From an optimization exercise on the open Yosys and OpenROAD flow, aimed at small area; shortcuts taken in it are not production practice.
The RTL was checked by simulation tests, not by an equivalence proof against the original design.
The series may have gaps, and a smaller design here may also do less where the tests do not look.
The clock cells of runs 11 to 13 come from the design's own scripts or RTL, not from TritonCTS.
The clock port is modelled as an ideal driver, which makes a skipped or thinned clock tree look cheaper than it is; a real chip needs a root buffer or a tree.

==> constraint.sdc <==
create_clock -name core_clock -period 13.0 [get_ports {clk}]
set_input_delay 2.6000 -clock core_clock [delete_from_list [all_inputs] [get_ports {clk}]]
set_output_delay 2.6000 -clock core_clock [all_outputs]
set_load 0.01 [all_outputs]
==> flow/run.sh <==
#!/bin/bash
set -euo pipefail
export CTS_ARGS="-sink_clustering_enable -repair_clock_nets -buf_list sky130_fd_sc_hd__clkbuf_8 -sink_clustering_size 24 -sink_clustering_max_diameter 150 -dont_use_dummy_load"
bash standard.sh > standard_flow.log 2>&1
==> standard.sh <==
#!/bin/bash
# synth_recipe.tcl (not shown) runs the flow's synth.tcl, then flattens the netlist and writes it again
# the make line also repeats each setting of config.mk as NAME=value (left out here)
make -C /OpenROAD-flow-scripts/flow DESIGN_CONFIG=/design/flow/config.mk WORK_HOME=/design/flow/orfs CLKGATE_MAP_FILE= SYNTH_SCRIPT=/design/flow/synth_recipe.tcl "${@:-finish}"
==> design.v <==
module fir_filter(clk,reset,data_in,data_out);
input clk,reset;
input signed [15:0] data_in;  
output reg signed [15:0] data_out;  
reg [15:0] x0, x1, x2, x3, x4, x5, x6, x7;
wire [15:0] y;
always @(posedge clk or posedge reset)
  if (reset) begin
    x0 <= 0; x1 <= 0; x2 <= 0; x3 <= 0;
    x4 <= 0; x5 <= 0; x6 <= 0; x7 <= 0;
    data_out <= 0;
  end else begin
    x0 <= data_in; x1 <= x0; x2 <= x1; x3 <= x2;
    x4 <= x3; x5 <= x4; x6 <= x5; x7 <= x6;
    data_out <= y;
  end
  wire n1 = x1[0] ^ x6[0];
  wire n2 = x1[0] & x6[0];
  wire n3, n4;
  fir_fa u_n3 (.a(x1[1]), .b(x6[1]), .c(n2), .s(n3), .co(n4));
  wire n5, n6;
  fir_fa u_n5 (.a(x1[2]), .b(x6[2]), .c(n4), .s(n5), .co(n6));
  wire n7, n8;
  fir_fa u_n7 (.a(x1[3]), .b(x6[3]), .c(n6), .s(n7), .co(n8));
  wire n9, n10;
  fir_fa u_n9 (.a(x1[4]), .b(x6[4]), .c(n8), .s(n9), .co(n10));
  wire n11, n12;
  fir_fa u_n11 (.a(x1[5]), .b(x6[5]), .c(n10), .s(n11), .co(n12));
  wire n13, n14;
  fir_fa u_n13 (.a(x1[6]), .b(x6[6]), .c(n12), .s(n13), .co(n14));
  wire n15, n16;
  fir_fa u_n15 (.a(x1[7]), .b(x6[7]), .c(n14), .s(n15), .co(n16));
  wire n17, n18;
  fir_fa u_n17 (.a(x1[8]), .b(x6[8]), .c(n16), .s(n17), .co(n18));
  wire n19, n20;
  fir_fa u_n19 (.a(x1[9]), .b(x6[9]), .c(n18), .s(n19), .co(n20));
  wire n21, n22;
  fir_fa u_n21 (.a(x1[10]), .b(x6[10]), .c(n20), .s(n21), .co(n22));
  wire n23, n24;
  fir_fa u_n23 (.a(x1[11]), .b(x6[11]), .c(n22), .s(n23), .co(n24));
  wire n25, n26;
  fir_fa u_n25 (.a(x1[12]), .b(x6[12]), .c(n24), .s(n25), .co(n26));
  wire n27, n28;
  fir_fa u_n27 (.a(x1[13]), .b(x6[13]), .c(n26), .s(n27), .co(n28));
  wire n29, n30;
  fir_fa u_n29 (.a(x1[14]), .b(x6[14]), .c(n28), .s(n29), .co(n30));
  wire n31, n32;
  fir_fa u_n31 (.a(x1[15]), .b(x6[15]), .c(~n30), .s(n31), .co(n32));
  wire n33 = x2[0] ^ x5[0];
  wire n34 = x2[0] & x5[0];
  wire n35, n36;
  fir_fa u_n35 (.a(x2[1]), .b(x5[1]), .c(n34), .s(n35), .co(n36));
  wire n37, n38;
  fir_fa u_n37 (.a(x2[2]), .b(x5[2]), .c(n36), .s(n37), .co(n38));
  wire n39, n40;
  fir_fa u_n39 (.a(x2[3]), .b(x5[3]), .c(n38), .s(n39), .co(n40));
  wire n41, n42;
  fir_fa u_n41 (.a(x2[4]), .b(x5[4]), .c(n40), .s(n41), .co(n42));
  wire n43, n44;
  fir_fa u_n43 (.a(x2[5]), .b(x5[5]), .c(n42), .s(n43), .co(n44));
  wire n45, n46;
  fir_fa u_n45 (.a(x2[6]), .b(x5[6]), .c(n44), .s(n45), .co(n46));
  wire n47, n48;
  fir_fa u_n47 (.a(x2[7]), .b(x5[7]), .c(n46), .s(n47), .co(n48));
  wire n49, n50;
  fir_fa u_n49 (.a(x2[8]), .b(x5[8]), .c(n48), .s(n49), .co(n50));
  wire n51, n52;
  fir_fa u_n51 (.a(x2[9]), .b(x5[9]), .c(n50), .s(n51), .co(n52));
  wire n53, n54;
  fir_fa u_n53 (.a(x2[10]), .b(x5[10]), .c(n52), .s(n53), .co(n54));
  wire n55, n56;
  fir_fa u_n55 (.a(x2[11]), .b(x5[11]), .c(n54), .s(n55), .co(n56));
  wire n57, n58;
  fir_fa u_n57 (.a(x2[12]), .b(x5[12]), .c(n56), .s(n57), .co(n58));
  wire n59, n60;
  fir_fa u_n59 (.a(x2[13]), .b(x5[13]), .c(n58), .s(n59), .co(n60));
  wire n61, n62;
  fir_fa u_n61 (.a(x2[14]), .b(x5[14]), .c(n60), .s(n61), .co(n62));
  wire n63, n64;
  fir_fa u_n63 (.a(x2[15]), .b(x5[15]), .c(~n62), .s(n63), .co(n64));
  wire n65 = x3[0] ^ x4[0];
  wire n66 = x3[0] & x4[0];
  wire n67, n68;
  fir_fa u_n67 (.a(x3[1]), .b(x4[1]), .c(n66), .s(n67), .co(n68));
  wire n69, n70;
  fir_fa u_n69 (.a(x3[2]), .b(x4[2]), .c(n68), .s(n69), .co(n70));
  wire n71, n72;
  fir_fa u_n71 (.a(x3[3]), .b(x4[3]), .c(n70), .s(n71), .co(n72));
  wire n73, n74;
  fir_fa u_n73 (.a(x3[4]), .b(x4[4]), .c(n72), .s(n73), .co(n74));
  wire n75, n76;
  fir_fa u_n75 (.a(x3[5]), .b(x4[5]), .c(n74), .s(n75), .co(n76));
  wire n77, n78;
  fir_fa u_n77 (.a(x3[6]), .b(x4[6]), .c(n76), .s(n77), .co(n78));
  wire n79, n80;
  fir_fa u_n79 (.a(x3[7]), .b(x4[7]), .c(n78), .s(n79), .co(n80));
  wire n81, n82;
  fir_fa u_n81 (.a(x3[8]), .b(x4[8]), .c(n80), .s(n81), .co(n82));
  wire n83, n84;
  fir_fa u_n83 (.a(x3[9]), .b(x4[9]), .c(n82), .s(n83), .co(n84));
  wire n85, n86;
  fir_fa u_n85 (.a(x3[10]), .b(x4[10]), .c(n84), .s(n85), .co(n86));
  wire n87, n88;
  fir_fa u_n87 (.a(x3[11]), .b(x4[11]), .c(n86), .s(n87), .co(n88));
  wire n89, n90;
  fir_fa u_n89 (.a(x3[12]), .b(x4[12]), .c(n88), .s(n89), .co(n90));
  wire n91, n92;
  fir_fa u_n91 (.a(x3[13]), .b(x4[13]), .c(n90), .s(n91), .co(n92));
  wire n93, n94;
  fir_fa u_n93 (.a(x3[14]), .b(x4[14]), .c(n92), .s(n93), .co(n94));
  wire n95, n96;
  fir_fa u_n95 (.a(x3[15]), .b(x4[15]), .c(~n94), .s(n95), .co(n96));
  wire n97 = n33 ^ ~x0[0];
  wire n98 = n33 & ~x0[0];
  wire n99, n100;
  fir_fa u_n99 (.a(n35), .b(~x0[1]), .c(n98), .s(n99), .co(n100));
  wire n101, n102;
  fir_fa u_n101 (.a(n37), .b(~x0[2]), .c(n100), .s(n101), .co(n102));
  wire n103, n104;
  fir_fa u_n103 (.a(n39), .b(~x0[3]), .c(n102), .s(n103), .co(n104));
  wire n105, n106;
  fir_fa u_n105 (.a(n41), .b(~x0[4]), .c(n104), .s(n105), .co(n106));
  wire n107, n108;
  fir_fa u_n107 (.a(n43), .b(~x0[5]), .c(n106), .s(n107), .co(n108));
  wire n109, n110;
  fir_fa u_n109 (.a(n45), .b(~x0[6]), .c(n108), .s(n109), .co(n110));
  wire n111, n112;
  fir_fa u_n111 (.a(n47), .b(~x0[7]), .c(n110), .s(n111), .co(n112));
  wire n113, n114;
  fir_fa u_n113 (.a(n49), .b(~x0[8]), .c(n112), .s(n113), .co(n114));
  wire n115, n116;
  fir_fa u_n115 (.a(n51), .b(~x0[9]), .c(n114), .s(n115), .co(n116));
  wire n117, n118;
  fir_fa u_n117 (.a(n53), .b(~x0[10]), .c(n116), .s(n117), .co(n118));
  wire n119, n120;
  fir_fa u_n119 (.a(n55), .b(~x0[11]), .c(n118), .s(n119), .co(n120));
  wire n121, n122;
  fir_fa u_n121 (.a(n57), .b(~x0[12]), .c(n120), .s(n121), .co(n122));
  wire n123, n124;
  fir_fa u_n123 (.a(n59), .b(~x0[13]), .c(n122), .s(n123), .co(n124));
  wire n125, n126;
  fir_fa u_n125 (.a(n61), .b(~x0[14]), .c(n124), .s(n125), .co(n126));
  wire n127, n128;
  fir_fa u_n127 (.a(~n63), .b(x0[15]), .c(n126), .s(n127), .co(n128));
  wire n129 = ~n64 ^ n128;
  wire n130 = ~n64 & n128;
  wire n131 = (1'b0 & x7[0]) | (1'b0 & n97) | (x7[0] & n97);
  wire n132 = 1'b0 ^ x7[1] ^ n1;
  wire n133 = (1'b0 & x7[1]) | (1'b0 & n1) | (x7[1] & n1);
  wire n134 = (n132 & n131) | (n132 & n99) | (n131 & n99);
  wire n135 = 1'b0 ^ x7[2] ^ x7[0];
  wire n136 = (1'b0 & x7[2]) | (1'b0 & x7[0]) | (x7[2] & x7[0]);
  wire n137, n138;
  fir_fa u_n137 (.a(n135), .b(n97), .c(n133), .s(n137), .co(n138));
  wire n139, n140;
  fir_fa u_n139 (.a(n3), .b(n137), .c(n134), .s(n139), .co(n140));
  wire n141 = (~x0[0] & n101) | (~x0[0] & n139) | (n101 & n139);
  wire n142, n143;
  fir_fa u_n142 (.a(x7[3]), .b(x7[1]), .c(n136), .s(n142), .co(n143));
  wire n144, n145;
  fir_fa u_n144 (.a(n142), .b(n138), .c(n5), .s(n144), .co(n145));
  wire n146, n147;
  fir_fa u_n146 (.a(x0[1]), .b(n65), .c(~n99), .s(n146), .co(n147));
  wire n148, n149;
  fir_fa u_n148 (.a(n144), .b(n140), .c(n103), .s(n148), .co(n149));
  wire n150 = (~n146 & n141) | (~n146 & n148) | (n141 & n148);
  wire n151 = 1'b0 ^ x0[0] ^ x7[4];
  wire n152 = (1'b0 & x0[0]) | (1'b0 & x7[4]) | (x0[0] & x7[4]);
  wire n153, n154;
  fir_fa u_n153 (.a(x0[2]), .b(n1), .c(n67), .s(n153), .co(n154));
  wire n155, n156;
  fir_fa u_n155 (.a(x7[2]), .b(n151), .c(n143), .s(n155), .co(n156));
  wire n157, n158;
  fir_fa u_n157 (.a(n155), .b(n7), .c(n145), .s(n157), .co(n158));
  wire n159, n160;
  fir_fa u_n159 (.a(n153), .b(~n101), .c(n147), .s(n159), .co(n160));
  wire n161, n162;
  fir_fa u_n161 (.a(n157), .b(n149), .c(n105), .s(n161), .co(n162));
  wire n163 = (~n159 & n150) | (~n159 & n161) | (n150 & n161);
  wire n164, n165;
  fir_fa u_n164 (.a(x0[1]), .b(x7[5]), .c(x7[3]), .s(n164), .co(n165));
  wire n166, n167;
  fir_fa u_n166 (.a(n152), .b(n164), .c(n97), .s(n166), .co(n167));
  wire n168, n169;
  fir_fa u_n168 (.a(x0[3]), .b(n3), .c(n154), .s(n168), .co(n169));
  wire n170, n171;
  fir_fa u_n170 (.a(~n69), .b(n166), .c(n156), .s(n170), .co(n171));
  wire n172, n173;
  fir_fa u_n172 (.a(n170), .b(n9), .c(n158), .s(n172), .co(n173));
  wire n174, n175;
  fir_fa u_n174 (.a(n168), .b(~n103), .c(n160), .s(n174), .co(n175));
  wire n176, n177;
  fir_fa u_n176 (.a(n172), .b(n162), .c(n107), .s(n176), .co(n177));
  wire n178 = (~n174 & n163) | (~n174 & n176) | (n163 & n176);
  wire n179 = 1'b0 ^ x0[2] ^ x7[6];
  wire n180 = (1'b0 & x0[2]) | (1'b0 & x7[6]) | (x0[2] & x7[6]);
  wire n181, n182;
  fir_fa u_n181 (.a(x7[4]), .b(x7[0]), .c(n165), .s(n181), .co(n182));
  wire n183, n184;
  fir_fa u_n183 (.a(n179), .b(n181), .c(n167), .s(n183), .co(n184));
  wire n185, n186;
  fir_fa u_n185 (.a(x0[4]), .b(n5), .c(n71), .s(n185), .co(n186));
  wire n187, n188;
  fir_fa u_n187 (.a(n99), .b(n183), .c(n171), .s(n187), .co(n188));
  wire n189, n190;
  fir_fa u_n189 (.a(n187), .b(n11), .c(n173), .s(n189), .co(n190));
  wire n191, n192;
  fir_fa u_n191 (.a(n169), .b(n185), .c(n175), .s(n191), .co(n192));
  wire n193, n194;
  fir_fa u_n193 (.a(n105), .b(n189), .c(n177), .s(n193), .co(n194));
  wire n195, n196;
  fir_fa u_n195 (.a(n109), .b(n193), .c(n178), .s(n195), .co(n196));
  wire n197 = n191 & ~n195;
  wire n198 = 1'b0 ^ x0[3] ^ x0[0];
  wire n199 = (1'b0 & x0[3]) | (1'b0 & x0[0]) | (x0[3] & x0[0]);
  wire n200, n201;
  fir_fa u_n200 (.a(x7[7]), .b(x7[5]), .c(x7[1]), .s(n200), .co(n201));
  wire n202, n203;
  fir_fa u_n202 (.a(n180), .b(n198), .c(n200), .s(n202), .co(n203));
  wire n204, n205;
  fir_fa u_n204 (.a(x0[5]), .b(n1), .c(~n182), .s(n204), .co(n205));
  wire n206, n207;
  fir_fa u_n206 (.a(n202), .b(n184), .c(n101), .s(n206), .co(n207));
  wire n208, n209;
  fir_fa u_n208 (.a(n204), .b(n7), .c(n73), .s(n208), .co(n209));
  wire n210, n211;
  fir_fa u_n210 (.a(n188), .b(n206), .c(n13), .s(n210), .co(n211));
  wire n212, n213;
  fir_fa u_n212 (.a(n186), .b(n208), .c(n192), .s(n212), .co(n213));
  wire n214, n215;
  fir_fa u_n214 (.a(n190), .b(n107), .c(n210), .s(n214), .co(n215));
  wire n216, n217;
  fir_fa u_n216 (.a(n214), .b(n194), .c(n111), .s(n216), .co(n217));
  wire n218, n219;
  fir_fa u_n218 (.a(~n212), .b(n196), .c(n216), .s(n218), .co(n219));
  wire n220 = n197 & ~n218;
  wire n221, n222;
  fir_fa u_n221 (.a(x0[4]), .b(x0[1]), .c(x7[8]), .s(n221), .co(n222));
  wire n223, n224;
  fir_fa u_n223 (.a(x7[6]), .b(x7[2]), .c(n199), .s(n223), .co(n224));
  wire n225, n226;
  fir_fa u_n225 (.a(n201), .b(n221), .c(n223), .s(n225), .co(n226));
  wire n227, n228;
  fir_fa u_n227 (.a(x0[6]), .b(n3), .c(n205), .s(n227), .co(n228));
  wire n229, n230;
  fir_fa u_n229 (.a(n203), .b(n225), .c(n207), .s(n229), .co(n230));
  wire n231, n232;
  fir_fa u_n231 (.a(n227), .b(n9), .c(n75), .s(n231), .co(n232));
  wire n233, n234;
  fir_fa u_n233 (.a(n103), .b(n229), .c(n15), .s(n233), .co(n234));
  wire n235, n236;
  fir_fa u_n235 (.a(n209), .b(n231), .c(n213), .s(n235), .co(n236));
  wire n237, n238;
  fir_fa u_n237 (.a(n211), .b(n109), .c(n215), .s(n237), .co(n238));
  wire n239, n240;
  fir_fa u_n239 (.a(n233), .b(n237), .c(n217), .s(n239), .co(n240));
  wire n241, n242;
  fir_fa u_n241 (.a(n113), .b(n239), .c(n219), .s(n241), .co(n242));
  wire n243 = (n235 & n220) | (n235 & ~n241) | (n220 & ~n241);
  wire n244 = 1'b0 ^ x0[5] ^ x0[2];
  wire n245 = (1'b0 & x0[5]) | (1'b0 & x0[2]) | (x0[5] & x0[2]);
  wire n246, n247;
  fir_fa u_n246 (.a(x7[9]), .b(x7[7]), .c(x7[3]), .s(n246), .co(n247));
  wire n248, n249;
  fir_fa u_n248 (.a(x7[0]), .b(n222), .c(n244), .s(n248), .co(n249));
  wire n250, n251;
  fir_fa u_n250 (.a(n246), .b(n224), .c(n248), .s(n250), .co(n251));
  wire n252, n253;
  fir_fa u_n252 (.a(x0[7]), .b(n1), .c(n5), .s(n252), .co(n253));
  wire n254, n255;
  fir_fa u_n254 (.a(n226), .b(n250), .c(~n228), .s(n254), .co(n255));
  wire n256, n257;
  fir_fa u_n256 (.a(n252), .b(n11), .c(n232), .s(n256), .co(n257));
  wire n258, n259;
  fir_fa u_n258 (.a(n254), .b(n230), .c(n105), .s(n258), .co(n259));
  wire n260, n261;
  fir_fa u_n260 (.a(n258), .b(n17), .c(n234), .s(n260), .co(n261));
  wire n262, n263;
  fir_fa u_n262 (.a(n77), .b(n256), .c(n236), .s(n262), .co(n263));
  wire n264, n265;
  fir_fa u_n264 (.a(n238), .b(n260), .c(n111), .s(n264), .co(n265));
  wire n266, n267;
  fir_fa u_n266 (.a(n264), .b(n240), .c(n115), .s(n266), .co(n267));
  wire n268, n269;
  fir_fa u_n268 (.a(~n262), .b(n242), .c(n266), .s(n268), .co(n269));
  wire n270 = n243 & ~n268;
  wire n271 = 1'b0 ^ x0[6] ^ x0[3];
  wire n272 = (1'b0 & x0[6]) | (1'b0 & x0[3]) | (x0[6] & x0[3]);
  wire n273, n274;
  fir_fa u_n273 (.a(x7[10]), .b(x7[8]), .c(x7[4]), .s(n273), .co(n274));
  wire n275, n276;
  fir_fa u_n275 (.a(x7[1]), .b(n245), .c(n247), .s(n275), .co(n276));
  wire n277, n278;
  fir_fa u_n277 (.a(x0[8]), .b(n97), .c(n3), .s(n277), .co(n278));
  wire n279, n280;
  fir_fa u_n279 (.a(n271), .b(n273), .c(n249), .s(n279), .co(n280));
  wire n281, n282;
  fir_fa u_n281 (.a(n275), .b(n251), .c(n279), .s(n281), .co(n282));
  wire n283, n284;
  fir_fa u_n283 (.a(n277), .b(n7), .c(n253), .s(n283), .co(n284));
  wire n285, n286;
  fir_fa u_n285 (.a(n281), .b(~n283), .c(n255), .s(n285), .co(n286));
  wire n287, n288;
  fir_fa u_n287 (.a(n13), .b(n79), .c(n257), .s(n287), .co(n288));
  wire n289, n290;
  fir_fa u_n289 (.a(n285), .b(n259), .c(n107), .s(n289), .co(n290));
  wire n291, n292;
  fir_fa u_n291 (.a(n289), .b(n19), .c(n261), .s(n291), .co(n292));
  wire n293, n294;
  fir_fa u_n293 (.a(n291), .b(n265), .c(n113), .s(n293), .co(n294));
  wire n295, n296;
  fir_fa u_n295 (.a(n293), .b(n267), .c(n117), .s(n295), .co(n296));
  wire n297, n298;
  fir_fa u_n297 (.a(n287), .b(n263), .c(n270), .s(n297), .co(n298));
  wire n299 = (n269 & n295) | (n269 & ~n297) | (n295 & ~n297);
  wire n300, n301;
  fir_fa u_n300 (.a(x0[7]), .b(x0[4]), .c(x7[11]), .s(n300), .co(n301));
  wire n302, n303;
  fir_fa u_n302 (.a(x7[9]), .b(x7[5]), .c(x7[2]), .s(n302), .co(n303));
  wire n304, n305;
  fir_fa u_n304 (.a(x0[9]), .b(n65), .c(n1), .s(n304), .co(n305));
  wire n306, n307;
  fir_fa u_n306 (.a(n272), .b(n274), .c(n300), .s(n306), .co(n307));
  wire n308, n309;
  fir_fa u_n308 (.a(n302), .b(n276), .c(n306), .s(n308), .co(n309));
  wire n310, n311;
  fir_fa u_n310 (.a(n304), .b(n5), .c(n278), .s(n310), .co(n311));
  wire n312, n313;
  fir_fa u_n312 (.a(n280), .b(n308), .c(n282), .s(n312), .co(n313));
  wire n314, n315;
  fir_fa u_n314 (.a(n99), .b(n310), .c(n9), .s(n314), .co(n315));
  wire n316, n317;
  fir_fa u_n316 (.a(n284), .b(~n312), .c(n314), .s(n316), .co(n317));
  wire n318, n319;
  fir_fa u_n318 (.a(n316), .b(n15), .c(n288), .s(n318), .co(n319));
  wire n320, n321;
  fir_fa u_n320 (.a(n286), .b(n290), .c(n109), .s(n320), .co(n321));
  wire n322, n323;
  fir_fa u_n322 (.a(n320), .b(n21), .c(n292), .s(n322), .co(n323));
  wire n324, n325;
  fir_fa u_n324 (.a(n322), .b(n294), .c(n115), .s(n324), .co(n325));
  wire n326, n327;
  fir_fa u_n326 (.a(n324), .b(n296), .c(n119), .s(n326), .co(n327));
  wire n328, n329;
  fir_fa u_n328 (.a(n81), .b(n318), .c(n298), .s(n328), .co(n329));
  wire n330 = (n326 & ~n328) | (n326 & n299) | (~n328 & n299);
  wire n331, n332;
  fir_fa u_n331 (.a(x0[8]), .b(x0[5]), .c(x7[12]), .s(n331), .co(n332));
  wire n333, n334;
  fir_fa u_n333 (.a(x7[10]), .b(x7[6]), .c(x7[3]), .s(n333), .co(n334));
  wire n335, n336;
  fir_fa u_n335 (.a(n301), .b(n303), .c(n331), .s(n335), .co(n336));
  wire n337, n338;
  fir_fa u_n337 (.a(x0[10]), .b(n67), .c(n305), .s(n337), .co(n338));
  wire n339, n340;
  fir_fa u_n339 (.a(n333), .b(n97), .c(n307), .s(n339), .co(n340));
  wire n341, n342;
  fir_fa u_n341 (.a(n335), .b(n309), .c(n339), .s(n341), .co(n342));
  wire n343, n344;
  fir_fa u_n343 (.a(n3), .b(n337), .c(n7), .s(n343), .co(n344));
  wire n345, n346;
  fir_fa u_n345 (.a(n311), .b(n101), .c(n343), .s(n345), .co(n346));
  wire n347, n348;
  fir_fa u_n347 (.a(n11), .b(n315), .c(n345), .s(n347), .co(n348));
  wire n349, n350;
  fir_fa u_n349 (.a(n341), .b(n313), .c(~n317), .s(n349), .co(n350));
  wire n351, n352;
  fir_fa u_n351 (.a(n347), .b(n17), .c(n83), .s(n351), .co(n352));
  wire n353, n354;
  fir_fa u_n353 (.a(n349), .b(n321), .c(n111), .s(n353), .co(n354));
  wire n355, n356;
  fir_fa u_n355 (.a(n353), .b(n23), .c(n323), .s(n355), .co(n356));
  wire n357, n358;
  fir_fa u_n357 (.a(n355), .b(n325), .c(n117), .s(n357), .co(n358));
  wire n359, n360;
  fir_fa u_n359 (.a(n357), .b(n327), .c(n121), .s(n359), .co(n360));
  wire n361, n362;
  fir_fa u_n361 (.a(n319), .b(n351), .c(n329), .s(n361), .co(n362));
  wire n363 = (n359 & ~n361) | (n359 & n330) | (~n361 & n330);
  wire n364, n365;
  fir_fa u_n364 (.a(x0[9]), .b(x0[6]), .c(x7[13]), .s(n364), .co(n365));
  wire n366, n367;
  fir_fa u_n366 (.a(x7[11]), .b(x7[7]), .c(x7[4]), .s(n366), .co(n367));
  wire n368, n369;
  fir_fa u_n368 (.a(x7[0]), .b(n1), .c(n332), .s(n368), .co(n369));
  wire n370, n371;
  fir_fa u_n370 (.a(n334), .b(n364), .c(n366), .s(n370), .co(n371));
  wire n372, n373;
  fir_fa u_n372 (.a(n336), .b(n368), .c(n370), .s(n372), .co(n373));
  wire n374, n375;
  fir_fa u_n374 (.a(x0[11]), .b(n65), .c(n69), .s(n374), .co(n375));
  wire n376, n377;
  fir_fa u_n376 (.a(n340), .b(n99), .c(n372), .s(n376), .co(n377));
  wire n378, n379;
  fir_fa u_n378 (.a(n338), .b(n5), .c(n374), .s(n378), .co(n379));
  wire n380, n381;
  fir_fa u_n380 (.a(n9), .b(n344), .c(n378), .s(n380), .co(n381));
  wire n382, n383;
  fir_fa u_n382 (.a(n103), .b(n346), .c(n380), .s(n382), .co(n383));
  wire n384, n385;
  fir_fa u_n384 (.a(n13), .b(n348), .c(n382), .s(n384), .co(n385));
  wire n386, n387;
  fir_fa u_n386 (.a(n342), .b(n376), .c(n350), .s(n386), .co(n387));
  wire n388, n389;
  fir_fa u_n388 (.a(n384), .b(n19), .c(n85), .s(n388), .co(n389));
  wire n390, n391;
  fir_fa u_n390 (.a(n386), .b(n354), .c(n113), .s(n390), .co(n391));
  wire n392, n393;
  fir_fa u_n392 (.a(n390), .b(n25), .c(n356), .s(n392), .co(n393));
  wire n394, n395;
  fir_fa u_n394 (.a(n392), .b(n358), .c(n119), .s(n394), .co(n395));
  wire n396, n397;
  fir_fa u_n396 (.a(n394), .b(n360), .c(n123), .s(n396), .co(n397));
  wire n398, n399;
  fir_fa u_n398 (.a(n352), .b(n388), .c(n362), .s(n398), .co(n399));
  wire n400 = (n396 & ~n398) | (n396 & n363) | (~n398 & n363);
  wire n401, n402;
  fir_fa u_n401 (.a(x0[10]), .b(x0[7]), .c(x7[14]), .s(n401), .co(n402));
  wire n403, n404;
  fir_fa u_n403 (.a(x7[12]), .b(x7[8]), .c(x7[5]), .s(n403), .co(n404));
  wire n405, n406;
  fir_fa u_n405 (.a(x7[1]), .b(n365), .c(n367), .s(n405), .co(n406));
  wire n407, n408;
  fir_fa u_n407 (.a(x0[12]), .b(n65), .c(n97), .s(n407), .co(n408));
  wire n409, n410;
  fir_fa u_n409 (.a(n401), .b(n403), .c(n3), .s(n409), .co(n410));
  wire n411, n412;
  fir_fa u_n411 (.a(n369), .b(n371), .c(n405), .s(n411), .co(n412));
  wire n413, n414;
  fir_fa u_n413 (.a(n409), .b(n373), .c(n411), .s(n413), .co(n414));
  wire n415, n416;
  fir_fa u_n415 (.a(n67), .b(n407), .c(n71), .s(n415), .co(n416));
  wire n417, n418;
  fir_fa u_n417 (.a(n101), .b(n377), .c(n413), .s(n417), .co(n418));
  wire n419, n420;
  fir_fa u_n419 (.a(n375), .b(n7), .c(n379), .s(n419), .co(n420));
  wire n421, n422;
  fir_fa u_n421 (.a(n415), .b(n11), .c(n381), .s(n421), .co(n422));
  wire n423, n424;
  fir_fa u_n423 (.a(n419), .b(n105), .c(n383), .s(n423), .co(n424));
  wire n425, n426;
  fir_fa u_n425 (.a(n421), .b(n15), .c(n385), .s(n425), .co(n426));
  wire n427, n428;
  fir_fa u_n427 (.a(n417), .b(~n423), .c(n387), .s(n427), .co(n428));
  wire n429, n430;
  fir_fa u_n429 (.a(n425), .b(n21), .c(n87), .s(n429), .co(n430));
  wire n431, n432;
  fir_fa u_n431 (.a(n427), .b(n391), .c(n115), .s(n431), .co(n432));
  wire n433, n434;
  fir_fa u_n433 (.a(n431), .b(n27), .c(n393), .s(n433), .co(n434));
  wire n435, n436;
  fir_fa u_n435 (.a(n433), .b(n395), .c(n121), .s(n435), .co(n436));
  wire n437, n438;
  fir_fa u_n437 (.a(n435), .b(n397), .c(n125), .s(n437), .co(n438));
  wire n439, n440;
  fir_fa u_n439 (.a(n389), .b(n429), .c(n399), .s(n439), .co(n440));
  wire n441 = (n437 & ~n439) | (n437 & n400) | (~n439 & n400);
  wire n442 = 1'b0 ^ x0[11] ^ x0[8];
  wire n443 = (1'b0 & x0[11]) | (1'b0 & x0[8]) | (x0[11] & x0[8]);
  wire n444, n445;
  fir_fa u_n444 (.a(x7[13]), .b(x7[9]), .c(x7[6]), .s(n444), .co(n445));
  wire n446, n447;
  fir_fa u_n446 (.a(x7[2]), .b(n402), .c(n404), .s(n446), .co(n447));
  wire n448, n449;
  fir_fa u_n448 (.a(x0[13]), .b(x7[15]), .c(n67), .s(n448), .co(n449));
  wire n450, n451;
  fir_fa u_n450 (.a(n442), .b(n444), .c(n406), .s(n450), .co(n451));
  wire n452, n453;
  fir_fa u_n452 (.a(n446), .b(n5), .c(n410), .s(n452), .co(n453));
  wire n454, n455;
  fir_fa u_n454 (.a(n408), .b(n69), .c(n448), .s(n454), .co(n455));
  wire n456, n457;
  fir_fa u_n456 (.a(n450), .b(n412), .c(n452), .s(n456), .co(n457));
  wire n458, n459;
  fir_fa u_n458 (.a(n99), .b(n454), .c(n73), .s(n458), .co(n459));
  wire n460, n461;
  fir_fa u_n460 (.a(n414), .b(n456), .c(n103), .s(n460), .co(n461));
  wire n462, n463;
  fir_fa u_n462 (.a(n416), .b(n9), .c(n420), .s(n462), .co(n463));
  wire n464, n465;
  fir_fa u_n464 (.a(n458), .b(n13), .c(n422), .s(n464), .co(n465));
  wire n466, n467;
  fir_fa u_n466 (.a(n418), .b(n460), .c(~n462), .s(n466), .co(n467));
  wire n468, n469;
  fir_fa u_n468 (.a(n107), .b(n424), .c(n464), .s(n468), .co(n469));
  wire n470, n471;
  fir_fa u_n470 (.a(n17), .b(n426), .c(n468), .s(n470), .co(n471));
  wire n472, n473;
  fir_fa u_n472 (.a(n466), .b(n428), .c(~n470), .s(n472), .co(n473));
  wire n474, n475;
  fir_fa u_n474 (.a(n23), .b(n89), .c(n430), .s(n474), .co(n475));
  wire n476, n477;
  fir_fa u_n476 (.a(n472), .b(n432), .c(n117), .s(n476), .co(n477));
  wire n478, n479;
  fir_fa u_n478 (.a(n29), .b(n434), .c(n476), .s(n478), .co(n479));
  wire n480, n481;
  fir_fa u_n480 (.a(n478), .b(n436), .c(n123), .s(n480), .co(n481));
  wire n482, n483;
  fir_fa u_n482 (.a(n480), .b(n438), .c(n127), .s(n482), .co(n483));
  wire n484, n485;
  fir_fa u_n484 (.a(n474), .b(~n482), .c(n440), .s(n484), .co(n485));
  wire n486 = n484 ^ ~n441;
  wire n487 = n484 & ~n441;
  wire n488 = 1'b0 ^ x0[12] ^ x0[9];
  wire n489 = (1'b0 & x0[12]) | (1'b0 & x0[9]) | (x0[12] & x0[9]);
  wire n490, n491;
  fir_fa u_n490 (.a(x7[14]), .b(x7[10]), .c(x7[7]), .s(n490), .co(n491));
  wire n492, n493;
  fir_fa u_n492 (.a(x7[3]), .b(n443), .c(n445), .s(n492), .co(n493));
  wire n494, n495;
  fir_fa u_n494 (.a(n488), .b(n490), .c(n447), .s(n494), .co(n495));
  wire n496, n497;
  fir_fa u_n496 (.a(x0[14]), .b(n449), .c(n69), .s(n496), .co(n497));
  wire n498, n499;
  fir_fa u_n498 (.a(n492), .b(n451), .c(n494), .s(n498), .co(n499));
  wire n500, n501;
  fir_fa u_n500 (.a(n71), .b(n455), .c(n496), .s(n500), .co(n501));
  wire n502, n503;
  fir_fa u_n502 (.a(n7), .b(n453), .c(n498), .s(n502), .co(n503));
  wire n504, n505;
  fir_fa u_n504 (.a(n101), .b(n500), .c(n75), .s(n504), .co(n505));
  wire n506, n507;
  fir_fa u_n506 (.a(n457), .b(n502), .c(n461), .s(n506), .co(n507));
  wire n508, n509;
  fir_fa u_n508 (.a(n459), .b(n11), .c(n504), .s(n508), .co(n509));
  wire n510, n511;
  fir_fa u_n510 (.a(n463), .b(n15), .c(n508), .s(n510), .co(n511));
  wire n512, n513;
  fir_fa u_n512 (.a(n105), .b(n506), .c(n467), .s(n512), .co(n513));
  wire n514, n515;
  fir_fa u_n514 (.a(n465), .b(n109), .c(n469), .s(n514), .co(n515));
  wire n516, n517;
  fir_fa u_n516 (.a(n510), .b(n19), .c(n471), .s(n516), .co(n517));
  wire n518, n519;
  fir_fa u_n518 (.a(n514), .b(n516), .c(n25), .s(n518), .co(n519));
  wire n520, n521;
  fir_fa u_n520 (.a(n91), .b(n475), .c(n518), .s(n520), .co(n521));
  wire n522, n523;
  fir_fa u_n522 (.a(n512), .b(n473), .c(n477), .s(n522), .co(n523));
  wire n524, n525;
  fir_fa u_n524 (.a(n119), .b(n479), .c(n522), .s(n524), .co(n525));
  wire n526, n527;
  fir_fa u_n526 (.a(n524), .b(n481), .c(n125), .s(n526), .co(n527));
  wire n528, n529;
  fir_fa u_n528 (.a(n526), .b(n129), .c(n483), .s(n528), .co(n529));
  wire n530, n531;
  fir_fa u_n530 (.a(n520), .b(n31), .c(n485), .s(n530), .co(n531));
  wire n532, n533;
  fir_fa u_n532 (.a(~n528), .b(n530), .c(n487), .s(n532), .co(n533));
  wire n534, n535;
  fir_fa u_n534 (.a(x0[15]), .b(x0[13]), .c(x0[10]), .s(n534), .co(n535));
  wire n536, n537;
  fir_fa u_n536 (.a(x7[11]), .b(x7[8]), .c(x7[4]), .s(n536), .co(n537));
  wire n538, n539;
  fir_fa u_n538 (.a(n489), .b(n491), .c(n534), .s(n538), .co(n539));
  wire n540, n541;
  fir_fa u_n540 (.a(n536), .b(n493), .c(n538), .s(n540), .co(n541));
  wire n542, n543;
  fir_fa u_n542 (.a(x7[15]), .b(n71), .c(n497), .s(n542), .co(n543));
  wire n544, n545;
  fir_fa u_n544 (.a(n495), .b(n540), .c(n499), .s(n544), .co(n545));
  wire n546, n547;
  fir_fa u_n546 (.a(n73), .b(n501), .c(n542), .s(n546), .co(n547));
  wire n548, n549;
  fir_fa u_n548 (.a(n9), .b(n544), .c(n503), .s(n548), .co(n549));
  wire n550, n551;
  fir_fa u_n550 (.a(n103), .b(n546), .c(n505), .s(n550), .co(n551));
  wire n552, n553;
  fir_fa u_n552 (.a(n77), .b(n13), .c(n509), .s(n552), .co(n553));
  wire n554, n555;
  fir_fa u_n554 (.a(n548), .b(n507), .c(n107), .s(n554), .co(n555));
  wire n556, n557;
  fir_fa u_n556 (.a(n550), .b(n17), .c(n511), .s(n556), .co(n557));
  wire n558, n559;
  fir_fa u_n558 (.a(n552), .b(n111), .c(n515), .s(n558), .co(n559));
  wire n560, n561;
  fir_fa u_n560 (.a(n554), .b(n513), .c(~n556), .s(n560), .co(n561));
  wire n562, n563;
  fir_fa u_n562 (.a(n21), .b(n517), .c(n558), .s(n562), .co(n563));
  wire n564, n565;
  fir_fa u_n564 (.a(n562), .b(n27), .c(n519), .s(n564), .co(n565));
  wire n566, n567;
  fir_fa u_n566 (.a(n93), .b(n521), .c(n564), .s(n566), .co(n567));
  wire n568, n569;
  fir_fa u_n568 (.a(n560), .b(n523), .c(n121), .s(n568), .co(n569));
  wire n570, n571;
  fir_fa u_n570 (.a(n32), .b(n566), .c(~n525), .s(n570), .co(n571));
  wire n572, n573;
  fir_fa u_n572 (.a(n568), .b(n527), .c(n127), .s(n572), .co(n573));
  wire n574, n575;
  fir_fa u_n574 (.a(n130), .b(n572), .c(n529), .s(n574), .co(n575));
  wire n576, n577;
  fir_fa u_n576 (.a(n570), .b(~n574), .c(n531), .s(n576), .co(n577));
  wire n578 = 1'b0 ^ x0[14] ^ x0[11];
  wire n579 = (1'b0 & x0[14]) | (1'b0 & x0[11]) | (x0[14] & x0[11]);
  wire n580, n581;
  fir_fa u_n580 (.a(x7[12]), .b(x7[9]), .c(x7[5]), .s(n580), .co(n581));
  wire n582, n583;
  fir_fa u_n582 (.a(n535), .b(n537), .c(n578), .s(n582), .co(n583));
  wire n584, n585;
  fir_fa u_n584 (.a(n580), .b(n539), .c(n582), .s(n584), .co(n585));
  wire n586, n587;
  fir_fa u_n586 (.a(n541), .b(n584), .c(n545), .s(n586), .co(n587));
  wire n588, n589;
  fir_fa u_n588 (.a(n73), .b(n543), .c(n75), .s(n588), .co(n589));
  wire n590, n591;
  fir_fa u_n590 (.a(n11), .b(n586), .c(n549), .s(n590), .co(n591));
  wire n592, n593;
  fir_fa u_n592 (.a(n547), .b(n105), .c(n588), .s(n592), .co(n593));
  wire n594, n595;
  fir_fa u_n594 (.a(n79), .b(n551), .c(n15), .s(n594), .co(n595));
  wire n596, n597;
  fir_fa u_n596 (.a(n590), .b(n555), .c(n109), .s(n596), .co(n597));
  wire n598, n599;
  fir_fa u_n598 (.a(n592), .b(n553), .c(n594), .s(n598), .co(n599));
  wire n600, n601;
  fir_fa u_n600 (.a(n19), .b(n557), .c(n598), .s(n600), .co(n601));
  wire n602, n603;
  fir_fa u_n602 (.a(n113), .b(n559), .c(n600), .s(n602), .co(n603));
  wire n604, n605;
  fir_fa u_n604 (.a(n23), .b(n563), .c(n602), .s(n604), .co(n605));
  wire n606, n607;
  fir_fa u_n606 (.a(n604), .b(n29), .c(n565), .s(n606), .co(n607));
  wire n608, n609;
  fir_fa u_n608 (.a(n596), .b(n561), .c(n95), .s(n608), .co(n609));
  wire n610, n611;
  fir_fa u_n610 (.a(n569), .b(n608), .c(n123), .s(n610), .co(n611));
  wire n612, n613;
  fir_fa u_n612 (.a(n567), .b(n606), .c(n571), .s(n612), .co(n613));
  wire n614, n615;
  fir_fa u_n614 (.a(n610), .b(n129), .c(n573), .s(n614), .co(n615));
  wire n616, n617;
  fir_fa u_n616 (.a(~n612), .b(n614), .c(n575), .s(n616), .co(n617));
  wire n618 = 1'b0 ^ x0[12] ^ x7[13];
  wire n619 = (1'b0 & x0[12]) | (1'b0 & x7[13]) | (x0[12] & x7[13]);
  wire n620, n621;
  fir_fa u_n620 (.a(x7[10]), .b(x7[6]), .c(n579), .s(n620), .co(n621));
  wire n622, n623;
  fir_fa u_n622 (.a(n581), .b(n618), .c(n583), .s(n622), .co(n623));
  wire n624, n625;
  fir_fa u_n624 (.a(n620), .b(n585), .c(n622), .s(n624), .co(n625));
  wire n626, n627;
  fir_fa u_n626 (.a(x0[15]), .b(n75), .c(n589), .s(n626), .co(n627));
  wire n628, n629;
  fir_fa u_n628 (.a(n624), .b(n587), .c(n13), .s(n628), .co(n629));
  wire n630, n631;
  fir_fa u_n630 (.a(n77), .b(n593), .c(n626), .s(n630), .co(n631));
  wire n632, n633;
  fir_fa u_n632 (.a(n107), .b(n81), .c(n17), .s(n632), .co(n633));
  wire n634, n635;
  fir_fa u_n634 (.a(n591), .b(n628), .c(n597), .s(n634), .co(n635));
  wire n636, n637;
  fir_fa u_n636 (.a(n595), .b(n630), .c(n599), .s(n636), .co(n637));
  wire n638, n639;
  fir_fa u_n638 (.a(n632), .b(n21), .c(n601), .s(n638), .co(n639));
  wire n640, n641;
  fir_fa u_n640 (.a(n111), .b(n634), .c(~n636), .s(n640), .co(n641));
  wire n642, n643;
  fir_fa u_n642 (.a(n115), .b(n603), .c(n638), .s(n642), .co(n643));
  wire n644, n645;
  fir_fa u_n644 (.a(n25), .b(n605), .c(n642), .s(n644), .co(n645));
  wire n646, n647;
  fir_fa u_n646 (.a(n640), .b(n96), .c(n31), .s(n646), .co(n647));
  wire n648, n649;
  fir_fa u_n648 (.a(n644), .b(n607), .c(~n609), .s(n648), .co(n649));
  wire n650, n651;
  fir_fa u_n650 (.a(n646), .b(n611), .c(n125), .s(n650), .co(n651));
  wire n652, n653;
  fir_fa u_n652 (.a(n648), .b(n613), .c(~n650), .s(n652), .co(n653));
  wire n654, n655;
  fir_fa u_n654 (.a(n130), .b(~n652), .c(n615), .s(n654), .co(n655));
  wire n656 = 1'b0 ^ x0[13] ^ x7[14];
  wire n657 = (1'b0 & x0[13]) | (1'b0 & x7[14]) | (x0[13] & x7[14]);
  wire n658, n659;
  fir_fa u_n658 (.a(x7[11]), .b(x7[7]), .c(n619), .s(n658), .co(n659));
  wire n660, n661;
  fir_fa u_n660 (.a(n656), .b(n621), .c(n658), .s(n660), .co(n661));
  wire n662, n663;
  fir_fa u_n662 (.a(n623), .b(n660), .c(n625), .s(n662), .co(n663));
  wire n664, n665;
  fir_fa u_n664 (.a(n77), .b(n79), .c(n627), .s(n664), .co(n665));
  wire n666, n667;
  fir_fa u_n666 (.a(n662), .b(n15), .c(n629), .s(n666), .co(n667));
  wire n668, n669;
  fir_fa u_n668 (.a(n631), .b(n664), .c(n109), .s(n668), .co(n669));
  wire n670, n671;
  fir_fa u_n670 (.a(n83), .b(n19), .c(n633), .s(n670), .co(n671));
  wire n672, n673;
  fir_fa u_n672 (.a(n668), .b(n637), .c(n670), .s(n672), .co(n673));
  wire n674, n675;
  fir_fa u_n674 (.a(n666), .b(n635), .c(n113), .s(n674), .co(n675));
  wire n676, n677;
  fir_fa u_n676 (.a(n23), .b(n639), .c(n672), .s(n676), .co(n677));
  wire n678, n679;
  fir_fa u_n678 (.a(n117), .b(n643), .c(n676), .s(n678), .co(n679));
  wire n680, n681;
  fir_fa u_n680 (.a(n27), .b(n645), .c(n678), .s(n680), .co(n681));
  wire n682, n683;
  fir_fa u_n682 (.a(n641), .b(n674), .c(n32), .s(n682), .co(n683));
  wire n684, n685;
  fir_fa u_n684 (.a(~n680), .b(n647), .c(n682), .s(n684), .co(n685));
  wire n686, n687;
  fir_fa u_n686 (.a(n684), .b(n651), .c(n127), .s(n686), .co(n687));
  wire n688, n689;
  fir_fa u_n688 (.a(n649), .b(~n686), .c(n653), .s(n688), .co(n689));
  wire n690, n691;
  fir_fa u_n690 (.a(x0[14]), .b(x7[12]), .c(x7[8]), .s(n690), .co(n691));
  wire n692, n693;
  fir_fa u_n692 (.a(n657), .b(n690), .c(n659), .s(n692), .co(n693));
  wire n694, n695;
  fir_fa u_n694 (.a(~x7[15]), .b(n692), .c(n661), .s(n694), .co(n695));
  wire n696, n697;
  fir_fa u_n696 (.a(n79), .b(n665), .c(n81), .s(n696), .co(n697));
  wire n698, n699;
  fir_fa u_n698 (.a(n694), .b(n663), .c(n17), .s(n698), .co(n699));
  wire n700, n701;
  fir_fa u_n700 (.a(n696), .b(n669), .c(n111), .s(n700), .co(n701));
  wire n702, n703;
  fir_fa u_n702 (.a(n85), .b(n21), .c(n671), .s(n702), .co(n703));
  wire n704, n705;
  fir_fa u_n704 (.a(n700), .b(n673), .c(n702), .s(n704), .co(n705));
  wire n706, n707;
  fir_fa u_n706 (.a(n667), .b(n698), .c(n675), .s(n706), .co(n707));
  wire n708, n709;
  fir_fa u_n708 (.a(n25), .b(n677), .c(n704), .s(n708), .co(n709));
  wire n710, n711;
  fir_fa u_n710 (.a(n679), .b(n708), .c(n119), .s(n710), .co(n711));
  wire n712, n713;
  fir_fa u_n712 (.a(n29), .b(n681), .c(n710), .s(n712), .co(n713));
  wire n714, n715;
  fir_fa u_n714 (.a(n115), .b(n706), .c(n683), .s(n714), .co(n715));
  wire n716, n717;
  fir_fa u_n716 (.a(~n712), .b(n714), .c(n685), .s(n716), .co(n717));
  wire n718, n719;
  fir_fa u_n718 (.a(n716), .b(n129), .c(n687), .s(n718), .co(n719));
  wire n720, n721;
  fir_fa u_n720 (.a(x7[13]), .b(x7[9]), .c(n691), .s(n720), .co(n721));
  wire n722, n723;
  fir_fa u_n722 (.a(~x0[15]), .b(n720), .c(n693), .s(n722), .co(n723));
  wire n724, n725;
  fir_fa u_n724 (.a(n81), .b(n83), .c(n697), .s(n724), .co(n725));
  wire n726, n727;
  fir_fa u_n726 (.a(n722), .b(n695), .c(n19), .s(n726), .co(n727));
  wire n728, n729;
  fir_fa u_n728 (.a(n724), .b(n701), .c(n113), .s(n728), .co(n729));
  wire n730, n731;
  fir_fa u_n730 (.a(n87), .b(n23), .c(n703), .s(n730), .co(n731));
  wire n732, n733;
  fir_fa u_n732 (.a(n728), .b(n705), .c(n730), .s(n732), .co(n733));
  wire n734, n735;
  fir_fa u_n734 (.a(n699), .b(n726), .c(n707), .s(n734), .co(n735));
  wire n736, n737;
  fir_fa u_n736 (.a(n27), .b(n709), .c(n732), .s(n736), .co(n737));
  wire n738, n739;
  fir_fa u_n738 (.a(n736), .b(n711), .c(n121), .s(n738), .co(n739));
  wire n740, n741;
  fir_fa u_n740 (.a(n117), .b(n734), .c(n31), .s(n740), .co(n741));
  wire n742, n743;
  fir_fa u_n742 (.a(n713), .b(n738), .c(~n740), .s(n742), .co(n743));
  wire n744, n745;
  fir_fa u_n744 (.a(n715), .b(n717), .c(n130), .s(n744), .co(n745));
  wire n746, n747;
  fir_fa u_n746 (.a(~n742), .b(n744), .c(n719), .s(n746), .co(n747));
  wire n748 = 1'b0 ^ x7[14] ^ x7[10];
  wire n749 = (1'b0 & x7[14]) | (1'b0 & x7[10]) | (x7[14] & x7[10]);
  wire n750, n751;
  fir_fa u_n750 (.a(n748), .b(n721), .c(n723), .s(n750), .co(n751));
  wire n752, n753;
  fir_fa u_n752 (.a(n83), .b(n85), .c(n725), .s(n752), .co(n753));
  wire n754, n755;
  fir_fa u_n754 (.a(n750), .b(n21), .c(n727), .s(n754), .co(n755));
  wire n756, n757;
  fir_fa u_n756 (.a(n752), .b(n729), .c(n115), .s(n756), .co(n757));
  wire n758, n759;
  fir_fa u_n758 (.a(n89), .b(n25), .c(n731), .s(n758), .co(n759));
  wire n760, n761;
  fir_fa u_n760 (.a(n756), .b(n733), .c(n758), .s(n760), .co(n761));
  wire n762, n763;
  fir_fa u_n762 (.a(n754), .b(n735), .c(n119), .s(n762), .co(n763));
  wire n764, n765;
  fir_fa u_n764 (.a(n29), .b(n737), .c(n760), .s(n764), .co(n765));
  wire n766, n767;
  fir_fa u_n766 (.a(n32), .b(n762), .c(n741), .s(n766), .co(n767));
  wire n768, n769;
  fir_fa u_n768 (.a(n764), .b(n739), .c(n123), .s(n768), .co(n769));
  wire n770, n771;
  fir_fa u_n770 (.a(~n766), .b(n768), .c(n743), .s(n770), .co(n771));
  wire n772, n773;
  fir_fa u_n772 (.a(~n770), .b(n745), .c(n747), .s(n772), .co(n773));
  wire n774 = 1'b0 ^ x7[11] ^ n749;
  wire n775 = (1'b0 & x7[11]) | (1'b0 & n749) | (x7[11] & n749);
  wire n776, n777;
  fir_fa u_n776 (.a(~x7[15]), .b(n774), .c(n751), .s(n776), .co(n777));
  wire n778, n779;
  fir_fa u_n778 (.a(n85), .b(n87), .c(n753), .s(n778), .co(n779));
  wire n780, n781;
  fir_fa u_n780 (.a(n776), .b(n23), .c(n755), .s(n780), .co(n781));
  wire n782, n783;
  fir_fa u_n782 (.a(n778), .b(n757), .c(n91), .s(n782), .co(n783));
  wire n784, n785;
  fir_fa u_n784 (.a(n117), .b(n27), .c(n759), .s(n784), .co(n785));
  wire n786, n787;
  fir_fa u_n786 (.a(n782), .b(n761), .c(n784), .s(n786), .co(n787));
  wire n788, n789;
  fir_fa u_n788 (.a(n780), .b(n763), .c(n121), .s(n788), .co(n789));
  wire n790, n791;
  fir_fa u_n790 (.a(~n31), .b(n765), .c(n786), .s(n790), .co(n791));
  wire n792, n793;
  fir_fa u_n792 (.a(n790), .b(n769), .c(n125), .s(n792), .co(n793));
  wire n794, n795;
  fir_fa u_n794 (.a(n788), .b(n767), .c(~n792), .s(n794), .co(n795));
  wire n796, n797;
  fir_fa u_n796 (.a(~n771), .b(n794), .c(n773), .s(n796), .co(n797));
  wire n798, n799;
  fir_fa u_n798 (.a(x7[12]), .b(n775), .c(n777), .s(n798), .co(n799));
  wire n800, n801;
  fir_fa u_n800 (.a(n87), .b(n89), .c(n779), .s(n800), .co(n801));
  wire n802, n803;
  fir_fa u_n802 (.a(n798), .b(n25), .c(n781), .s(n802), .co(n803));
  wire n804, n805;
  fir_fa u_n804 (.a(n800), .b(n93), .c(n783), .s(n804), .co(n805));
  wire n806, n807;
  fir_fa u_n806 (.a(n119), .b(n29), .c(n785), .s(n806), .co(n807));
  wire n808, n809;
  fir_fa u_n808 (.a(n804), .b(n787), .c(n806), .s(n808), .co(n809));
  wire n810, n811;
  fir_fa u_n810 (.a(n802), .b(n32), .c(n789), .s(n810), .co(n811));
  wire n812, n813;
  fir_fa u_n812 (.a(~n123), .b(n808), .c(n791), .s(n812), .co(n813));
  wire n814, n815;
  fir_fa u_n814 (.a(n812), .b(n793), .c(n127), .s(n814), .co(n815));
  wire n816, n817;
  fir_fa u_n816 (.a(n810), .b(~n814), .c(n795), .s(n816), .co(n817));
  wire n818 = 1'b0 ^ x7[13] ^ n799;
  wire n819 = (1'b0 & x7[13]) | (1'b0 & n799) | (x7[13] & n799);
  wire n820, n821;
  fir_fa u_n820 (.a(n89), .b(n91), .c(n801), .s(n820), .co(n821));
  wire n822, n823;
  fir_fa u_n822 (.a(n818), .b(n27), .c(n803), .s(n822), .co(n823));
  wire n824, n825;
  fir_fa u_n824 (.a(n820), .b(n805), .c(n807), .s(n824), .co(n825));
  wire n826, n827;
  fir_fa u_n826 (.a(n822), .b(n95), .c(n31), .s(n826), .co(n827));
  wire n828, n829;
  fir_fa u_n828 (.a(n121), .b(n809), .c(n824), .s(n828), .co(n829));
  wire n830, n831;
  fir_fa u_n830 (.a(n826), .b(n811), .c(n125), .s(n830), .co(n831));
  wire n832, n833;
  fir_fa u_n832 (.a(n828), .b(n813), .c(n129), .s(n832), .co(n833));
  wire n834, n835;
  fir_fa u_n834 (.a(~n830), .b(n815), .c(n832), .s(n834), .co(n835));
  wire n836 = 1'b0 ^ x7[14] ^ n819;
  wire n837 = (1'b0 & x7[14]) | (1'b0 & n819) | (x7[14] & n819);
  wire n838, n839;
  fir_fa u_n838 (.a(n91), .b(n93), .c(n821), .s(n838), .co(n839));
  wire n840, n841;
  fir_fa u_n840 (.a(n836), .b(n29), .c(n823), .s(n840), .co(n841));
  wire n842, n843;
  fir_fa u_n842 (.a(n96), .b(n32), .c(n840), .s(n842), .co(n843));
  wire n844, n845;
  fir_fa u_n844 (.a(n838), .b(n825), .c(n123), .s(n844), .co(n845));
  wire n846, n847;
  fir_fa u_n846 (.a(n827), .b(n842), .c(n831), .s(n846), .co(n847));
  wire n848, n849;
  fir_fa u_n848 (.a(n829), .b(n844), .c(n130), .s(n848), .co(n849));
  wire n850, n851;
  fir_fa u_n850 (.a(n127), .b(n846), .c(~n833), .s(n850), .co(n851));
  wire n852, n853;
  fir_fa u_n852 (.a(n848), .b(n835), .c(~n850), .s(n852), .co(n853));
  wire n854, n855;
  fir_fa u_n854 (.a(x7[15]), .b(n93), .c(n839), .s(n854), .co(n855));
  wire n856, n857;
  fir_fa u_n856 (.a(n837), .b(n95), .c(n841), .s(n856), .co(n857));
  wire n858, n859;
  fir_fa u_n858 (.a(n31), .b(n854), .c(n845), .s(n858), .co(n859));
  wire n860, n861;
  fir_fa u_n860 (.a(n843), .b(n856), .c(~n125), .s(n860), .co(n861));
  wire n862, n863;
  fir_fa u_n862 (.a(n860), .b(n129), .c(n847), .s(n862), .co(n863));
  wire n864, n865;
  fir_fa u_n864 (.a(n858), .b(n849), .c(~n862), .s(n864), .co(n865));
  wire n866, n867;
  fir_fa u_n866 (.a(~n851), .b(n864), .c(n853), .s(n866), .co(n867));
  wire n868, n869;
  fir_fa u_n868 (.a(n96), .b(n95), .c(n857), .s(n868), .co(n869));
  wire n870, n871;
  fir_fa u_n870 (.a(n32), .b(n855), .c(n859), .s(n870), .co(n871));
  wire n872, n873;
  fir_fa u_n872 (.a(n868), .b(n861), .c(n130), .s(n872), .co(n873));
  wire n874, n875;
  fir_fa u_n874 (.a(n127), .b(n870), .c(~n872), .s(n874), .co(n875));
  wire n876, n877;
  fir_fa u_n876 (.a(~n863), .b(n874), .c(n865), .s(n876), .co(n877));
  wire n878 = 1'b0 ^ n96 ^ n869;
  wire n879 = ~n878 ^ n129 ^ n871;
  wire n880 = ~n873 ^ n879 ^ n875;
  wire n881 = n533 ^ n576;
  wire n882 = n533 & n576;
  wire n883, n884;
  fir_fa u_n883 (.a(n577), .b(~n616), .c(n882), .s(n883), .co(n884));
  wire n885, n886;
  fir_fa u_n885 (.a(n617), .b(n654), .c(~n884), .s(n885), .co(n886));
  wire n887, n888;
  fir_fa u_n887 (.a(n655), .b(~n688), .c(n886), .s(n887), .co(n888));
  wire n889, n890;
  fir_fa u_n889 (.a(~n689), .b(n718), .c(n888), .s(n889), .co(n890));
  wire n891 = n746 ^ n890;
  wire n892 = ~(n746 | n890);
  wire n893 = ~n772 ^ n892;
  wire n894 = ~n772 & n892;
  wire n895 = n797 ^ n816;
  wire n896 = ~(n797 | n816);
  wire n897, n898;
  fir_fa u_n897 (.a(~n817), .b(n834), .c(n896), .s(n897), .co(n898));
  wire n899 = n852 ^ n898;
  wire n900 = n852 & n898;
  wire n901 = n866 ^ n900;
  wire n902 = n866 & n900;
  wire n903, n904;
  fir_fa u_n903 (.a(n867), .b(n876), .c(n902), .s(n903), .co(n904));
  wire n905 = n877 ^ n880 ^ n904;
  wire n906, n907;
  fir_fa u_n906 (.a(n797), .b(n816), .c(n796), .s(n906), .co(n907));
  wire n908, n909;
  fir_fa u_n908 (.a(n817), .b(~n834), .c(n907), .s(n908), .co(n909));
  wire n910 = n852 ^ ~n909;
  wire n911 = n852 & ~n909;
  wire n912 = n866 ^ n911;
  wire n913 = n866 & n911;
  wire n914, n915;
  fir_fa u_n914 (.a(n867), .b(n876), .c(n913), .s(n914), .co(n915));
  wire n916 = n877 ^ n880 ^ n915;
  wire n917 = n894 ? n796 : ~n796;
  wire n918 = n894 ? ~n906 : n895;
  wire n919 = n894 ? ~n908 : n897;
  wire n920 = n894 ? n910 : n899;
  wire n921 = n894 ? n912 : n901;
  wire n922 = n894 ? n914 : n903;
  wire n923 = n894 ? n916 : n905;
  assign y = {n923, n922, n921, n920, n919, n918, n917, n893, n891, ~n889, ~n887, ~n885, n883, n881, n532, n486};
endmodule
module fir_fa(a, b, c, s, co);
input a, b, c;
output s, co;
assign s = a ^ b ^ c;
assign co = (a & b) | (a & c) | (b & c);
endmodule
==> config.mk <==
export PLATFORM = sky130hd
export DESIGN_NAME = fir_filter
export DESIGN_NICKNAME = fir_filter
export VERILOG_FILES = /design/flow/design.v
export SDC_FILE = /design/flow/constraint.sdc
export NUM_CORES = 4
export LEC_CHECK = 0
export CAP_MARGIN = 20
export CORE_MARGIN = 2
export CORE_UTILIZATION = 60
export GPL_TIMING_DRIVEN = 0
export SLEW_MARGIN = 20
export SYNTH_HIERARCHICAL = 1
### Routed metal per tile, run 1

The die is cut into 30 by 30 equal tiles; dark blue is low, red is high, scaled to the fullest tile. Values are wire area over tile area, all layers added.
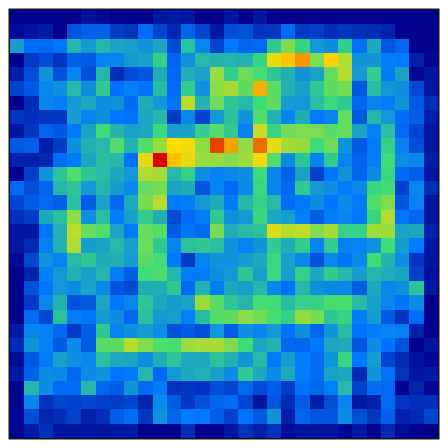
The mean over all tiles is 0.17. 13% of the tiles are over half the peak. The fullest tile reaches 0.58. 6.7% of the tiles are nearly empty.
via count: 5776
Detailed Route WL: 24810 µm
WL/cell: 23.77 µm

### Placed standard cells, run 1

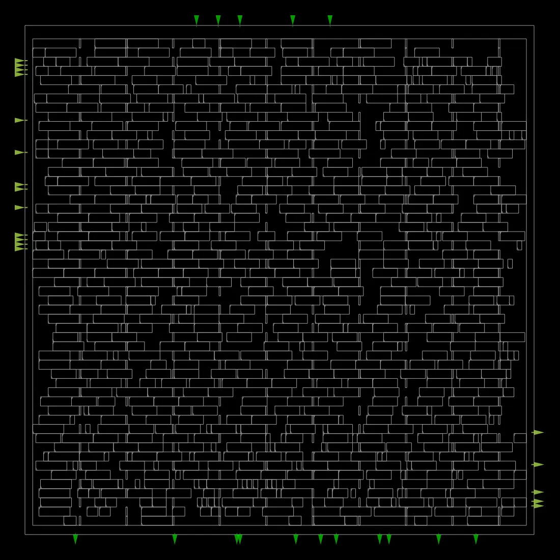
final std cells w/o fill: 1044
FP Rows: 53
sequential cell count: 144

### Selected gate families, run 1

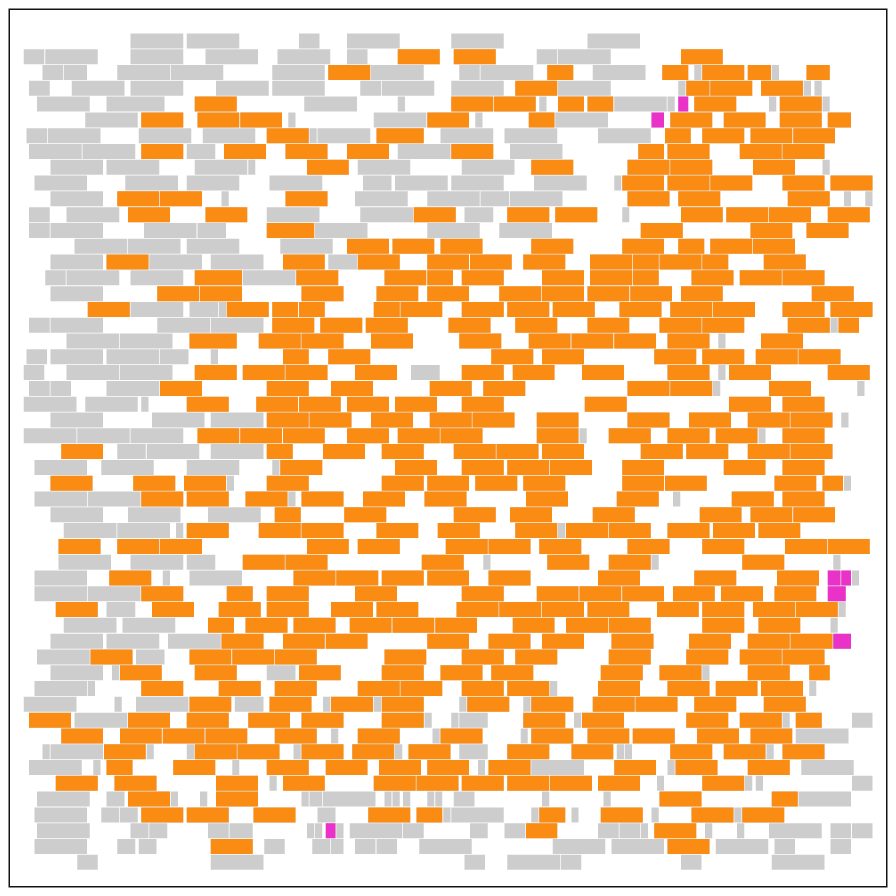
Key: fa/ha/maj cells = orange [cells 451, where spread over the die]; aoi and oai cells = magenta [cells 7]
fraction of area in multi-input gates: 64.78%
commonest non-fill, non-tap cell in the layout: fa_1

==> flow_summary.toml, run 1 <==
[layout]
diodes = 0
layout.nonclk_buf_share_pct = 2.576
drive_above_1_share_pct = 3.771
largest_class = "multi-input gates"
mostFrequentLayoutCells = "fa_1, dfrtp_1, inv_1, clkdlybuf4s50_1, ha_1"
multi_input_cells = 482
clock_buffers = 17
signal_buffers = 34
design_area_mm2 = 0.01389
inv_count = 92
seq_area_share_pct = 25.94
nNetsFinal = 1233
multi_input_area_mm2 = 0.008997
layout.core_utilization_pct = 65.87
clock_area_share_pct = 1.685
ff_latch_area_mm2 = 0.003603
area_growth_pct = 7.360
n_fill_cell = 1476

[cts]
h-tree-depth = 4
cts_tree = "done"
numCtsBuffers = 17
post_cts_buffers = 0
clk_path_buf_depth = 2
cts.sinks = 144
cts_root_buf = "clkbuf_8"
cts_resized = 0
postCtsHoldBufs = 0
clk_latency_ns = 0.46
path_clk_slew_ns = 0.08

[global_route]
met1_usage_pct = 39.37
top_usage_layer = "met2"
overflow = 0
grt_first_pass_wirelength_um = 40220
grt_pass1_vias = 7214
grt_antenna_before_repair = 0
grt_max_degree = 111
grtUsageMet3_pct = 4.729
grtUsageTotal_pct = 25.64
grtUsageMet2_pct = 40.20

[route]
drc = 0
ant_nets = 0
drtPass1Iterations = 4
via_per_inst = 5.533
met2_length_um = 12500
top_layer = "met4"
drt_iter0_drc = 273
wl_met3_um = 1226
wl_met1_um = 10770

[status]
outcome = "finished clean"

[worst_setup_path]
critPathCaptureType = "flip-flop"
startpoint = "x2[0]"
start_kind = "flip-flop"
reg2regPathDepth = 34
critical_path.most_common_cell = "fa_1"
rr_endpoint = "data_out[15]"
cp.depth = 34
cp.arrival_ns = 12.66
r2r-start = "x2[0]"
required_ns = 13.34
critPathKind = "flip-flop to flip-flop"
slowest_delay_ns = 0.79
endpoint = "data_out[15]"
crit_buf_inv = 3
critPathMaxFanout = 7
crit_slowest_cell = "fa_1"
path_delay_family = "adder cells"
worst-r2r-setup-slack_ns = 0.68

[synthesis]
synthArstFlopShare_pct = 100.0
synth_xor_area_share_pct = 0.6770
synth_common_cells = "fa_1, dfrtp_1, inv_1"
syn_nets = 1181
yosys_warnings = 7
synth_edf_count = 0
synth_fa_ha_area_share_pct = 67.78
netlist_instances = 719
yosys-top-cells-area = "fa_1, dfrtp_1, inv_1"
yosys.area_share.simple_pct = 0.3288
yosysUniqueCellTypes = 21
syn_avg_cell_area_um2 = 17.99
synth_area_mm2 = 0.01294
ys_seq_area_share_pct = 27.85
ys.flop_type = "dfrtp_1"
synth_compound_area_share_pct = 0.3482
ys_ff_latch = 144
synth_top_area_share_pct = 64.68
post-synth-top-count-cell = "fa_1"
synthMuxAreaShare_pct = 0.3191
synth_top_area_cell = "fa_1"
synth_top_family_by_area = "adder cells"

[floorplan]
die_area_mm2 = 0.02275
die_h_um = 150.8
core-area_mm2 = 0.02109
n_tap_cell = 275
die_w_um = 150.8
initial_utilization_pct = 61.35
io_pins = 34

[placed_design]
placed_cell_area_mm2 = 0.01365
hpwl_um = 21800
dp_worst_setup_slack_ns = 0.2453
place_inst = 1028
numPortBuffers = 33
gp_congestion = 0.8899

[sta]
finalCriticalPeriod_ns = 12.32
final.setup.tns_ns = 0
slew_viol_final = 0
fin_hold_ws_ns = 0.3874
skew_ns = 0.03859
tightest_slew_ns = 0.7379
finalCritPeriodShare_pct = 94.77
grt_setup_unrepaired = "no"
max_freq_mhz = 81.16
slew_headroom_pct = 50.75
setup_slack_ns = 0.6794
hold_viol_final = 0
setup_viol = 0

[min_path]
hold_path.class = "flip-flop to flip-flop"
min_to = "x2[0]"
hold_start = "x1[0]"
min_delay_path_depth = 0

[flow_run]
max_cap_violations = 0
### Local utilization, run 1

The die is cut into 15 by 15 equal tiles; dark blue is low, red is high, 0 to 100% covered.
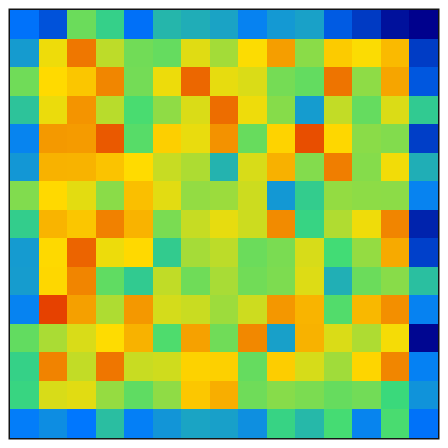

==> run 2: changes to the inputs <==
==> flow/run.sh (replaced) <==
#!/bin/bash
set -euo pipefail
export CTS_ARGS="-sink_clustering_enable -repair_clock_nets -buf_list sky130_fd_sc_hd__clkbuf_16 -sink_clustering_size 36 -sink_clustering_max_diameter 200 -dont_use_dummy_load"
bash standard.sh > standard_flow.log 2>&1
### Local utilization, run 2

The die is cut into 15 by 15 equal tiles; dark blue is low, red is high, 0 to 100% covered.
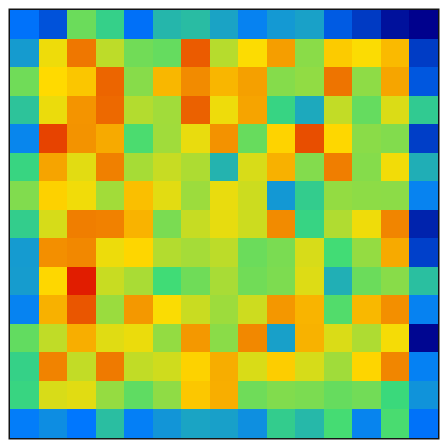
The fullest tile reaches 97%. 0.90% of the tiles are nearly empty. 28% of the tiles are over 75% full.
area of the core: 0.02109 mm²
post-layout util: 66.77%
Initial Util: 61.35%

==> run 2 against run 1 <==
Wire length grew 0.94%. Design area increased by 1.4%. Via count shrank 0.33%. Sequential share of layout area decreased by 0.35 points. Critical endpoint unchanged. Area after synthesis stayed put. Still clean. Highest routed layer unchanged. Clock skew shrank 0.0092 ns. Critical path type unchanged. Flip-flop and latch count unchanged.
==> flow_summary.toml, run 2 <==
[cts]
clk_latency_ns = 0.42
cts_resized = 0
postCtsHoldBufs = 0
post_cts_buffers = 0
cts_tree = "done"
path_clk_slew_ns = 0.06

[worst_setup_path]
slowest_delay_ns = 0.81
rr_endpoint = "data_out[15]"
crit_slowest_cell = "fa_1"
r2r-start = "x2[0]"
startpoint = "x2[0]"
worst-r2r-setup-slack_ns = 0.62
cp.arrival_ns = 12.70
cp.depth = 34
endpoint = "data_out[15]"
critPathCaptureType = "flip-flop"

[layout]
nNetsFinal = 1233
clock_buffers = 17
seq_area_share_pct = 25.59
inv_count = 92
fin_cells = 1044
n_fill_cell = 1432
mostFrequentLayoutCells = "fa_1, dfrtp_1, inv_1, clkdlybuf4s50_1, ha_1"
diodes = 0
multi_input_area_share_pct = 63.90
design_area_mm2 = 0.01408
area_growth_pct = 8.839
largest_class = "multi-input gates"

[route]
drtPass1Iterations = 4
drc = 0
drt_iter0_drc = 291
ant_nets = 0

[global_route]
grt_first_pass_wirelength_um = 40540
grtUsageMet2_pct = 40.68
grt_antenna_before_repair = 0

[synthesis]
ys_ff_latch = 144
synthMuxAreaShare_pct = 0.3191
post-synth-top-count-cell = "fa_1"
synth_top_area_cell = "fa_1"
synth_top_area_share_pct = 64.68
yosys-top-cells-area = "fa_1, dfrtp_1, inv_1"
ys.flop_type = "dfrtp_1"
yosys_warnings = 7
netlist_instances = 719

[sta]
tightest_slew_ns = 0.7279
setup_viol = 0
fin_hold_ws_ns = 0.3840
setup_slack_ns = 0.6226
slew_viol_final = 0
skew_ns = 0.02941
hold_viol_final = 0
finalCritPeriodShare_pct = 95.21
grt_setup_unrepaired = "no"
max_freq_mhz = 80.79

[status]
outcome = "finished clean"

[flow_run]
max_cap_violations = 0

[floorplan]
io_pins = 34
die_h_um = 150.8
row_count = 53
n_tap_cell = 275
die_area_mm2 = 0.02275

[min_path]
hold_path.class = "flip-flop to flip-flop"

[placed_design]
hpwl_um = 21800
gp_congestion = 0.8899
### Routed metal, one colour a layer, run 2

Two of the layers only.
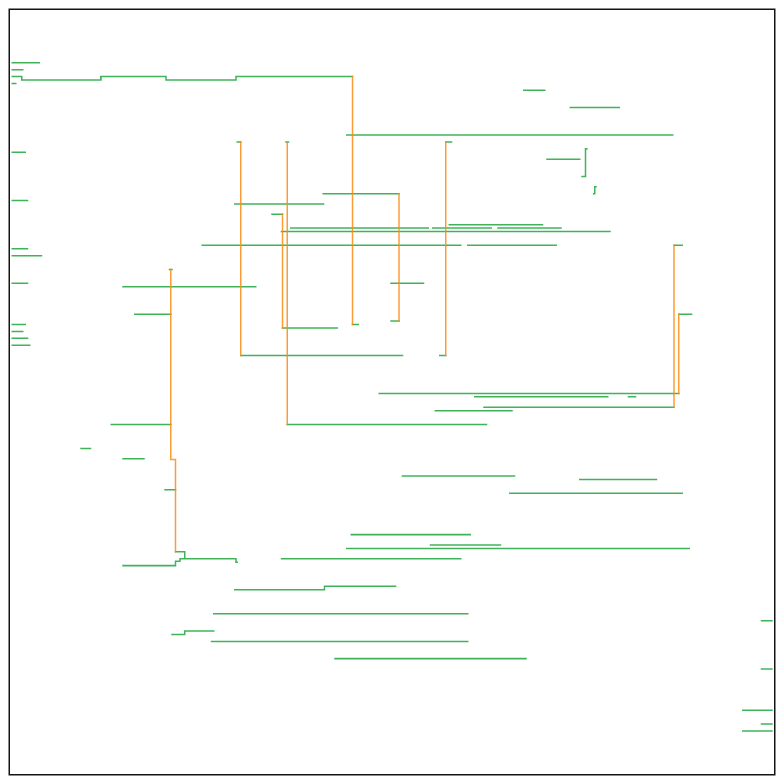
Key: metal 3 = green [wire length 1160 µm]; metal 4 = orange [wire length 341 µm]
via count: 5757
WL/cell: 23.99 µm

### Routed metal per tile, run 2

The die is cut into 30 by 30 equal tiles; dark blue is low, red is high, scaled to the fullest tile. Values are wire area over tile area, all layers added.
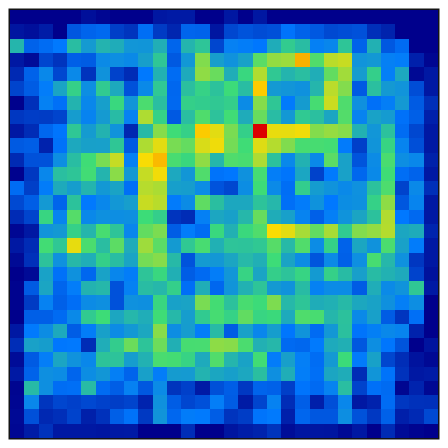

## Run 3: files that changed since run 2, shown whole
==> design.v <==
module fir_filter(clk,reset,data_in,data_out);
input clk,reset;
input signed [15:0] data_in;  
output reg signed [15:0] data_out;  
reg [15:0] x0, x1, x2, x3, x4, x5, x6, x7;
wire [15:0] y;
always @(posedge clk or posedge reset)
  if (reset) begin
    x0 <= 0; x1 <= 0; x2 <= 0; x3 <= 0;
    x4 <= 0; x5 <= 0; x6 <= 0; x7 <= 0;
    data_out <= 0;
  end else begin
    x0 <= data_in; x1 <= x0; x2 <= x1; x3 <= x2;
    x4 <= x3; x5 <= x4; x6 <= x5; x7 <= x6;
    data_out <= y;
  end
  wire n1 = x1[0] ^ x6[0];
  wire n2 = x1[0] & x6[0];
  wire n3, n4;
  fir_fa u_n3 (.a(x1[1]), .b(x6[1]), .c(n2), .s(n3), .co(n4));
  wire n5, n6;
  fir_fa u_n5 (.a(x1[2]), .b(x6[2]), .c(n4), .s(n5), .co(n6));
  wire n7, n8;
  fir_fa u_n7 (.a(x1[3]), .b(x6[3]), .c(n6), .s(n7), .co(n8));
  wire n9, n10;
  fir_fa u_n9 (.a(x1[4]), .b(x6[4]), .c(n8), .s(n9), .co(n10));
  wire n11, n12;
  fir_fa u_n11 (.a(x1[5]), .b(x6[5]), .c(n10), .s(n11), .co(n12));
  wire n13, n14;
  fir_fa u_n13 (.a(x1[6]), .b(x6[6]), .c(n12), .s(n13), .co(n14));
  wire n15, n16;
  fir_fa u_n15 (.a(x1[7]), .b(x6[7]), .c(n14), .s(n15), .co(n16));
  wire n17, n18;
  fir_fa u_n17 (.a(x1[8]), .b(x6[8]), .c(n16), .s(n17), .co(n18));
  wire n19, n20;
  fir_fa u_n19 (.a(x1[9]), .b(x6[9]), .c(n18), .s(n19), .co(n20));
  wire n21, n22;
  fir_fa u_n21 (.a(x1[10]), .b(x6[10]), .c(n20), .s(n21), .co(n22));
  wire n23, n24;
  fir_fa u_n23 (.a(x1[11]), .b(x6[11]), .c(n22), .s(n23), .co(n24));
  wire n25, n26;
  fir_fa u_n25 (.a(x1[12]), .b(x6[12]), .c(n24), .s(n25), .co(n26));
  wire n27, n28;
  fir_fa u_n27 (.a(x1[13]), .b(x6[13]), .c(n26), .s(n27), .co(n28));
  wire n29, n30;
  fir_fa u_n29 (.a(x1[14]), .b(x6[14]), .c(n28), .s(n29), .co(n30));
  wire n31, n32;
  fir_fa u_n31 (.a(x1[15]), .b(x6[15]), .c(~n30), .s(n31), .co(n32));
  wire n33 = x2[0] ^ x5[0];
  wire n34 = x2[0] & x5[0];
  wire n35, n36;
  fir_fa u_n35 (.a(x2[1]), .b(x5[1]), .c(n34), .s(n35), .co(n36));
  wire n37, n38;
  fir_fa u_n37 (.a(x2[2]), .b(x5[2]), .c(n36), .s(n37), .co(n38));
  wire n39, n40;
  fir_fa u_n39 (.a(x2[3]), .b(x5[3]), .c(n38), .s(n39), .co(n40));
  wire n41, n42;
  fir_fa u_n41 (.a(x2[4]), .b(x5[4]), .c(n40), .s(n41), .co(n42));
  wire n43, n44;
  fir_fa u_n43 (.a(x2[5]), .b(x5[5]), .c(n42), .s(n43), .co(n44));
  wire n45, n46;
  fir_fa u_n45 (.a(x2[6]), .b(x5[6]), .c(n44), .s(n45), .co(n46));
  wire n47, n48;
  fir_fa u_n47 (.a(x2[7]), .b(x5[7]), .c(n46), .s(n47), .co(n48));
  wire n49, n50;
  fir_fa u_n49 (.a(x2[8]), .b(x5[8]), .c(n48), .s(n49), .co(n50));
  wire n51, n52;
  fir_fa u_n51 (.a(x2[9]), .b(x5[9]), .c(n50), .s(n51), .co(n52));
  wire n53, n54;
  fir_fa u_n53 (.a(x2[10]), .b(x5[10]), .c(n52), .s(n53), .co(n54));
  wire n55, n56;
  fir_fa u_n55 (.a(x2[11]), .b(x5[11]), .c(n54), .s(n55), .co(n56));
  wire n57, n58;
  fir_fa u_n57 (.a(x2[12]), .b(x5[12]), .c(n56), .s(n57), .co(n58));
  wire n59, n60;
  fir_fa u_n59 (.a(x2[13]), .b(x5[13]), .c(n58), .s(n59), .co(n60));
  wire n61, n62;
  fir_fa u_n61 (.a(x2[14]), .b(x5[14]), .c(n60), .s(n61), .co(n62));
  wire n63, n64;
  fir_fa u_n63 (.a(x2[15]), .b(x5[15]), .c(~n62), .s(n63), .co(n64));
  wire n65 = x3[0] ^ x4[0];
  wire n66 = x3[0] & x4[0];
  wire n67, n68;
  fir_fa u_n67 (.a(x3[1]), .b(x4[1]), .c(n66), .s(n67), .co(n68));
  wire n69, n70;
  fir_fa u_n69 (.a(x3[2]), .b(x4[2]), .c(n68), .s(n69), .co(n70));
  wire n71, n72;
  fir_fa u_n71 (.a(x3[3]), .b(x4[3]), .c(n70), .s(n71), .co(n72));
  wire n73, n74;
  fir_fa u_n73 (.a(x3[4]), .b(x4[4]), .c(n72), .s(n73), .co(n74));
  wire n75, n76;
  fir_fa u_n75 (.a(x3[5]), .b(x4[5]), .c(n74), .s(n75), .co(n76));
  wire n77, n78;
  fir_fa u_n77 (.a(x3[6]), .b(x4[6]), .c(n76), .s(n77), .co(n78));
  wire n79, n80;
  fir_fa u_n79 (.a(x3[7]), .b(x4[7]), .c(n78), .s(n79), .co(n80));
  wire n81, n82;
  fir_fa u_n81 (.a(x3[8]), .b(x4[8]), .c(n80), .s(n81), .co(n82));
  wire n83, n84;
  fir_fa u_n83 (.a(x3[9]), .b(x4[9]), .c(n82), .s(n83), .co(n84));
  wire n85, n86;
  fir_fa u_n85 (.a(x3[10]), .b(x4[10]), .c(n84), .s(n85), .co(n86));
  wire n87, n88;
  fir_fa u_n87 (.a(x3[11]), .b(x4[11]), .c(n86), .s(n87), .co(n88));
  wire n89, n90;
  fir_fa u_n89 (.a(x3[12]), .b(x4[12]), .c(n88), .s(n89), .co(n90));
  wire n91, n92;
  fir_fa u_n91 (.a(x3[13]), .b(x4[13]), .c(n90), .s(n91), .co(n92));
  wire n93, n94;
  fir_fa u_n93 (.a(x3[14]), .b(x4[14]), .c(n92), .s(n93), .co(n94));
  wire n95, n96;
  fir_fa u_n95 (.a(x3[15]), .b(x4[15]), .c(~n94), .s(n95), .co(n96));
  wire n97 = n33 ^ ~x0[0];
  wire n98 = n33 & ~x0[0];
  wire n99, n100;
  fir_fa u_n99 (.a(n35), .b(~x0[1]), .c(n98), .s(n99), .co(n100));
  wire n101, n102;
  fir_fa u_n101 (.a(n37), .b(~x0[2]), .c(n100), .s(n101), .co(n102));
  wire n103, n104;
  fir_fa u_n103 (.a(n39), .b(~x0[3]), .c(n102), .s(n103), .co(n104));
  wire n105, n106;
  fir_fa u_n105 (.a(n41), .b(~x0[4]), .c(n104), .s(n105), .co(n106));
  wire n107, n108;
  fir_fa u_n107 (.a(n43), .b(~x0[5]), .c(n106), .s(n107), .co(n108));
  wire n109, n110;
  fir_fa u_n109 (.a(n45), .b(~x0[6]), .c(n108), .s(n109), .co(n110));
  wire n111, n112;
  fir_fa u_n111 (.a(n47), .b(~x0[7]), .c(n110), .s(n111), .co(n112));
  wire n113, n114;
  fir_fa u_n113 (.a(n49), .b(~x0[8]), .c(n112), .s(n113), .co(n114));
  wire n115, n116;
  fir_fa u_n115 (.a(n51), .b(~x0[9]), .c(n114), .s(n115), .co(n116));
  wire n117, n118;
  fir_fa u_n117 (.a(n53), .b(~x0[10]), .c(n116), .s(n117), .co(n118));
  wire n119, n120;
  fir_fa u_n119 (.a(n55), .b(~x0[11]), .c(n118), .s(n119), .co(n120));
  wire n121, n122;
  fir_fa u_n121 (.a(n57), .b(~x0[12]), .c(n120), .s(n121), .co(n122));
  wire n123, n124;
  fir_fa u_n123 (.a(n59), .b(~x0[13]), .c(n122), .s(n123), .co(n124));
  wire n125, n126;
  fir_fa u_n125 (.a(n61), .b(~x0[14]), .c(n124), .s(n125), .co(n126));
  wire n127, n128;
  fir_fa u_n127 (.a(~n63), .b(x0[15]), .c(n126), .s(n127), .co(n128));
  wire n129 = ~n64 ^ n128;
  wire n130 = ~n64 & n128;
  wire n131 = x0[0] ^ ~n1;
  wire n132 = x0[0] & ~n1;
  wire n133, n134;
  fir_fa u_n133 (.a(x0[1]), .b(~n3), .c(n132), .s(n133), .co(n134));
  wire n135, n136;
  fir_fa u_n135 (.a(x0[2]), .b(~n5), .c(n134), .s(n135), .co(n136));
  wire n137, n138;
  fir_fa u_n137 (.a(x0[3]), .b(~n7), .c(n136), .s(n137), .co(n138));
  wire n139, n140;
  fir_fa u_n139 (.a(x0[4]), .b(~n9), .c(n138), .s(n139), .co(n140));
  wire n141, n142;
  fir_fa u_n141 (.a(x0[5]), .b(~n11), .c(n140), .s(n141), .co(n142));
  wire n143, n144;
  fir_fa u_n143 (.a(x0[6]), .b(~n13), .c(n142), .s(n143), .co(n144));
  wire n145, n146;
  fir_fa u_n145 (.a(x0[7]), .b(~n15), .c(n144), .s(n145), .co(n146));
  wire n147, n148;
  fir_fa u_n147 (.a(x0[8]), .b(~n17), .c(n146), .s(n147), .co(n148));
  wire n149, n150;
  fir_fa u_n149 (.a(x0[9]), .b(~n19), .c(n148), .s(n149), .co(n150));
  wire n151, n152;
  fir_fa u_n151 (.a(x0[10]), .b(~n21), .c(n150), .s(n151), .co(n152));
  wire n153, n154;
  fir_fa u_n153 (.a(x0[11]), .b(~n23), .c(n152), .s(n153), .co(n154));
  wire n155, n156;
  fir_fa u_n155 (.a(x0[12]), .b(~n25), .c(n154), .s(n155), .co(n156));
  wire n157, n158;
  fir_fa u_n157 (.a(x0[13]), .b(~n27), .c(n156), .s(n157), .co(n158));
  wire n159, n160;
  fir_fa u_n159 (.a(x0[14]), .b(~n29), .c(n158), .s(n159), .co(n160));
  wire n161, n162;
  fir_fa u_n161 (.a(~x0[15]), .b(n31), .c(n160), .s(n161), .co(n162));
  wire n163 = n32 ^ n162;
  wire n164 = n32 & n162;
  wire n165 = n3 ^ ~n97;
  wire n166 = n3 & ~n97;
  wire n167, n168;
  fir_fa u_n167 (.a(n5), .b(~n99), .c(n166), .s(n167), .co(n168));
  wire n169, n170;
  fir_fa u_n169 (.a(n7), .b(~n101), .c(n168), .s(n169), .co(n170));
  wire n171, n172;
  fir_fa u_n171 (.a(n9), .b(~n103), .c(n170), .s(n171), .co(n172));
  wire n173, n174;
  fir_fa u_n173 (.a(n11), .b(~n105), .c(n172), .s(n173), .co(n174));
  wire n175, n176;
  fir_fa u_n175 (.a(n13), .b(~n107), .c(n174), .s(n175), .co(n176));
  wire n177, n178;
  fir_fa u_n177 (.a(n15), .b(~n109), .c(n176), .s(n177), .co(n178));
  wire n179, n180;
  fir_fa u_n179 (.a(n17), .b(~n111), .c(n178), .s(n179), .co(n180));
  wire n181, n182;
  fir_fa u_n181 (.a(n19), .b(~n113), .c(n180), .s(n181), .co(n182));
  wire n183, n184;
  fir_fa u_n183 (.a(n21), .b(~n115), .c(n182), .s(n183), .co(n184));
  wire n185, n186;
  fir_fa u_n185 (.a(n23), .b(~n117), .c(n184), .s(n185), .co(n186));
  wire n187, n188;
  fir_fa u_n187 (.a(n25), .b(~n119), .c(n186), .s(n187), .co(n188));
  wire n189, n190;
  fir_fa u_n189 (.a(n27), .b(~n121), .c(n188), .s(n189), .co(n190));
  wire n191, n192;
  fir_fa u_n191 (.a(n29), .b(~n123), .c(n190), .s(n191), .co(n192));
  wire n193, n194;
  fir_fa u_n193 (.a(n31), .b(n125), .c(~n192), .s(n193), .co(n194));
  wire n195, n196;
  fir_fa u_n195 (.a(n32), .b(n127), .c(n194), .s(n195), .co(n196));
  wire n197 = n129 ^ n196;
  wire n198 = ~(n129 | n196);
  wire n199 = ~n130 ^ n198;
  wire n200 = ~n130 & n198;
  wire n201 = (1'b0 & x7[0]) | (1'b0 & n97) | (x7[0] & n97);
  wire n202, n203;
  fir_fa u_n202 (.a(x7[1]), .b(n201), .c(n99), .s(n202), .co(n203));
  wire n204 = n1 & ~n202;
  wire n205, n206;
  fir_fa u_n205 (.a(x7[2]), .b(x7[0]), .c(~n131), .s(n205), .co(n206));
  wire n207, n208;
  fir_fa u_n207 (.a(n205), .b(n203), .c(n101), .s(n207), .co(n208));
  wire n209 = (n165 & n204) | (n165 & ~n207) | (n204 & ~n207);
  wire n210 = 1'b0 ^ x7[3] ^ x7[1];
  wire n211 = (1'b0 & x7[3]) | (1'b0 & x7[1]) | (x7[3] & x7[1]);
  wire n212, n213;
  fir_fa u_n212 (.a(~n65), .b(n210), .c(n206), .s(n212), .co(n213));
  wire n214, n215;
  fir_fa u_n214 (.a(n212), .b(n208), .c(n103), .s(n214), .co(n215));
  wire n216, n217;
  fir_fa u_n216 (.a(n133), .b(n167), .c(n209), .s(n216), .co(n217));
  wire n218 = ~n214 & n216;
  wire n219, n220;
  fir_fa u_n219 (.a(x7[4]), .b(x7[2]), .c(n211), .s(n219), .co(n220));
  wire n221, n222;
  fir_fa u_n221 (.a(n131), .b(~n67), .c(n219), .s(n221), .co(n222));
  wire n223, n224;
  fir_fa u_n223 (.a(n213), .b(n221), .c(~n135), .s(n223), .co(n224));
  wire n225, n226;
  fir_fa u_n225 (.a(n223), .b(n215), .c(n105), .s(n225), .co(n226));
  wire n227, n228;
  fir_fa u_n227 (.a(n169), .b(n217), .c(n218), .s(n227), .co(n228));
  wire n229 = ~n225 & n227;
  wire n230, n231;
  fir_fa u_n230 (.a(x7[5]), .b(x7[3]), .c(n97), .s(n230), .co(n231));
  wire n232, n233;
  fir_fa u_n232 (.a(n220), .b(n230), .c(n133), .s(n232), .co(n233));
  wire n234, n235;
  fir_fa u_n234 (.a(n222), .b(n232), .c(n224), .s(n234), .co(n235));
  wire n236, n237;
  fir_fa u_n236 (.a(n69), .b(n137), .c(n171), .s(n236), .co(n237));
  wire n238, n239;
  fir_fa u_n238 (.a(n234), .b(n226), .c(n107), .s(n238), .co(n239));
  wire n240, n241;
  fir_fa u_n240 (.a(n236), .b(n228), .c(n229), .s(n240), .co(n241));
  wire n242 = ~n238 & n240;
  wire n243 = 1'b0 ^ x7[6] ^ x7[4];
  wire n244 = (1'b0 & x7[6]) | (1'b0 & x7[4]) | (x7[6] & x7[4]);
  wire n245, n246;
  fir_fa u_n245 (.a(x7[0]), .b(n243), .c(n231), .s(n245), .co(n246));
  wire n247, n248;
  fir_fa u_n247 (.a(n99), .b(n245), .c(n233), .s(n247), .co(n248));
  wire n249, n250;
  fir_fa u_n249 (.a(n135), .b(n247), .c(n235), .s(n249), .co(n250));
  wire n251, n252;
  fir_fa u_n251 (.a(n71), .b(n139), .c(n237), .s(n251), .co(n252));
  wire n253, n254;
  fir_fa u_n253 (.a(n249), .b(n239), .c(n109), .s(n253), .co(n254));
  wire n255, n256;
  fir_fa u_n255 (.a(n173), .b(n251), .c(n241), .s(n255), .co(n256));
  wire n257 = (~n253 & n242) | (~n253 & n255) | (n242 & n255);
  wire n258, n259;
  fir_fa u_n258 (.a(x7[7]), .b(x7[5]), .c(x7[1]), .s(n258), .co(n259));
  wire n260, n261;
  fir_fa u_n260 (.a(n244), .b(n258), .c(n131), .s(n260), .co(n261));
  wire n262, n263;
  fir_fa u_n262 (.a(n260), .b(n246), .c(n101), .s(n262), .co(n263));
  wire n264, n265;
  fir_fa u_n264 (.a(n248), .b(n137), .c(n262), .s(n264), .co(n265));
  wire n266, n267;
  fir_fa u_n266 (.a(~n73), .b(n264), .c(n250), .s(n266), .co(n267));
  wire n268, n269;
  fir_fa u_n268 (.a(n141), .b(n252), .c(n175), .s(n268), .co(n269));
  wire n270, n271;
  fir_fa u_n270 (.a(n266), .b(n254), .c(n111), .s(n270), .co(n271));
  wire n272, n273;
  fir_fa u_n272 (.a(n268), .b(~n270), .c(n256), .s(n272), .co(n273));
  wire n274 = n257 & n272;
  wire n275, n276;
  fir_fa u_n275 (.a(x7[8]), .b(x7[6]), .c(x7[2]), .s(n275), .co(n276));
  wire n277, n278;
  fir_fa u_n277 (.a(n259), .b(n275), .c(n261), .s(n277), .co(n278));
  wire n279, n280;
  fir_fa u_n279 (.a(n133), .b(n277), .c(n263), .s(n279), .co(n280));
  wire n281, n282;
  fir_fa u_n281 (.a(n103), .b(n265), .c(n279), .s(n281), .co(n282));
  wire n283, n284;
  fir_fa u_n283 (.a(n139), .b(n281), .c(n267), .s(n283), .co(n284));
  wire n285, n286;
  fir_fa u_n285 (.a(n75), .b(n143), .c(n269), .s(n285), .co(n286));
  wire n287, n288;
  fir_fa u_n287 (.a(n283), .b(n271), .c(n113), .s(n287), .co(n288));
  wire n289, n290;
  fir_fa u_n289 (.a(n177), .b(n285), .c(n273), .s(n289), .co(n290));
  wire n291 = (~n287 & n274) | (~n287 & n289) | (n274 & n289);
  wire n292 = 1'b0 ^ x7[9] ^ x7[7];
  wire n293 = (1'b0 & x7[9]) | (1'b0 & x7[7]) | (x7[9] & x7[7]);
  wire n294, n295;
  fir_fa u_n294 (.a(x7[3]), .b(x7[0]), .c(n276), .s(n294), .co(n295));
  wire n296, n297;
  fir_fa u_n296 (.a(n292), .b(n294), .c(n278), .s(n296), .co(n297));
  wire n298, n299;
  fir_fa u_n298 (.a(~n1), .b(n135), .c(n296), .s(n298), .co(n299));
  wire n300, n301;
  fir_fa u_n300 (.a(n298), .b(n280), .c(n105), .s(n300), .co(n301));
  wire n302, n303;
  fir_fa u_n302 (.a(n282), .b(n141), .c(n300), .s(n302), .co(n303));
  wire n304, n305;
  fir_fa u_n304 (.a(~n77), .b(n302), .c(n284), .s(n304), .co(n305));
  wire n306, n307;
  fir_fa u_n306 (.a(n145), .b(n286), .c(n179), .s(n306), .co(n307));
  wire n308, n309;
  fir_fa u_n308 (.a(n304), .b(n288), .c(n115), .s(n308), .co(n309));
  wire n310, n311;
  fir_fa u_n310 (.a(n306), .b(~n308), .c(n290), .s(n310), .co(n311));
  wire n312 = n291 & n310;
  wire n313, n314;
  fir_fa u_n313 (.a(x7[10]), .b(x7[8]), .c(x7[4]), .s(n313), .co(n314));
  wire n315, n316;
  fir_fa u_n315 (.a(x7[1]), .b(n293), .c(n313), .s(n315), .co(n316));
  wire n317, n318;
  fir_fa u_n317 (.a(n295), .b(~n165), .c(n315), .s(n317), .co(n318));
  wire n319, n320;
  fir_fa u_n319 (.a(n317), .b(n297), .c(n137), .s(n319), .co(n320));
  wire n321, n322;
  fir_fa u_n321 (.a(n299), .b(n319), .c(n301), .s(n321), .co(n322));
  wire n323, n324;
  fir_fa u_n323 (.a(n107), .b(n303), .c(n321), .s(n323), .co(n324));
  wire n325, n326;
  fir_fa u_n325 (.a(n143), .b(n323), .c(n305), .s(n325), .co(n326));
  wire n327, n328;
  fir_fa u_n327 (.a(n79), .b(n147), .c(n307), .s(n327), .co(n328));
  wire n329, n330;
  fir_fa u_n329 (.a(n325), .b(n309), .c(n117), .s(n329), .co(n330));
  wire n331, n332;
  fir_fa u_n331 (.a(n181), .b(n327), .c(n311), .s(n331), .co(n332));
  wire n333 = (~n329 & n312) | (~n329 & n331) | (n312 & n331);
  wire n334, n335;
  fir_fa u_n334 (.a(x7[11]), .b(x7[9]), .c(x7[5]), .s(n334), .co(n335));
  wire n336, n337;
  fir_fa u_n336 (.a(x7[2]), .b(n65), .c(n314), .s(n336), .co(n337));
  wire n338, n339;
  fir_fa u_n338 (.a(n334), .b(n316), .c(n336), .s(n338), .co(n339));
  wire n340, n341;
  fir_fa u_n340 (.a(n1), .b(n97), .c(n167), .s(n340), .co(n341));
  wire n342, n343;
  fir_fa u_n342 (.a(n338), .b(n318), .c(n320), .s(n342), .co(n343));
  wire n344, n345;
  fir_fa u_n344 (.a(n139), .b(n342), .c(n322), .s(n344), .co(n345));
  wire n346, n347;
  fir_fa u_n346 (.a(n109), .b(n324), .c(n344), .s(n346), .co(n347));
  wire n348, n349;
  fir_fa u_n348 (.a(n340), .b(n81), .c(~n145), .s(n348), .co(n349));
  wire n350, n351;
  fir_fa u_n350 (.a(n346), .b(~n348), .c(n326), .s(n350), .co(n351));
  wire n352, n353;
  fir_fa u_n352 (.a(n149), .b(n328), .c(n183), .s(n352), .co(n353));
  wire n354, n355;
  fir_fa u_n354 (.a(n350), .b(n330), .c(n119), .s(n354), .co(n355));
  wire n356, n357;
  fir_fa u_n356 (.a(n352), .b(~n354), .c(n332), .s(n356), .co(n357));
  wire n358 = n333 & n356;
  wire n359, n360;
  fir_fa u_n359 (.a(x7[12]), .b(x7[10]), .c(x7[6]), .s(n359), .co(n360));
  wire n361, n362;
  fir_fa u_n361 (.a(x7[3]), .b(n65), .c(n335), .s(n361), .co(n362));
  wire n363, n364;
  fir_fa u_n363 (.a(n359), .b(n67), .c(n337), .s(n363), .co(n364));
  wire n365, n366;
  fir_fa u_n365 (.a(n361), .b(n363), .c(n339), .s(n365), .co(n366));
  wire n367, n368;
  fir_fa u_n367 (.a(n165), .b(n99), .c(n341), .s(n367), .co(n368));
  wire n369, n370;
  fir_fa u_n369 (.a(n365), .b(n343), .c(n141), .s(n369), .co(n370));
  wire n371, n372;
  fir_fa u_n371 (.a(n169), .b(n367), .c(n83), .s(n371), .co(n372));
  wire n373, n374;
  fir_fa u_n373 (.a(n369), .b(n345), .c(n111), .s(n373), .co(n374));
  wire n375, n376;
  fir_fa u_n375 (.a(n347), .b(n147), .c(n373), .s(n375), .co(n376));
  wire n377, n378;
  fir_fa u_n377 (.a(n371), .b(n349), .c(n151), .s(n377), .co(n378));
  wire n379, n380;
  fir_fa u_n379 (.a(n377), .b(n353), .c(n185), .s(n379), .co(n380));
  wire n381, n382;
  fir_fa u_n381 (.a(n375), .b(n351), .c(n355), .s(n381), .co(n382));
  wire n383, n384;
  fir_fa u_n383 (.a(n121), .b(~n379), .c(n381), .s(n383), .co(n384));
  wire n385 = (n357 & ~n383) | (n357 & n358) | (~n383 & n358);
  wire n386 = 1'b0 ^ x7[13] ^ x7[11];
  wire n387 = (1'b0 & x7[13]) | (1'b0 & x7[11]) | (x7[13] & x7[11]);
  wire n388, n389;
  fir_fa u_n388 (.a(x7[7]), .b(x7[4]), .c(x7[0]), .s(n388), .co(n389));
  wire n390, n391;
  fir_fa u_n390 (.a(n1), .b(n360), .c(n386), .s(n390), .co(n391));
  wire n392, n393;
  fir_fa u_n392 (.a(n388), .b(n67), .c(n362), .s(n392), .co(n393));
  wire n394, n395;
  fir_fa u_n394 (.a(n390), .b(n69), .c(n364), .s(n394), .co(n395));
  wire n396, n397;
  fir_fa u_n396 (.a(n392), .b(n394), .c(n366), .s(n396), .co(n397));
  wire n398, n399;
  fir_fa u_n398 (.a(n101), .b(n167), .c(n368), .s(n398), .co(n399));
  wire n400, n401;
  fir_fa u_n400 (.a(n396), .b(n370), .c(n143), .s(n400), .co(n401));
  wire n402, n403;
  fir_fa u_n402 (.a(n171), .b(n398), .c(n85), .s(n402), .co(n403));
  wire n404, n405;
  fir_fa u_n404 (.a(n400), .b(n374), .c(n113), .s(n404), .co(n405));
  wire n406, n407;
  fir_fa u_n406 (.a(n376), .b(n149), .c(n404), .s(n406), .co(n407));
  wire n408, n409;
  fir_fa u_n408 (.a(n372), .b(n402), .c(n378), .s(n408), .co(n409));
  wire n410, n411;
  fir_fa u_n410 (.a(n153), .b(n408), .c(n380), .s(n410), .co(n411));
  wire n412, n413;
  fir_fa u_n412 (.a(n406), .b(n382), .c(n123), .s(n412), .co(n413));
  wire n414, n415;
  fir_fa u_n414 (.a(n187), .b(n410), .c(~n384), .s(n414), .co(n415));
  wire n416 = (~n412 & n414) | (~n412 & n385) | (n414 & n385);
  wire n417 = 1'b0 ^ x7[14] ^ x7[12];
  wire n418 = (1'b0 & x7[14]) | (1'b0 & x7[12]) | (x7[14] & x7[12]);
  wire n419, n420;
  fir_fa u_n419 (.a(x7[8]), .b(x7[5]), .c(x7[1]), .s(n419), .co(n420));
  wire n421, n422;
  fir_fa u_n421 (.a(n387), .b(n389), .c(n417), .s(n421), .co(n422));
  wire n423, n424;
  fir_fa u_n423 (.a(n419), .b(n391), .c(n165), .s(n423), .co(n424));
  wire n425, n426;
  fir_fa u_n425 (.a(n421), .b(n69), .c(n393), .s(n425), .co(n426));
  wire n427, n428;
  fir_fa u_n427 (.a(n71), .b(n423), .c(n395), .s(n427), .co(n428));
  wire n429, n430;
  fir_fa u_n429 (.a(n425), .b(n427), .c(n397), .s(n429), .co(n430));
  wire n431, n432;
  fir_fa u_n431 (.a(n103), .b(n169), .c(n399), .s(n431), .co(n432));
  wire n433, n434;
  fir_fa u_n433 (.a(n429), .b(n401), .c(n145), .s(n433), .co(n434));
  wire n435, n436;
  fir_fa u_n435 (.a(n173), .b(n431), .c(n87), .s(n435), .co(n436));
  wire n437, n438;
  fir_fa u_n437 (.a(n433), .b(n405), .c(n115), .s(n437), .co(n438));
  wire n439, n440;
  fir_fa u_n439 (.a(n407), .b(n151), .c(n437), .s(n439), .co(n440));
  wire n441, n442;
  fir_fa u_n441 (.a(n403), .b(n435), .c(n409), .s(n441), .co(n442));
  wire n443, n444;
  fir_fa u_n443 (.a(n155), .b(n441), .c(n411), .s(n443), .co(n444));
  wire n445, n446;
  fir_fa u_n445 (.a(n439), .b(n413), .c(n125), .s(n445), .co(n446));
  wire n447, n448;
  fir_fa u_n447 (.a(n189), .b(n443), .c(n415), .s(n447), .co(n448));
  wire n449 = (~n445 & n447) | (~n445 & n416) | (n447 & n416);
  wire n450, n451;
  fir_fa u_n450 (.a(x7[13]), .b(x7[9]), .c(x7[6]), .s(n450), .co(n451));
  wire n452, n453;
  fir_fa u_n452 (.a(x7[2]), .b(n418), .c(n420), .s(n452), .co(n453));
  wire n454, n455;
  fir_fa u_n454 (.a(n450), .b(n422), .c(n452), .s(n454), .co(n455));
  wire n456, n457;
  fir_fa u_n456 (.a(n424), .b(n454), .c(n71), .s(n456), .co(n457));
  wire n458, n459;
  fir_fa u_n458 (.a(n426), .b(n167), .c(n73), .s(n458), .co(n459));
  wire n460, n461;
  fir_fa u_n460 (.a(n456), .b(n428), .c(n458), .s(n460), .co(n461));
  wire n462, n463;
  fir_fa u_n462 (.a(x7[15]), .b(n65), .c(n105), .s(n462), .co(n463));
  wire n464, n465;
  fir_fa u_n464 (.a(n430), .b(~n171), .c(n460), .s(n464), .co(n465));
  wire n466, n467;
  fir_fa u_n466 (.a(n462), .b(n432), .c(n175), .s(n466), .co(n467));
  wire n468, n469;
  fir_fa u_n468 (.a(n464), .b(n434), .c(n147), .s(n468), .co(n469));
  wire n470, n471;
  fir_fa u_n470 (.a(n466), .b(n89), .c(n436), .s(n470), .co(n471));
  wire n472, n473;
  fir_fa u_n472 (.a(n468), .b(n438), .c(n117), .s(n472), .co(n473));
  wire n474, n475;
  fir_fa u_n474 (.a(n440), .b(n153), .c(n472), .s(n474), .co(n475));
  wire n476, n477;
  fir_fa u_n476 (.a(n470), .b(n442), .c(n157), .s(n476), .co(n477));
  wire n478, n479;
  fir_fa u_n478 (.a(n444), .b(n476), .c(n191), .s(n478), .co(n479));
  wire n480, n481;
  fir_fa u_n480 (.a(n474), .b(n446), .c(n127), .s(n480), .co(n481));
  wire n482, n483;
  fir_fa u_n482 (.a(n478), .b(n448), .c(~n480), .s(n482), .co(n483));
  wire n484 = n482 ^ n449;
  wire n485 = n482 & n449;
  wire n486 = 1'b0 ^ x7[14] ^ x7[10];
  wire n487 = (1'b0 & x7[14]) | (1'b0 & x7[10]) | (x7[14] & x7[10]);
  wire n488, n489;
  fir_fa u_n488 (.a(x7[7]), .b(x7[3]), .c(n451), .s(n488), .co(n489));
  wire n490, n491;
  fir_fa u_n490 (.a(n486), .b(n453), .c(n488), .s(n490), .co(n491));
  wire n492, n493;
  fir_fa u_n492 (.a(n455), .b(n490), .c(n73), .s(n492), .co(n493));
  wire n494, n495;
  fir_fa u_n494 (.a(n457), .b(n75), .c(n459), .s(n494), .co(n495));
  wire n496, n497;
  fir_fa u_n496 (.a(n169), .b(n492), .c(n461), .s(n496), .co(n497));
  wire n498, n499;
  fir_fa u_n498 (.a(n67), .b(n463), .c(n107), .s(n498), .co(n499));
  wire n500, n501;
  fir_fa u_n500 (.a(n494), .b(n496), .c(n465), .s(n500), .co(n501));
  wire n502, n503;
  fir_fa u_n502 (.a(n173), .b(n498), .c(n467), .s(n502), .co(n503));
  wire n504, n505;
  fir_fa u_n504 (.a(n500), .b(n469), .c(n149), .s(n504), .co(n505));
  wire n506, n507;
  fir_fa u_n506 (.a(n177), .b(n502), .c(n91), .s(n506), .co(n507));
  wire n508, n509;
  fir_fa u_n508 (.a(n504), .b(n473), .c(n119), .s(n508), .co(n509));
  wire n510, n511;
  fir_fa u_n510 (.a(n475), .b(n155), .c(n508), .s(n510), .co(n511));
  wire n512, n513;
  fir_fa u_n512 (.a(n471), .b(n506), .c(n477), .s(n512), .co(n513));
  wire n514, n515;
  fir_fa u_n514 (.a(n159), .b(n512), .c(n479), .s(n514), .co(n515));
  wire n516, n517;
  fir_fa u_n516 (.a(n510), .b(n193), .c(n129), .s(n516), .co(n517));
  wire n518, n519;
  fir_fa u_n518 (.a(n481), .b(~n514), .c(n516), .s(n518), .co(n519));
  wire n520, n521;
  fir_fa u_n520 (.a(n483), .b(~n518), .c(n485), .s(n520), .co(n521));
  wire n522, n523;
  fir_fa u_n522 (.a(x7[11]), .b(x7[8]), .c(x7[4]), .s(n522), .co(n523));
  wire n524, n525;
  fir_fa u_n524 (.a(n487), .b(n522), .c(n489), .s(n524), .co(n525));
  wire n526, n527;
  fir_fa u_n526 (.a(x7[15]), .b(n69), .c(~n524), .s(n526), .co(n527));
  wire n528, n529;
  fir_fa u_n528 (.a(n491), .b(n75), .c(n493), .s(n528), .co(n529));
  wire n530, n531;
  fir_fa u_n530 (.a(n77), .b(n495), .c(n171), .s(n530), .co(n531));
  wire n532, n533;
  fir_fa u_n532 (.a(n528), .b(n497), .c(n530), .s(n532), .co(n533));
  wire n534, n535;
  fir_fa u_n534 (.a(n526), .b(n499), .c(n109), .s(n534), .co(n535));
  wire n536, n537;
  fir_fa u_n536 (.a(~n175), .b(n501), .c(n532), .s(n536), .co(n537));
  wire n538, n539;
  fir_fa u_n538 (.a(n534), .b(n503), .c(n179), .s(n538), .co(n539));
  wire n540, n541;
  fir_fa u_n540 (.a(n536), .b(n505), .c(n151), .s(n540), .co(n541));
  wire n542, n543;
  fir_fa u_n542 (.a(n538), .b(n93), .c(n507), .s(n542), .co(n543));
  wire n544, n545;
  fir_fa u_n544 (.a(n540), .b(n509), .c(n121), .s(n544), .co(n545));
  wire n546, n547;
  fir_fa u_n546 (.a(n511), .b(n157), .c(n544), .s(n546), .co(n547));
  wire n548, n549;
  fir_fa u_n548 (.a(n542), .b(n513), .c(n161), .s(n548), .co(n549));
  wire n550, n551;
  fir_fa u_n550 (.a(n546), .b(n130), .c(n195), .s(n550), .co(n551));
  wire n552, n553;
  fir_fa u_n552 (.a(n515), .b(n548), .c(~n517), .s(n552), .co(n553));
  wire n554, n555;
  fir_fa u_n554 (.a(n550), .b(n519), .c(~n552), .s(n554), .co(n555));
  wire n556 = ~n554 ^ n521;
  wire n557 = ~n554 & n521;
  wire n558, n559;
  fir_fa u_n558 (.a(x7[12]), .b(x7[9]), .c(x7[5]), .s(n558), .co(n559));
  wire n560, n561;
  fir_fa u_n560 (.a(n523), .b(n558), .c(n525), .s(n560), .co(n561));
  wire n562, n563;
  fir_fa u_n562 (.a(n71), .b(~n560), .c(n527), .s(n562), .co(n563));
  wire n564, n565;
  fir_fa u_n564 (.a(n77), .b(n529), .c(n79), .s(n564), .co(n565));
  wire n566, n567;
  fir_fa u_n566 (.a(n531), .b(n173), .c(n564), .s(n566), .co(n567));
  wire n568, n569;
  fir_fa u_n568 (.a(n562), .b(n535), .c(n111), .s(n568), .co(n569));
  wire n570, n571;
  fir_fa u_n570 (.a(n533), .b(n566), .c(n537), .s(n570), .co(n571));
  wire n572, n573;
  fir_fa u_n572 (.a(n177), .b(n568), .c(n539), .s(n572), .co(n573));
  wire n574, n575;
  fir_fa u_n574 (.a(n570), .b(n541), .c(n153), .s(n574), .co(n575));
  wire n576, n577;
  fir_fa u_n576 (.a(n181), .b(n572), .c(n543), .s(n576), .co(n577));
  wire n578, n579;
  fir_fa u_n578 (.a(n574), .b(n95), .c(n545), .s(n578), .co(n579));
  wire n580, n581;
  fir_fa u_n580 (.a(n123), .b(n547), .c(n578), .s(n580), .co(n581));
  wire n582, n583;
  fir_fa u_n582 (.a(n576), .b(n163), .c(n549), .s(n582), .co(n583));
  wire n584, n585;
  fir_fa u_n584 (.a(n159), .b(n580), .c(n551), .s(n584), .co(n585));
  wire n586, n587;
  fir_fa u_n586 (.a(n197), .b(n582), .c(n553), .s(n586), .co(n587));
  wire n588, n589;
  fir_fa u_n588 (.a(n584), .b(~n586), .c(n555), .s(n588), .co(n589));
  wire n590 = n557 ^ ~n588;
  wire n591 = n557 & ~n588;
  wire n592 = 1'b0 ^ x7[13] ^ x7[10];
  wire n593 = (1'b0 & x7[13]) | (1'b0 & x7[10]) | (x7[13] & x7[10]);
  wire n594, n595;
  fir_fa u_n594 (.a(x7[6]), .b(n559), .c(n592), .s(n594), .co(n595));
  wire n596, n597;
  fir_fa u_n596 (.a(n594), .b(n561), .c(~n73), .s(n596), .co(n597));
  wire n598, n599;
  fir_fa u_n598 (.a(n596), .b(n79), .c(n565), .s(n598), .co(n599));
  wire n600, n601;
  fir_fa u_n600 (.a(n81), .b(n175), .c(n567), .s(n600), .co(n601));
  wire n602, n603;
  fir_fa u_n602 (.a(n563), .b(n569), .c(n113), .s(n602), .co(n603));
  wire n604, n605;
  fir_fa u_n604 (.a(n598), .b(n600), .c(n571), .s(n604), .co(n605));
  wire n606, n607;
  fir_fa u_n606 (.a(n179), .b(n602), .c(n573), .s(n606), .co(n607));
  wire n608, n609;
  fir_fa u_n608 (.a(n604), .b(n575), .c(n96), .s(n608), .co(n609));
  wire n610, n611;
  fir_fa u_n610 (.a(n183), .b(n606), .c(n577), .s(n610), .co(n611));
  wire n612, n613;
  fir_fa u_n612 (.a(n155), .b(n608), .c(n579), .s(n612), .co(n613));
  wire n614, n615;
  fir_fa u_n614 (.a(n125), .b(n581), .c(n612), .s(n614), .co(n615));
  wire n616, n617;
  fir_fa u_n616 (.a(n610), .b(~n161), .c(n164), .s(n616), .co(n617));
  wire n618, n619;
  fir_fa u_n618 (.a(n616), .b(n583), .c(n199), .s(n618), .co(n619));
  wire n620, n621;
  fir_fa u_n620 (.a(n614), .b(n585), .c(~n587), .s(n620), .co(n621));
  wire n622, n623;
  fir_fa u_n622 (.a(~n618), .b(n620), .c(n589), .s(n622), .co(n623));
  wire n624 = n591 ^ ~n622;
  wire n625 = n591 & ~n622;
  wire n626, n627;
  fir_fa u_n626 (.a(x7[14]), .b(x7[11]), .c(x7[7]), .s(n626), .co(n627));
  wire n628, n629;
  fir_fa u_n628 (.a(n593), .b(n626), .c(n595), .s(n628), .co(n629));
  wire n630, n631;
  fir_fa u_n630 (.a(n628), .b(~n75), .c(n597), .s(n630), .co(n631));
  wire n632, n633;
  fir_fa u_n632 (.a(n630), .b(n81), .c(n83), .s(n632), .co(n633));
  wire n634, n635;
  fir_fa u_n634 (.a(n599), .b(n177), .c(n601), .s(n634), .co(n635));
  wire n636, n637;
  fir_fa u_n636 (.a(n632), .b(n634), .c(n605), .s(n636), .co(n637));
  wire n638, n639;
  fir_fa u_n638 (.a(n603), .b(n115), .c(n181), .s(n638), .co(n639));
  wire n640, n641;
  fir_fa u_n640 (.a(n638), .b(n607), .c(n185), .s(n640), .co(n641));
  wire n642, n643;
  fir_fa u_n642 (.a(n636), .b(n609), .c(n157), .s(n642), .co(n643));
  wire n644, n645;
  fir_fa u_n644 (.a(n642), .b(n613), .c(n127), .s(n644), .co(n645));
  wire n646, n647;
  fir_fa u_n646 (.a(n163), .b(n615), .c(n644), .s(n646), .co(n647));
  wire n648, n649;
  fir_fa u_n648 (.a(n640), .b(n611), .c(n617), .s(n648), .co(n649));
  wire n650, n651;
  fir_fa u_n650 (.a(n200), .b(n648), .c(n619), .s(n650), .co(n651));
  wire n652, n653;
  fir_fa u_n652 (.a(n646), .b(~n650), .c(n621), .s(n652), .co(n653));
  wire n654, n655;
  fir_fa u_n654 (.a(n652), .b(n623), .c(~n625), .s(n654), .co(n655));
  wire n656, n657;
  fir_fa u_n656 (.a(x7[12]), .b(x7[8]), .c(n627), .s(n656), .co(n657));
  wire n658, n659;
  fir_fa u_n658 (.a(~x7[15]), .b(n656), .c(n629), .s(n658), .co(n659));
  wire n660, n661;
  fir_fa u_n660 (.a(n658), .b(~n77), .c(n631), .s(n660), .co(n661));
  wire n662, n663;
  fir_fa u_n662 (.a(n660), .b(n83), .c(n85), .s(n662), .co(n663));
  wire n664, n665;
  fir_fa u_n664 (.a(n633), .b(n179), .c(n635), .s(n664), .co(n665));
  wire n666, n667;
  fir_fa u_n666 (.a(n662), .b(n664), .c(n637), .s(n666), .co(n667));
  wire n668, n669;
  fir_fa u_n668 (.a(n117), .b(n639), .c(n183), .s(n668), .co(n669));
  wire n670, n671;
  fir_fa u_n670 (.a(n668), .b(n641), .c(n187), .s(n670), .co(n671));
  wire n672, n673;
  fir_fa u_n672 (.a(n666), .b(n643), .c(n159), .s(n672), .co(n673));
  wire n674, n675;
  fir_fa u_n674 (.a(n672), .b(n164), .c(n129), .s(n674), .co(n675));
  wire n676, n677;
  fir_fa u_n676 (.a(n645), .b(n674), .c(n647), .s(n676), .co(n677));
  wire n678, n679;
  fir_fa u_n678 (.a(n670), .b(n649), .c(n651), .s(n678), .co(n679));
  wire n680, n681;
  fir_fa u_n680 (.a(n676), .b(~n678), .c(n653), .s(n680), .co(n681));
  wire n682, n683;
  fir_fa u_n682 (.a(x7[13]), .b(x7[9]), .c(n657), .s(n682), .co(n683));
  wire n684, n685;
  fir_fa u_n684 (.a(n682), .b(n659), .c(n661), .s(n684), .co(n685));
  wire n686, n687;
  fir_fa u_n686 (.a(n684), .b(n85), .c(n87), .s(n686), .co(n687));
  wire n688, n689;
  fir_fa u_n688 (.a(n663), .b(n181), .c(n665), .s(n688), .co(n689));
  wire n690, n691;
  fir_fa u_n690 (.a(n686), .b(n688), .c(n667), .s(n690), .co(n691));
  wire n692, n693;
  fir_fa u_n692 (.a(n79), .b(n119), .c(n669), .s(n692), .co(n693));
  wire n694, n695;
  fir_fa u_n694 (.a(n185), .b(n692), .c(n671), .s(n694), .co(n695));
  wire n696, n697;
  fir_fa u_n696 (.a(n690), .b(n673), .c(n161), .s(n696), .co(n697));
  wire n698, n699;
  fir_fa u_n698 (.a(n130), .b(n696), .c(n675), .s(n698), .co(n699));
  wire n700, n701;
  fir_fa u_n700 (.a(n189), .b(n694), .c(~n698), .s(n700), .co(n701));
  wire n702, n703;
  fir_fa u_n702 (.a(~n677), .b(n700), .c(n679), .s(n702), .co(n703));
  wire n704, n705;
  fir_fa u_n704 (.a(x7[14]), .b(x7[10]), .c(n683), .s(n704), .co(n705));
  wire n706, n707;
  fir_fa u_n706 (.a(n704), .b(~n81), .c(n685), .s(n706), .co(n707));
  wire n708, n709;
  fir_fa u_n708 (.a(n706), .b(n87), .c(n89), .s(n708), .co(n709));
  wire n710, n711;
  fir_fa u_n710 (.a(n687), .b(n183), .c(n689), .s(n710), .co(n711));
  wire n712, n713;
  fir_fa u_n712 (.a(n708), .b(n710), .c(n691), .s(n712), .co(n713));
  wire n714, n715;
  fir_fa u_n714 (.a(n121), .b(n693), .c(n187), .s(n714), .co(n715));
  wire n716, n717;
  fir_fa u_n716 (.a(n714), .b(n695), .c(n191), .s(n716), .co(n717));
  wire n718, n719;
  fir_fa u_n718 (.a(n712), .b(n163), .c(n697), .s(n718), .co(n719));
  wire n720, n721;
  fir_fa u_n720 (.a(~n716), .b(n718), .c(n699), .s(n720), .co(n721));
  wire n722, n723;
  fir_fa u_n722 (.a(n701), .b(~n720), .c(n703), .s(n722), .co(n723));
  wire n724 = 1'b1 ^ x7[15] ^ ~x7[11];
  wire n725 = (1'b1 & x7[15]) | (1'b1 & ~x7[11]) | (x7[15] & ~x7[11]);
  wire n726, n727;
  fir_fa u_n726 (.a(n724), .b(~n705), .c(n83), .s(n726), .co(n727));
  wire n728, n729;
  fir_fa u_n728 (.a(n707), .b(n89), .c(n91), .s(n728), .co(n729));
  wire n730, n731;
  fir_fa u_n730 (.a(n709), .b(n185), .c(n711), .s(n730), .co(n731));
  wire n732, n733;
  fir_fa u_n732 (.a(n728), .b(n730), .c(n713), .s(n732), .co(n733));
  wire n734, n735;
  fir_fa u_n734 (.a(n726), .b(n123), .c(n715), .s(n734), .co(n735));
  wire n736, n737;
  fir_fa u_n736 (.a(n189), .b(n734), .c(n717), .s(n736), .co(n737));
  wire n738, n739;
  fir_fa u_n738 (.a(n732), .b(n164), .c(n193), .s(n738), .co(n739));
  wire n740, n741;
  fir_fa u_n740 (.a(~n736), .b(n738), .c(n719), .s(n740), .co(n741));
  wire n742, n743;
  fir_fa u_n742 (.a(n740), .b(n721), .c(~n723), .s(n742), .co(n743));
  wire n744, n745;
  fir_fa u_n744 (.a(n725), .b(n85), .c(n727), .s(n744), .co(n745));
  wire n746, n747;
  fir_fa u_n746 (.a(x7[12]), .b(n91), .c(n93), .s(n746), .co(n747));
  wire n748, n749;
  fir_fa u_n748 (.a(n729), .b(n731), .c(n746), .s(n748), .co(n749));
  wire n750, n751;
  fir_fa u_n750 (.a(n187), .b(n748), .c(n733), .s(n750), .co(n751));
  wire n752, n753;
  fir_fa u_n752 (.a(n744), .b(n125), .c(n735), .s(n752), .co(n753));
  wire n754, n755;
  fir_fa u_n754 (.a(n191), .b(n752), .c(n737), .s(n754), .co(n755));
  wire n756, n757;
  fir_fa u_n756 (.a(n750), .b(n195), .c(n739), .s(n756), .co(n757));
  wire n758, n759;
  fir_fa u_n758 (.a(~n754), .b(n756), .c(n741), .s(n758), .co(n759));
  wire n760 = 1'b1 ^ n87 ^ n745;
  wire n761 = (1'b1 & n87) | (1'b1 & n745) | (n87 & n745);
  wire n762, n763;
  fir_fa u_n762 (.a(x7[13]), .b(n93), .c(n747), .s(n762), .co(n763));
  wire n764, n765;
  fir_fa u_n764 (.a(n749), .b(n762), .c(n189), .s(n764), .co(n765));
  wire n766, n767;
  fir_fa u_n766 (.a(n760), .b(n95), .c(n753), .s(n766), .co(n767));
  wire n768, n769;
  fir_fa u_n768 (.a(n764), .b(n751), .c(n193), .s(n768), .co(n769));
  wire n770, n771;
  fir_fa u_n770 (.a(n127), .b(n766), .c(n197), .s(n770), .co(n771));
  wire n772, n773;
  fir_fa u_n772 (.a(n768), .b(~n755), .c(n757), .s(n772), .co(n773));
  wire n774, n775;
  fir_fa u_n774 (.a(~n770), .b(n772), .c(n759), .s(n774), .co(n775));
  wire n776 = 1'b1 ^ n89 ^ n761;
  wire n777 = (1'b1 & n89) | (1'b1 & n761) | (n89 & n761);
  wire n778, n779;
  fir_fa u_n778 (.a(n776), .b(n96), .c(n95), .s(n778), .co(n779));
  wire n780, n781;
  fir_fa u_n780 (.a(x7[14]), .b(n763), .c(n765), .s(n780), .co(n781));
  wire n782, n783;
  fir_fa u_n782 (.a(n778), .b(n129), .c(n767), .s(n782), .co(n783));
  wire n784, n785;
  fir_fa u_n784 (.a(n191), .b(n780), .c(n195), .s(n784), .co(n785));
  wire n786, n787;
  fir_fa u_n786 (.a(n782), .b(n199), .c(n771), .s(n786), .co(n787));
  wire n788, n789;
  fir_fa u_n788 (.a(n769), .b(n784), .c(n773), .s(n788), .co(n789));
  wire n790, n791;
  fir_fa u_n790 (.a(~n786), .b(n788), .c(n775), .s(n790), .co(n791));
  wire n792, n793;
  fir_fa u_n792 (.a(x7[15]), .b(n91), .c(n777), .s(n792), .co(n793));
  wire n794, n795;
  fir_fa u_n794 (.a(n792), .b(n96), .c(n779), .s(n794), .co(n795));
  wire n796, n797;
  fir_fa u_n796 (.a(n794), .b(n130), .c(n193), .s(n796), .co(n797));
  wire n798, n799;
  fir_fa u_n798 (.a(n796), .b(n197), .c(n783), .s(n798), .co(n799));
  wire n800, n801;
  fir_fa u_n800 (.a(n781), .b(~n200), .c(n785), .s(n800), .co(n801));
  wire n802, n803;
  fir_fa u_n802 (.a(n798), .b(~n800), .c(n787), .s(n802), .co(n803));
  wire n804, n805;
  fir_fa u_n804 (.a(n789), .b(~n802), .c(n791), .s(n804), .co(n805));
  wire n806, n807;
  fir_fa u_n806 (.a(n93), .b(n793), .c(n795), .s(n806), .co(n807));
  wire n808, n809;
  fir_fa u_n808 (.a(n806), .b(n195), .c(n797), .s(n808), .co(n809));
  wire n810, n811;
  fir_fa u_n810 (.a(n199), .b(n808), .c(n799), .s(n810), .co(n811));
  wire n812, n813;
  fir_fa u_n812 (.a(~n801), .b(n810), .c(n803), .s(n812), .co(n813));
  wire n814 = 1'b1 ^ ~n95 ^ n807;
  wire n815 = n814 ^ n200 ^ n809;
  wire n816 = ~n197 ^ n815 ^ n811;
  wire n817 = n655 ^ n680;
  wire n818 = ~(n655 | n680);
  wire n819, n820;
  fir_fa u_n819 (.a(~n681), .b(n702), .c(n818), .s(n819), .co(n820));
  wire n821 = n722 ^ n820;
  wire n822 = n722 & n820;
  wire n823 = ~n742 ^ n822;
  wire n824 = ~n742 & n822;
  wire n825, n826;
  fir_fa u_n825 (.a(n743), .b(n758), .c(~n824), .s(n825), .co(n826));
  wire n827 = ~n805 ^ n812;
  wire n828 = ~n805 & n812;
  wire n829 = n813 ^ n816 ^ n828;
  wire n830 = n790 ^ n774;
  wire n831 = ~(n790 | n774);
  wire n832 = ~n804 ^ n831;
  wire n833 = ~n804 & n831;
  wire n834, n835;
  fir_fa u_n834 (.a(~n805), .b(n812), .c(n833), .s(n834), .co(n835));
  wire n836 = n813 ^ n816 ^ n835;
  wire n837 = ~n826 ? n774 : ~n774;
  wire n838 = ~n826 ? n830 : ~n790;
  wire n839 = ~n826 ? n832 : ~n804;
  wire n840 = ~n826 ? n834 : n827;
  wire n841 = ~n826 ? n836 : n829;
  assign y = {n841, n840, n839, n838, n837, ~n825, n823, n821, n819, n817, ~n654, n624, n590, n556, n520, n484};
endmodule
module fir_fa(a, b, c, s, co);
input a, b, c;
output s, co;
assign s = a ^ b ^ c;
assign co = (a & b) | (a & c) | (b & c);
endmodule
==> flow/run.sh <==
#!/bin/bash
set -euo pipefail
export CTS_ARGS="-sink_clustering_enable -repair_clock_nets -buf_list sky130_fd_sc_hd__clkbuf_8 -dont_use_dummy_load"
bash standard.sh > standard_flow.log 2>&1
### Routed metal per tile, run 3

The die is cut into 29 by 29 equal tiles; dark blue is low, red is high, scaled to the fullest tile. Values are wire area over tile area, all layers added.
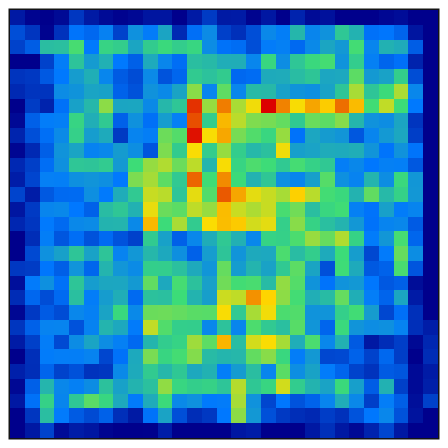
The densest ninth of the die: centre. The emptiest ninth of the die: lower right. The fullest tile reaches 0.52. The mean over all tiles is 0.17.

==> run 3 against run 2 <==
Die area fell by 4.9%. First-iteration DRC count decreased by 15%. Register-to-register slack got worse by 0.16 ns. Area after synthesis down 5.0%. Still clean on timing, DRC and antenna. Via count down 3.3%.
==> flow_summary.toml, run 3 <==
[status]
outcome = "finished clean"

[placed_design]
numPortBuffers = 33
dp_worst_setup_slack_ns = -0.1179
hpwl_um = 21070
gp_congestion = 0.8908

[flow_run]
max_cap_violations = 0

[floorplan]
io_pins = 34
core-area_mm2 = 0.02017
die_area_mm2 = 0.02165
die_w_um = 147.1
row_count = 52
die_h_um = 147.1
initial_utilization_pct = 60.94
n_tap_cell = 270

[route]
met2_length_um = 11180
wl_met1_um = 10470
drt_iter0_drc = 247
drtPass1Iterations = 4
wl_per_cell_um = 22.30
via_count = 5567
drc = 0
top_layer = "met4"
routed_wl_um = 23370
ant_nets = 0

[cts]
cts_resized = 9
postCtsHoldBufs = 0
numCtsBuffers = 17
clk_path_buf_depth = 2
clk_latency_ns = 0.46
h-tree-depth = 4
cts_tree = "done"
path_clk_slew_ns = 0.10
post_cts_buffers = 0

[layout]
inv_count = 130
area_growth_pct = 8.602
flops_and_latches = 144
largest_class = "multi-input gates"
fin_cells = 1048
multi_input_area_mm2 = 0.008252
mostFrequentLayoutCells = "fa_1, dfrtp_1, inv_1, clkdlybuf4s50_1, ha_1"
design_area_mm2 = 0.01335
seq_area_share_pct = 27.00
ff_latch_area_mm2 = 0.003603
clock_buffers = 17
diodes = 0
layout.nonclk_buf_share_pct = 3.187
clock_area_share_pct = 1.753
multi_input_area_share_pct = 61.82
n_fill_cell = 1457
nNetsFinal = 1206
layout.core_utilization_pct = 66.18

[synthesis]
ys_seq_area_share_pct = 29.32
yosys-top-cells-area = "fa_1, dfrtp_1, inv_1"
netlist_instances = 719
synthMuxAreaShare_pct = 0.1731
post-synth-top-count-cell = "fa_1"
synth_top_area_cell = "fa_1"
ys_ff_latch = 144
yosys_warnings = 7
syn_nets = 1145
synthArstFlopShare_pct = 100.0
synth_edf_count = 0
synth_xor_area_share_pct = 0.5701
synth_top_area_share_pct = 61.57
ys.flop_type = "dfrtp_1"
synth_common_cells = "fa_1, dfrtp_1, inv_1"
yosysUniqueCellTypes = 22
synth_area_mm2 = 0.01229
synth_top_family_by_area = "adder cells"

[worst_setup_path]
critPathCaptureType = "flip-flop"
worst-r2r-setup-slack_ns = 0.46
cp.depth = 36
startpoint = "x5[0]"
critPathKind = "flip-flop to flip-flop"
required_ns = 13.30
critical_path.most_common_cell = "fa_1"
endpoint = "data_out[15]"
r2r-start = "x5[0]"
slowest_delay_ns = 0.83
path_delay_family = "adder cells"
cp.arrival_ns = 12.84
crit_slowest_cell = "fa_1"
rr_endpoint = "data_out[15]"

[sta]
setup_viol = 0
hold_viol_final = 0
skew_ns = 0.04230
max_freq_mhz = 79.75
slew_headroom_pct = 66.40
grt_setup_unrepaired = "no"
finalCriticalPeriod_ns = 12.54
final.setup.tns_ns = 0
finalCritPeriodShare_pct = 96.46
fin_hold_ws_ns = 0.3807
slew_viol_final = 0
setup_slack_ns = 0.4601
tightest_slew_ns = 0.5041

[global_route]
grt_antenna_before_repair = 0
grt_first_pass_wirelength_um = 38250
overflow = 0
grtUsageTotal_pct = 24.80
grt_pass1_vias = 7099
grt_max_degree = 102
grtUsageMet2_pct = 36.68
met1_usage_pct = 38.81

[min_path]
hold_path.class = "flip-flop to flip-flop"
### Local utilization, run 3

The die is cut into 15 by 15 equal tiles; dark blue is low, red is high, 0 to 100% covered.
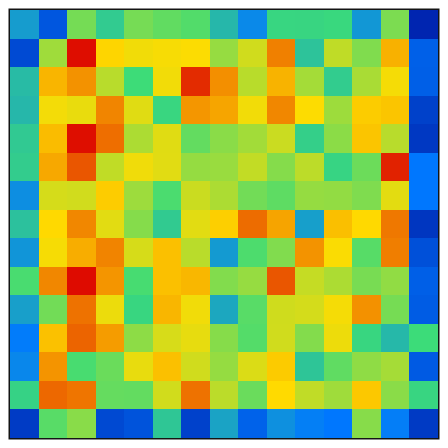
25% of the tiles are over 75% full. The fullest tile reaches 99%. The mean over all tiles is 60%.

### Selected gate families, run 3

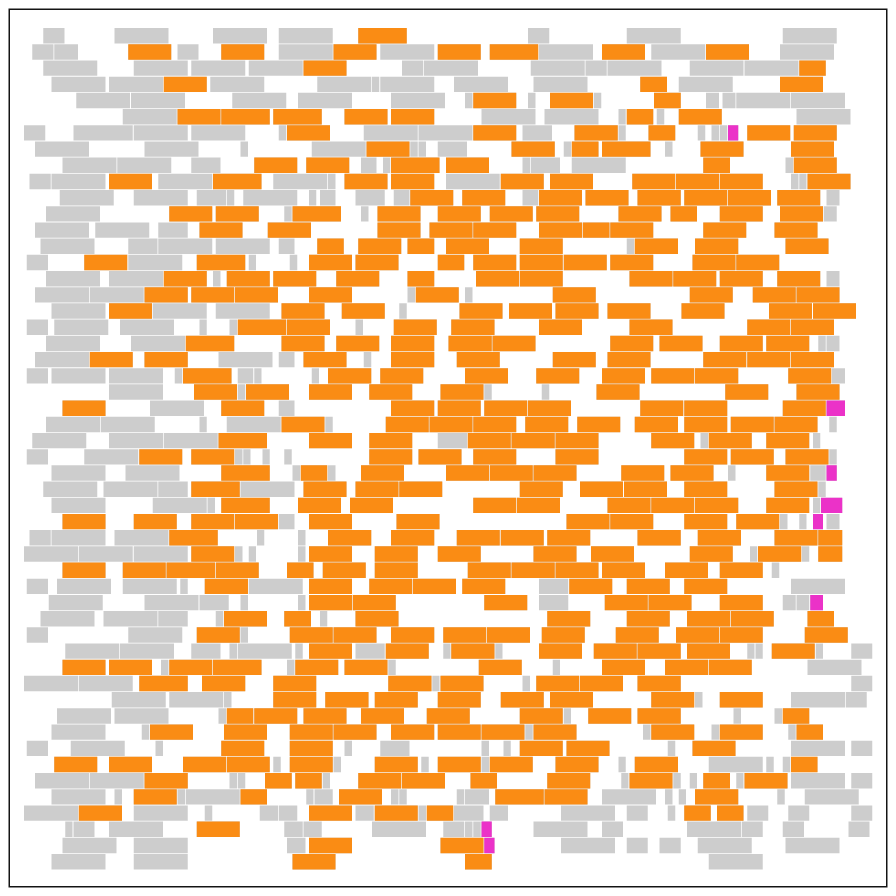

==> run 4: a larger rewrite; changed files in full <==
==> design.v <==
module fir_filter(clk,reset,data_in,data_out);
input clk,reset;
input signed [15:0] data_in;  
output reg signed [15:0] data_out;  
reg [15:0] x0, x1, x2, x3, x4, x5, x6, x7;
wire [15:0] y;
always @(posedge clk or posedge reset)
  if (reset) begin
    x0 <= 0; x1 <= 0; x2 <= 0; x3 <= 0;
    x4 <= 0; x5 <= 0; x6 <= 0; x7 <= 0;
    data_out <= 0;
  end else begin
    x0 <= data_in; x1 <= x0; x2 <= x1; x3 <= x2;
    x4 <= x3; x5 <= x4; x6 <= x5; x7 <= x6;
    data_out <= y;
  end
  wire n1 = x1[0] ^ x6[0];
  wire n2 = x1[0] & x6[0];
  wire n3, n4;
  fir_fa u_n3 (.a(x1[1]), .b(x6[1]), .c(n2), .s(n3), .co(n4));
  wire n5, n6;
  fir_fa u_n5 (.a(x1[2]), .b(x6[2]), .c(n4), .s(n5), .co(n6));
  wire n7, n8;
  fir_fa u_n7 (.a(x1[3]), .b(x6[3]), .c(n6), .s(n7), .co(n8));
  wire n9, n10;
  fir_fa u_n9 (.a(x1[4]), .b(x6[4]), .c(n8), .s(n9), .co(n10));
  wire n11, n12;
  fir_fa u_n11 (.a(x1[5]), .b(x6[5]), .c(n10), .s(n11), .co(n12));
  wire n13, n14;
  fir_fa u_n13 (.a(x1[6]), .b(x6[6]), .c(n12), .s(n13), .co(n14));
  wire n15, n16;
  fir_fa u_n15 (.a(x1[7]), .b(x6[7]), .c(n14), .s(n15), .co(n16));
  wire n17, n18;
  fir_fa u_n17 (.a(x1[8]), .b(x6[8]), .c(n16), .s(n17), .co(n18));
  wire n19, n20;
  fir_fa u_n19 (.a(x1[9]), .b(x6[9]), .c(n18), .s(n19), .co(n20));
  wire n21, n22;
  fir_fa u_n21 (.a(x1[10]), .b(x6[10]), .c(n20), .s(n21), .co(n22));
  wire n23, n24;
  fir_fa u_n23 (.a(x1[11]), .b(x6[11]), .c(n22), .s(n23), .co(n24));
  wire n25, n26;
  fir_fa u_n25 (.a(x1[12]), .b(x6[12]), .c(n24), .s(n25), .co(n26));
  wire n27, n28;
  fir_fa u_n27 (.a(x1[13]), .b(x6[13]), .c(n26), .s(n27), .co(n28));
  wire n29, n30;
  fir_fa u_n29 (.a(x1[14]), .b(x6[14]), .c(n28), .s(n29), .co(n30));
  wire n31, n32;
  fir_fa u_n31 (.a(x1[15]), .b(x6[15]), .c(~n30), .s(n31), .co(n32));
  wire n33 = x2[0] ^ x5[0];
  wire n34 = x2[0] & x5[0];
  wire n35, n36;
  fir_fa u_n35 (.a(x2[1]), .b(x5[1]), .c(n34), .s(n35), .co(n36));
  wire n37, n38;
  fir_fa u_n37 (.a(x2[2]), .b(x5[2]), .c(n36), .s(n37), .co(n38));
  wire n39, n40;
  fir_fa u_n39 (.a(x2[3]), .b(x5[3]), .c(n38), .s(n39), .co(n40));
  wire n41, n42;
  fir_fa u_n41 (.a(x2[4]), .b(x5[4]), .c(n40), .s(n41), .co(n42));
  wire n43, n44;
  fir_fa u_n43 (.a(x2[5]), .b(x5[5]), .c(n42), .s(n43), .co(n44));
  wire n45, n46;
  fir_fa u_n45 (.a(x2[6]), .b(x5[6]), .c(n44), .s(n45), .co(n46));
  wire n47, n48;
  fir_fa u_n47 (.a(x2[7]), .b(x5[7]), .c(n46), .s(n47), .co(n48));
  wire n49, n50;
  fir_fa u_n49 (.a(x2[8]), .b(x5[8]), .c(n48), .s(n49), .co(n50));
  wire n51, n52;
  fir_fa u_n51 (.a(x2[9]), .b(x5[9]), .c(n50), .s(n51), .co(n52));
  wire n53, n54;
  fir_fa u_n53 (.a(x2[10]), .b(x5[10]), .c(n52), .s(n53), .co(n54));
  wire n55, n56;
  fir_fa u_n55 (.a(x2[11]), .b(x5[11]), .c(n54), .s(n55), .co(n56));
  wire n57, n58;
  fir_fa u_n57 (.a(x2[12]), .b(x5[12]), .c(n56), .s(n57), .co(n58));
  wire n59, n60;
  fir_fa u_n59 (.a(x2[13]), .b(x5[13]), .c(n58), .s(n59), .co(n60));
  wire n61, n62;
  fir_fa u_n61 (.a(x2[14]), .b(x5[14]), .c(n60), .s(n61), .co(n62));
  wire n63, n64;
  fir_fa u_n63 (.a(x2[15]), .b(x5[15]), .c(~n62), .s(n63), .co(n64));
  wire n65 = x3[0] ^ x4[0];
  wire n66 = x3[0] & x4[0];
  wire n67, n68;
  fir_fa u_n67 (.a(x3[1]), .b(x4[1]), .c(n66), .s(n67), .co(n68));
  wire n69, n70;
  fir_fa u_n69 (.a(x3[2]), .b(x4[2]), .c(n68), .s(n69), .co(n70));
  wire n71, n72;
  fir_fa u_n71 (.a(x3[3]), .b(x4[3]), .c(n70), .s(n71), .co(n72));
  wire n73, n74;
  fir_fa u_n73 (.a(x3[4]), .b(x4[4]), .c(n72), .s(n73), .co(n74));
  wire n75, n76;
  fir_fa u_n75 (.a(x3[5]), .b(x4[5]), .c(n74), .s(n75), .co(n76));
  wire n77, n78;
  fir_fa u_n77 (.a(x3[6]), .b(x4[6]), .c(n76), .s(n77), .co(n78));
  wire n79, n80;
  fir_fa u_n79 (.a(x3[7]), .b(x4[7]), .c(n78), .s(n79), .co(n80));
  wire n81, n82;
  fir_fa u_n81 (.a(x3[8]), .b(x4[8]), .c(n80), .s(n81), .co(n82));
  wire n83, n84;
  fir_fa u_n83 (.a(x3[9]), .b(x4[9]), .c(n82), .s(n83), .co(n84));
  wire n85, n86;
  fir_fa u_n85 (.a(x3[10]), .b(x4[10]), .c(n84), .s(n85), .co(n86));
  wire n87, n88;
  fir_fa u_n87 (.a(x3[11]), .b(x4[11]), .c(n86), .s(n87), .co(n88));
  wire n89, n90;
  fir_fa u_n89 (.a(x3[12]), .b(x4[12]), .c(n88), .s(n89), .co(n90));
  wire n91, n92;
  fir_fa u_n91 (.a(x3[13]), .b(x4[13]), .c(n90), .s(n91), .co(n92));
  wire n93, n94;
  fir_fa u_n93 (.a(x3[14]), .b(x4[14]), .c(n92), .s(n93), .co(n94));
  wire n95, n96;
  fir_fa u_n95 (.a(x3[15]), .b(x4[15]), .c(~n94), .s(n95), .co(n96));
  wire n97 = n33 ^ ~x0[0];
  wire n98 = n33 & ~x0[0];
  wire n99, n100;
  fir_fa u_n99 (.a(n35), .b(~x0[1]), .c(n98), .s(n99), .co(n100));
  wire n101, n102;
  fir_fa u_n101 (.a(n37), .b(~x0[2]), .c(n100), .s(n101), .co(n102));
  wire n103, n104;
  fir_fa u_n103 (.a(n39), .b(~x0[3]), .c(n102), .s(n103), .co(n104));
  wire n105, n106;
  fir_fa u_n105 (.a(n41), .b(~x0[4]), .c(n104), .s(n105), .co(n106));
  wire n107, n108;
  fir_fa u_n107 (.a(n43), .b(~x0[5]), .c(n106), .s(n107), .co(n108));
  wire n109, n110;
  fir_fa u_n109 (.a(n45), .b(~x0[6]), .c(n108), .s(n109), .co(n110));
  wire n111, n112;
  fir_fa u_n111 (.a(n47), .b(~x0[7]), .c(n110), .s(n111), .co(n112));
  wire n113, n114;
  fir_fa u_n113 (.a(n49), .b(~x0[8]), .c(n112), .s(n113), .co(n114));
  wire n115, n116;
  fir_fa u_n115 (.a(n51), .b(~x0[9]), .c(n114), .s(n115), .co(n116));
  wire n117, n118;
  fir_fa u_n117 (.a(n53), .b(~x0[10]), .c(n116), .s(n117), .co(n118));
  wire n119, n120;
  fir_fa u_n119 (.a(n55), .b(~x0[11]), .c(n118), .s(n119), .co(n120));
  wire n121, n122;
  fir_fa u_n121 (.a(n57), .b(~x0[12]), .c(n120), .s(n121), .co(n122));
  wire n123, n124;
  fir_fa u_n123 (.a(n59), .b(~x0[13]), .c(n122), .s(n123), .co(n124));
  wire n125, n126;
  fir_fa u_n125 (.a(n61), .b(~x0[14]), .c(n124), .s(n125), .co(n126));
  wire n127, n128;
  fir_fa u_n127 (.a(~n63), .b(x0[15]), .c(n126), .s(n127), .co(n128));
  wire n129 = ~n64 ^ n128;
  wire n130 = ~n64 & n128;
  wire n131 = x0[3] ^ n1;
  wire n132 = x0[3] & n1;
  wire n133, n134;
  fir_fa u_n133 (.a(x0[4]), .b(n3), .c(n132), .s(n133), .co(n134));
  wire n135, n136;
  fir_fa u_n135 (.a(x0[5]), .b(n5), .c(n134), .s(n135), .co(n136));
  wire n137, n138;
  fir_fa u_n137 (.a(x0[6]), .b(n7), .c(n136), .s(n137), .co(n138));
  wire n139, n140;
  fir_fa u_n139 (.a(x0[7]), .b(n9), .c(n138), .s(n139), .co(n140));
  wire n141, n142;
  fir_fa u_n141 (.a(x0[8]), .b(n11), .c(n140), .s(n141), .co(n142));
  wire n143, n144;
  fir_fa u_n143 (.a(x0[9]), .b(n13), .c(n142), .s(n143), .co(n144));
  wire n145, n146;
  fir_fa u_n145 (.a(x0[10]), .b(n15), .c(n144), .s(n145), .co(n146));
  wire n147, n148;
  fir_fa u_n147 (.a(x0[11]), .b(n17), .c(n146), .s(n147), .co(n148));
  wire n149, n150;
  fir_fa u_n149 (.a(x0[12]), .b(n19), .c(n148), .s(n149), .co(n150));
  wire n151, n152;
  fir_fa u_n151 (.a(x0[13]), .b(n21), .c(n150), .s(n151), .co(n152));
  wire n153, n154;
  fir_fa u_n153 (.a(x0[14]), .b(n23), .c(n152), .s(n153), .co(n154));
  wire n155, n156;
  fir_fa u_n155 (.a(~x0[15]), .b(n25), .c(n154), .s(n155), .co(n156));
  wire n157 = n27 ^ n156;
  wire n158 = n27 & n156;
  wire n159 = n29 ^ n158;
  wire n160 = n29 & n158;
  wire n161 = ~n31 ^ n160;
  wire n162 = ~n31 & n160;
  wire n163 = ~n32 ^ n162;
  wire n164 = ~n32 & n162;
  wire n165 = n3 ^ x7[0];
  wire n166 = n3 & x7[0];
  wire n167, n168;
  fir_fa u_n167 (.a(n5), .b(x7[1]), .c(n166), .s(n167), .co(n168));
  wire n169, n170;
  fir_fa u_n169 (.a(n7), .b(x7[2]), .c(n168), .s(n169), .co(n170));
  wire n171, n172;
  fir_fa u_n171 (.a(n9), .b(x7[3]), .c(n170), .s(n171), .co(n172));
  wire n173, n174;
  fir_fa u_n173 (.a(n11), .b(x7[4]), .c(n172), .s(n173), .co(n174));
  wire n175, n176;
  fir_fa u_n175 (.a(n13), .b(x7[5]), .c(n174), .s(n175), .co(n176));
  wire n177, n178;
  fir_fa u_n177 (.a(n15), .b(x7[6]), .c(n176), .s(n177), .co(n178));
  wire n179, n180;
  fir_fa u_n179 (.a(n17), .b(x7[7]), .c(n178), .s(n179), .co(n180));
  wire n181, n182;
  fir_fa u_n181 (.a(n19), .b(x7[8]), .c(n180), .s(n181), .co(n182));
  wire n183, n184;
  fir_fa u_n183 (.a(n21), .b(x7[9]), .c(n182), .s(n183), .co(n184));
  wire n185, n186;
  fir_fa u_n185 (.a(n23), .b(x7[10]), .c(n184), .s(n185), .co(n186));
  wire n187, n188;
  fir_fa u_n187 (.a(n25), .b(x7[11]), .c(n186), .s(n187), .co(n188));
  wire n189, n190;
  fir_fa u_n189 (.a(n27), .b(x7[12]), .c(n188), .s(n189), .co(n190));
  wire n191, n192;
  fir_fa u_n191 (.a(n29), .b(x7[13]), .c(n190), .s(n191), .co(n192));
  wire n193, n194;
  fir_fa u_n193 (.a(~n31), .b(x7[14]), .c(n192), .s(n193), .co(n194));
  wire n195, n196;
  fir_fa u_n195 (.a(n32), .b(x7[15]), .c(~n194), .s(n195), .co(n196));
  wire n197 = x7[0] ^ n97;
  wire n198 = x7[0] & n97;
  wire n199, n200;
  fir_fa u_n199 (.a(x7[1]), .b(n99), .c(n198), .s(n199), .co(n200));
  wire n201, n202;
  fir_fa u_n201 (.a(x7[2]), .b(n101), .c(n200), .s(n201), .co(n202));
  wire n203, n204;
  fir_fa u_n203 (.a(x7[3]), .b(n103), .c(n202), .s(n203), .co(n204));
  wire n205, n206;
  fir_fa u_n205 (.a(x7[4]), .b(n105), .c(n204), .s(n205), .co(n206));
  wire n207, n208;
  fir_fa u_n207 (.a(x7[5]), .b(n107), .c(n206), .s(n207), .co(n208));
  wire n209, n210;
  fir_fa u_n209 (.a(x7[6]), .b(n109), .c(n208), .s(n209), .co(n210));
  wire n211, n212;
  fir_fa u_n211 (.a(x7[7]), .b(n111), .c(n210), .s(n211), .co(n212));
  wire n213 = x7[8] ^ n113;
  wire n214 = x7[8] & n113;
  wire n215, n216;
  fir_fa u_n215 (.a(x7[9]), .b(n115), .c(n214), .s(n215), .co(n216));
  wire n217, n218;
  fir_fa u_n217 (.a(x7[10]), .b(n117), .c(n216), .s(n217), .co(n218));
  wire n219, n220;
  fir_fa u_n219 (.a(x7[11]), .b(n119), .c(n218), .s(n219), .co(n220));
  wire n221, n222;
  fir_fa u_n221 (.a(x7[12]), .b(n121), .c(n220), .s(n221), .co(n222));
  wire n223, n224;
  fir_fa u_n223 (.a(x7[13]), .b(n123), .c(n222), .s(n223), .co(n224));
  wire n225, n226;
  fir_fa u_n225 (.a(x7[14]), .b(n125), .c(n224), .s(n225), .co(n226));
  wire n227, n228;
  fir_fa u_n227 (.a(~x7[15]), .b(n127), .c(n226), .s(n227), .co(n228));
  wire n229 = n129 ^ n228;
  wire n230 = n129 & n228;
  wire n231 = n130 ^ n230;
  wire n232 = n130 & n230;
  wire n233 = n99 ^ n65;
  wire n234 = n99 & n65;
  wire n235, n236;
  fir_fa u_n235 (.a(n101), .b(n67), .c(n234), .s(n235), .co(n236));
  wire n237, n238;
  fir_fa u_n237 (.a(n103), .b(n69), .c(n236), .s(n237), .co(n238));
  wire n239, n240;
  fir_fa u_n239 (.a(n105), .b(n71), .c(n238), .s(n239), .co(n240));
  wire n241, n242;
  fir_fa u_n241 (.a(n107), .b(n73), .c(n240), .s(n241), .co(n242));
  wire n243, n244;
  fir_fa u_n243 (.a(n109), .b(n75), .c(n242), .s(n243), .co(n244));
  wire n245, n246;
  fir_fa u_n245 (.a(n111), .b(n77), .c(n244), .s(n245), .co(n246));
  wire n247, n248;
  fir_fa u_n247 (.a(n113), .b(n79), .c(n246), .s(n247), .co(n248));
  wire n249, n250;
  fir_fa u_n249 (.a(n115), .b(n81), .c(n248), .s(n249), .co(n250));
  wire n251, n252;
  fir_fa u_n251 (.a(n117), .b(n83), .c(n250), .s(n251), .co(n252));
  wire n253, n254;
  fir_fa u_n253 (.a(n119), .b(n85), .c(n252), .s(n253), .co(n254));
  wire n255, n256;
  fir_fa u_n255 (.a(n121), .b(n87), .c(n254), .s(n255), .co(n256));
  wire n257, n258;
  fir_fa u_n257 (.a(n123), .b(n89), .c(n256), .s(n257), .co(n258));
  wire n259, n260;
  fir_fa u_n259 (.a(n125), .b(n91), .c(n258), .s(n259), .co(n260));
  wire n261, n262;
  fir_fa u_n261 (.a(n127), .b(n93), .c(n260), .s(n261), .co(n262));
  wire n263, n264;
  fir_fa u_n263 (.a(n129), .b(~n95), .c(n262), .s(n263), .co(n264));
  wire n265, n266;
  fir_fa u_n265 (.a(n130), .b(~n96), .c(n264), .s(n265), .co(n266));
  wire n267 = (1'b0 & n1) | (1'b0 & n199) | (n1 & n199);
  wire n268 = 1'b0 ^ x0[0] ^ n97;
  wire n269 = (1'b0 & x0[0]) | (1'b0 & n97) | (x0[0] & n97);
  wire n270, n271;
  fir_fa u_n270 (.a(n165), .b(n268), .c(n267), .s(n270), .co(n271));
  wire n272 = ~(n201 | n270);
  wire n273 = 1'b0 ^ x0[1] ^ x0[0];
  wire n274 = (1'b0 & x0[1]) | (1'b0 & x0[0]) | (x0[1] & x0[0]);
  wire n275, n276;
  fir_fa u_n275 (.a(n273), .b(n269), .c(n233), .s(n275), .co(n276));
  wire n277, n278;
  fir_fa u_n277 (.a(n167), .b(n275), .c(n271), .s(n277), .co(n278));
  wire n279 = (n203 & ~n272) | (n203 & n277) | (~n272 & n277);
  wire n280 = 1'b0 ^ x0[2] ^ x0[1];
  wire n281 = (1'b0 & x0[2]) | (1'b0 & x0[1]) | (x0[2] & x0[1]);
  wire n282, n283;
  fir_fa u_n282 (.a(n1), .b(n274), .c(n280), .s(n282), .co(n283));
  wire n284, n285;
  fir_fa u_n284 (.a(n282), .b(n276), .c(n169), .s(n284), .co(n285));
  wire n286, n287;
  fir_fa u_n286 (.a(n235), .b(n284), .c(n278), .s(n286), .co(n287));
  wire n288, n289;
  fir_fa u_n288 (.a(n205), .b(n286), .c(n279), .s(n288), .co(n289));
  wire n290 = n65 & ~n288;
  wire n291, n292;
  fir_fa u_n291 (.a(x0[2]), .b(n281), .c(n131), .s(n291), .co(n292));
  wire n293, n294;
  fir_fa u_n293 (.a(n197), .b(n283), .c(n165), .s(n293), .co(n294));
  wire n295, n296;
  fir_fa u_n295 (.a(~n67), .b(n291), .c(n293), .s(n295), .co(n296));
  wire n297, n298;
  fir_fa u_n297 (.a(n295), .b(n171), .c(n285), .s(n297), .co(n298));
  wire n299, n300;
  fir_fa u_n299 (.a(n237), .b(n297), .c(n287), .s(n299), .co(n300));
  wire n301, n302;
  fir_fa u_n301 (.a(n207), .b(n299), .c(n289), .s(n301), .co(n302));
  wire n303 = n290 & ~n301;
  wire n304, n305;
  fir_fa u_n304 (.a(n131), .b(n292), .c(n133), .s(n304), .co(n305));
  wire n306, n307;
  fir_fa u_n306 (.a(n294), .b(n167), .c(n304), .s(n306), .co(n307));
  wire n308, n309;
  fir_fa u_n308 (.a(n199), .b(n296), .c(n306), .s(n308), .co(n309));
  wire n310, n311;
  fir_fa u_n310 (.a(n308), .b(n173), .c(n298), .s(n310), .co(n311));
  wire n312, n313;
  fir_fa u_n312 (.a(n239), .b(n310), .c(n300), .s(n312), .co(n313));
  wire n314, n315;
  fir_fa u_n314 (.a(n209), .b(n312), .c(n302), .s(n314), .co(n315));
  wire n316 = (n69 & n303) | (n69 & ~n314) | (n303 & ~n314);
  wire n317 = 1'b0 ^ x0[0] ^ n133;
  wire n318 = (1'b0 & x0[0]) | (1'b0 & n133) | (x0[0] & n133);
  wire n319, n320;
  fir_fa u_n319 (.a(n135), .b(n305), .c(n317), .s(n319), .co(n320));
  wire n321, n322;
  fir_fa u_n321 (.a(n169), .b(n307), .c(n201), .s(n321), .co(n322));
  wire n323, n324;
  fir_fa u_n323 (.a(n319), .b(n309), .c(n321), .s(n323), .co(n324));
  wire n325, n326;
  fir_fa u_n325 (.a(n323), .b(n175), .c(n311), .s(n325), .co(n326));
  wire n327, n328;
  fir_fa u_n327 (.a(n241), .b(n325), .c(n313), .s(n327), .co(n328));
  wire n329, n330;
  fir_fa u_n329 (.a(n211), .b(n327), .c(n315), .s(n329), .co(n330));
  wire n331 = (n71 & ~n329) | (n71 & n316) | (~n329 & n316);
  wire n332, n333;
  fir_fa u_n332 (.a(x0[1]), .b(n1), .c(n135), .s(n332), .co(n333));
  wire n334, n335;
  fir_fa u_n334 (.a(n318), .b(n137), .c(n332), .s(n334), .co(n335));
  wire n336, n337;
  fir_fa u_n336 (.a(n320), .b(n171), .c(n322), .s(n336), .co(n337));
  wire n338, n339;
  fir_fa u_n338 (.a(n334), .b(n203), .c(n324), .s(n338), .co(n339));
  wire n340, n341;
  fir_fa u_n340 (.a(n336), .b(n338), .c(n177), .s(n340), .co(n341));
  wire n342, n343;
  fir_fa u_n342 (.a(n326), .b(n243), .c(n340), .s(n342), .co(n343));
  wire n344, n345;
  fir_fa u_n344 (.a(n212), .b(n328), .c(n342), .s(n344), .co(n345));
  wire n346, n347;
  fir_fa u_n346 (.a(n213), .b(n330), .c(n344), .s(n346), .co(n347));
  wire n348 = (n73 & ~n346) | (n73 & n331) | (~n346 & n331);
  wire n349, n350;
  fir_fa u_n349 (.a(x0[2]), .b(n165), .c(n137), .s(n349), .co(n350));
  wire n351, n352;
  fir_fa u_n351 (.a(n333), .b(n139), .c(n335), .s(n351), .co(n352));
  wire n353, n354;
  fir_fa u_n353 (.a(n349), .b(n173), .c(n337), .s(n353), .co(n354));
  wire n355, n356;
  fir_fa u_n355 (.a(n351), .b(n205), .c(n339), .s(n355), .co(n356));
  wire n357, n358;
  fir_fa u_n357 (.a(n353), .b(n355), .c(n179), .s(n357), .co(n358));
  wire n359, n360;
  fir_fa u_n359 (.a(n341), .b(n343), .c(n357), .s(n359), .co(n360));
  wire n361, n362;
  fir_fa u_n361 (.a(n245), .b(n345), .c(n359), .s(n361), .co(n362));
  wire n363, n364;
  fir_fa u_n363 (.a(n215), .b(n347), .c(n361), .s(n363), .co(n364));
  wire n365 = (n75 & ~n363) | (n75 & n348) | (~n363 & n348);
  wire n366 = 1'b1 ^ ~n131 ^ n97;
  wire n367 = (1'b1 & ~n131) | (1'b1 & n97) | (~n131 & n97);
  wire n368, n369;
  fir_fa u_n368 (.a(n167), .b(n139), .c(n350), .s(n368), .co(n369));
  wire n370, n371;
  fir_fa u_n370 (.a(n141), .b(n352), .c(n368), .s(n370), .co(n371));
  wire n372, n373;
  fir_fa u_n372 (.a(n175), .b(n354), .c(n370), .s(n372), .co(n373));
  wire n374, n375;
  fir_fa u_n374 (.a(n207), .b(n356), .c(n372), .s(n374), .co(n375));
  wire n376, n377;
  fir_fa u_n376 (.a(n181), .b(n358), .c(n374), .s(n376), .co(n377));
  wire n378, n379;
  fir_fa u_n378 (.a(n360), .b(n376), .c(n247), .s(n378), .co(n379));
  wire n380, n381;
  fir_fa u_n380 (.a(n362), .b(n378), .c(n217), .s(n380), .co(n381));
  wire n382, n383;
  fir_fa u_n382 (.a(n366), .b(n77), .c(~n364), .s(n382), .co(n383));
  wire n384 = (~n380 & n382) | (~n380 & n365) | (n382 & n365);
  wire n385, n386;
  fir_fa u_n385 (.a(n367), .b(~n133), .c(n233), .s(n385), .co(n386));
  wire n387, n388;
  fir_fa u_n387 (.a(n169), .b(n141), .c(n369), .s(n387), .co(n388));
  wire n389, n390;
  fir_fa u_n389 (.a(n143), .b(n371), .c(n387), .s(n389), .co(n390));
  wire n391, n392;
  fir_fa u_n391 (.a(n177), .b(n373), .c(n389), .s(n391), .co(n392));
  wire n393, n394;
  fir_fa u_n393 (.a(n209), .b(n375), .c(n391), .s(n393), .co(n394));
  wire n395, n396;
  fir_fa u_n395 (.a(n183), .b(n377), .c(n393), .s(n395), .co(n396));
  wire n397, n398;
  fir_fa u_n397 (.a(n395), .b(n379), .c(n249), .s(n397), .co(n398));
  wire n399, n400;
  fir_fa u_n399 (.a(n397), .b(n381), .c(n219), .s(n399), .co(n400));
  wire n401, n402;
  fir_fa u_n401 (.a(n385), .b(n79), .c(n383), .s(n401), .co(n402));
  wire n403 = (~n399 & n401) | (~n399 & n384) | (n401 & n384);
  wire n404 = 1'b0 ^ n1 ^ n97;
  wire n405 = (1'b0 & n1) | (1'b0 & n97) | (n1 & n97);
  wire n406, n407;
  fir_fa u_n406 (.a(n404), .b(n135), .c(n171), .s(n406), .co(n407));
  wire n408, n409;
  fir_fa u_n408 (.a(n406), .b(n143), .c(n388), .s(n408), .co(n409));
  wire n410, n411;
  fir_fa u_n410 (.a(n386), .b(n235), .c(n81), .s(n410), .co(n411));
  wire n412, n413;
  fir_fa u_n412 (.a(n145), .b(n390), .c(n408), .s(n412), .co(n413));
  wire n414, n415;
  fir_fa u_n414 (.a(n179), .b(n392), .c(n412), .s(n414), .co(n415));
  wire n416, n417;
  fir_fa u_n416 (.a(n211), .b(n394), .c(n414), .s(n416), .co(n417));
  wire n418, n419;
  fir_fa u_n418 (.a(n185), .b(n396), .c(n416), .s(n418), .co(n419));
  wire n420, n421;
  fir_fa u_n420 (.a(n418), .b(n398), .c(n251), .s(n420), .co(n421));
  wire n422, n423;
  fir_fa u_n422 (.a(n420), .b(n400), .c(n221), .s(n422), .co(n423));
  wire n424, n425;
  fir_fa u_n424 (.a(n410), .b(n402), .c(n403), .s(n424), .co(n425));
  wire n426 = ~n422 & n424;
  wire n427 = 1'b0 ^ n405 ^ n165;
  wire n428 = (1'b0 & n405) | (1'b0 & n165) | (n405 & n165);
  wire n429, n430;
  fir_fa u_n429 (.a(n427), .b(n233), .c(n137), .s(n429), .co(n430));
  wire n431, n432;
  fir_fa u_n431 (.a(n429), .b(n407), .c(n173), .s(n431), .co(n432));
  wire n433, n434;
  fir_fa u_n433 (.a(n431), .b(n145), .c(n409), .s(n433), .co(n434));
  wire n435, n436;
  fir_fa u_n435 (.a(n237), .b(n83), .c(n411), .s(n435), .co(n436));
  wire n437, n438;
  fir_fa u_n437 (.a(n147), .b(n413), .c(n433), .s(n437), .co(n438));
  wire n439, n440;
  fir_fa u_n439 (.a(n212), .b(n181), .c(n415), .s(n439), .co(n440));
  wire n441, n442;
  fir_fa u_n441 (.a(n437), .b(n213), .c(n417), .s(n441), .co(n442));
  wire n443, n444;
  fir_fa u_n443 (.a(n439), .b(n187), .c(n419), .s(n443), .co(n444));
  wire n445, n446;
  fir_fa u_n445 (.a(n441), .b(n443), .c(n421), .s(n445), .co(n446));
  wire n447, n448;
  fir_fa u_n447 (.a(n253), .b(n445), .c(n423), .s(n447), .co(n448));
  wire n449, n450;
  fir_fa u_n449 (.a(~n435), .b(n223), .c(n447), .s(n449), .co(n450));
  wire n451 = (n425 & ~n449) | (n425 & n426) | (~n449 & n426);
  wire n452, n453;
  fir_fa u_n452 (.a(~n97), .b(n428), .c(n167), .s(n452), .co(n453));
  wire n454, n455;
  fir_fa u_n454 (.a(n452), .b(n235), .c(n139), .s(n454), .co(n455));
  wire n456, n457;
  fir_fa u_n456 (.a(n430), .b(n454), .c(n175), .s(n456), .co(n457));
  wire n458, n459;
  fir_fa u_n458 (.a(n432), .b(n456), .c(n147), .s(n458), .co(n459));
  wire n460, n461;
  fir_fa u_n460 (.a(n239), .b(n85), .c(n436), .s(n460), .co(n461));
  wire n462, n463;
  fir_fa u_n462 (.a(n434), .b(n149), .c(n438), .s(n462), .co(n463));
  wire n464, n465;
  fir_fa u_n464 (.a(n458), .b(n183), .c(n440), .s(n464), .co(n465));
  wire n466, n467;
  fir_fa u_n466 (.a(n462), .b(n215), .c(n442), .s(n466), .co(n467));
  wire n468, n469;
  fir_fa u_n468 (.a(n464), .b(n189), .c(n444), .s(n468), .co(n469));
  wire n470, n471;
  fir_fa u_n470 (.a(n466), .b(n468), .c(n446), .s(n470), .co(n471));
  wire n472, n473;
  fir_fa u_n472 (.a(n255), .b(n470), .c(n448), .s(n472), .co(n473));
  wire n474, n475;
  fir_fa u_n474 (.a(n225), .b(n472), .c(n450), .s(n474), .co(n475));
  wire n476 = (n460 & ~n474) | (n460 & n451) | (~n474 & n451);
  wire n477, n478;
  fir_fa u_n477 (.a(~n233), .b(n169), .c(n453), .s(n477), .co(n478));
  wire n479, n480;
  fir_fa u_n479 (.a(n477), .b(n237), .c(n141), .s(n479), .co(n480));
  wire n481, n482;
  fir_fa u_n481 (.a(n455), .b(n479), .c(n457), .s(n481), .co(n482));
  wire n483, n484;
  fir_fa u_n483 (.a(n177), .b(n481), .c(n149), .s(n483), .co(n484));
  wire n485, n486;
  fir_fa u_n485 (.a(n241), .b(n87), .c(n461), .s(n485), .co(n486));
  wire n487, n488;
  fir_fa u_n487 (.a(n459), .b(n151), .c(n463), .s(n487), .co(n488));
  wire n489, n490;
  fir_fa u_n489 (.a(n483), .b(n185), .c(n465), .s(n489), .co(n490));
  wire n491, n492;
  fir_fa u_n491 (.a(n487), .b(n217), .c(n467), .s(n491), .co(n492));
  wire n493, n494;
  fir_fa u_n493 (.a(n489), .b(n191), .c(n469), .s(n493), .co(n494));
  wire n495, n496;
  fir_fa u_n495 (.a(n491), .b(n493), .c(n471), .s(n495), .co(n496));
  wire n497, n498;
  fir_fa u_n497 (.a(n257), .b(n495), .c(n473), .s(n497), .co(n498));
  wire n499, n500;
  fir_fa u_n499 (.a(n227), .b(n497), .c(n475), .s(n499), .co(n500));
  wire n501, n502;
  fir_fa u_n501 (.a(n485), .b(~n499), .c(n476), .s(n501), .co(n502));
  wire n503, n504;
  fir_fa u_n503 (.a(~n235), .b(n171), .c(n478), .s(n503), .co(n504));
  wire n505, n506;
  fir_fa u_n505 (.a(n503), .b(n143), .c(n480), .s(n505), .co(n506));
  wire n507, n508;
  fir_fa u_n507 (.a(n239), .b(n505), .c(n482), .s(n507), .co(n508));
  wire n509, n510;
  fir_fa u_n509 (.a(n179), .b(n507), .c(n151), .s(n509), .co(n510));
  wire n511, n512;
  fir_fa u_n511 (.a(n243), .b(n89), .c(n486), .s(n511), .co(n512));
  wire n513, n514;
  fir_fa u_n513 (.a(n484), .b(n153), .c(n488), .s(n513), .co(n514));
  wire n515, n516;
  fir_fa u_n515 (.a(n509), .b(n187), .c(n490), .s(n515), .co(n516));
  wire n517, n518;
  fir_fa u_n517 (.a(n513), .b(n492), .c(n515), .s(n517), .co(n518));
  wire n519, n520;
  fir_fa u_n519 (.a(n219), .b(n494), .c(n517), .s(n519), .co(n520));
  wire n521, n522;
  fir_fa u_n521 (.a(n193), .b(n519), .c(n496), .s(n521), .co(n522));
  wire n523, n524;
  fir_fa u_n523 (.a(n259), .b(n521), .c(n498), .s(n523), .co(n524));
  wire n525, n526;
  fir_fa u_n525 (.a(n229), .b(n523), .c(n500), .s(n525), .co(n526));
  wire n527, n528;
  fir_fa u_n527 (.a(n511), .b(~n525), .c(n502), .s(n527), .co(n528));
  wire n529 = 1'b0 ^ n173 ^ n504;
  wire n530 = (1'b0 & n173) | (1'b0 & n504) | (n173 & n504);
  wire n531, n532;
  fir_fa u_n531 (.a(n529), .b(n145), .c(n506), .s(n531), .co(n532));
  wire n533, n534;
  fir_fa u_n533 (.a(n241), .b(n531), .c(n508), .s(n533), .co(n534));
  wire n535, n536;
  fir_fa u_n535 (.a(n237), .b(~n181), .c(n245), .s(n535), .co(n536));
  wire n537, n538;
  fir_fa u_n537 (.a(n533), .b(n153), .c(n510), .s(n537), .co(n538));
  wire n539, n540;
  fir_fa u_n539 (.a(n535), .b(n91), .c(n512), .s(n539), .co(n540));
  wire n541, n542;
  fir_fa u_n541 (.a(n155), .b(n514), .c(n537), .s(n541), .co(n542));
  wire n543, n544;
  fir_fa u_n543 (.a(n189), .b(n516), .c(n541), .s(n543), .co(n544));
  wire n545, n546;
  fir_fa u_n545 (.a(n518), .b(n543), .c(n221), .s(n545), .co(n546));
  wire n547, n548;
  fir_fa u_n547 (.a(~n539), .b(n520), .c(n545), .s(n547), .co(n548));
  wire n549, n550;
  fir_fa u_n549 (.a(n547), .b(n522), .c(n261), .s(n549), .co(n550));
  wire n551, n552;
  fir_fa u_n551 (.a(n231), .b(n549), .c(n524), .s(n551), .co(n552));
  wire n553, n554;
  fir_fa u_n553 (.a(~n195), .b(n551), .c(n526), .s(n553), .co(n554));
  wire n555 = ~n553 ^ n528;
  wire n556 = ~n553 & n528;
  wire n557, n558;
  fir_fa u_n557 (.a(~n239), .b(n175), .c(n530), .s(n557), .co(n558));
  wire n559, n560;
  fir_fa u_n559 (.a(n147), .b(n532), .c(n557), .s(n559), .co(n560));
  wire n561, n562;
  fir_fa u_n561 (.a(n243), .b(n559), .c(n534), .s(n561), .co(n562));
  wire n563, n564;
  fir_fa u_n563 (.a(~n183), .b(n247), .c(n536), .s(n563), .co(n564));
  wire n565, n566;
  fir_fa u_n565 (.a(n561), .b(n538), .c(n155), .s(n565), .co(n566));
  wire n567, n568;
  fir_fa u_n567 (.a(n563), .b(n93), .c(n540), .s(n567), .co(n568));
  wire n569, n570;
  fir_fa u_n569 (.a(n157), .b(n542), .c(n565), .s(n569), .co(n570));
  wire n571, n572;
  fir_fa u_n571 (.a(n191), .b(n544), .c(n569), .s(n571), .co(n572));
  wire n573, n574;
  fir_fa u_n573 (.a(n571), .b(n546), .c(n223), .s(n573), .co(n574));
  wire n575, n576;
  fir_fa u_n575 (.a(n567), .b(n196), .c(~n548), .s(n575), .co(n576));
  wire n577, n578;
  fir_fa u_n577 (.a(n573), .b(n232), .c(n550), .s(n577), .co(n578));
  wire n579, n580;
  fir_fa u_n579 (.a(n263), .b(n577), .c(n552), .s(n579), .co(n580));
  wire n581, n582;
  fir_fa u_n581 (.a(~n575), .b(n579), .c(n554), .s(n581), .co(n582));
  wire n583 = n556 ^ ~n581;
  wire n584 = n556 & ~n581;
  wire n585 = 1'b0 ^ n177 ^ n558;
  wire n586 = (1'b0 & n177) | (1'b0 & n558) | (n177 & n558);
  wire n587, n588;
  fir_fa u_n587 (.a(n149), .b(n560), .c(n585), .s(n587), .co(n588));
  wire n589, n590;
  fir_fa u_n589 (.a(n245), .b(n587), .c(n562), .s(n589), .co(n590));
  wire n591, n592;
  fir_fa u_n591 (.a(n241), .b(n249), .c(n564), .s(n591), .co(n592));
  wire n593, n594;
  fir_fa u_n593 (.a(n185), .b(n589), .c(n157), .s(n593), .co(n594));
  wire n595, n596;
  fir_fa u_n595 (.a(n566), .b(n159), .c(n95), .s(n595), .co(n596));
  wire n597, n598;
  fir_fa u_n597 (.a(n593), .b(n570), .c(n595), .s(n597), .co(n598));
  wire n599, n600;
  fir_fa u_n599 (.a(n193), .b(n572), .c(n597), .s(n599), .co(n600));
  wire n601, n602;
  fir_fa u_n601 (.a(n574), .b(n225), .c(n599), .s(n601), .co(n602));
  wire n603, n604;
  fir_fa u_n603 (.a(n591), .b(n568), .c(n576), .s(n603), .co(n604));
  wire n605, n606;
  fir_fa u_n605 (.a(n601), .b(n578), .c(n265), .s(n605), .co(n606));
  wire n607, n608;
  fir_fa u_n607 (.a(~n603), .b(n580), .c(n605), .s(n607), .co(n608));
  wire n609, n610;
  fir_fa u_n609 (.a(n607), .b(n582), .c(~n584), .s(n609), .co(n610));
  wire n611 = 1'b0 ^ n179 ^ n586;
  wire n612 = (1'b0 & n179) | (1'b0 & n586) | (n179 & n586);
  wire n613, n614;
  fir_fa u_n613 (.a(n151), .b(n588), .c(n611), .s(n613), .co(n614));
  wire n615, n616;
  fir_fa u_n615 (.a(n247), .b(n613), .c(n590), .s(n615), .co(n616));
  wire n617, n618;
  fir_fa u_n617 (.a(n243), .b(n592), .c(n251), .s(n617), .co(n618));
  wire n619, n620;
  fir_fa u_n619 (.a(n187), .b(n96), .c(n615), .s(n619), .co(n620));
  wire n621, n622;
  fir_fa u_n621 (.a(n159), .b(n594), .c(n161), .s(n621), .co(n622));
  wire n623, n624;
  fir_fa u_n623 (.a(n596), .b(n619), .c(n598), .s(n623), .co(n624));
  wire n625, n626;
  fir_fa u_n625 (.a(n621), .b(n600), .c(n623), .s(n625), .co(n626));
  wire n627, n628;
  fir_fa u_n627 (.a(n602), .b(n625), .c(n227), .s(n627), .co(n628));
  wire n629, n630;
  fir_fa u_n629 (.a(n617), .b(n195), .c(n604), .s(n629), .co(n630));
  wire n631, n632;
  fir_fa u_n631 (.a(n627), .b(n266), .c(n606), .s(n631), .co(n632));
  wire n633, n634;
  fir_fa u_n633 (.a(~n629), .b(n631), .c(n608), .s(n633), .co(n634));
  wire n635, n636;
  fir_fa u_n635 (.a(n181), .b(n612), .c(n153), .s(n635), .co(n636));
  wire n637, n638;
  fir_fa u_n637 (.a(n614), .b(n249), .c(n635), .s(n637), .co(n638));
  wire n639, n640;
  fir_fa u_n639 (.a(n616), .b(n189), .c(n637), .s(n639), .co(n640));
  wire n641, n642;
  fir_fa u_n641 (.a(n245), .b(n618), .c(n253), .s(n641), .co(n642));
  wire n643, n644;
  fir_fa u_n643 (.a(n620), .b(n161), .c(n639), .s(n643), .co(n644));
  wire n645, n646;
  fir_fa u_n645 (.a(n163), .b(n622), .c(n643), .s(n645), .co(n646));
  wire n647, n648;
  fir_fa u_n647 (.a(n641), .b(n196), .c(~n624), .s(n647), .co(n648));
  wire n649, n650;
  fir_fa u_n649 (.a(n645), .b(n626), .c(n229), .s(n649), .co(n650));
  wire n651, n652;
  fir_fa u_n651 (.a(~n647), .b(n628), .c(n649), .s(n651), .co(n652));
  wire n653, n654;
  fir_fa u_n653 (.a(~n630), .b(n651), .c(n632), .s(n653), .co(n654));
  wire n655, n656;
  fir_fa u_n655 (.a(n183), .b(n636), .c(n155), .s(n655), .co(n656));
  wire n657, n658;
  fir_fa u_n657 (.a(n251), .b(n638), .c(n655), .s(n657), .co(n658));
  wire n659, n660;
  fir_fa u_n659 (.a(n191), .b(n640), .c(n657), .s(n659), .co(n660));
  wire n661, n662;
  fir_fa u_n661 (.a(n247), .b(n642), .c(n255), .s(n661), .co(n662));
  wire n663, n664;
  fir_fa u_n663 (.a(n164), .b(n163), .c(n644), .s(n663), .co(n664));
  wire n665, n666;
  fir_fa u_n665 (.a(n659), .b(n646), .c(n663), .s(n665), .co(n666));
  wire n667, n668;
  fir_fa u_n667 (.a(n661), .b(n648), .c(~n665), .s(n667), .co(n668));
  wire n669, n670;
  fir_fa u_n669 (.a(n231), .b(~n667), .c(n650), .s(n669), .co(n670));
  wire n671, n672;
  fir_fa u_n671 (.a(n652), .b(n669), .c(n654), .s(n671), .co(n672));
  wire n673, n674;
  fir_fa u_n673 (.a(n185), .b(n157), .c(n656), .s(n673), .co(n674));
  wire n675, n676;
  fir_fa u_n675 (.a(n253), .b(n658), .c(n673), .s(n675), .co(n676));
  wire n677, n678;
  fir_fa u_n677 (.a(n164), .b(n193), .c(n660), .s(n677), .co(n678));
  wire n679, n680;
  fir_fa u_n679 (.a(n249), .b(n662), .c(n257), .s(n679), .co(n680));
  wire n681, n682;
  fir_fa u_n681 (.a(n675), .b(n664), .c(n677), .s(n681), .co(n682));
  wire n683, n684;
  fir_fa u_n683 (.a(n666), .b(n681), .c(n232), .s(n683), .co(n684));
  wire n685, n686;
  fir_fa u_n685 (.a(n679), .b(n668), .c(~n683), .s(n685), .co(n686));
  wire n687, n688;
  fir_fa u_n687 (.a(n670), .b(~n685), .c(n672), .s(n687), .co(n688));
  wire n689, n690;
  fir_fa u_n689 (.a(n187), .b(n159), .c(n674), .s(n689), .co(n690));
  wire n691, n692;
  fir_fa u_n691 (.a(n255), .b(n676), .c(n689), .s(n691), .co(n692));
  wire n693, n694;
  fir_fa u_n693 (.a(n251), .b(n195), .c(n680), .s(n693), .co(n694));
  wire n695, n696;
  fir_fa u_n695 (.a(n678), .b(n691), .c(n682), .s(n695), .co(n696));
  wire n697, n698;
  fir_fa u_n697 (.a(n259), .b(n693), .c(~n695), .s(n697), .co(n698));
  wire n699, n700;
  fir_fa u_n699 (.a(~n684), .b(n697), .c(n686), .s(n699), .co(n700));
  wire n701 = 1'b0 ^ n189 ^ n161;
  wire n702 = (1'b0 & n189) | (1'b0 & n161) | (n189 & n161);
  wire n703, n704;
  fir_fa u_n703 (.a(n690), .b(n701), .c(n257), .s(n703), .co(n704));
  wire n705, n706;
  fir_fa u_n705 (.a(n253), .b(n196), .c(~n692), .s(n705), .co(n706));
  wire n707, n708;
  fir_fa u_n707 (.a(n705), .b(n694), .c(n261), .s(n707), .co(n708));
  wire n709, n710;
  fir_fa u_n709 (.a(n703), .b(n696), .c(~n707), .s(n709), .co(n710));
  wire n711, n712;
  fir_fa u_n711 (.a(n698), .b(~n709), .c(n700), .s(n711), .co(n712));
  wire n713, n714;
  fir_fa u_n713 (.a(n191), .b(n163), .c(n702), .s(n713), .co(n714));
  wire n715, n716;
  fir_fa u_n715 (.a(n713), .b(n704), .c(n259), .s(n715), .co(n716));
  wire n717, n718;
  fir_fa u_n717 (.a(n255), .b(n706), .c(n708), .s(n717), .co(n718));
  wire n719, n720;
  fir_fa u_n719 (.a(~n715), .b(n263), .c(n717), .s(n719), .co(n720));
  wire n721, n722;
  fir_fa u_n721 (.a(~n710), .b(n719), .c(n712), .s(n721), .co(n722));
  wire n723 = 1'b0 ^ n164 ^ n193;
  wire n724 = (1'b0 & n164) | (1'b0 & n193) | (n164 & n193);
  wire n725, n726;
  fir_fa u_n725 (.a(~n257), .b(n714), .c(n723), .s(n725), .co(n726));
  wire n727, n728;
  fir_fa u_n727 (.a(n725), .b(n716), .c(n261), .s(n727), .co(n728));
  wire n729, n730;
  fir_fa u_n729 (.a(n718), .b(n265), .c(n720), .s(n729), .co(n730));
  wire n731, n732;
  fir_fa u_n731 (.a(~n727), .b(n729), .c(n722), .s(n731), .co(n732));
  wire n733 = 1'b1 ^ n195 ^ n259;
  wire n734 = (1'b1 & n195) | (1'b1 & n259) | (n195 & n259);
  wire n735, n736;
  fir_fa u_n735 (.a(n724), .b(n726), .c(n728), .s(n735), .co(n736));
  wire n737, n738;
  fir_fa u_n737 (.a(n733), .b(~n263), .c(n266), .s(n737), .co(n738));
  wire n739, n740;
  fir_fa u_n739 (.a(~n735), .b(n737), .c(n730), .s(n739), .co(n740));
  wire n741, n742;
  fir_fa u_n741 (.a(n196), .b(n734), .c(n261), .s(n741), .co(n742));
  wire n743, n744;
  fir_fa u_n743 (.a(~n741), .b(n736), .c(n265), .s(n743), .co(n744));
  wire n745, n746;
  fir_fa u_n745 (.a(n738), .b(~n743), .c(n740), .s(n745), .co(n746));
  wire n747 = n742 ^ n263 ^ ~n266;
  wire n748 = ~n744 ^ n747 ^ n746;
  wire n749 = n610 ^ n633;
  wire n750 = ~(n610 | n633);
  wire n751, n752;
  fir_fa u_n751 (.a(n634), .b(n653), .c(~n750), .s(n751), .co(n752));
  wire n753 = n671 ^ n752;
  wire n754 = ~(n671 | n752);
  wire n755 = ~n687 ^ n754;
  wire n756 = ~n687 & n754;
  wire n757, n758;
  fir_fa u_n757 (.a(~n688), .b(n699), .c(n756), .s(n757), .co(n758));
  wire n759 = n711 ^ n758;
  wire n760 = n711 & n758;
  wire n761 = n732 ^ n739;
  wire n762 = n732 & n739;
  wire n763 = n745 ^ n762;
  wire n764 = n745 & n762;
  wire n765 = n748 ^ n764;
  wire n766 = n731 ^ n721;
  wire n767 = n731 & n721;
  wire n768, n769;
  fir_fa u_n768 (.a(n732), .b(n739), .c(n767), .s(n768), .co(n769));
  wire n770 = n745 ^ n769;
  wire n771 = n745 & n769;
  wire n772 = n748 ^ n771;
  wire n773 = n760 ? ~n721 : n721;
  wire n774 = n760 ? n766 : n731;
  wire n775 = n760 ? n768 : n761;
  wire n776 = n760 ? n770 : n763;
  wire n777 = n760 ? n772 : n765;
  assign y = {n777, n776, n775, n774, n773, n759, n757, n755, n753, ~n751, n749, ~n609, n583, n555, n527, n501};
endmodule
module fir_fa(a, b, c, s, co);
input a, b, c;
output s, co;
assign s = a ^ b ^ c;
assign co = (a & b) | (a & c) | (b & c);
endmodule
==> config.mk <==
export PLATFORM = sky130hd
export DESIGN_NAME = fir_filter
export DESIGN_NICKNAME = fir_filter
export VERILOG_FILES = /design/flow/design.v
export SDC_FILE = /design/flow/constraint.sdc
export NUM_CORES = 4
export LEC_CHECK = 0
export CAP_MARGIN = 20
export CORE_MARGIN = 2
export CORE_UTILIZATION = 60
export SLEW_MARGIN = 20
export SYNTH_HIERARCHICAL = 1
### Selected gate families, run 4

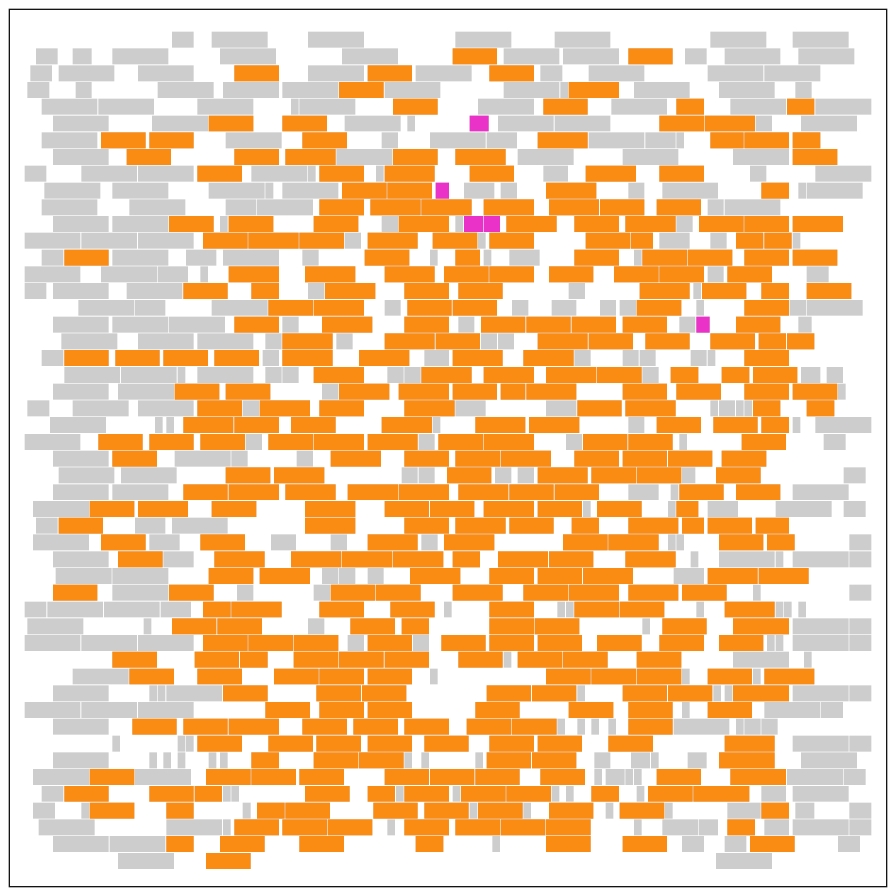
Key: aoi and oai cells = magenta [cells 5, where top centre]; fa/ha/maj cells = orange [cells 382, where spread over the die]

### Placed standard cells, run 4

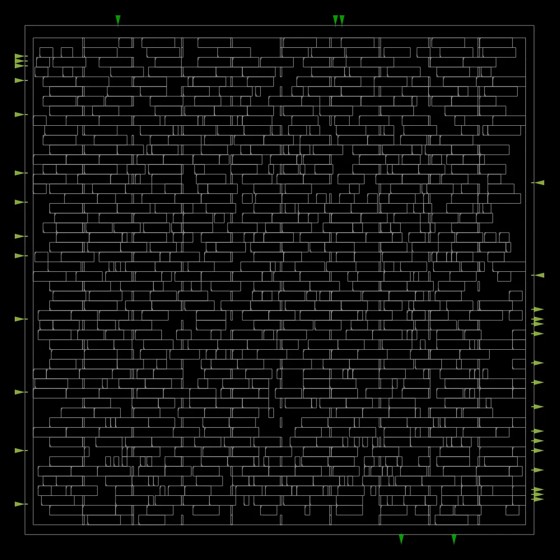
area of the core: 0.01871 mm²
sequential share of cell area: 27.44%
FP Rows: 50

==> run 4 against run 3 <==
Design area is 1.6% lower. Largest cell class unchanged. Sequential share of layout area is 0.45 points higher. Non-clock buffer count rose by 57. Critical endpoint unchanged. Setup slack got worse by 0.28 ns. Utilization rose by 4.0 points. Clock-buffer cell count unchanged. Synthesized cell count down 11%. Clock skew shrank 0.011 ns.
==> flow_summary.toml, run 4 <==
[layout]
inv_count = 94
clock_buffers = 17
layout.nonclk_buf_share_pct = 6.461
mostFrequentLayoutCells = "fa_1, dfrtp_1, inv_1, fa_2, buf_4"
fin_cells = 994
ff_latch_area_mm2 = 0.003603
area_growth_pct = 14.61
flops_and_latches = 144
design_area_mm2 = 0.01313
layout.core_utilization_pct = 70.19
n_fill_cell = 1206
clock_area_share_pct = 1.782

[synthesis]
yosys-top-cells-area = "fa_1, dfrtp_1, ha_1"
synthMuxAreaShare_pct = 0.2949
post-synth-top-count-cell = "fa_1"
ys_seq_area_share_pct = 31.45
yosys_warnings = 7
synth_edf_count = 0
synth_top_area_cell = "fa_1"
synthArstFlopShare_pct = 100.0
synth_top_area_share_pct = 59.24
yosysUniqueCellTypes = 22
synth_area_mm2 = 0.01146
synth_common_cells = "fa_1, dfrtp_1, inv_1"
netlist_instances = 643
syn_nets = 1038
synth_top_family_by_area = "adder cells"

[sta]
slew_viol_final = 0
hold_viol_final = 0
setup_viol = 0
fin_hold_ws_ns = 0.3846
finalCritPeriodShare_pct = 98.60
final.setup.tns_ns = 0
grt_setup_unrepaired = "yes"
skew_ns = 0.03083
finalCriticalPeriod_ns = 12.82

[worst_setup_path]
critPathKind = "flip-flop to flip-flop"
startpoint = "x1[0]"
crit_slowest_cell = "fa_2"
cp.arrival_ns = 13.17
required_ns = 13.35
path_delay_family = "adder cells"
critPathCaptureType = "flip-flop"
cp.depth = 42
endpoint = "data_out[15]"
r2r-start = "x1[0]"
rr_endpoint = "data_out[15]"
slowest_delay_ns = 0.61
worst-r2r-setup-slack_ns = 0.18

[placed_design]
dp_worst_setup_slack_ns = -0.3152
gp_congestion = 0.9165
hpwl_um = 20460
numPortBuffers = 33

[route]
met2_length_um = 11250
top_layer = "met4"
wl_met1_um = 10390
via_count = 5363
routed_wl_um = 23390
drtPass1Iterations = 5
wl_per_cell_um = 23.53
drc = 0
ant_nets = 0

[flow_run]
max_cap_violations = 0

[floorplan]
io_pins = 34
die_w_um = 142.2
n_tap_cell = 234
die_area_mm2 = 0.02022

[cts]
clk_latency_ns = 0.45
numCtsBuffers = 17
postCtsHoldBufs = 0
cts_tree = "done"
cts_resized = 83
clk_path_buf_depth = 2
h-tree-depth = 4
post_cts_buffers = 9

[status]
outcome = "finished clean"

[global_route]
grt_pass1_vias = 6725
overflow = 0
grt_antenna_before_repair = 0
grtUsageMet2_pct = 40.71

[min_path]
hold_path.class = "flip-flop to flip-flop"
### Routed metal, one colour a layer, run 4

Two of the layers only.
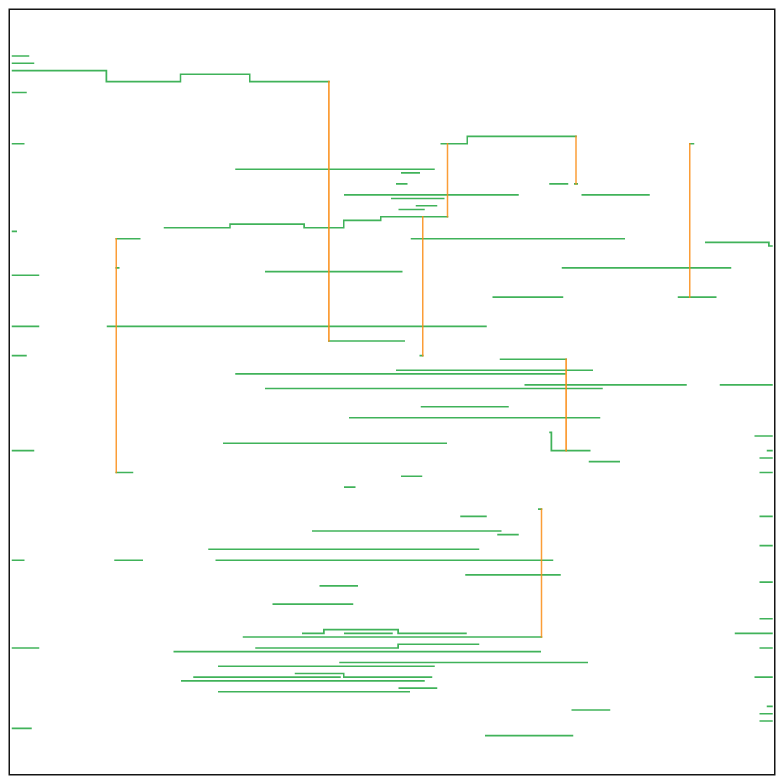

==> run 5: changes to the inputs <==
--- a/config.mk
+++ b/config.mk
@@ -10,2 +10,3 @@
 export CORE_UTILIZATION = 60
+export GPL_TIMING_DRIVEN = 0
 export SLEW_MARGIN = 20
### Routed metal, one colour a layer, run 5

Two of the layers only.
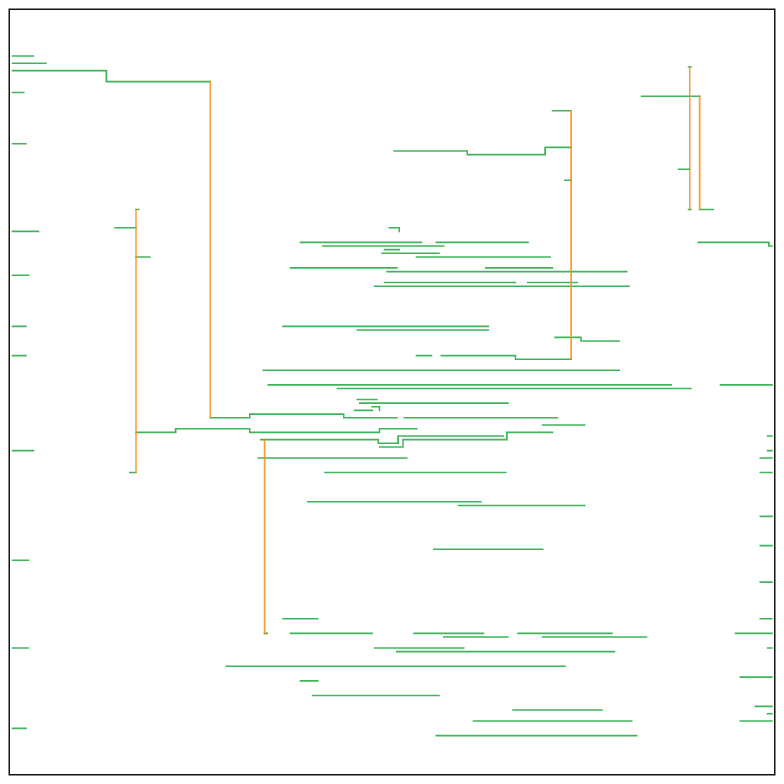
Key: metal 4 = orange [wire length 241 µm]; metal 3 = green [wire length 1470 µm]
WL/cell: 23.28 µm
via count: 5093

==> run 5 against run 4 <==
Still clean. Via count shrank 5.0%. Die area is the same. Clock skew grew 0.0047 ns. Utilization shrank 1.8 points. Clock-buffer cell count is the same. Design area shrank 2.5%. First-iteration DRC count shrank 9.3%. Cell count shrank 4.6%. Synthesized cell count is the same. Highest routed layer unchanged.
==> flow_summary.toml, run 5 <==
[floorplan]
core-area_mm2 = 0.01871
row_count = 50
die_area_mm2 = 0.02022
n_tap_cell = 234
die_w_um = 142.2

[layout]
mostFrequentLayoutCells = "fa_1, dfrtp_1, fa_2, inv_1, clkdlybuf4s50_1"
clock_area_share_pct = 1.828
clock_buffers = 17
ff_latch_area_mm2 = 0.003603
flops_and_latches = 144
layout.core_utilization_pct = 68.43
n_fill_cell = 1241
inv_count = 94
area_growth_pct = 11.73
design_area_mm2 = 0.01280
layout.nonclk_buf_share_pct = 3.969

[status]
outcome = "finished clean"

[min_path]
min_delay_path_depth = 0
hold_path.class = "flip-flop to flip-flop"

[global_route]
grt_pass1_vias = 6282
grtUsageMet2_pct = 35.72
grt_antenna_before_repair = 0
overflow = 0

[sta]
slew_viol_final = 0
fin_hold_ws_ns = 0.3814
setup_viol = 0
grt_setup_unrepaired = "yes"
finalCriticalPeriod_ns = 12.81
finalCritPeriodShare_pct = 98.50
skew_ns = 0.03555
hold_viol_final = 0

[route]
wl_met1_um = 10300
routed_wl_um = 22070
drtPass1Iterations = 4
drc = 0
top_layer = "met4"
ant_nets = 0

[cts]
clk_path_buf_depth = 2
post_cts_buffers = 14
h-tree-depth = 4
clk_latency_ns = 0.44
postCtsHoldBufs = 0
numCtsBuffers = 17
cts_tree = "done"
cts_resized = 72

[synthesis]
synth_area_mm2 = 0.01146
synthMuxAreaShare_pct = 0.2949
ys_seq_area_share_pct = 31.45
yosys-top-cells-area = "fa_1, dfrtp_1, ha_1"
synth_common_cells = "fa_1, dfrtp_1, inv_1"
synthArstFlopShare_pct = 100.0
synth_top_area_share_pct = 59.24
synth_edf_count = 0
syn_nets = 1038
yosysUniqueCellTypes = 22
synth_top_family_by_area = "adder cells"
post-synth-top-count-cell = "fa_1"

[worst_setup_path]
cp.depth = 40
endpoint = "data_out[15]"
r2r-start = "x1[0]"
crit_slowest_cell = "fa_2"
critPathCaptureType = "flip-flop"
path_delay_family = "adder cells"
startpoint = "x1[0]"
worst-r2r-setup-slack_ns = 0.19
cp.arrival_ns = 13.16
slowest_delay_ns = 0.56
rr_endpoint = "data_out[15]"
critPathKind = "flip-flop to flip-flop"

[placed_design]
numPortBuffers = 33
hpwl_um = 19050
gp_congestion = 0.8821
dp_worst_setup_slack_ns = -0.6201

[flow_run]
max_cap_violations = 0
### Selected gate families, run 5

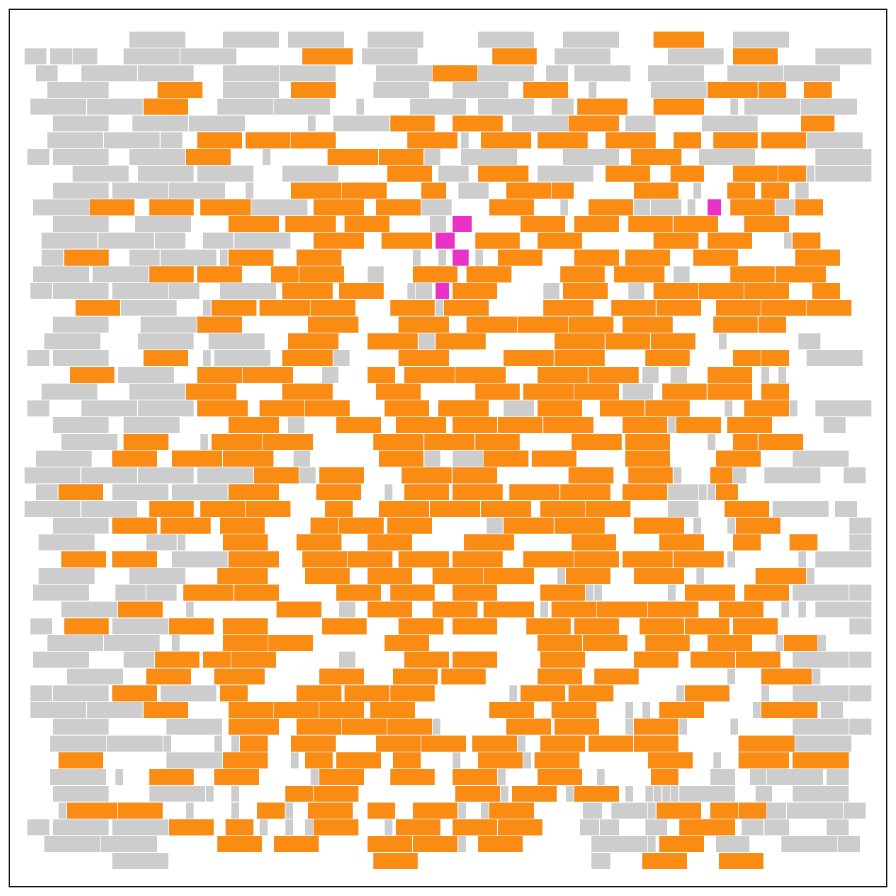
final std cells w/o fill: 948
fraction of area in multi-input gates: 60.95%

### Local utilization, run 5

The die is cut into 14 by 14 equal tiles; dark blue is low, red is high, 0 to 100% covered.
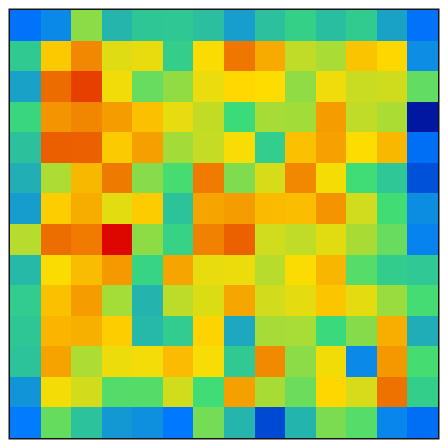

==> run 6: changes to the inputs <==
==> flow/run.sh (replaced) <==
#!/bin/bash
# The standard layout (bash standard.sh) with two settings changed:
#  - port buffers (one per input and output port, as standard) use buf_1 cells;
#  - clock tree synthesis uses clkbuf_8 buffers and adds no dummy loads.
# standard.sh's output goes to standard_flow.log; ORFS's per-step logs stay in orfs/logs.
set -euo pipefail
export BUFFER_PORTS_ARGS="-buffer_cell sky130_fd_sc_hd__buf_1"
export CTS_ARGS="-sink_clustering_enable -repair_clock_nets -buf_list sky130_fd_sc_hd__clkbuf_8 -dont_use_dummy_load"
bash standard.sh > standard_flow.log 2>&1
### Local utilization, run 6

The die is cut into 14 by 14 equal tiles; dark blue is low, red is high, 0 to 100% covered.
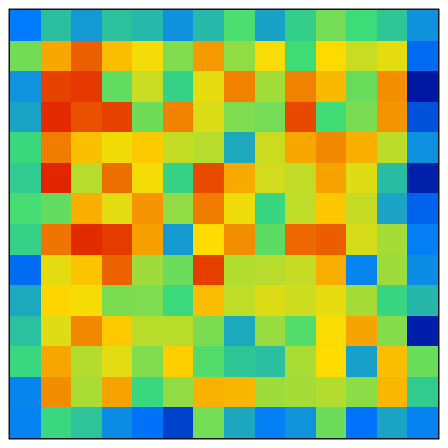
The mean over all tiles is 61%. 29% of the tiles are over 75% full. The fullest tile reaches 96%.

### Placed standard cells, run 6

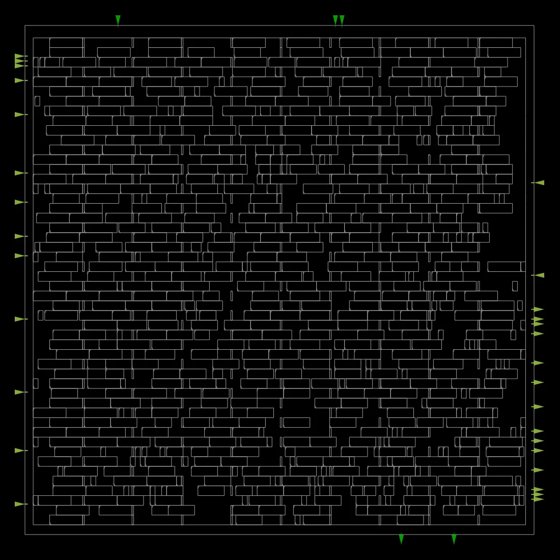
filler cell count: 1294
TAP cells: 234
post-layout util: 67.30%
sequential share of cell area: 28.63%

==> run 6 against run 5 <==
Critical path depth rose by 1. Wire length rose by 2.6%. Area after synthesis did not move. Worst hold slack improved by 0.0086 ns. Setup slack improved by 0.0038 ns. Non-clock buffer count did not move. Cell count did not move. Flip-flop and latch count did not move. Maximum frequency barely moved. Critical path type unchanged. Critical endpoint unchanged. Highest routed layer unchanged.
==> flow_summary.toml, run 6 <==
[worst_setup_path]
path_delay_family = "adder cells"
worst-r2r-setup-slack_ns = 0.20
rr_endpoint = "data_out[15]"
cp.depth = 41
critPathKind = "flip-flop to flip-flop"
endpoint = "data_out[15]"
startpoint = "x1[0]"
critPathCaptureType = "flip-flop"
cp.arrival_ns = 13.15
crit_slowest_cell = "fa_2"
r2r-start = "x1[0]"

[layout]
clock_buffers = 17
design_area_mm2 = 0.01259
ff_latch_area_mm2 = 0.003603
clock_area_share_pct = 1.859
mostFrequentLayoutCells = "fa_1, dfrtp_1, fa_2, inv_1, ha_1"
flops_and_latches = 144
fin_cells = 948
area_growth_pct = 9.884
inv_count = 94
layout.nonclk_buf_share_pct = 2.525

[route]
via_count = 5140
drtPass1Iterations = 4
routed_wl_um = 22630
wl_per_cell_um = 23.87
wl_met1_um = 10430
ant_nets = 0
drc = 0

[min_path]
hold_path.class = "flip-flop to flip-flop"
min_delay_path_depth = 0

[global_route]
grtUsageMet2_pct = 38.06
overflow = 0
grt_pass1_vias = 6386

[cts]
clk_latency_ns = 0.45
cts_resized = 79
h-tree-depth = 4
cts_tree = "done"
clk_path_buf_depth = 2
post_cts_buffers = 16
numCtsBuffers = 17

[sta]
fin_hold_ws_ns = 0.3900
skew_ns = 0.03043
slew_viol_final = 0
finalCriticalPeriod_ns = 12.80
finalCritPeriodShare_pct = 98.47
hold_viol_final = 0

[placed_design]
gp_congestion = 0.8746
dp_worst_setup_slack_ns = -0.6726
hpwl_um = 19490

[synthesis]
netlist_instances = 643
yosys-top-cells-area = "fa_1, dfrtp_1, ha_1"
yosysUniqueCellTypes = 22
ys_seq_area_share_pct = 31.45
synth_top_family_by_area = "adder cells"
synth_area_mm2 = 0.01146
synth_top_area_share_pct = 59.24
synthArstFlopShare_pct = 100.0
synth_common_cells = "fa_1, dfrtp_1, inv_1"
syn_nets = 1038
synthMuxAreaShare_pct = 0.2949

[floorplan]
row_count = 50
die_w_um = 142.2
core-area_mm2 = 0.01871
die_area_mm2 = 0.02022

[status]
outcome = "finished clean"
### Routed metal, one colour a layer, run 6

Two of the layers only.
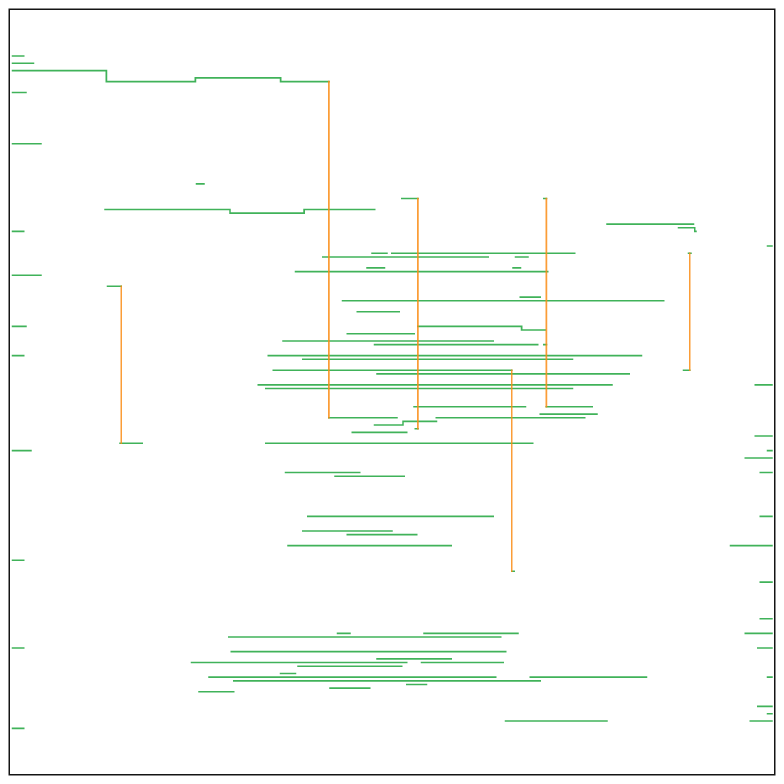

==> run 7: too many edits to list; what changed since run 6 <==
design.v: 801 -> 802 lines; modules unchanged: 1
  fir_filter: edited, 795 -> 796 lines
--- a/config.mk
+++ b/config.mk
@@ -8,5 +8,5 @@
 export CAP_MARGIN = 20
 export CORE_MARGIN = 2
-export CORE_UTILIZATION = 60
+export CORE_UTILIZATION = 68
 export GPL_TIMING_DRIVEN = 0
 export SLEW_MARGIN = 20
### Routed metal, one colour a layer, run 7

Two of the layers only.
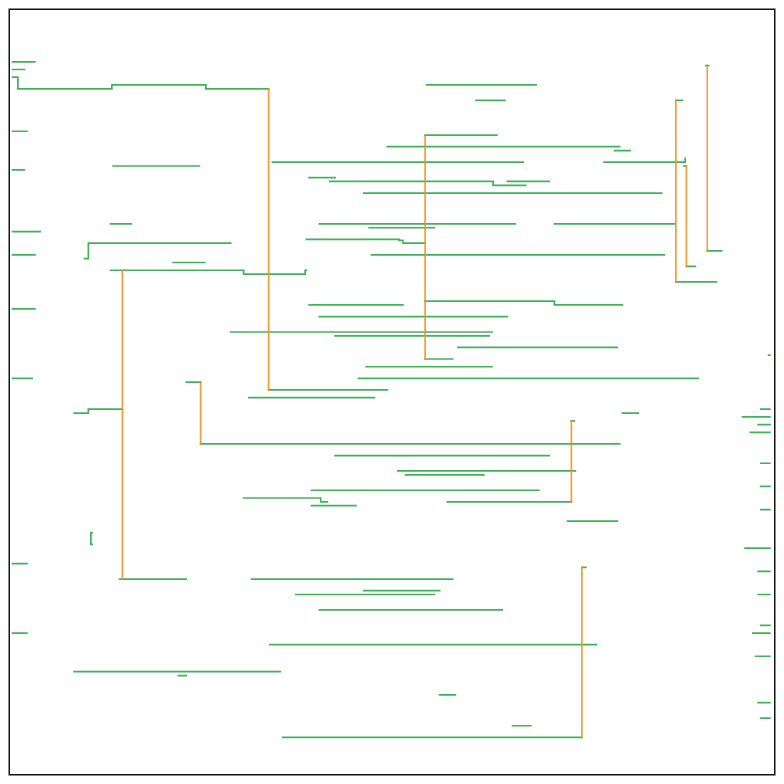
Key: metal 3 = green [wire length 1450 µm]; metal 4 = orange [wire length 284 µm]
via count: 5278
GRT Overall Usage: 28.00%

### Routed metal per tile, run 7

The die is cut into 27 by 27 equal tiles; dark blue is low, red is high, scaled to the fullest tile. Values are wire area over tile area, all layers added.
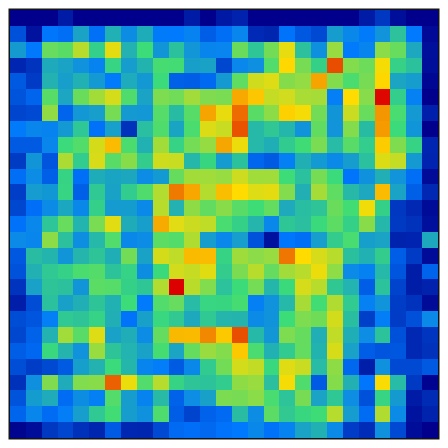
Detailed Route WL: 21660 µm
WL/cell: 22.58 µm

==> run 7 against run 6 <==
Flip-flop and latch count did not move. Clock skew up 0.013 ns. Cell count increased by 1.2%. Clock-buffer cell count unchanged. Design area decreased by 1.6%. Synthesized cell count grew 5.9%. First-iteration DRC count shrank 15%. Critical endpoint unchanged. Largest cell class unchanged. Highest routed layer unchanged.
==> flow_summary.toml, run 7 <==
[status]
outcome = "finished clean"

[sta]
skew_ns = 0.04308
hold_viol_final = 0
finalCriticalPeriod_ns = 12.51
fin_hold_ws_ns = 0.3886
finalCritPeriodShare_pct = 96.25
slew_viol_final = 0

[layout]
area_growth_pct = 6.841
n_fill_cell = 1003
clock_buffers = 17
inv_count = 128
ff_latch_area_mm2 = 0.003603
clock_area_share_pct = 1.889
flops_and_latches = 144
design_area_mm2 = 0.01239
fin_cells = 959
multi_input_area_share_pct = 61.18
layout.core_utilization_pct = 74.44

[floorplan]
n_tap_cell = 220
row_count = 47
die_area_mm2 = 0.01811
die_w_um = 134.6

[worst_setup_path]
startpoint = "x1[0]"
rr_endpoint = "data_out[15]"
path_delay_family = "adder cells"
reg2regPathDepth = 39
cp.arrival_ns = 12.85
cp.depth = 39
critPathCaptureType = "flip-flop"
crit_slowest_cell = "fa_2"
endpoint = "data_out[15]"
r2r-start = "x1[0]"
critPathKind = "flip-flop to flip-flop"
worst-r2r-setup-slack_ns = 0.49

[synthesis]
yosysUniqueCellTypes = 23
yosys-top-cells-area = "fa_1, dfrtp_1, ha_1"
ys_ff_latch = 144
synth_top_area_share_pct = 58.53
netlist_instances = 681
synth_top_family_by_area = "adder cells"
synth_common_cells = "fa_1, dfrtp_1, inv_1"
ys_seq_area_share_pct = 31.08
synthMuxAreaShare_pct = 0.3777
syn_nets = 1077

[route]
ant_nets = 0
drtPass1Iterations = 4
wl_met3_um = 1452

[cts]
clk_latency_ns = 0.45
post_cts_buffers = 0
cts_tree = "done"
clk_path_buf_depth = 2

[global_route]
grt_pass1_vias = 6558
grtUsageMet2_pct = 40.08
overflow = 0

[min_path]
min_delay_path_depth = 0
hold_path.class = "flip-flop to flip-flop"

[placed_design]
dp_worst_setup_slack_ns = 0.05566
gp_congestion = 0.9381
hpwl_um = 19290
numPortBuffers = 33
### Selected gate families, run 7

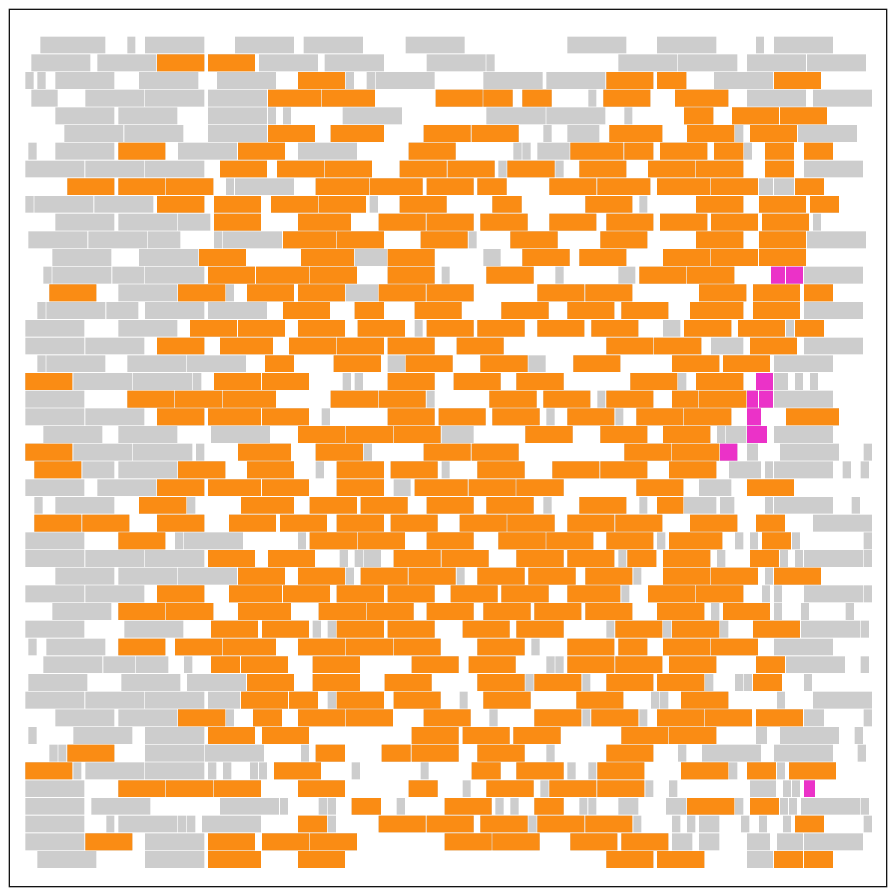

==> run 8: changes to the inputs <==
--- a/config.mk
+++ b/config.mk
@@ -9,3 +9,3 @@
 export CORE_MARGIN = 2
-export CORE_UTILIZATION = 68
+export CORE_UTILIZATION = 75
 export GPL_TIMING_DRIVEN = 0
### Selected gate families, run 8

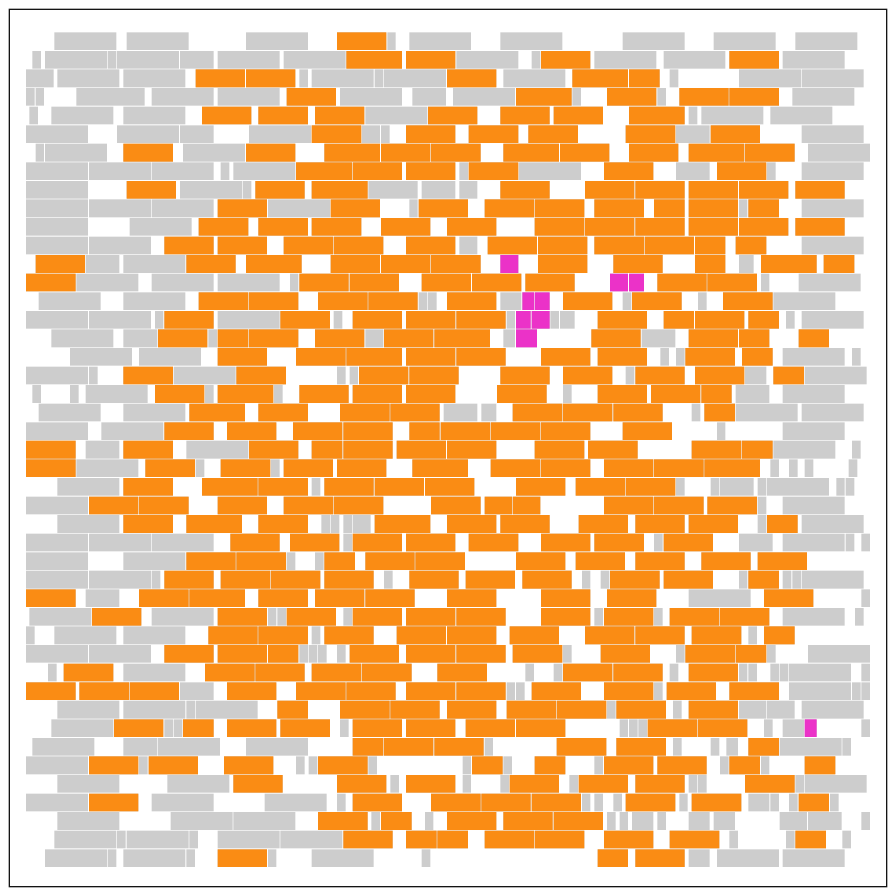
Key: aoi and oai cells = magenta [cells 9]; fa/ha/maj cells = orange [cells 380]

==> run 8 against run 7 <==
Critical endpoint unchanged. Non-clock buffer count down 1. Design area decreased by 0.41%. Largest cell class unchanged. Area after synthesis unchanged. Sequential share of layout area rose by 0.12 points. Clock-buffer cell count unchanged. Clock skew down 0.0085 ns.
==> flow_summary.toml, run 8 <==
[worst_setup_path]
start_kind = "flip-flop"
slowest_delay_ns = 0.61
r2r-start = "x1[0]"
rr_endpoint = "data_out[15]"
critical_path.most_common_cell = "fa_1"
cp.depth = 39
startpoint = "x1[0]"
critPathCaptureType = "flip-flop"
worst-r2r-setup-slack_ns = 0.33
critPathKind = "flip-flop to flip-flop"
path_delay_family = "adder cells"
cp.arrival_ns = 13.03
reg2regPathDepth = 39
endpoint = "data_out[15]"
crit_slowest_cell = "fa_2"
critPathMaxFanout = 7
required_ns = 13.36

[layout]
layout.core_utilization_pct = 81.45
clock_buffers = 17
clock_area_share_pct = 1.897
inv_count = 128
nNetsFinal = 1136
flops_and_latches = 144
ff_latch_area_mm2 = 0.003603
area_growth_pct = 6.399
drive_above_1_share_pct = 7.182
layout.nonclk_buf_share_pct = 1.734
multi_input_area_share_pct = 61.30
design_area_mm2 = 0.01234
n_fill_cell = 769
signal_buffers = 41
seq_area_share_pct = 29.21
multi_input_cells = 408
mostFrequentLayoutCells = "fa_1, dfrtp_1, inv_1, ha_1, buf_1"
final_common_cell = "fa_1"

[sta]
fin_hold_ws_ns = 0.3760
finalCritPeriodShare_pct = 97.49
final.setup.tns_ns = 0
tightest_slew_ns = 0.4721
slew_headroom_pct = 68.53
skew_ns = 0.03454
slew_viol_final = 0
finalCriticalPeriod_ns = 12.67
hold_viol_final = 0
grt_setup_unrepaired = "no"

[route]
top_layer = "met4"
met2_length_um = 11150
wl_per_cell_um = 24.77
drtPass1Iterations = 5
drt_iter0_drc = 399
routed_wl_um = 22940
wl_met1_um = 9214
drc = 0
wl_met3_um = 2015
ant_nets = 0
via_count = 5451

[synthesis]
yosys.area_share.simple_pct = 0.3021
ys_seq_area_share_pct = 31.08
synth_common_cells = "fa_1, dfrtp_1, inv_1"
synth_top_family_by_area = "adder cells"
ys.flop_type = "dfrtp_1"
synthMuxAreaShare_pct = 0.3777
yosys_warnings = 7
netlist_instances = 681
synth_compound_area_share_pct = 0.5935
synth_xor_area_share_pct = 0.5288
syn_nets = 1077
yosys-top-cells-area = "fa_1, dfrtp_1, ha_1"
synth_fa_ha_area_share_pct = 62.93
synth_top_area_share_pct = 58.53
synth_area_mm2 = 0.01159
ys_ff_latch = 144
yosysUniqueCellTypes = 23
syn_avg_cell_area_um2 = 17.03

[global_route]
grtUsageTotal_pct = 32.81
grt_antenna_before_repair = 0
top_usage_layer = "met2"
grtUsageMet3_pct = 9.938
grt_first_pass_wirelength_um = 37280
overflow = 0
grtUsageMet2_pct = 49.12
grt_pass1_vias = 6844

[min_path]
min_delay_path_depth = 0
hold_path.class = "flip-flop to flip-flop"
min_to = "x4[0]"
hold_start = "x3[0]"

[floorplan]
n_tap_cell = 188
die_area_mm2 = 0.01647
io_pins = 34
die_w_um = 128.3
die_h_um = 128.3
initial_utilization_pct = 76.56

[cts]
postCtsHoldBufs = 0
path_clk_slew_ns = 0.07
cts_resized = 5
post_cts_buffers = 1
cts_root_buf = "clkbuf_8"
cts_tree = "done"
clk_path_buf_depth = 2
h-tree-depth = 4
clk_latency_ns = 0.47

[placed_design]
place_inst = 903
dp_worst_setup_slack_ns = -0.09388
gp_congestion = 0.9752
hpwl_um = 19660
numPortBuffers = 33

[status]
outcome = "finished clean"
### Placed standard cells, run 8

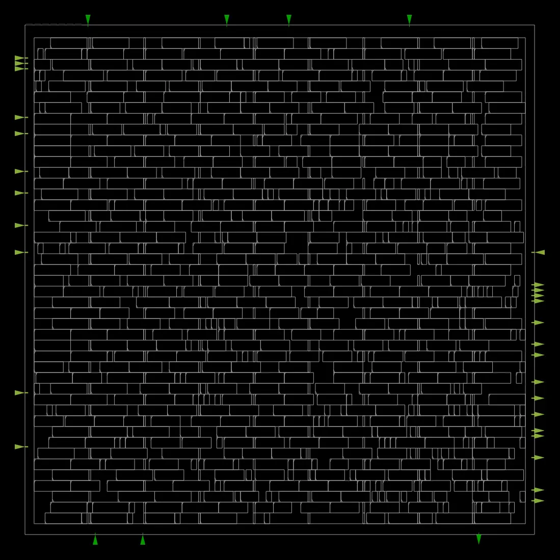
FP Rows: 45
area of the core: 0.01515 mm²
final std cells w/o fill: 926

### Local utilization, run 8

The die is cut into 13 by 13 equal tiles; dark blue is low, red is high, 0 to 100% covered.
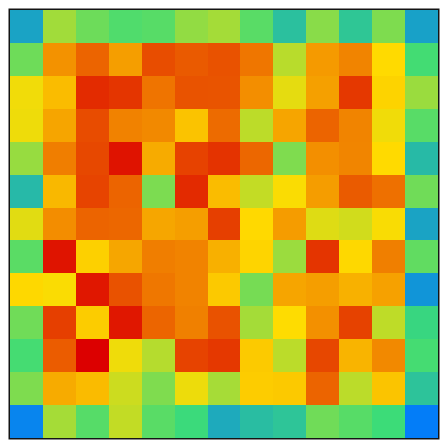

==> run 9: changes to the inputs <==
--- a/config.mk
+++ b/config.mk
@@ -9,3 +9,3 @@
 export CORE_MARGIN = 2
-export CORE_UTILIZATION = 75
+export CORE_UTILIZATION = 60
 export GPL_TIMING_DRIVEN = 0
### Local utilization, run 9

The die is cut into 14 by 14 equal tiles; dark blue is low, red is high, 0 to 100% covered.
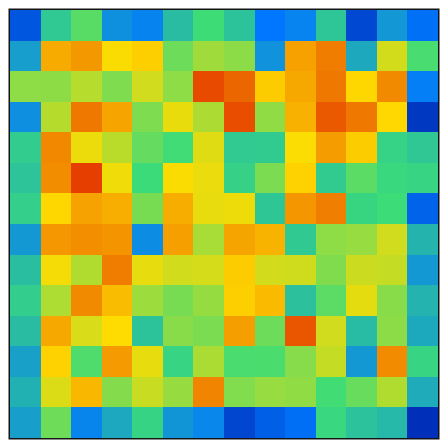
The fullest tile reaches 93%. 26% of the tiles are over 75% full. The mean over all tiles is 59%.
Initial Util: 61.57%
post-layout util: 66.25%
area of the core: 0.01883 mm²

==> run 9 against run 8 <==
Design area up 1.1%. Register-to-register slack better by 0.09 ns. Wire length down 2.2%. Flip-flop and latch count did not move. Worst hold slack got worse by 0.011 ns. Maximum frequency rose by 0.72%. Critical path type unchanged.
==> flow_summary.toml, run 9 <==
[synthesis]
synth_xor_area_share_pct = 0.5288
syn_nets = 1077
netlist_instances = 681
yosys-top-cells-area = "fa_1, dfrtp_1, ha_1"
synthMuxAreaShare_pct = 0.3777
synth_compound_area_share_pct = 0.5935
synth_fa_ha_area_share_pct = 62.93
ys_ff_latch = 144
synth_top_area_share_pct = 58.53
yosys.area_share.simple_pct = 0.3021
synth_common_cells = "fa_1, dfrtp_1, inv_1"
ys.flop_type = "dfrtp_1"
yosys_warnings = 7
yosysUniqueCellTypes = 23
synth_area_mm2 = 0.01159
ys_seq_area_share_pct = 31.08
syn_avg_cell_area_um2 = 17.03
synth_top_family_by_area = "adder cells"

[worst_setup_path]
critPathCaptureType = "flip-flop"
start_kind = "flip-flop"
r2r-start = "x6[0]"
critPathMaxFanout = 7
worst-r2r-setup-slack_ns = 0.42
reg2regPathDepth = 39
slowest_delay_ns = 0.60
cp.depth = 39
cp.arrival_ns = 12.94
path_delay_family = "adder cells"
crit_slowest_cell = "fa_2"
critPathKind = "flip-flop to flip-flop"
rr_endpoint = "data_out[15]"
required_ns = 13.36
critical_path.most_common_cell = "fa_1"
endpoint = "data_out[15]"
startpoint = "x6[0]"

[layout]
nNetsFinal = 1143
inv_count = 128
layout.nonclk_buf_share_pct = 2.036
clock_area_share_pct = 1.876
mostFrequentLayoutCells = "fa_1, dfrtp_1, inv_1, ha_1, buf_1"
n_fill_cell = 1355
clock_buffers = 17
signal_buffers = 48
seq_area_share_pct = 28.89
multi_input_cells = 408
flops_and_latches = 144
final_common_cell = "fa_1"
ff_latch_area_mm2 = 0.003603
drive_above_1_share_pct = 8.456
design_area_mm2 = 0.01247
area_growth_pct = 7.586

[route]
drtPass1Iterations = 4
drc = 0
wl_met1_um = 10390
met2_length_um = 10330
top_layer = "met4"
drt_iter0_drc = 315
via_count = 5253
routed_wl_um = 22440
wl_per_cell_um = 22.32
ant_nets = 0
wl_met3_um = 1427

[cts]
clk_latency_ns = 0.46
cts.sinks = 144
postCtsHoldBufs = 0
h-tree-depth = 4
numCtsBuffers = 17
post_cts_buffers = 0
cts_resized = 4
cts_tree = "done"
path_clk_slew_ns = 0.07
cts_root_buf = "clkbuf_8"
clk_path_buf_depth = 2

[global_route]
top_usage_layer = "met1"
grtUsageTotal_pct = 25.01
grt_antenna_before_repair = 0
met1_usage_pct = 39.63
grtUsageMet3_pct = 5.869
grtUsageMet2_pct = 36.09
grt_first_pass_wirelength_um = 35990
overflow = 0
grt_max_degree = 76
grt_pass1_vias = 6391

[floorplan]
die_area_mm2 = 0.02045
die_h_um = 143.0
io_pins = 34
n_tap_cell = 260
die_w_um = 143.0
row_count = 50

[placed_design]
numPortBuffers = 33
placed_cell_area_mm2 = 0.01208
place_inst = 975
dp_worst_setup_slack_ns = -0.1072
hpwl_um = 19790
gp_congestion = 0.9477

[sta]
slew_viol_final = 0
tightest_slew_ns = 0.4771
hold_viol_final = 0
finalCritPeriodShare_pct = 96.80
fin_hold_ws_ns = 0.3648
setup_slack_ns = 0.4163
skew_ns = 0.04479
final.setup.tns_ns = 0
slew_headroom_pct = 68.20
finalCriticalPeriod_ns = 12.58
grt_setup_unrepaired = "no"

[min_path]
min_delay_path_depth = 0
min_to = "x5[0]"
hold_path.class = "flip-flop to flip-flop"
hold_start = "x4[0]"

[status]
outcome = "finished clean"
### Selected gate families, run 9

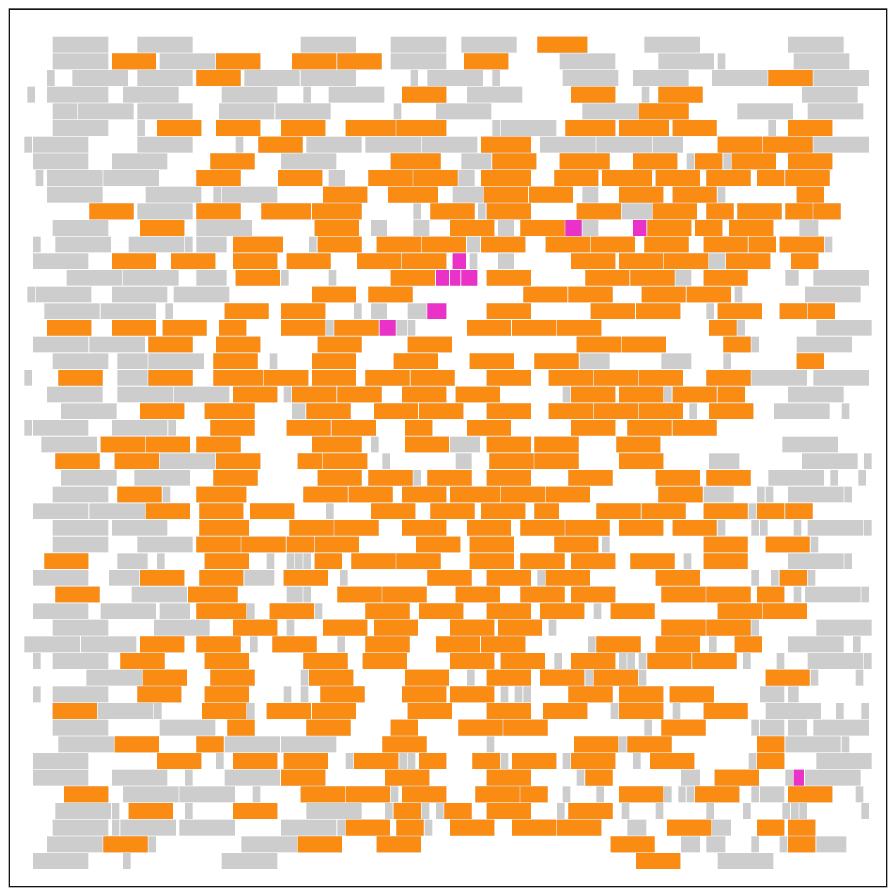
final std cells w/o fill: 1005
fraction of area in multi-input gates: 60.68%

### Routed metal, one colour a layer, run 9

Two of the layers only.
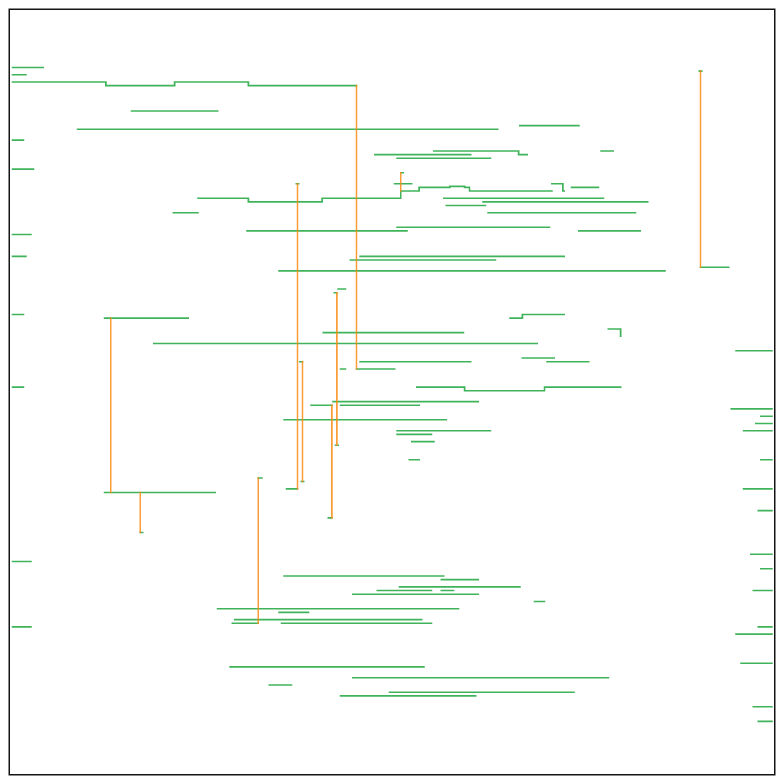

==> run 10: too many edits to list; what changed since run 9 <==
design.v: 802 -> 813 lines; modules unchanged: 1
  fir_filter: edited, 796 -> 807 lines
--- a/config.mk
+++ b/config.mk
@@ -8,5 +8,5 @@
 export CAP_MARGIN = 20
 export CORE_MARGIN = 2
-export CORE_UTILIZATION = 60
+export CORE_UTILIZATION = 72
 export GPL_TIMING_DRIVEN = 0
 export SLEW_MARGIN = 20
### Routed metal, one colour a layer, run 10

Two of the layers only.
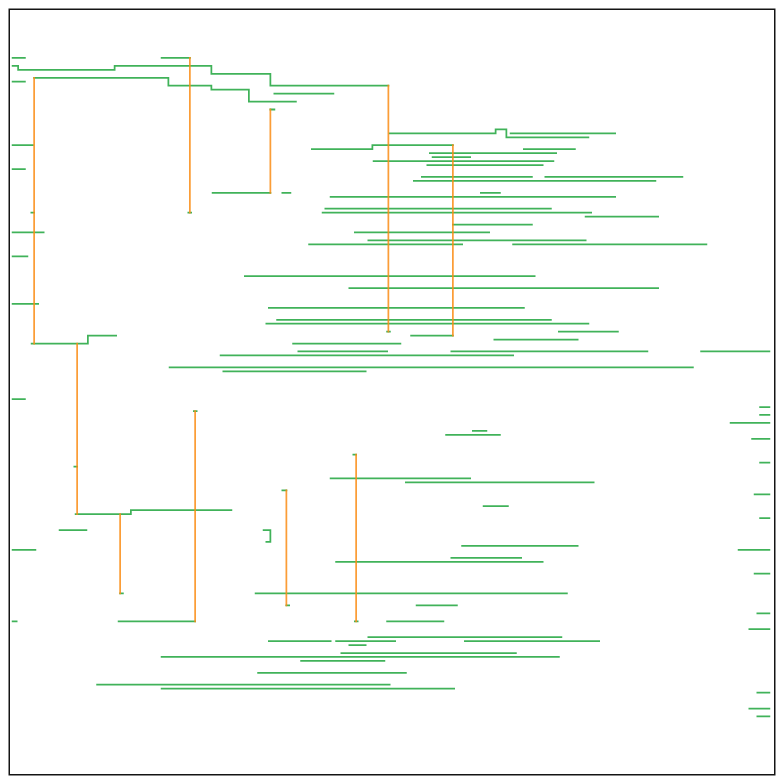
Key: metal 3 = green [wire length 1860 µm]; metal 4 = orange [wire length 288 µm]
WL/cell: 23.03 µm
via count: 5302
GRT Overall Usage: 30.25%

==> run 10 against run 9 <==
Global-route usage up 5.2 points. Critical path depth decreased by 5. Non-clock buffer count shrank 9. Register-to-register slack about the same. Cell count is 5.4% lower. Flip-flop and latch count unchanged. Design area fell by 1.2%. Critical path type unchanged. Wire length down 2.4%. Highest routed layer unchanged. Still clean. Synthesized cell count fell by 0.15%.
==> flow_summary.toml, run 10 <==
[layout]
mostFrequentLayoutCells = "fa_1, dfrtp_1, inv_1, ha_1, buf_1"
nNetsFinal = 1132
area_growth_pct = 6.210
ff_latch_area_mm2 = 0.003603
seq_area_share_pct = 29.24
fin_cells = 951
inv_count = 122
flops_and_latches = 144
final_common_cell = "fa_1"
n_fill_cell = 897
drive_above_1_share_pct = 4.898
multi_input_area_mm2 = 0.007560
clock_area_share_pct = 1.898
clock_buffers = 17
design_area_mm2 = 0.01233
multi_input_cells = 413
diodes = 0
multi_input_area_share_pct = 61.33
signal_buffers = 39
layout.core_utilization_pct = 77.87
largest_class = "multi-input gates"
layout.nonclk_buf_share_pct = 1.563

[worst_setup_path]
slowest_delay_ns = 0.61
required_ns = 13.32
critPathCaptureType = "flip-flop"
critPathMaxFanout = 3
crit_slowest_cell = "fa_2"
cp.depth = 34
r2r-start = "x1[0]"
endpoint = "data_out[15]"
startpoint = "x1[0]"
cp.arrival_ns = 12.89
path_delay_family = "adder cells"
critPathKind = "flip-flop to flip-flop"
reg2regPathDepth = 34
worst-r2r-setup-slack_ns = 0.43
crit_buf_inv = 1
rr_endpoint = "data_out[15]"
critical_path.most_common_cell = "fa_1"
start_kind = "flip-flop"

[sta]
slew_headroom_pct = 66.77
skew_ns = 0.03243
setup_slack_ns = 0.4258
hold_viol_final = 0
finalCritPeriodShare_pct = 96.72
fin_hold_ws_ns = 0.3789
slew_viol_final = 0
setup_viol = 0
finalCriticalPeriod_ns = 12.57
grt_setup_unrepaired = "no"
tightest_slew_ns = 0.4979
max_freq_mhz = 79.53
final.setup.tns_ns = 0

[cts]
clk_latency_ns = 0.46
cts_root_buf = "clkbuf_8"
cts.sinks = 144
h-tree-depth = 4
clk_path_buf_depth = 2
cts_resized = 0
postCtsHoldBufs = 0
cts_tree = "done"
post_cts_buffers = 0
numCtsBuffers = 17
path_clk_slew_ns = 0.09

[floorplan]
n_tap_cell = 216
row_count = 46
core-area_mm2 = 0.01583
initial_utilization_pct = 73.32
die_w_um = 131.0
die_h_um = 131.0
io_pins = 34
die_area_mm2 = 0.01715

[placed_design]
numPortBuffers = 33
place_inst = 930
placed_cell_area_mm2 = 0.01203
hpwl_um = 19350
gp_congestion = 0.9083
dp_worst_setup_slack_ns = 0.2025

[route]
wl_met3_um = 1861
ant_nets = 0
via_per_inst = 5.575
drt_iter0_drc = 249
met2_length_um = 10270
drtPass1Iterations = 4
top_layer = "met4"
drc = 0
routed_wl_um = 21900
wl_met1_um = 9476

[global_route]
grt_max_degree = 84
grt_first_pass_wirelength_um = 35760
met1_usage_pct = 46.63
grt_pass1_vias = 6635
top_usage_layer = "met1"
grt_antenna_before_repair = 0
grtUsageMet2_pct = 43.19
overflow = 0
grtUsageMet3_pct = 10.63

[synthesis]
synth_common_cells = "fa_1, dfrtp_1, inv_1"
synth_edf_count = 0
yosys.area_share.simple_pct = 0.4528
netlist_instances = 680
synth_top_area_cell = "fa_1"
syn_avg_cell_area_um2 = 17.07
synth_fa_ha_area_share_pct = 62.76
ys.flop_type = "dfrtp_1"
synth_top_family_by_area = "adder cells"
synthMuxAreaShare_pct = 0.3881
post-synth-top-count-cell = "fa_1"
synthArstFlopShare_pct = 100.0
ys_ff_latch = 144
yosys-top-cells-area = "fa_1, dfrtp_1, ha_1"
yosysUniqueCellTypes = 24
synth_top_area_share_pct = 58.48
syn_nets = 1075
synth_area_mm2 = 0.01160
ys_seq_area_share_pct = 31.05
synth_xor_area_share_pct = 0.7547
yosys_warnings = 7
synth_compound_area_share_pct = 0.5499

[min_path]
hold_start = "x4[15]"
hold_path.class = "flip-flop to flip-flop"
min_to = "x5[15]"
min_delay_path_depth = 0

[flow_run]
max_cap_violations = 0

[status]
outcome = "finished clean"
### Local utilization, run 10

The die is cut into 13 by 13 equal tiles; dark blue is low, red is high, 0 to 100% covered.
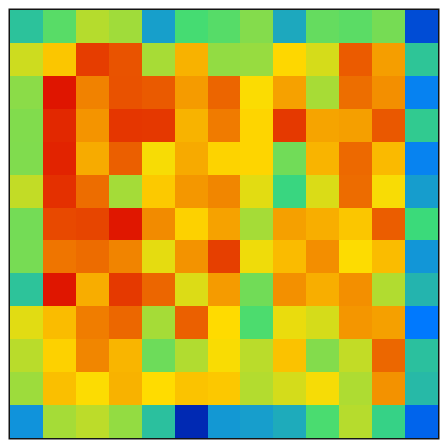
50% of the tiles are over 75% full. The fullest tile reaches 98%. The mean over all tiles is 70%.

### Selected gate families, run 10

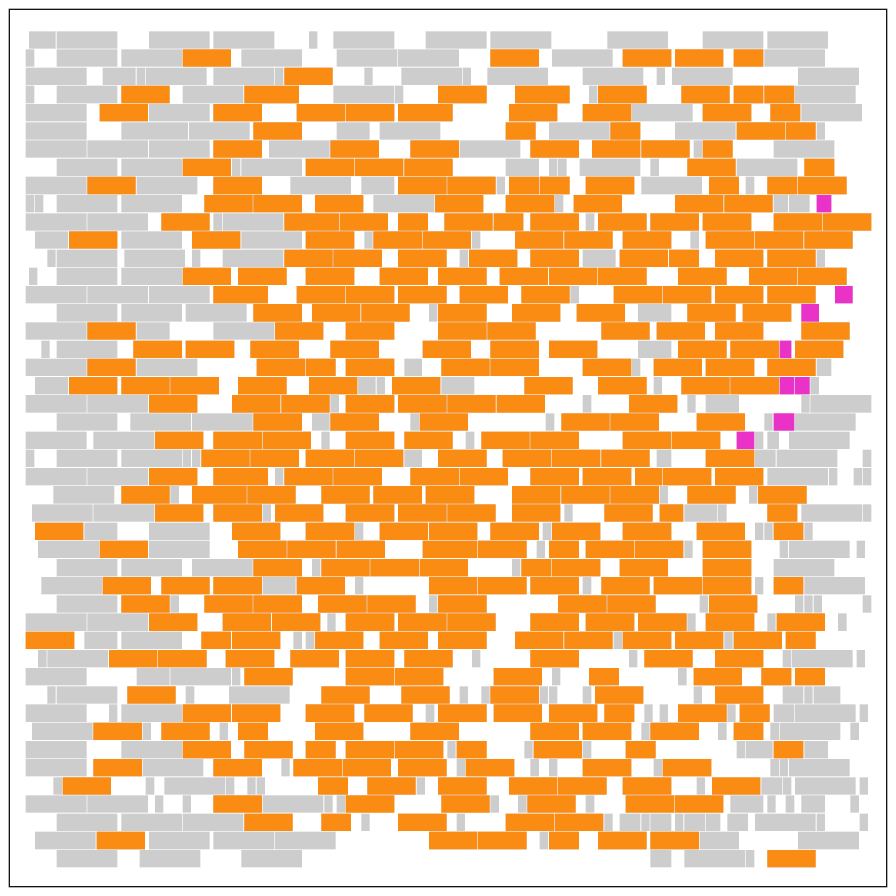

==> run 11: changes to the inputs <==
==> flow/run.sh (replaced) <==
#!/bin/bash
# The standard layout (bash standard.sh) with these changes:
#  - port buffers (one per input and output port, as standard) use buf_1 cells;
#  - after clock tree synthesis, its tree is replaced (POST_CTS_TCL hook) by a
#    two-level tree: clk -> one clkbuf_8 -> 9 clkbuf_8, each driving the
#    flip-flops of one placement cluster (flow/mantree.tcl, flow/rebuild.tcl).
# standard.sh's output goes to standard_flow.log; ORFS's per-step logs stay in orfs/logs.
set -euo pipefail
FLOWDIR="$PWD/flow"
cat > "$PWD/post_cts.tcl" <<EOF
source $FLOWDIR/mantree.tcl
source $FLOWDIR/rebuild.tcl
clktree_rebuild 9 sky130_fd_sc_hd__clkbuf_8 sky130_fd_sc_hd__clkbuf_8
detailed_placement
check_placement -verbose
estimate_parasitics -placement
report_worst_slack -max
report_worst_slack -min
EOF
export POST_CTS_TCL="$PWD/post_cts.tcl"
export BUFFER_PORTS_ARGS="-buffer_cell sky130_fd_sc_hd__buf_1"
export CTS_ARGS="-sink_clustering_enable -repair_clock_nets -buf_list sky130_fd_sc_hd__clkbuf_8 -dont_use_dummy_load"
bash standard.sh > standard_flow.log 2>&1
==> flow/mantree.tcl (new file) <==
# Build a two-level clock tree by hand: the clock port drives one root
# buffer, which drives NLEAF leaf buffers, each feeding the flip-flops of one
# k-means cluster (by placed location) directly.
proc mantree_build { nleaf leaf_cell root_cell } {
  set db [ord::get_db]
  set block [ord::get_db_block]
  set clknet [$block findNet clk]
  set sinks {}
  foreach it [$clknet getITerms] {
    lappend sinks $it
  }
  set pts {}
  foreach it $sinks {
    set b [[$it getInst] getBBox]
    lappend pts [list [expr {([$b xMin] + [$b xMax]) / 2}] [expr {([$b yMin] + [$b yMax]) / 2}]]
  }
  set n [llength $pts]
  # k-means, deterministic init: sinks sorted by x then split evenly
  set order [lsort -integer -indices [lmap p $pts {lindex $p 0}]]
  set cent {}
  for {set k 0} {$k < $nleaf} {incr k} {
    set i [lindex $order [expr {int(($k + 0.5) * $n / $nleaf)}]]
    lappend cent [lindex $pts $i]
  }
  set cap [expr {int(ceil(double($n) / $nleaf)) + 2}]
  for {set iter 0} {$iter < 30} {incr iter} {
    # capacity-limited assignment: closest sink-centroid pairs first
    set pairs {}
    for {set i 0} {$i < $n} {incr i} {
      set p [lindex $pts $i]
      for {set k 0} {$k < $nleaf} {incr k} {
        set c [lindex $cent $k]
        set d [expr {abs([lindex $p 0] - [lindex $c 0]) + abs([lindex $p 1] - [lindex $c 1])}]
        lappend pairs [list $d $i $k]
      }
    }
    set pairs [lsort -real -index 0 $pairs]
    set asg [lrepeat $n -1]
    set cnt [lrepeat $nleaf 0]
    foreach pr $pairs {
      lassign $pr d i k
      if {[lindex $asg $i] >= 0} continue
      if {[lindex $cnt $k] >= $cap} continue
      lset asg $i $k
      lset cnt $k [expr {[lindex $cnt $k] + 1}]
    }
    set newc {}
    for {set k 0} {$k < $nleaf} {incr k} {
      set sx 0; set sy 0; set m 0
      for {set i 0} {$i < $n} {incr i} {
        if {[lindex $asg $i] == $k} {
          set sx [expr {$sx + [lindex $pts $i 0]}]
          set sy [expr {$sy + [lindex $pts $i 1]}]
          incr m
        }
      }
      if {$m > 0} {
        lappend newc [list [expr {$sx / $m}] [expr {$sy / $m}]]
      } else {
        lappend newc [lindex $cent $k]
      }
    }
    set cent $newc
  }
  # root buffer at the centroid of the leaves
  set rx 0; set ry 0
  foreach c $cent { set rx [expr {$rx + [lindex $c 0]}]; set ry [expr {$ry + [lindex $c 1]}] }
  set rx [expr {$rx / $nleaf}]; set ry [expr {$ry / $nleaf}]
  set rmaster [$db findMaster $root_cell]
  set lmaster [$db findMaster $leaf_cell]
  set root [odb::dbInst_create $block $rmaster "clkroot_buf"]
  $root setLocation [expr {int($rx)}] [expr {int($ry)}]
  $root setPlacementStatus PLACED
  set rnet [odb::dbNet_create $block "clk_root"]
  $rnet setSigType CLOCK
  foreach it $sinks { $it disconnect }
  [$root findITerm A] connect $clknet
  [$root findITerm X] connect $rnet
  for {set k 0} {$k < $nleaf} {incr k} {
    set leaf [odb::dbInst_create $block $lmaster "clkleaf_buf_$k"]
    $leaf setLocation [expr {int([lindex $cent $k 0])}] [expr {int([lindex $cent $k 1])}]
    $leaf setPlacementStatus PLACED
    set lnet [odb::dbNet_create $block "clk_leaf_$k"]
    $lnet setSigType CLOCK
    [$leaf findITerm A] connect $rnet
    [$leaf findITerm X] connect $lnet
    for {set i 0} {$i < $n} {incr i} {
      if {[lindex $asg $i] == $k} {
        [lindex $sinks $i] connect $lnet
      }
    }
  }
  puts "mantree: $n sinks, $nleaf leaves, cluster sizes $cnt"
}
==> flow/rebuild.tcl (new file) <==
# Replace the clock tree that clock_tree_synthesis built with a two-level
# tree (mantree.tcl): every flip-flop clock pin goes back on the clock net,
# the CTS buffers and their nets are removed, then the new tree is built.
proc clktree_rebuild { nleaf leaf_cell root_cell } {
  set block [ord::get_db_block]
  set clknet [$block findNet clk]
  set bufs {}
  foreach inst [$block getInsts] {
    if {[string match "clkbuf_*" [$inst getName]] && [string match "sky130_fd_sc_hd__clkbuf_*" [[$inst getMaster] getName]]} {
      lappend bufs $inst
    }
  }
  set nets {}
  foreach b $bufs {
    set onet [[$b findITerm X] getNet]
    if {$onet ne "NULL"} { lappend nets $onet }
  }
  foreach onet $nets {
    foreach it [$onet getITerms] {
      set inst [$it getInst]
      if {[lsearch -exact $bufs $inst] >= 0} continue
      $it disconnect
      $it connect $clknet
    }
  }
  foreach b $bufs { odb::dbInst_destroy $b }
  foreach onet $nets { odb::dbNet_destroy $onet }
  puts "clktree_rebuild: removed [llength $bufs] CTS buffers"
  mantree_build $nleaf $leaf_cell $root_cell
}
### Selected gate families, run 11

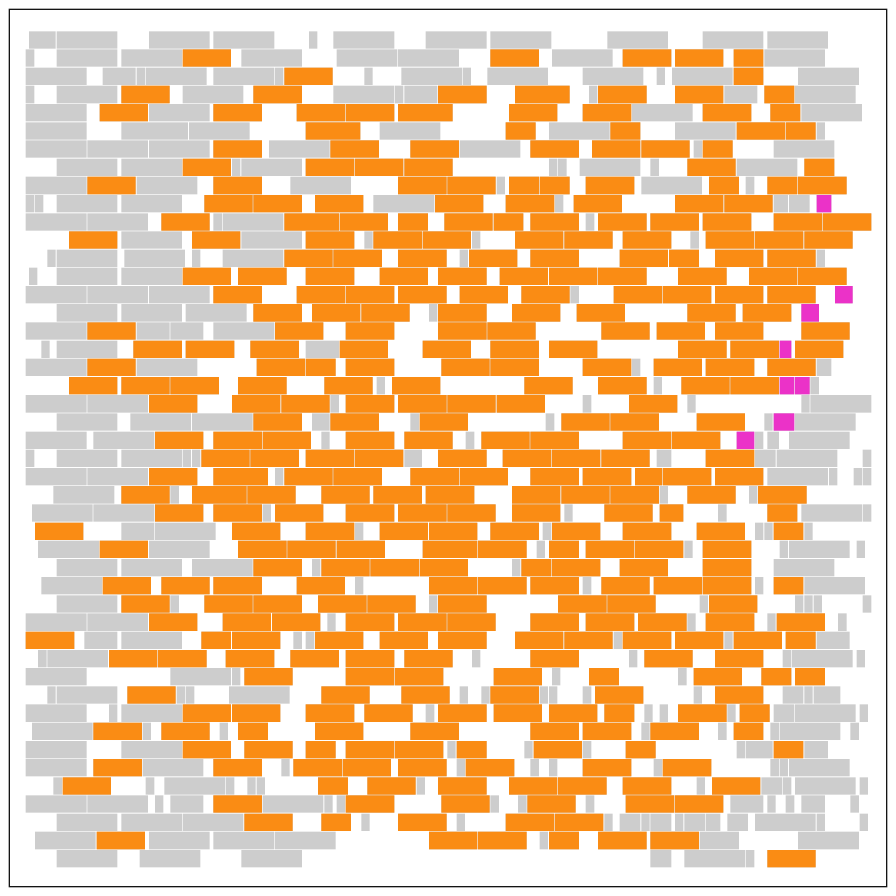
Key: aoi and oai cells = magenta [cells 8, where middle right]; fa/ha/maj cells = orange [cells 379]

==> run 11 against run 10 <==
Clock skew fell by 0.018 ns. Die area stayed put. Area after synthesis did not move. First-iteration DRC count is 6.4% higher. Global-route usage decreased by 1.6 points. Flip-flop and latch count unchanged. Maximum frequency is 0.15% lower. Wire length decreased by 2.3%. Register-to-register slack got worse by 0.02 ns. Design area shrank 0.92%.
==> flow_summary.toml, run 11 <==
[floorplan]
die_area_mm2 = 0.01715
die_h_um = 131.0
row_count = 46
io_pins = 34
n_tap_cell = 216

[worst_setup_path]
required_ns = 13.33
endpoint = "data_out[15]"
crit_slowest_cell = "fa_2"
critPathMaxFanout = 3
critPathCaptureType = "flip-flop"
start_kind = "flip-flop"
slowest_delay_ns = 0.61
critPathKind = "flip-flop to flip-flop"
worst-r2r-setup-slack_ns = 0.41
reg2regPathDepth = 34

[synthesis]
yosys_warnings = 7
netlist_instances = 680
ys.flop_type = "dfrtp_1"
ys_ff_latch = 144
synth_fa_ha_area_share_pct = 62.76
synth_compound_area_share_pct = 0.5499
synth_top_family_by_area = "adder cells"
ys_seq_area_share_pct = 31.05
synth_top_area_cell = "fa_1"
synth_edf_count = 0
synth_area_mm2 = 0.01160
yosysUniqueCellTypes = 24

[layout]
multi_input_area_share_pct = 61.89
multi_input_area_mm2 = 0.007557
final_common_cell = "fa_1"
nNetsFinal = 1123
ff_latch_area_mm2 = 0.003603
multi_input_cells = 413
diodes = 0
largest_class = "multi-input gates"

[route]
via_per_inst = 5.577
wl_per_cell_um = 22.72
via_count = 5254
met2_length_um = 9962

[flow_run]
max_cap_violations = 0

[status]
outcome = "finished clean"

[global_route]
grt_max_degree = 84
overflow = 0
met1_usage_pct = 46.69
grt_first_pass_wirelength_um = 35060

[cts]
path_clk_slew_ns = 0.11

[placed_design]
numPortBuffers = 33
gp_congestion = 0.9083

[sta]
finalCriticalPeriod_ns = 12.59
grt_setup_unrepaired = "no"
max_freq_mhz = 79.41
slew_headroom_pct = 69.83
hold_viol_final = 0

[min_path]
hold_path.class = "flip-flop to flip-flop"
### Placed standard cells, run 11

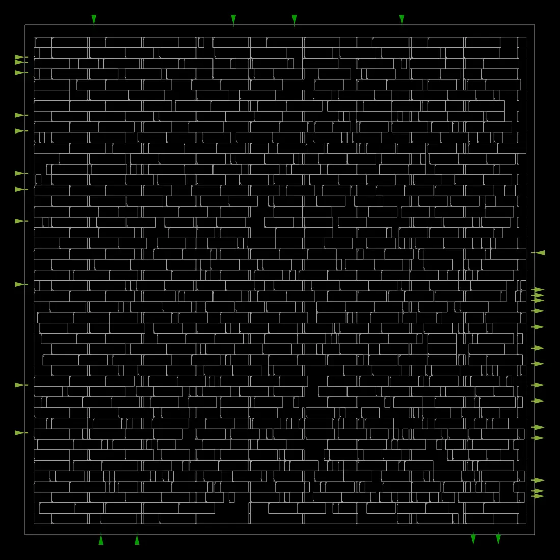
sequential share of cell area: 29.51%
filler cell count: 903
post-layout util: 77.15%
area of the core: 0.01583 mm²
final std cells w/o fill: 942

### Routed metal, one colour a layer, run 11

Two of the layers only.
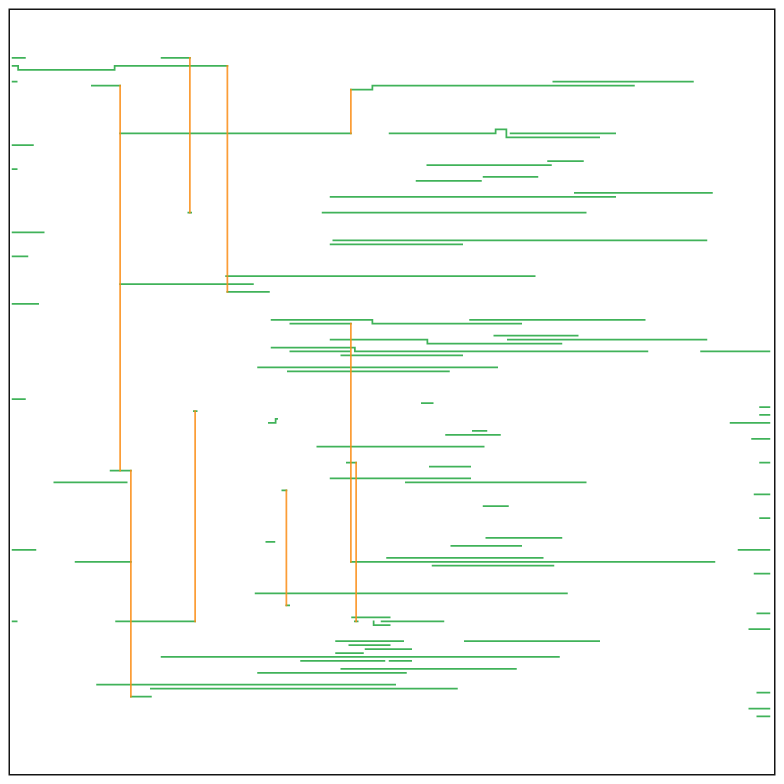

==> run 12: too many edits to list; what changed since run 11 <==
design.v: 813 -> 779 lines; modules unchanged: 1
  fir_filter: edited, 807 -> 773 lines
--- a/config.mk
+++ b/config.mk
@@ -8,5 +8,5 @@
 export CAP_MARGIN = 20
 export CORE_MARGIN = 2
-export CORE_UTILIZATION = 72
+export CORE_UTILIZATION = 66
 export GPL_TIMING_DRIVEN = 0
 export SLEW_MARGIN = 20
### Routed metal, one colour a layer, run 12

Two of the layers only.
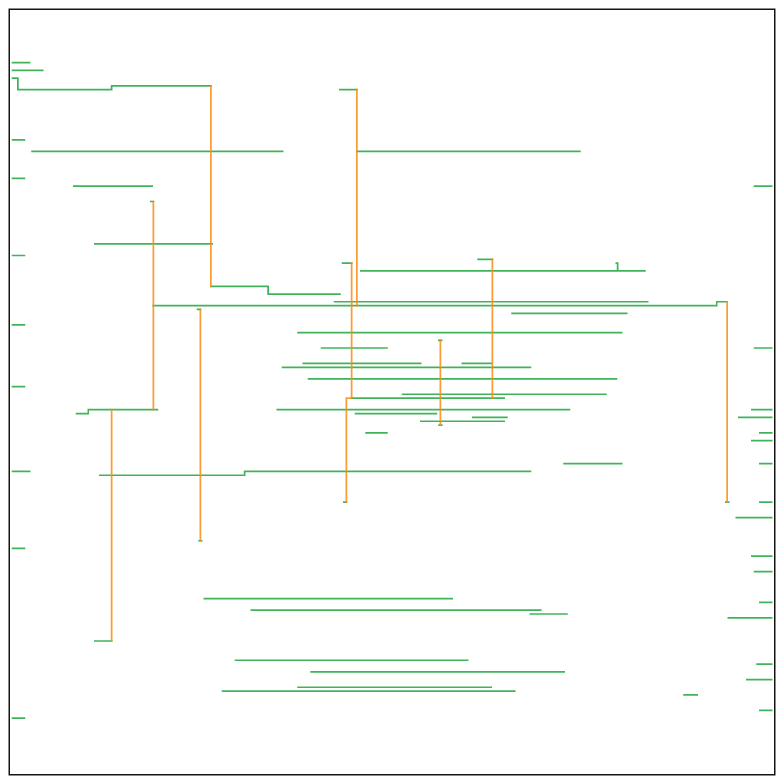
Key: metal 4 = orange [wire length 310 µm]; metal 3 = green [wire length 1220 µm]

### Placed standard cells, run 12

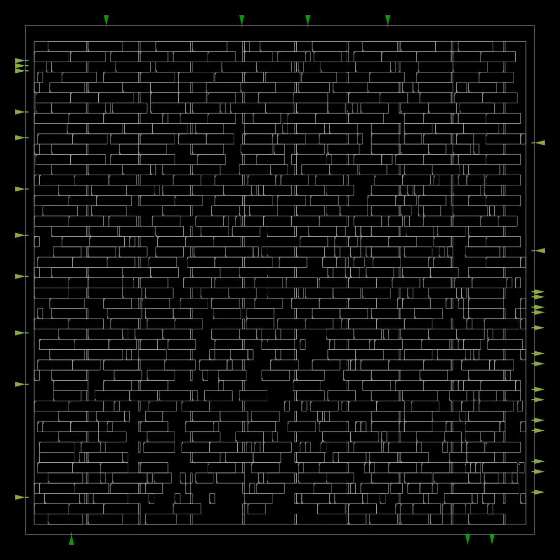
TAP cells: 220
sequential share of cell area: 30.12%

==> run 12 against run 11 <==
Cell count is 0.53% lower. Worst hold slack worse by 0.013 ns. Die area is 5.9% higher. Utilization is 5.3 points lower. Clock skew is 0.0044 ns higher. Setup slack worse by 0.015 ns. Synthesized cell count is 1.6% lower. Wire length is 4.8% lower. Critical endpoint unchanged.
==> flow_summary.toml, run 12 <==
[synthesis]
synthMuxAreaShare_pct = 0.3992
yosys-top-cells-area = "fa_1, dfrtp_1, inv_1"
ys_ff_latch = 144
synth_fa_ha_area_share_pct = 61.36
yosys_warnings = 7
yosysUniqueCellTypes = 24
synth_compound_area_share_pct = 0.6763
synthArstFlopShare_pct = 100.0
yosys.area_share.simple_pct = 0.6098
post-synth-top-count-cell = "fa_1"
ys_seq_area_share_pct = 31.93
syn_nets = 1045
synth_top_area_cell = "fa_1"
ys.flop_type = "dfrtp_1"
synth_area_mm2 = 0.01128
synth_top_area_share_pct = 57.30
synth_top_family_by_area = "adder cells"
syn_avg_cell_area_um2 = 16.87
netlist_instances = 669
synth_xor_area_share_pct = 0.6985
synth_common_cells = "fa_1, dfrtp_1, inv_1"
synth_edf_count = 0

[global_route]
grt_max_degree = 74
overflow = 0
grtUsageMet2_pct = 39.85
met1_usage_pct = 39.85
grt_first_pass_wirelength_um = 33820
grtUsageTotal_pct = 25.51
top_usage_layer = "met1"
grtUsageMet3_pct = 5.105
grt_pass1_vias = 6262
grt_antenna_before_repair = 0

[route]
via_per_inst = 5.286
top_layer = "met4"
drtPass1Iterations = 4
ant_nets = 0
via_count = 4953
routed_wl_um = 20370
met2_length_um = 9805
wl_met1_um = 9028
wl_met3_um = 1224
wl_per_cell_um = 21.74
drc = 0
drt_iter0_drc = 186

[layout]
mostFrequentLayoutCells = "fa_1, dfrtp_1, inv_1, ha_1, buf_1"
multi_input_area_share_pct = 60.78
design_area_mm2 = 0.01197
largest_class = "multi-input gates"
ff_latch_area_mm2 = 0.003603
final_common_cell = "fa_1"
inv_count = 127
drive_above_1_share_pct = 5.439
flops_and_latches = 144
multi_input_cells = 397
n_fill_cell = 1070
multi_input_area_mm2 = 0.007272
diodes = 0
nNetsFinal = 1095
fin_cells = 937
area_growth_pct = 6.031
layout.core_utilization_pct = 71.90

[worst_setup_path]
worst-r2r-setup-slack_ns = 0.39
endpoint = "data_out[15]"
r2r-start = "x5[0]"
cp.arrival_ns = 12.95
crit_buf_inv = 6
rr_endpoint = "data_out[15]"
critPathKind = "flip-flop to flip-flop"
startpoint = "x5[0]"
cp.depth = 39
start_kind = "flip-flop"
crit_slowest_cell = "fa_2"
critical_path.most_common_cell = "fa_1"
required_ns = 13.34
critPathMaxFanout = 5
slowest_delay_ns = 0.62
critPathCaptureType = "flip-flop"
path_delay_family = "adder cells"
reg2regPathDepth = 39

[floorplan]
initial_utilization_pct = 67.81
core-area_mm2 = 0.01664
row_count = 47
die_area_mm2 = 0.01816
die_h_um = 134.8
io_pins = 34
die_w_um = 134.8

[sta]
skew_ns = 0.01915
setup_viol = 0
finalCriticalPeriod_ns = 12.61
slew_headroom_pct = 67.03
slew_viol_final = 0
max_freq_mhz = 79.31
fin_hold_ws_ns = 0.3882
hold_viol_final = 0
finalCritPeriodShare_pct = 96.99
final.setup.tns_ns = 0
setup_slack_ns = 0.3918
tightest_slew_ns = 0.4946

[cts]
clk_latency_ns = 0.43
cts.sinks = 144
path_clk_slew_ns = 0.10

[placed_design]
gp_congestion = 0.9297
placed_cell_area_mm2 = 0.01172
dp_worst_setup_slack_ns = 0.09754
place_inst = 923
numPortBuffers = 33
hpwl_um = 18400

[min_path]
hold_start = "x5[10]"
hold_path.class = "flip-flop to flip-flop"
min_delay_path_depth = 0
min_to = "x6[10]"

[status]
outcome = "finished clean"

[flow_run]
max_cap_violations = 0
### Local utilization, run 12

The die is cut into 13 by 13 equal tiles; dark blue is low, red is high, 0 to 100% covered.
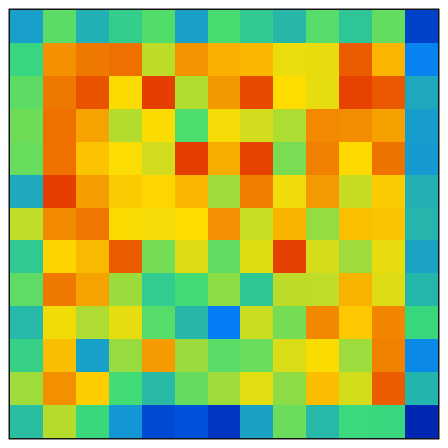

==> run 13: changes to the inputs <==
--- a/config.mk
+++ b/config.mk
@@ -9,3 +9,3 @@
 export CORE_MARGIN = 2
-export CORE_UTILIZATION = 66
+export CORE_UTILIZATION = 80
 export GPL_TIMING_DRIVEN = 0
### Local utilization, run 13

The die is cut into 12 by 12 equal tiles; dark blue is low, red is high, 0 to 100% covered.
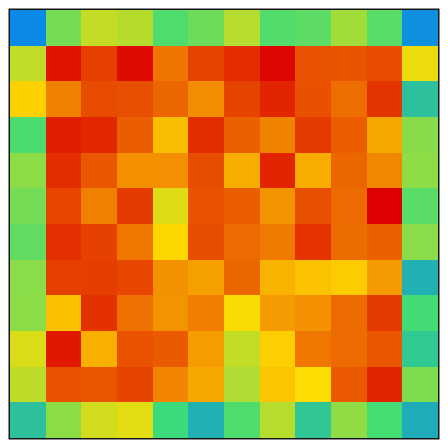
The mean over all tiles is 78%. 67% of the tiles are over 75% full. The fullest tile reaches 100%.

### Placed standard cells, run 13

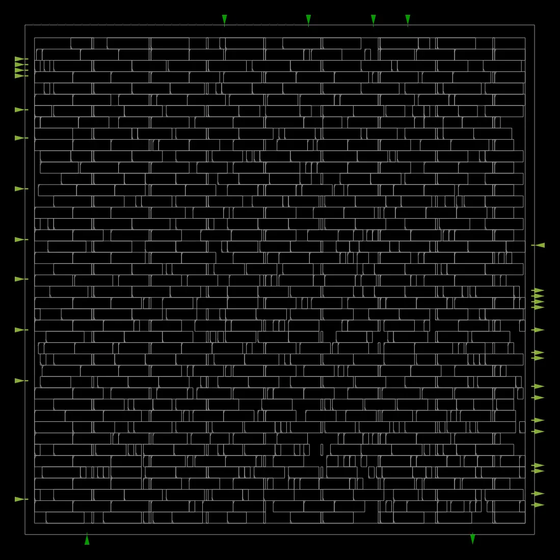
post-layout util: 86.57%
TAP cells: 180
final std cells w/o fill: 899
FP Rows: 43

==> run 13 against run 12 <==
Cell count fell by 4.1%. Sequential share of layout area barely moved. Clock skew barely moved. Via count rose by 9.4%. Area after synthesis did not move. Setup slack got worse by 0.10 ns. Utilization rose by 15 points. Register-to-register slack got worse by 0.10 ns. Flip-flop and latch count did not move. Still clean on timing, DRC and antenna.
==> flow_summary.toml, run 13 <==
[synthesis]
synth_top_family_by_area = "adder cells"
ys_ff_latch = 144
synth_fa_ha_area_share_pct = 61.36
synth_top_area_share_pct = 57.30
yosys_warnings = 7
synth_compound_area_share_pct = 0.6763
post-synth-top-count-cell = "fa_1"
synthMuxAreaShare_pct = 0.3992
yosys-top-cells-area = "fa_1, dfrtp_1, inv_1"
synth_edf_count = 0
syn_nets = 1045
yosys.area_share.simple_pct = 0.6098
synth_area_mm2 = 0.01128
syn_avg_cell_area_um2 = 16.87
netlist_instances = 669
synthArstFlopShare_pct = 100.0
ys_seq_area_share_pct = 31.93
ys.flop_type = "dfrtp_1"
synth_top_area_cell = "fa_1"

[global_route]
grt_pass1_vias = 6770
grt_max_degree = 75
grtUsageMet3_pct = 9.247
grt_antenna_before_repair = 0
grtUsageTotal_pct = 35.74
grt_first_pass_wirelength_um = 37450
overflow = 0

[route]
via_per_inst = 6.029
met2_length_um = 12380
via_count = 5420
top_layer = "met4"
wl_per_cell_um = 26.33
ant_nets = 0
drc = 0
routed_wl_um = 23670
drt_iter0_drc = 387
wl_met3_um = 1858
drtPass1Iterations = 4
wl_met1_um = 8786

[worst_setup_path]
crit_slowest_cell = "fa_2"
critPathMaxFanout = 2
r2r-start = "x1[0]"
critPathCaptureType = "flip-flop"
endpoint = "data_out[15]"
startpoint = "x1[0]"
required_ns = 13.29
start_kind = "flip-flop"
cp.arrival_ns = 13.00
reg2regPathDepth = 36
crit_buf_inv = 4
cp.depth = 36
slowest_delay_ns = 0.59
critical_path.most_common_cell = "fa_1"
critPathKind = "flip-flop to flip-flop"
worst-r2r-setup-slack_ns = 0.29
path_delay_family = "adder cells"

[min_path]
hold_path.class = "flip-flop to flip-flop"
min_to = "x6[0]"
min_delay_path_depth = 0
hold_start = "x5[0]"

[sta]
finalCriticalPeriod_ns = 12.71
finalCritPeriodShare_pct = 97.79
slew_viol_final = 0
slew_headroom_pct = 67.08
hold_viol_final = 0
setup_slack_ns = 0.2873
skew_ns = 0.01875
fin_hold_ws_ns = 0.3991
tightest_slew_ns = 0.4938
max_freq_mhz = 78.66
final.setup.tns_ns = 0

[placed_design]
place_inst = 883
dp_worst_setup_slack_ns = 0.04098
gp_congestion = 0.9902
numPortBuffers = 33
placed_cell_area_mm2 = 0.01167
hpwl_um = 20410

[flow_run]
max_cap_violations = 0

[layout]
multi_input_area_share_pct = 61.09
nNetsFinal = 1097
largest_class = "multi-input gates"
final_common_cell = "fa_1"
multi_input_area_mm2 = 0.007312
seq_area_share_pct = 30.10
area_growth_pct = 6.076
mostFrequentLayoutCells = "fa_1, dfrtp_1, inv_1, ha_1, buf_1"
flops_and_latches = 144
design_area_mm2 = 0.01197
inv_count = 127
multi_input_cells = 397
ff_latch_area_mm2 = 0.003603
diodes = 0

[cts]
cts.sinks = 144
path_clk_slew_ns = 0.09
clk_latency_ns = 0.41

[floorplan]
die_h_um = 122.8
core-area_mm2 = 0.01383
initial_utilization_pct = 81.61
die_w_um = 122.8
die_area_mm2 = 0.01507

[status]
outcome = "finished clean"

## Gallery

Placed standard cells.
(a)
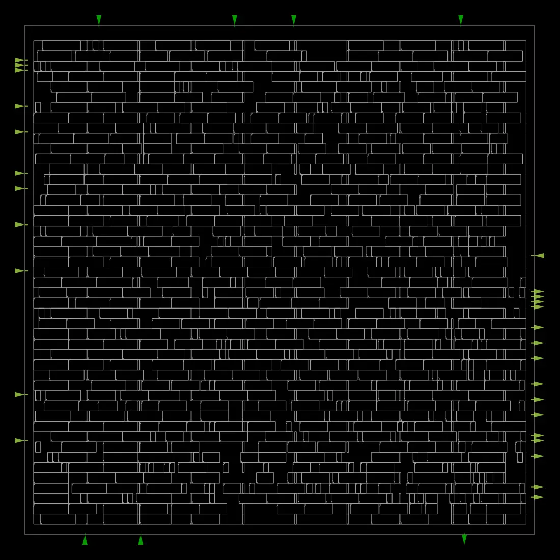
(b)
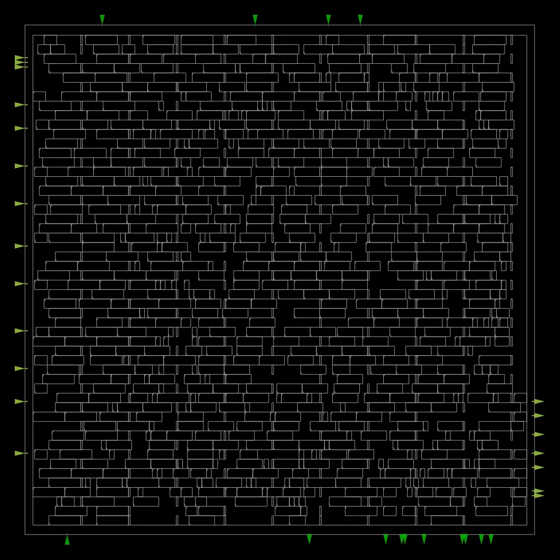
(c)
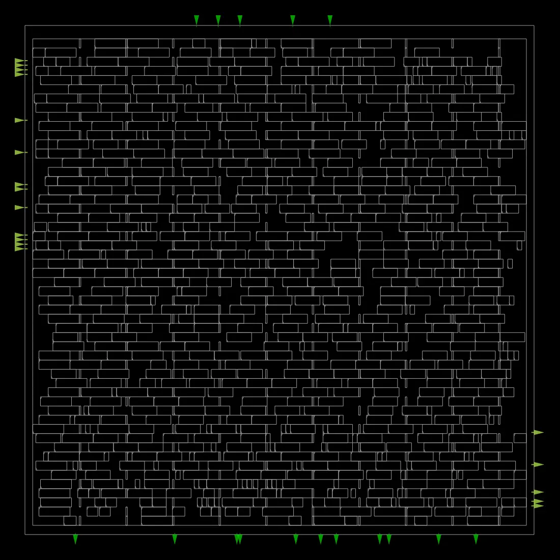
- (b) = run 3
- (c) = run 2
- (a) = run 7


==> screenshots <==
Routed metal, one colour a layer.
Two of the layers only.
image #1
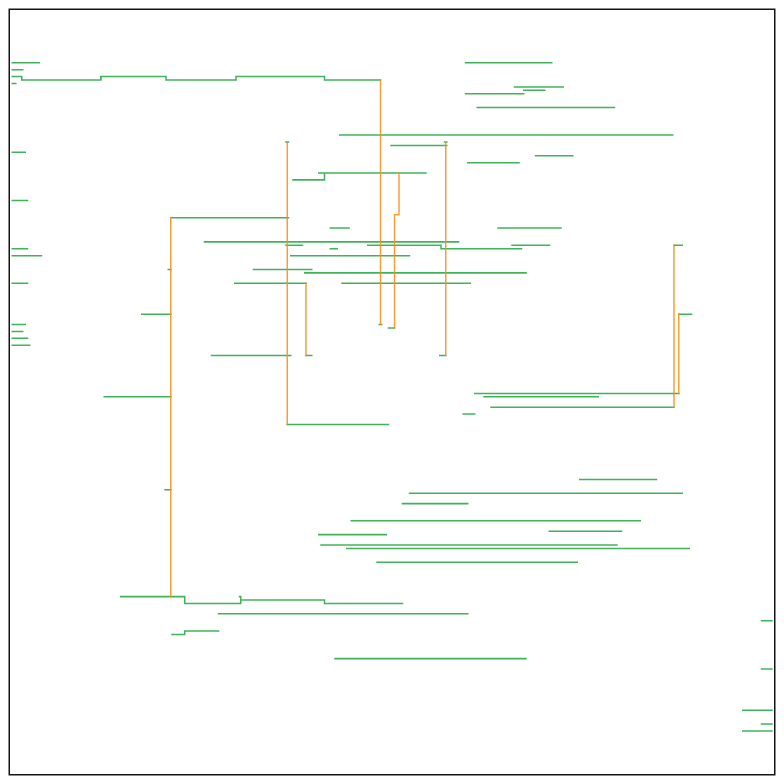
image #2
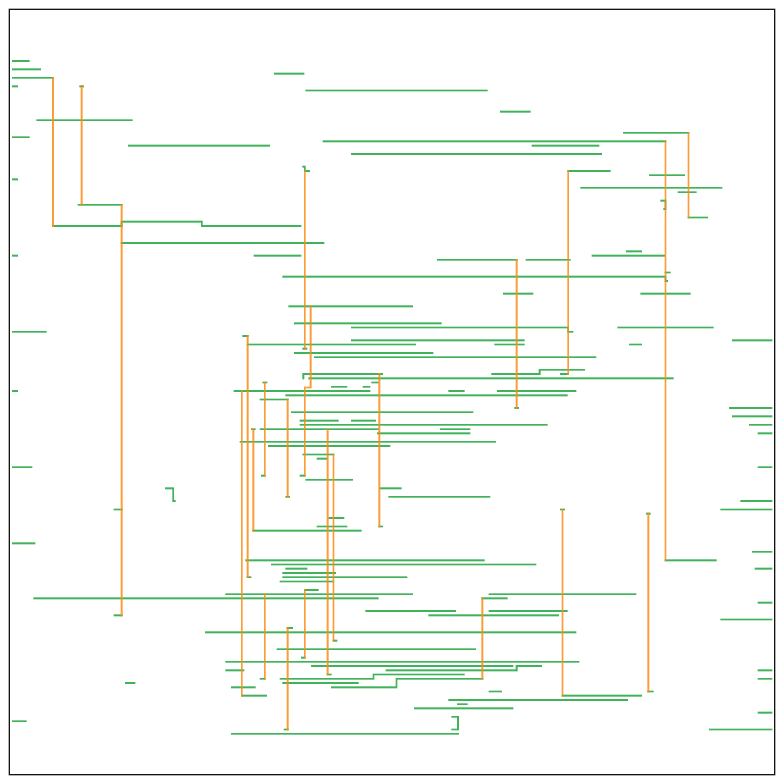
image #3
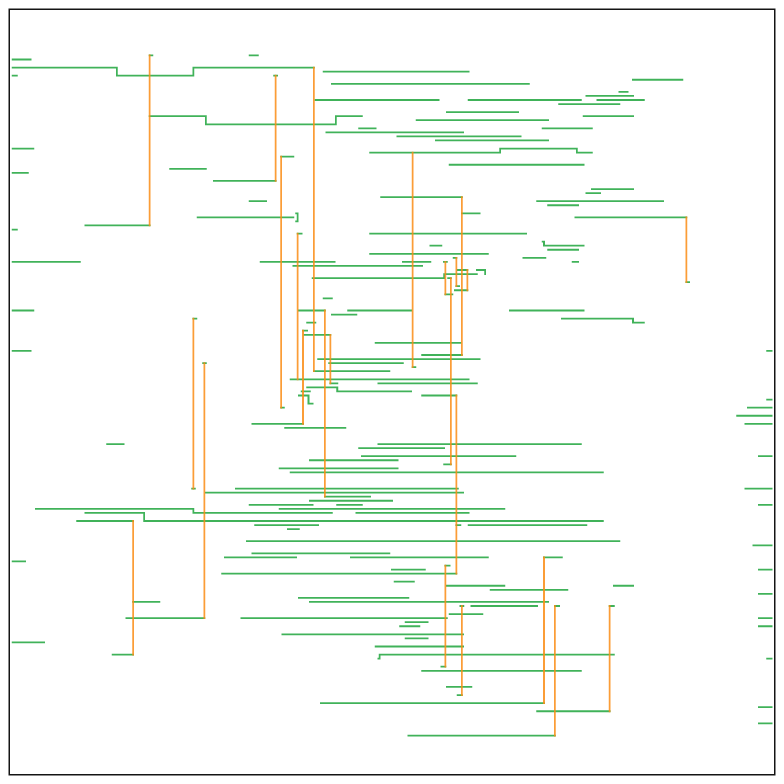
image #4
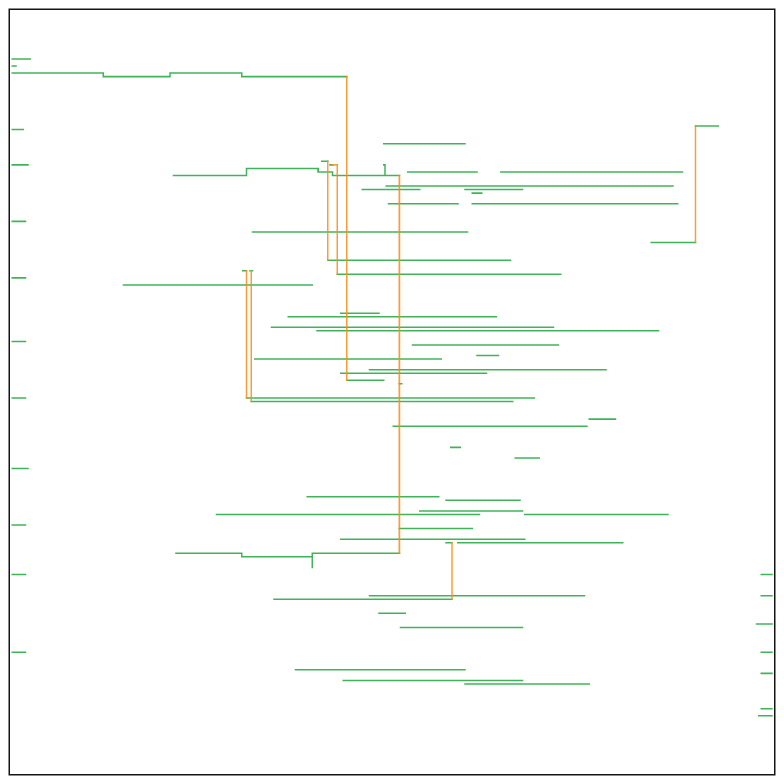
Image #3 is run 8.
Image #2 is run 13.
Image #4 is run 3.
Image #1 is run 1.

==> what the ideal ports hide <==
Ports are ideal in the flow. The routed layouts listed here were re-timed in OpenROAD.
Step 1, drivers: a clkbuf_16 drives clk and a buf_2 each remaining input, both assumed.
Step 2 moves the port delays by t, midway between the first and last clock arrival at a register: inputs arrive t later, outputs are due t later. That takes back most of the time a late clock gives input paths.
a / b / c = ideal ports / drivers / drivers and shift; a / b = the first two.
run | shift t [ns] | slack for setup (ns) | pins driven straight from the clock port
run 1 | 0.477 | 0.679 / 0.679 / 0.679 | 1
run 2 | 0.447 | 0.623 / 0.623 / 0.623 | 1
run 3 | 0.477 | 0.460 / 0.460 / 0.460 | 1
run 4 | 0.477 | 0.182 / 0.182 / 0.182 | 1
run 5 | 0.469 | 0.195 / 0.195 / 0.195 | 1
run 6 | 0.477 | 0.199 / 0.199 / 0.199 | 1
run 7 | 0.466 | 0.488 / 0.488 / 0.488 | 1
run 8 | 0.482 | 0.326 / 0.326 / 0.326 | 1
run 9 | 0.477 | 0.416 / 0.416 / 0.416 | 1
run 10 | 0.482 | 0.426 / 0.426 / 0.426 | 1
run 11 | 0.471 | 0.406 / 0.406 / 0.406 | 1
run 12 | 0.451 | 0.392 / 0.392 / 0.392 | 1
run 13 | 0.433 | 0.287 / 0.287 / 0.287 | 1
After both steps setup and hold are still met in every run listed.
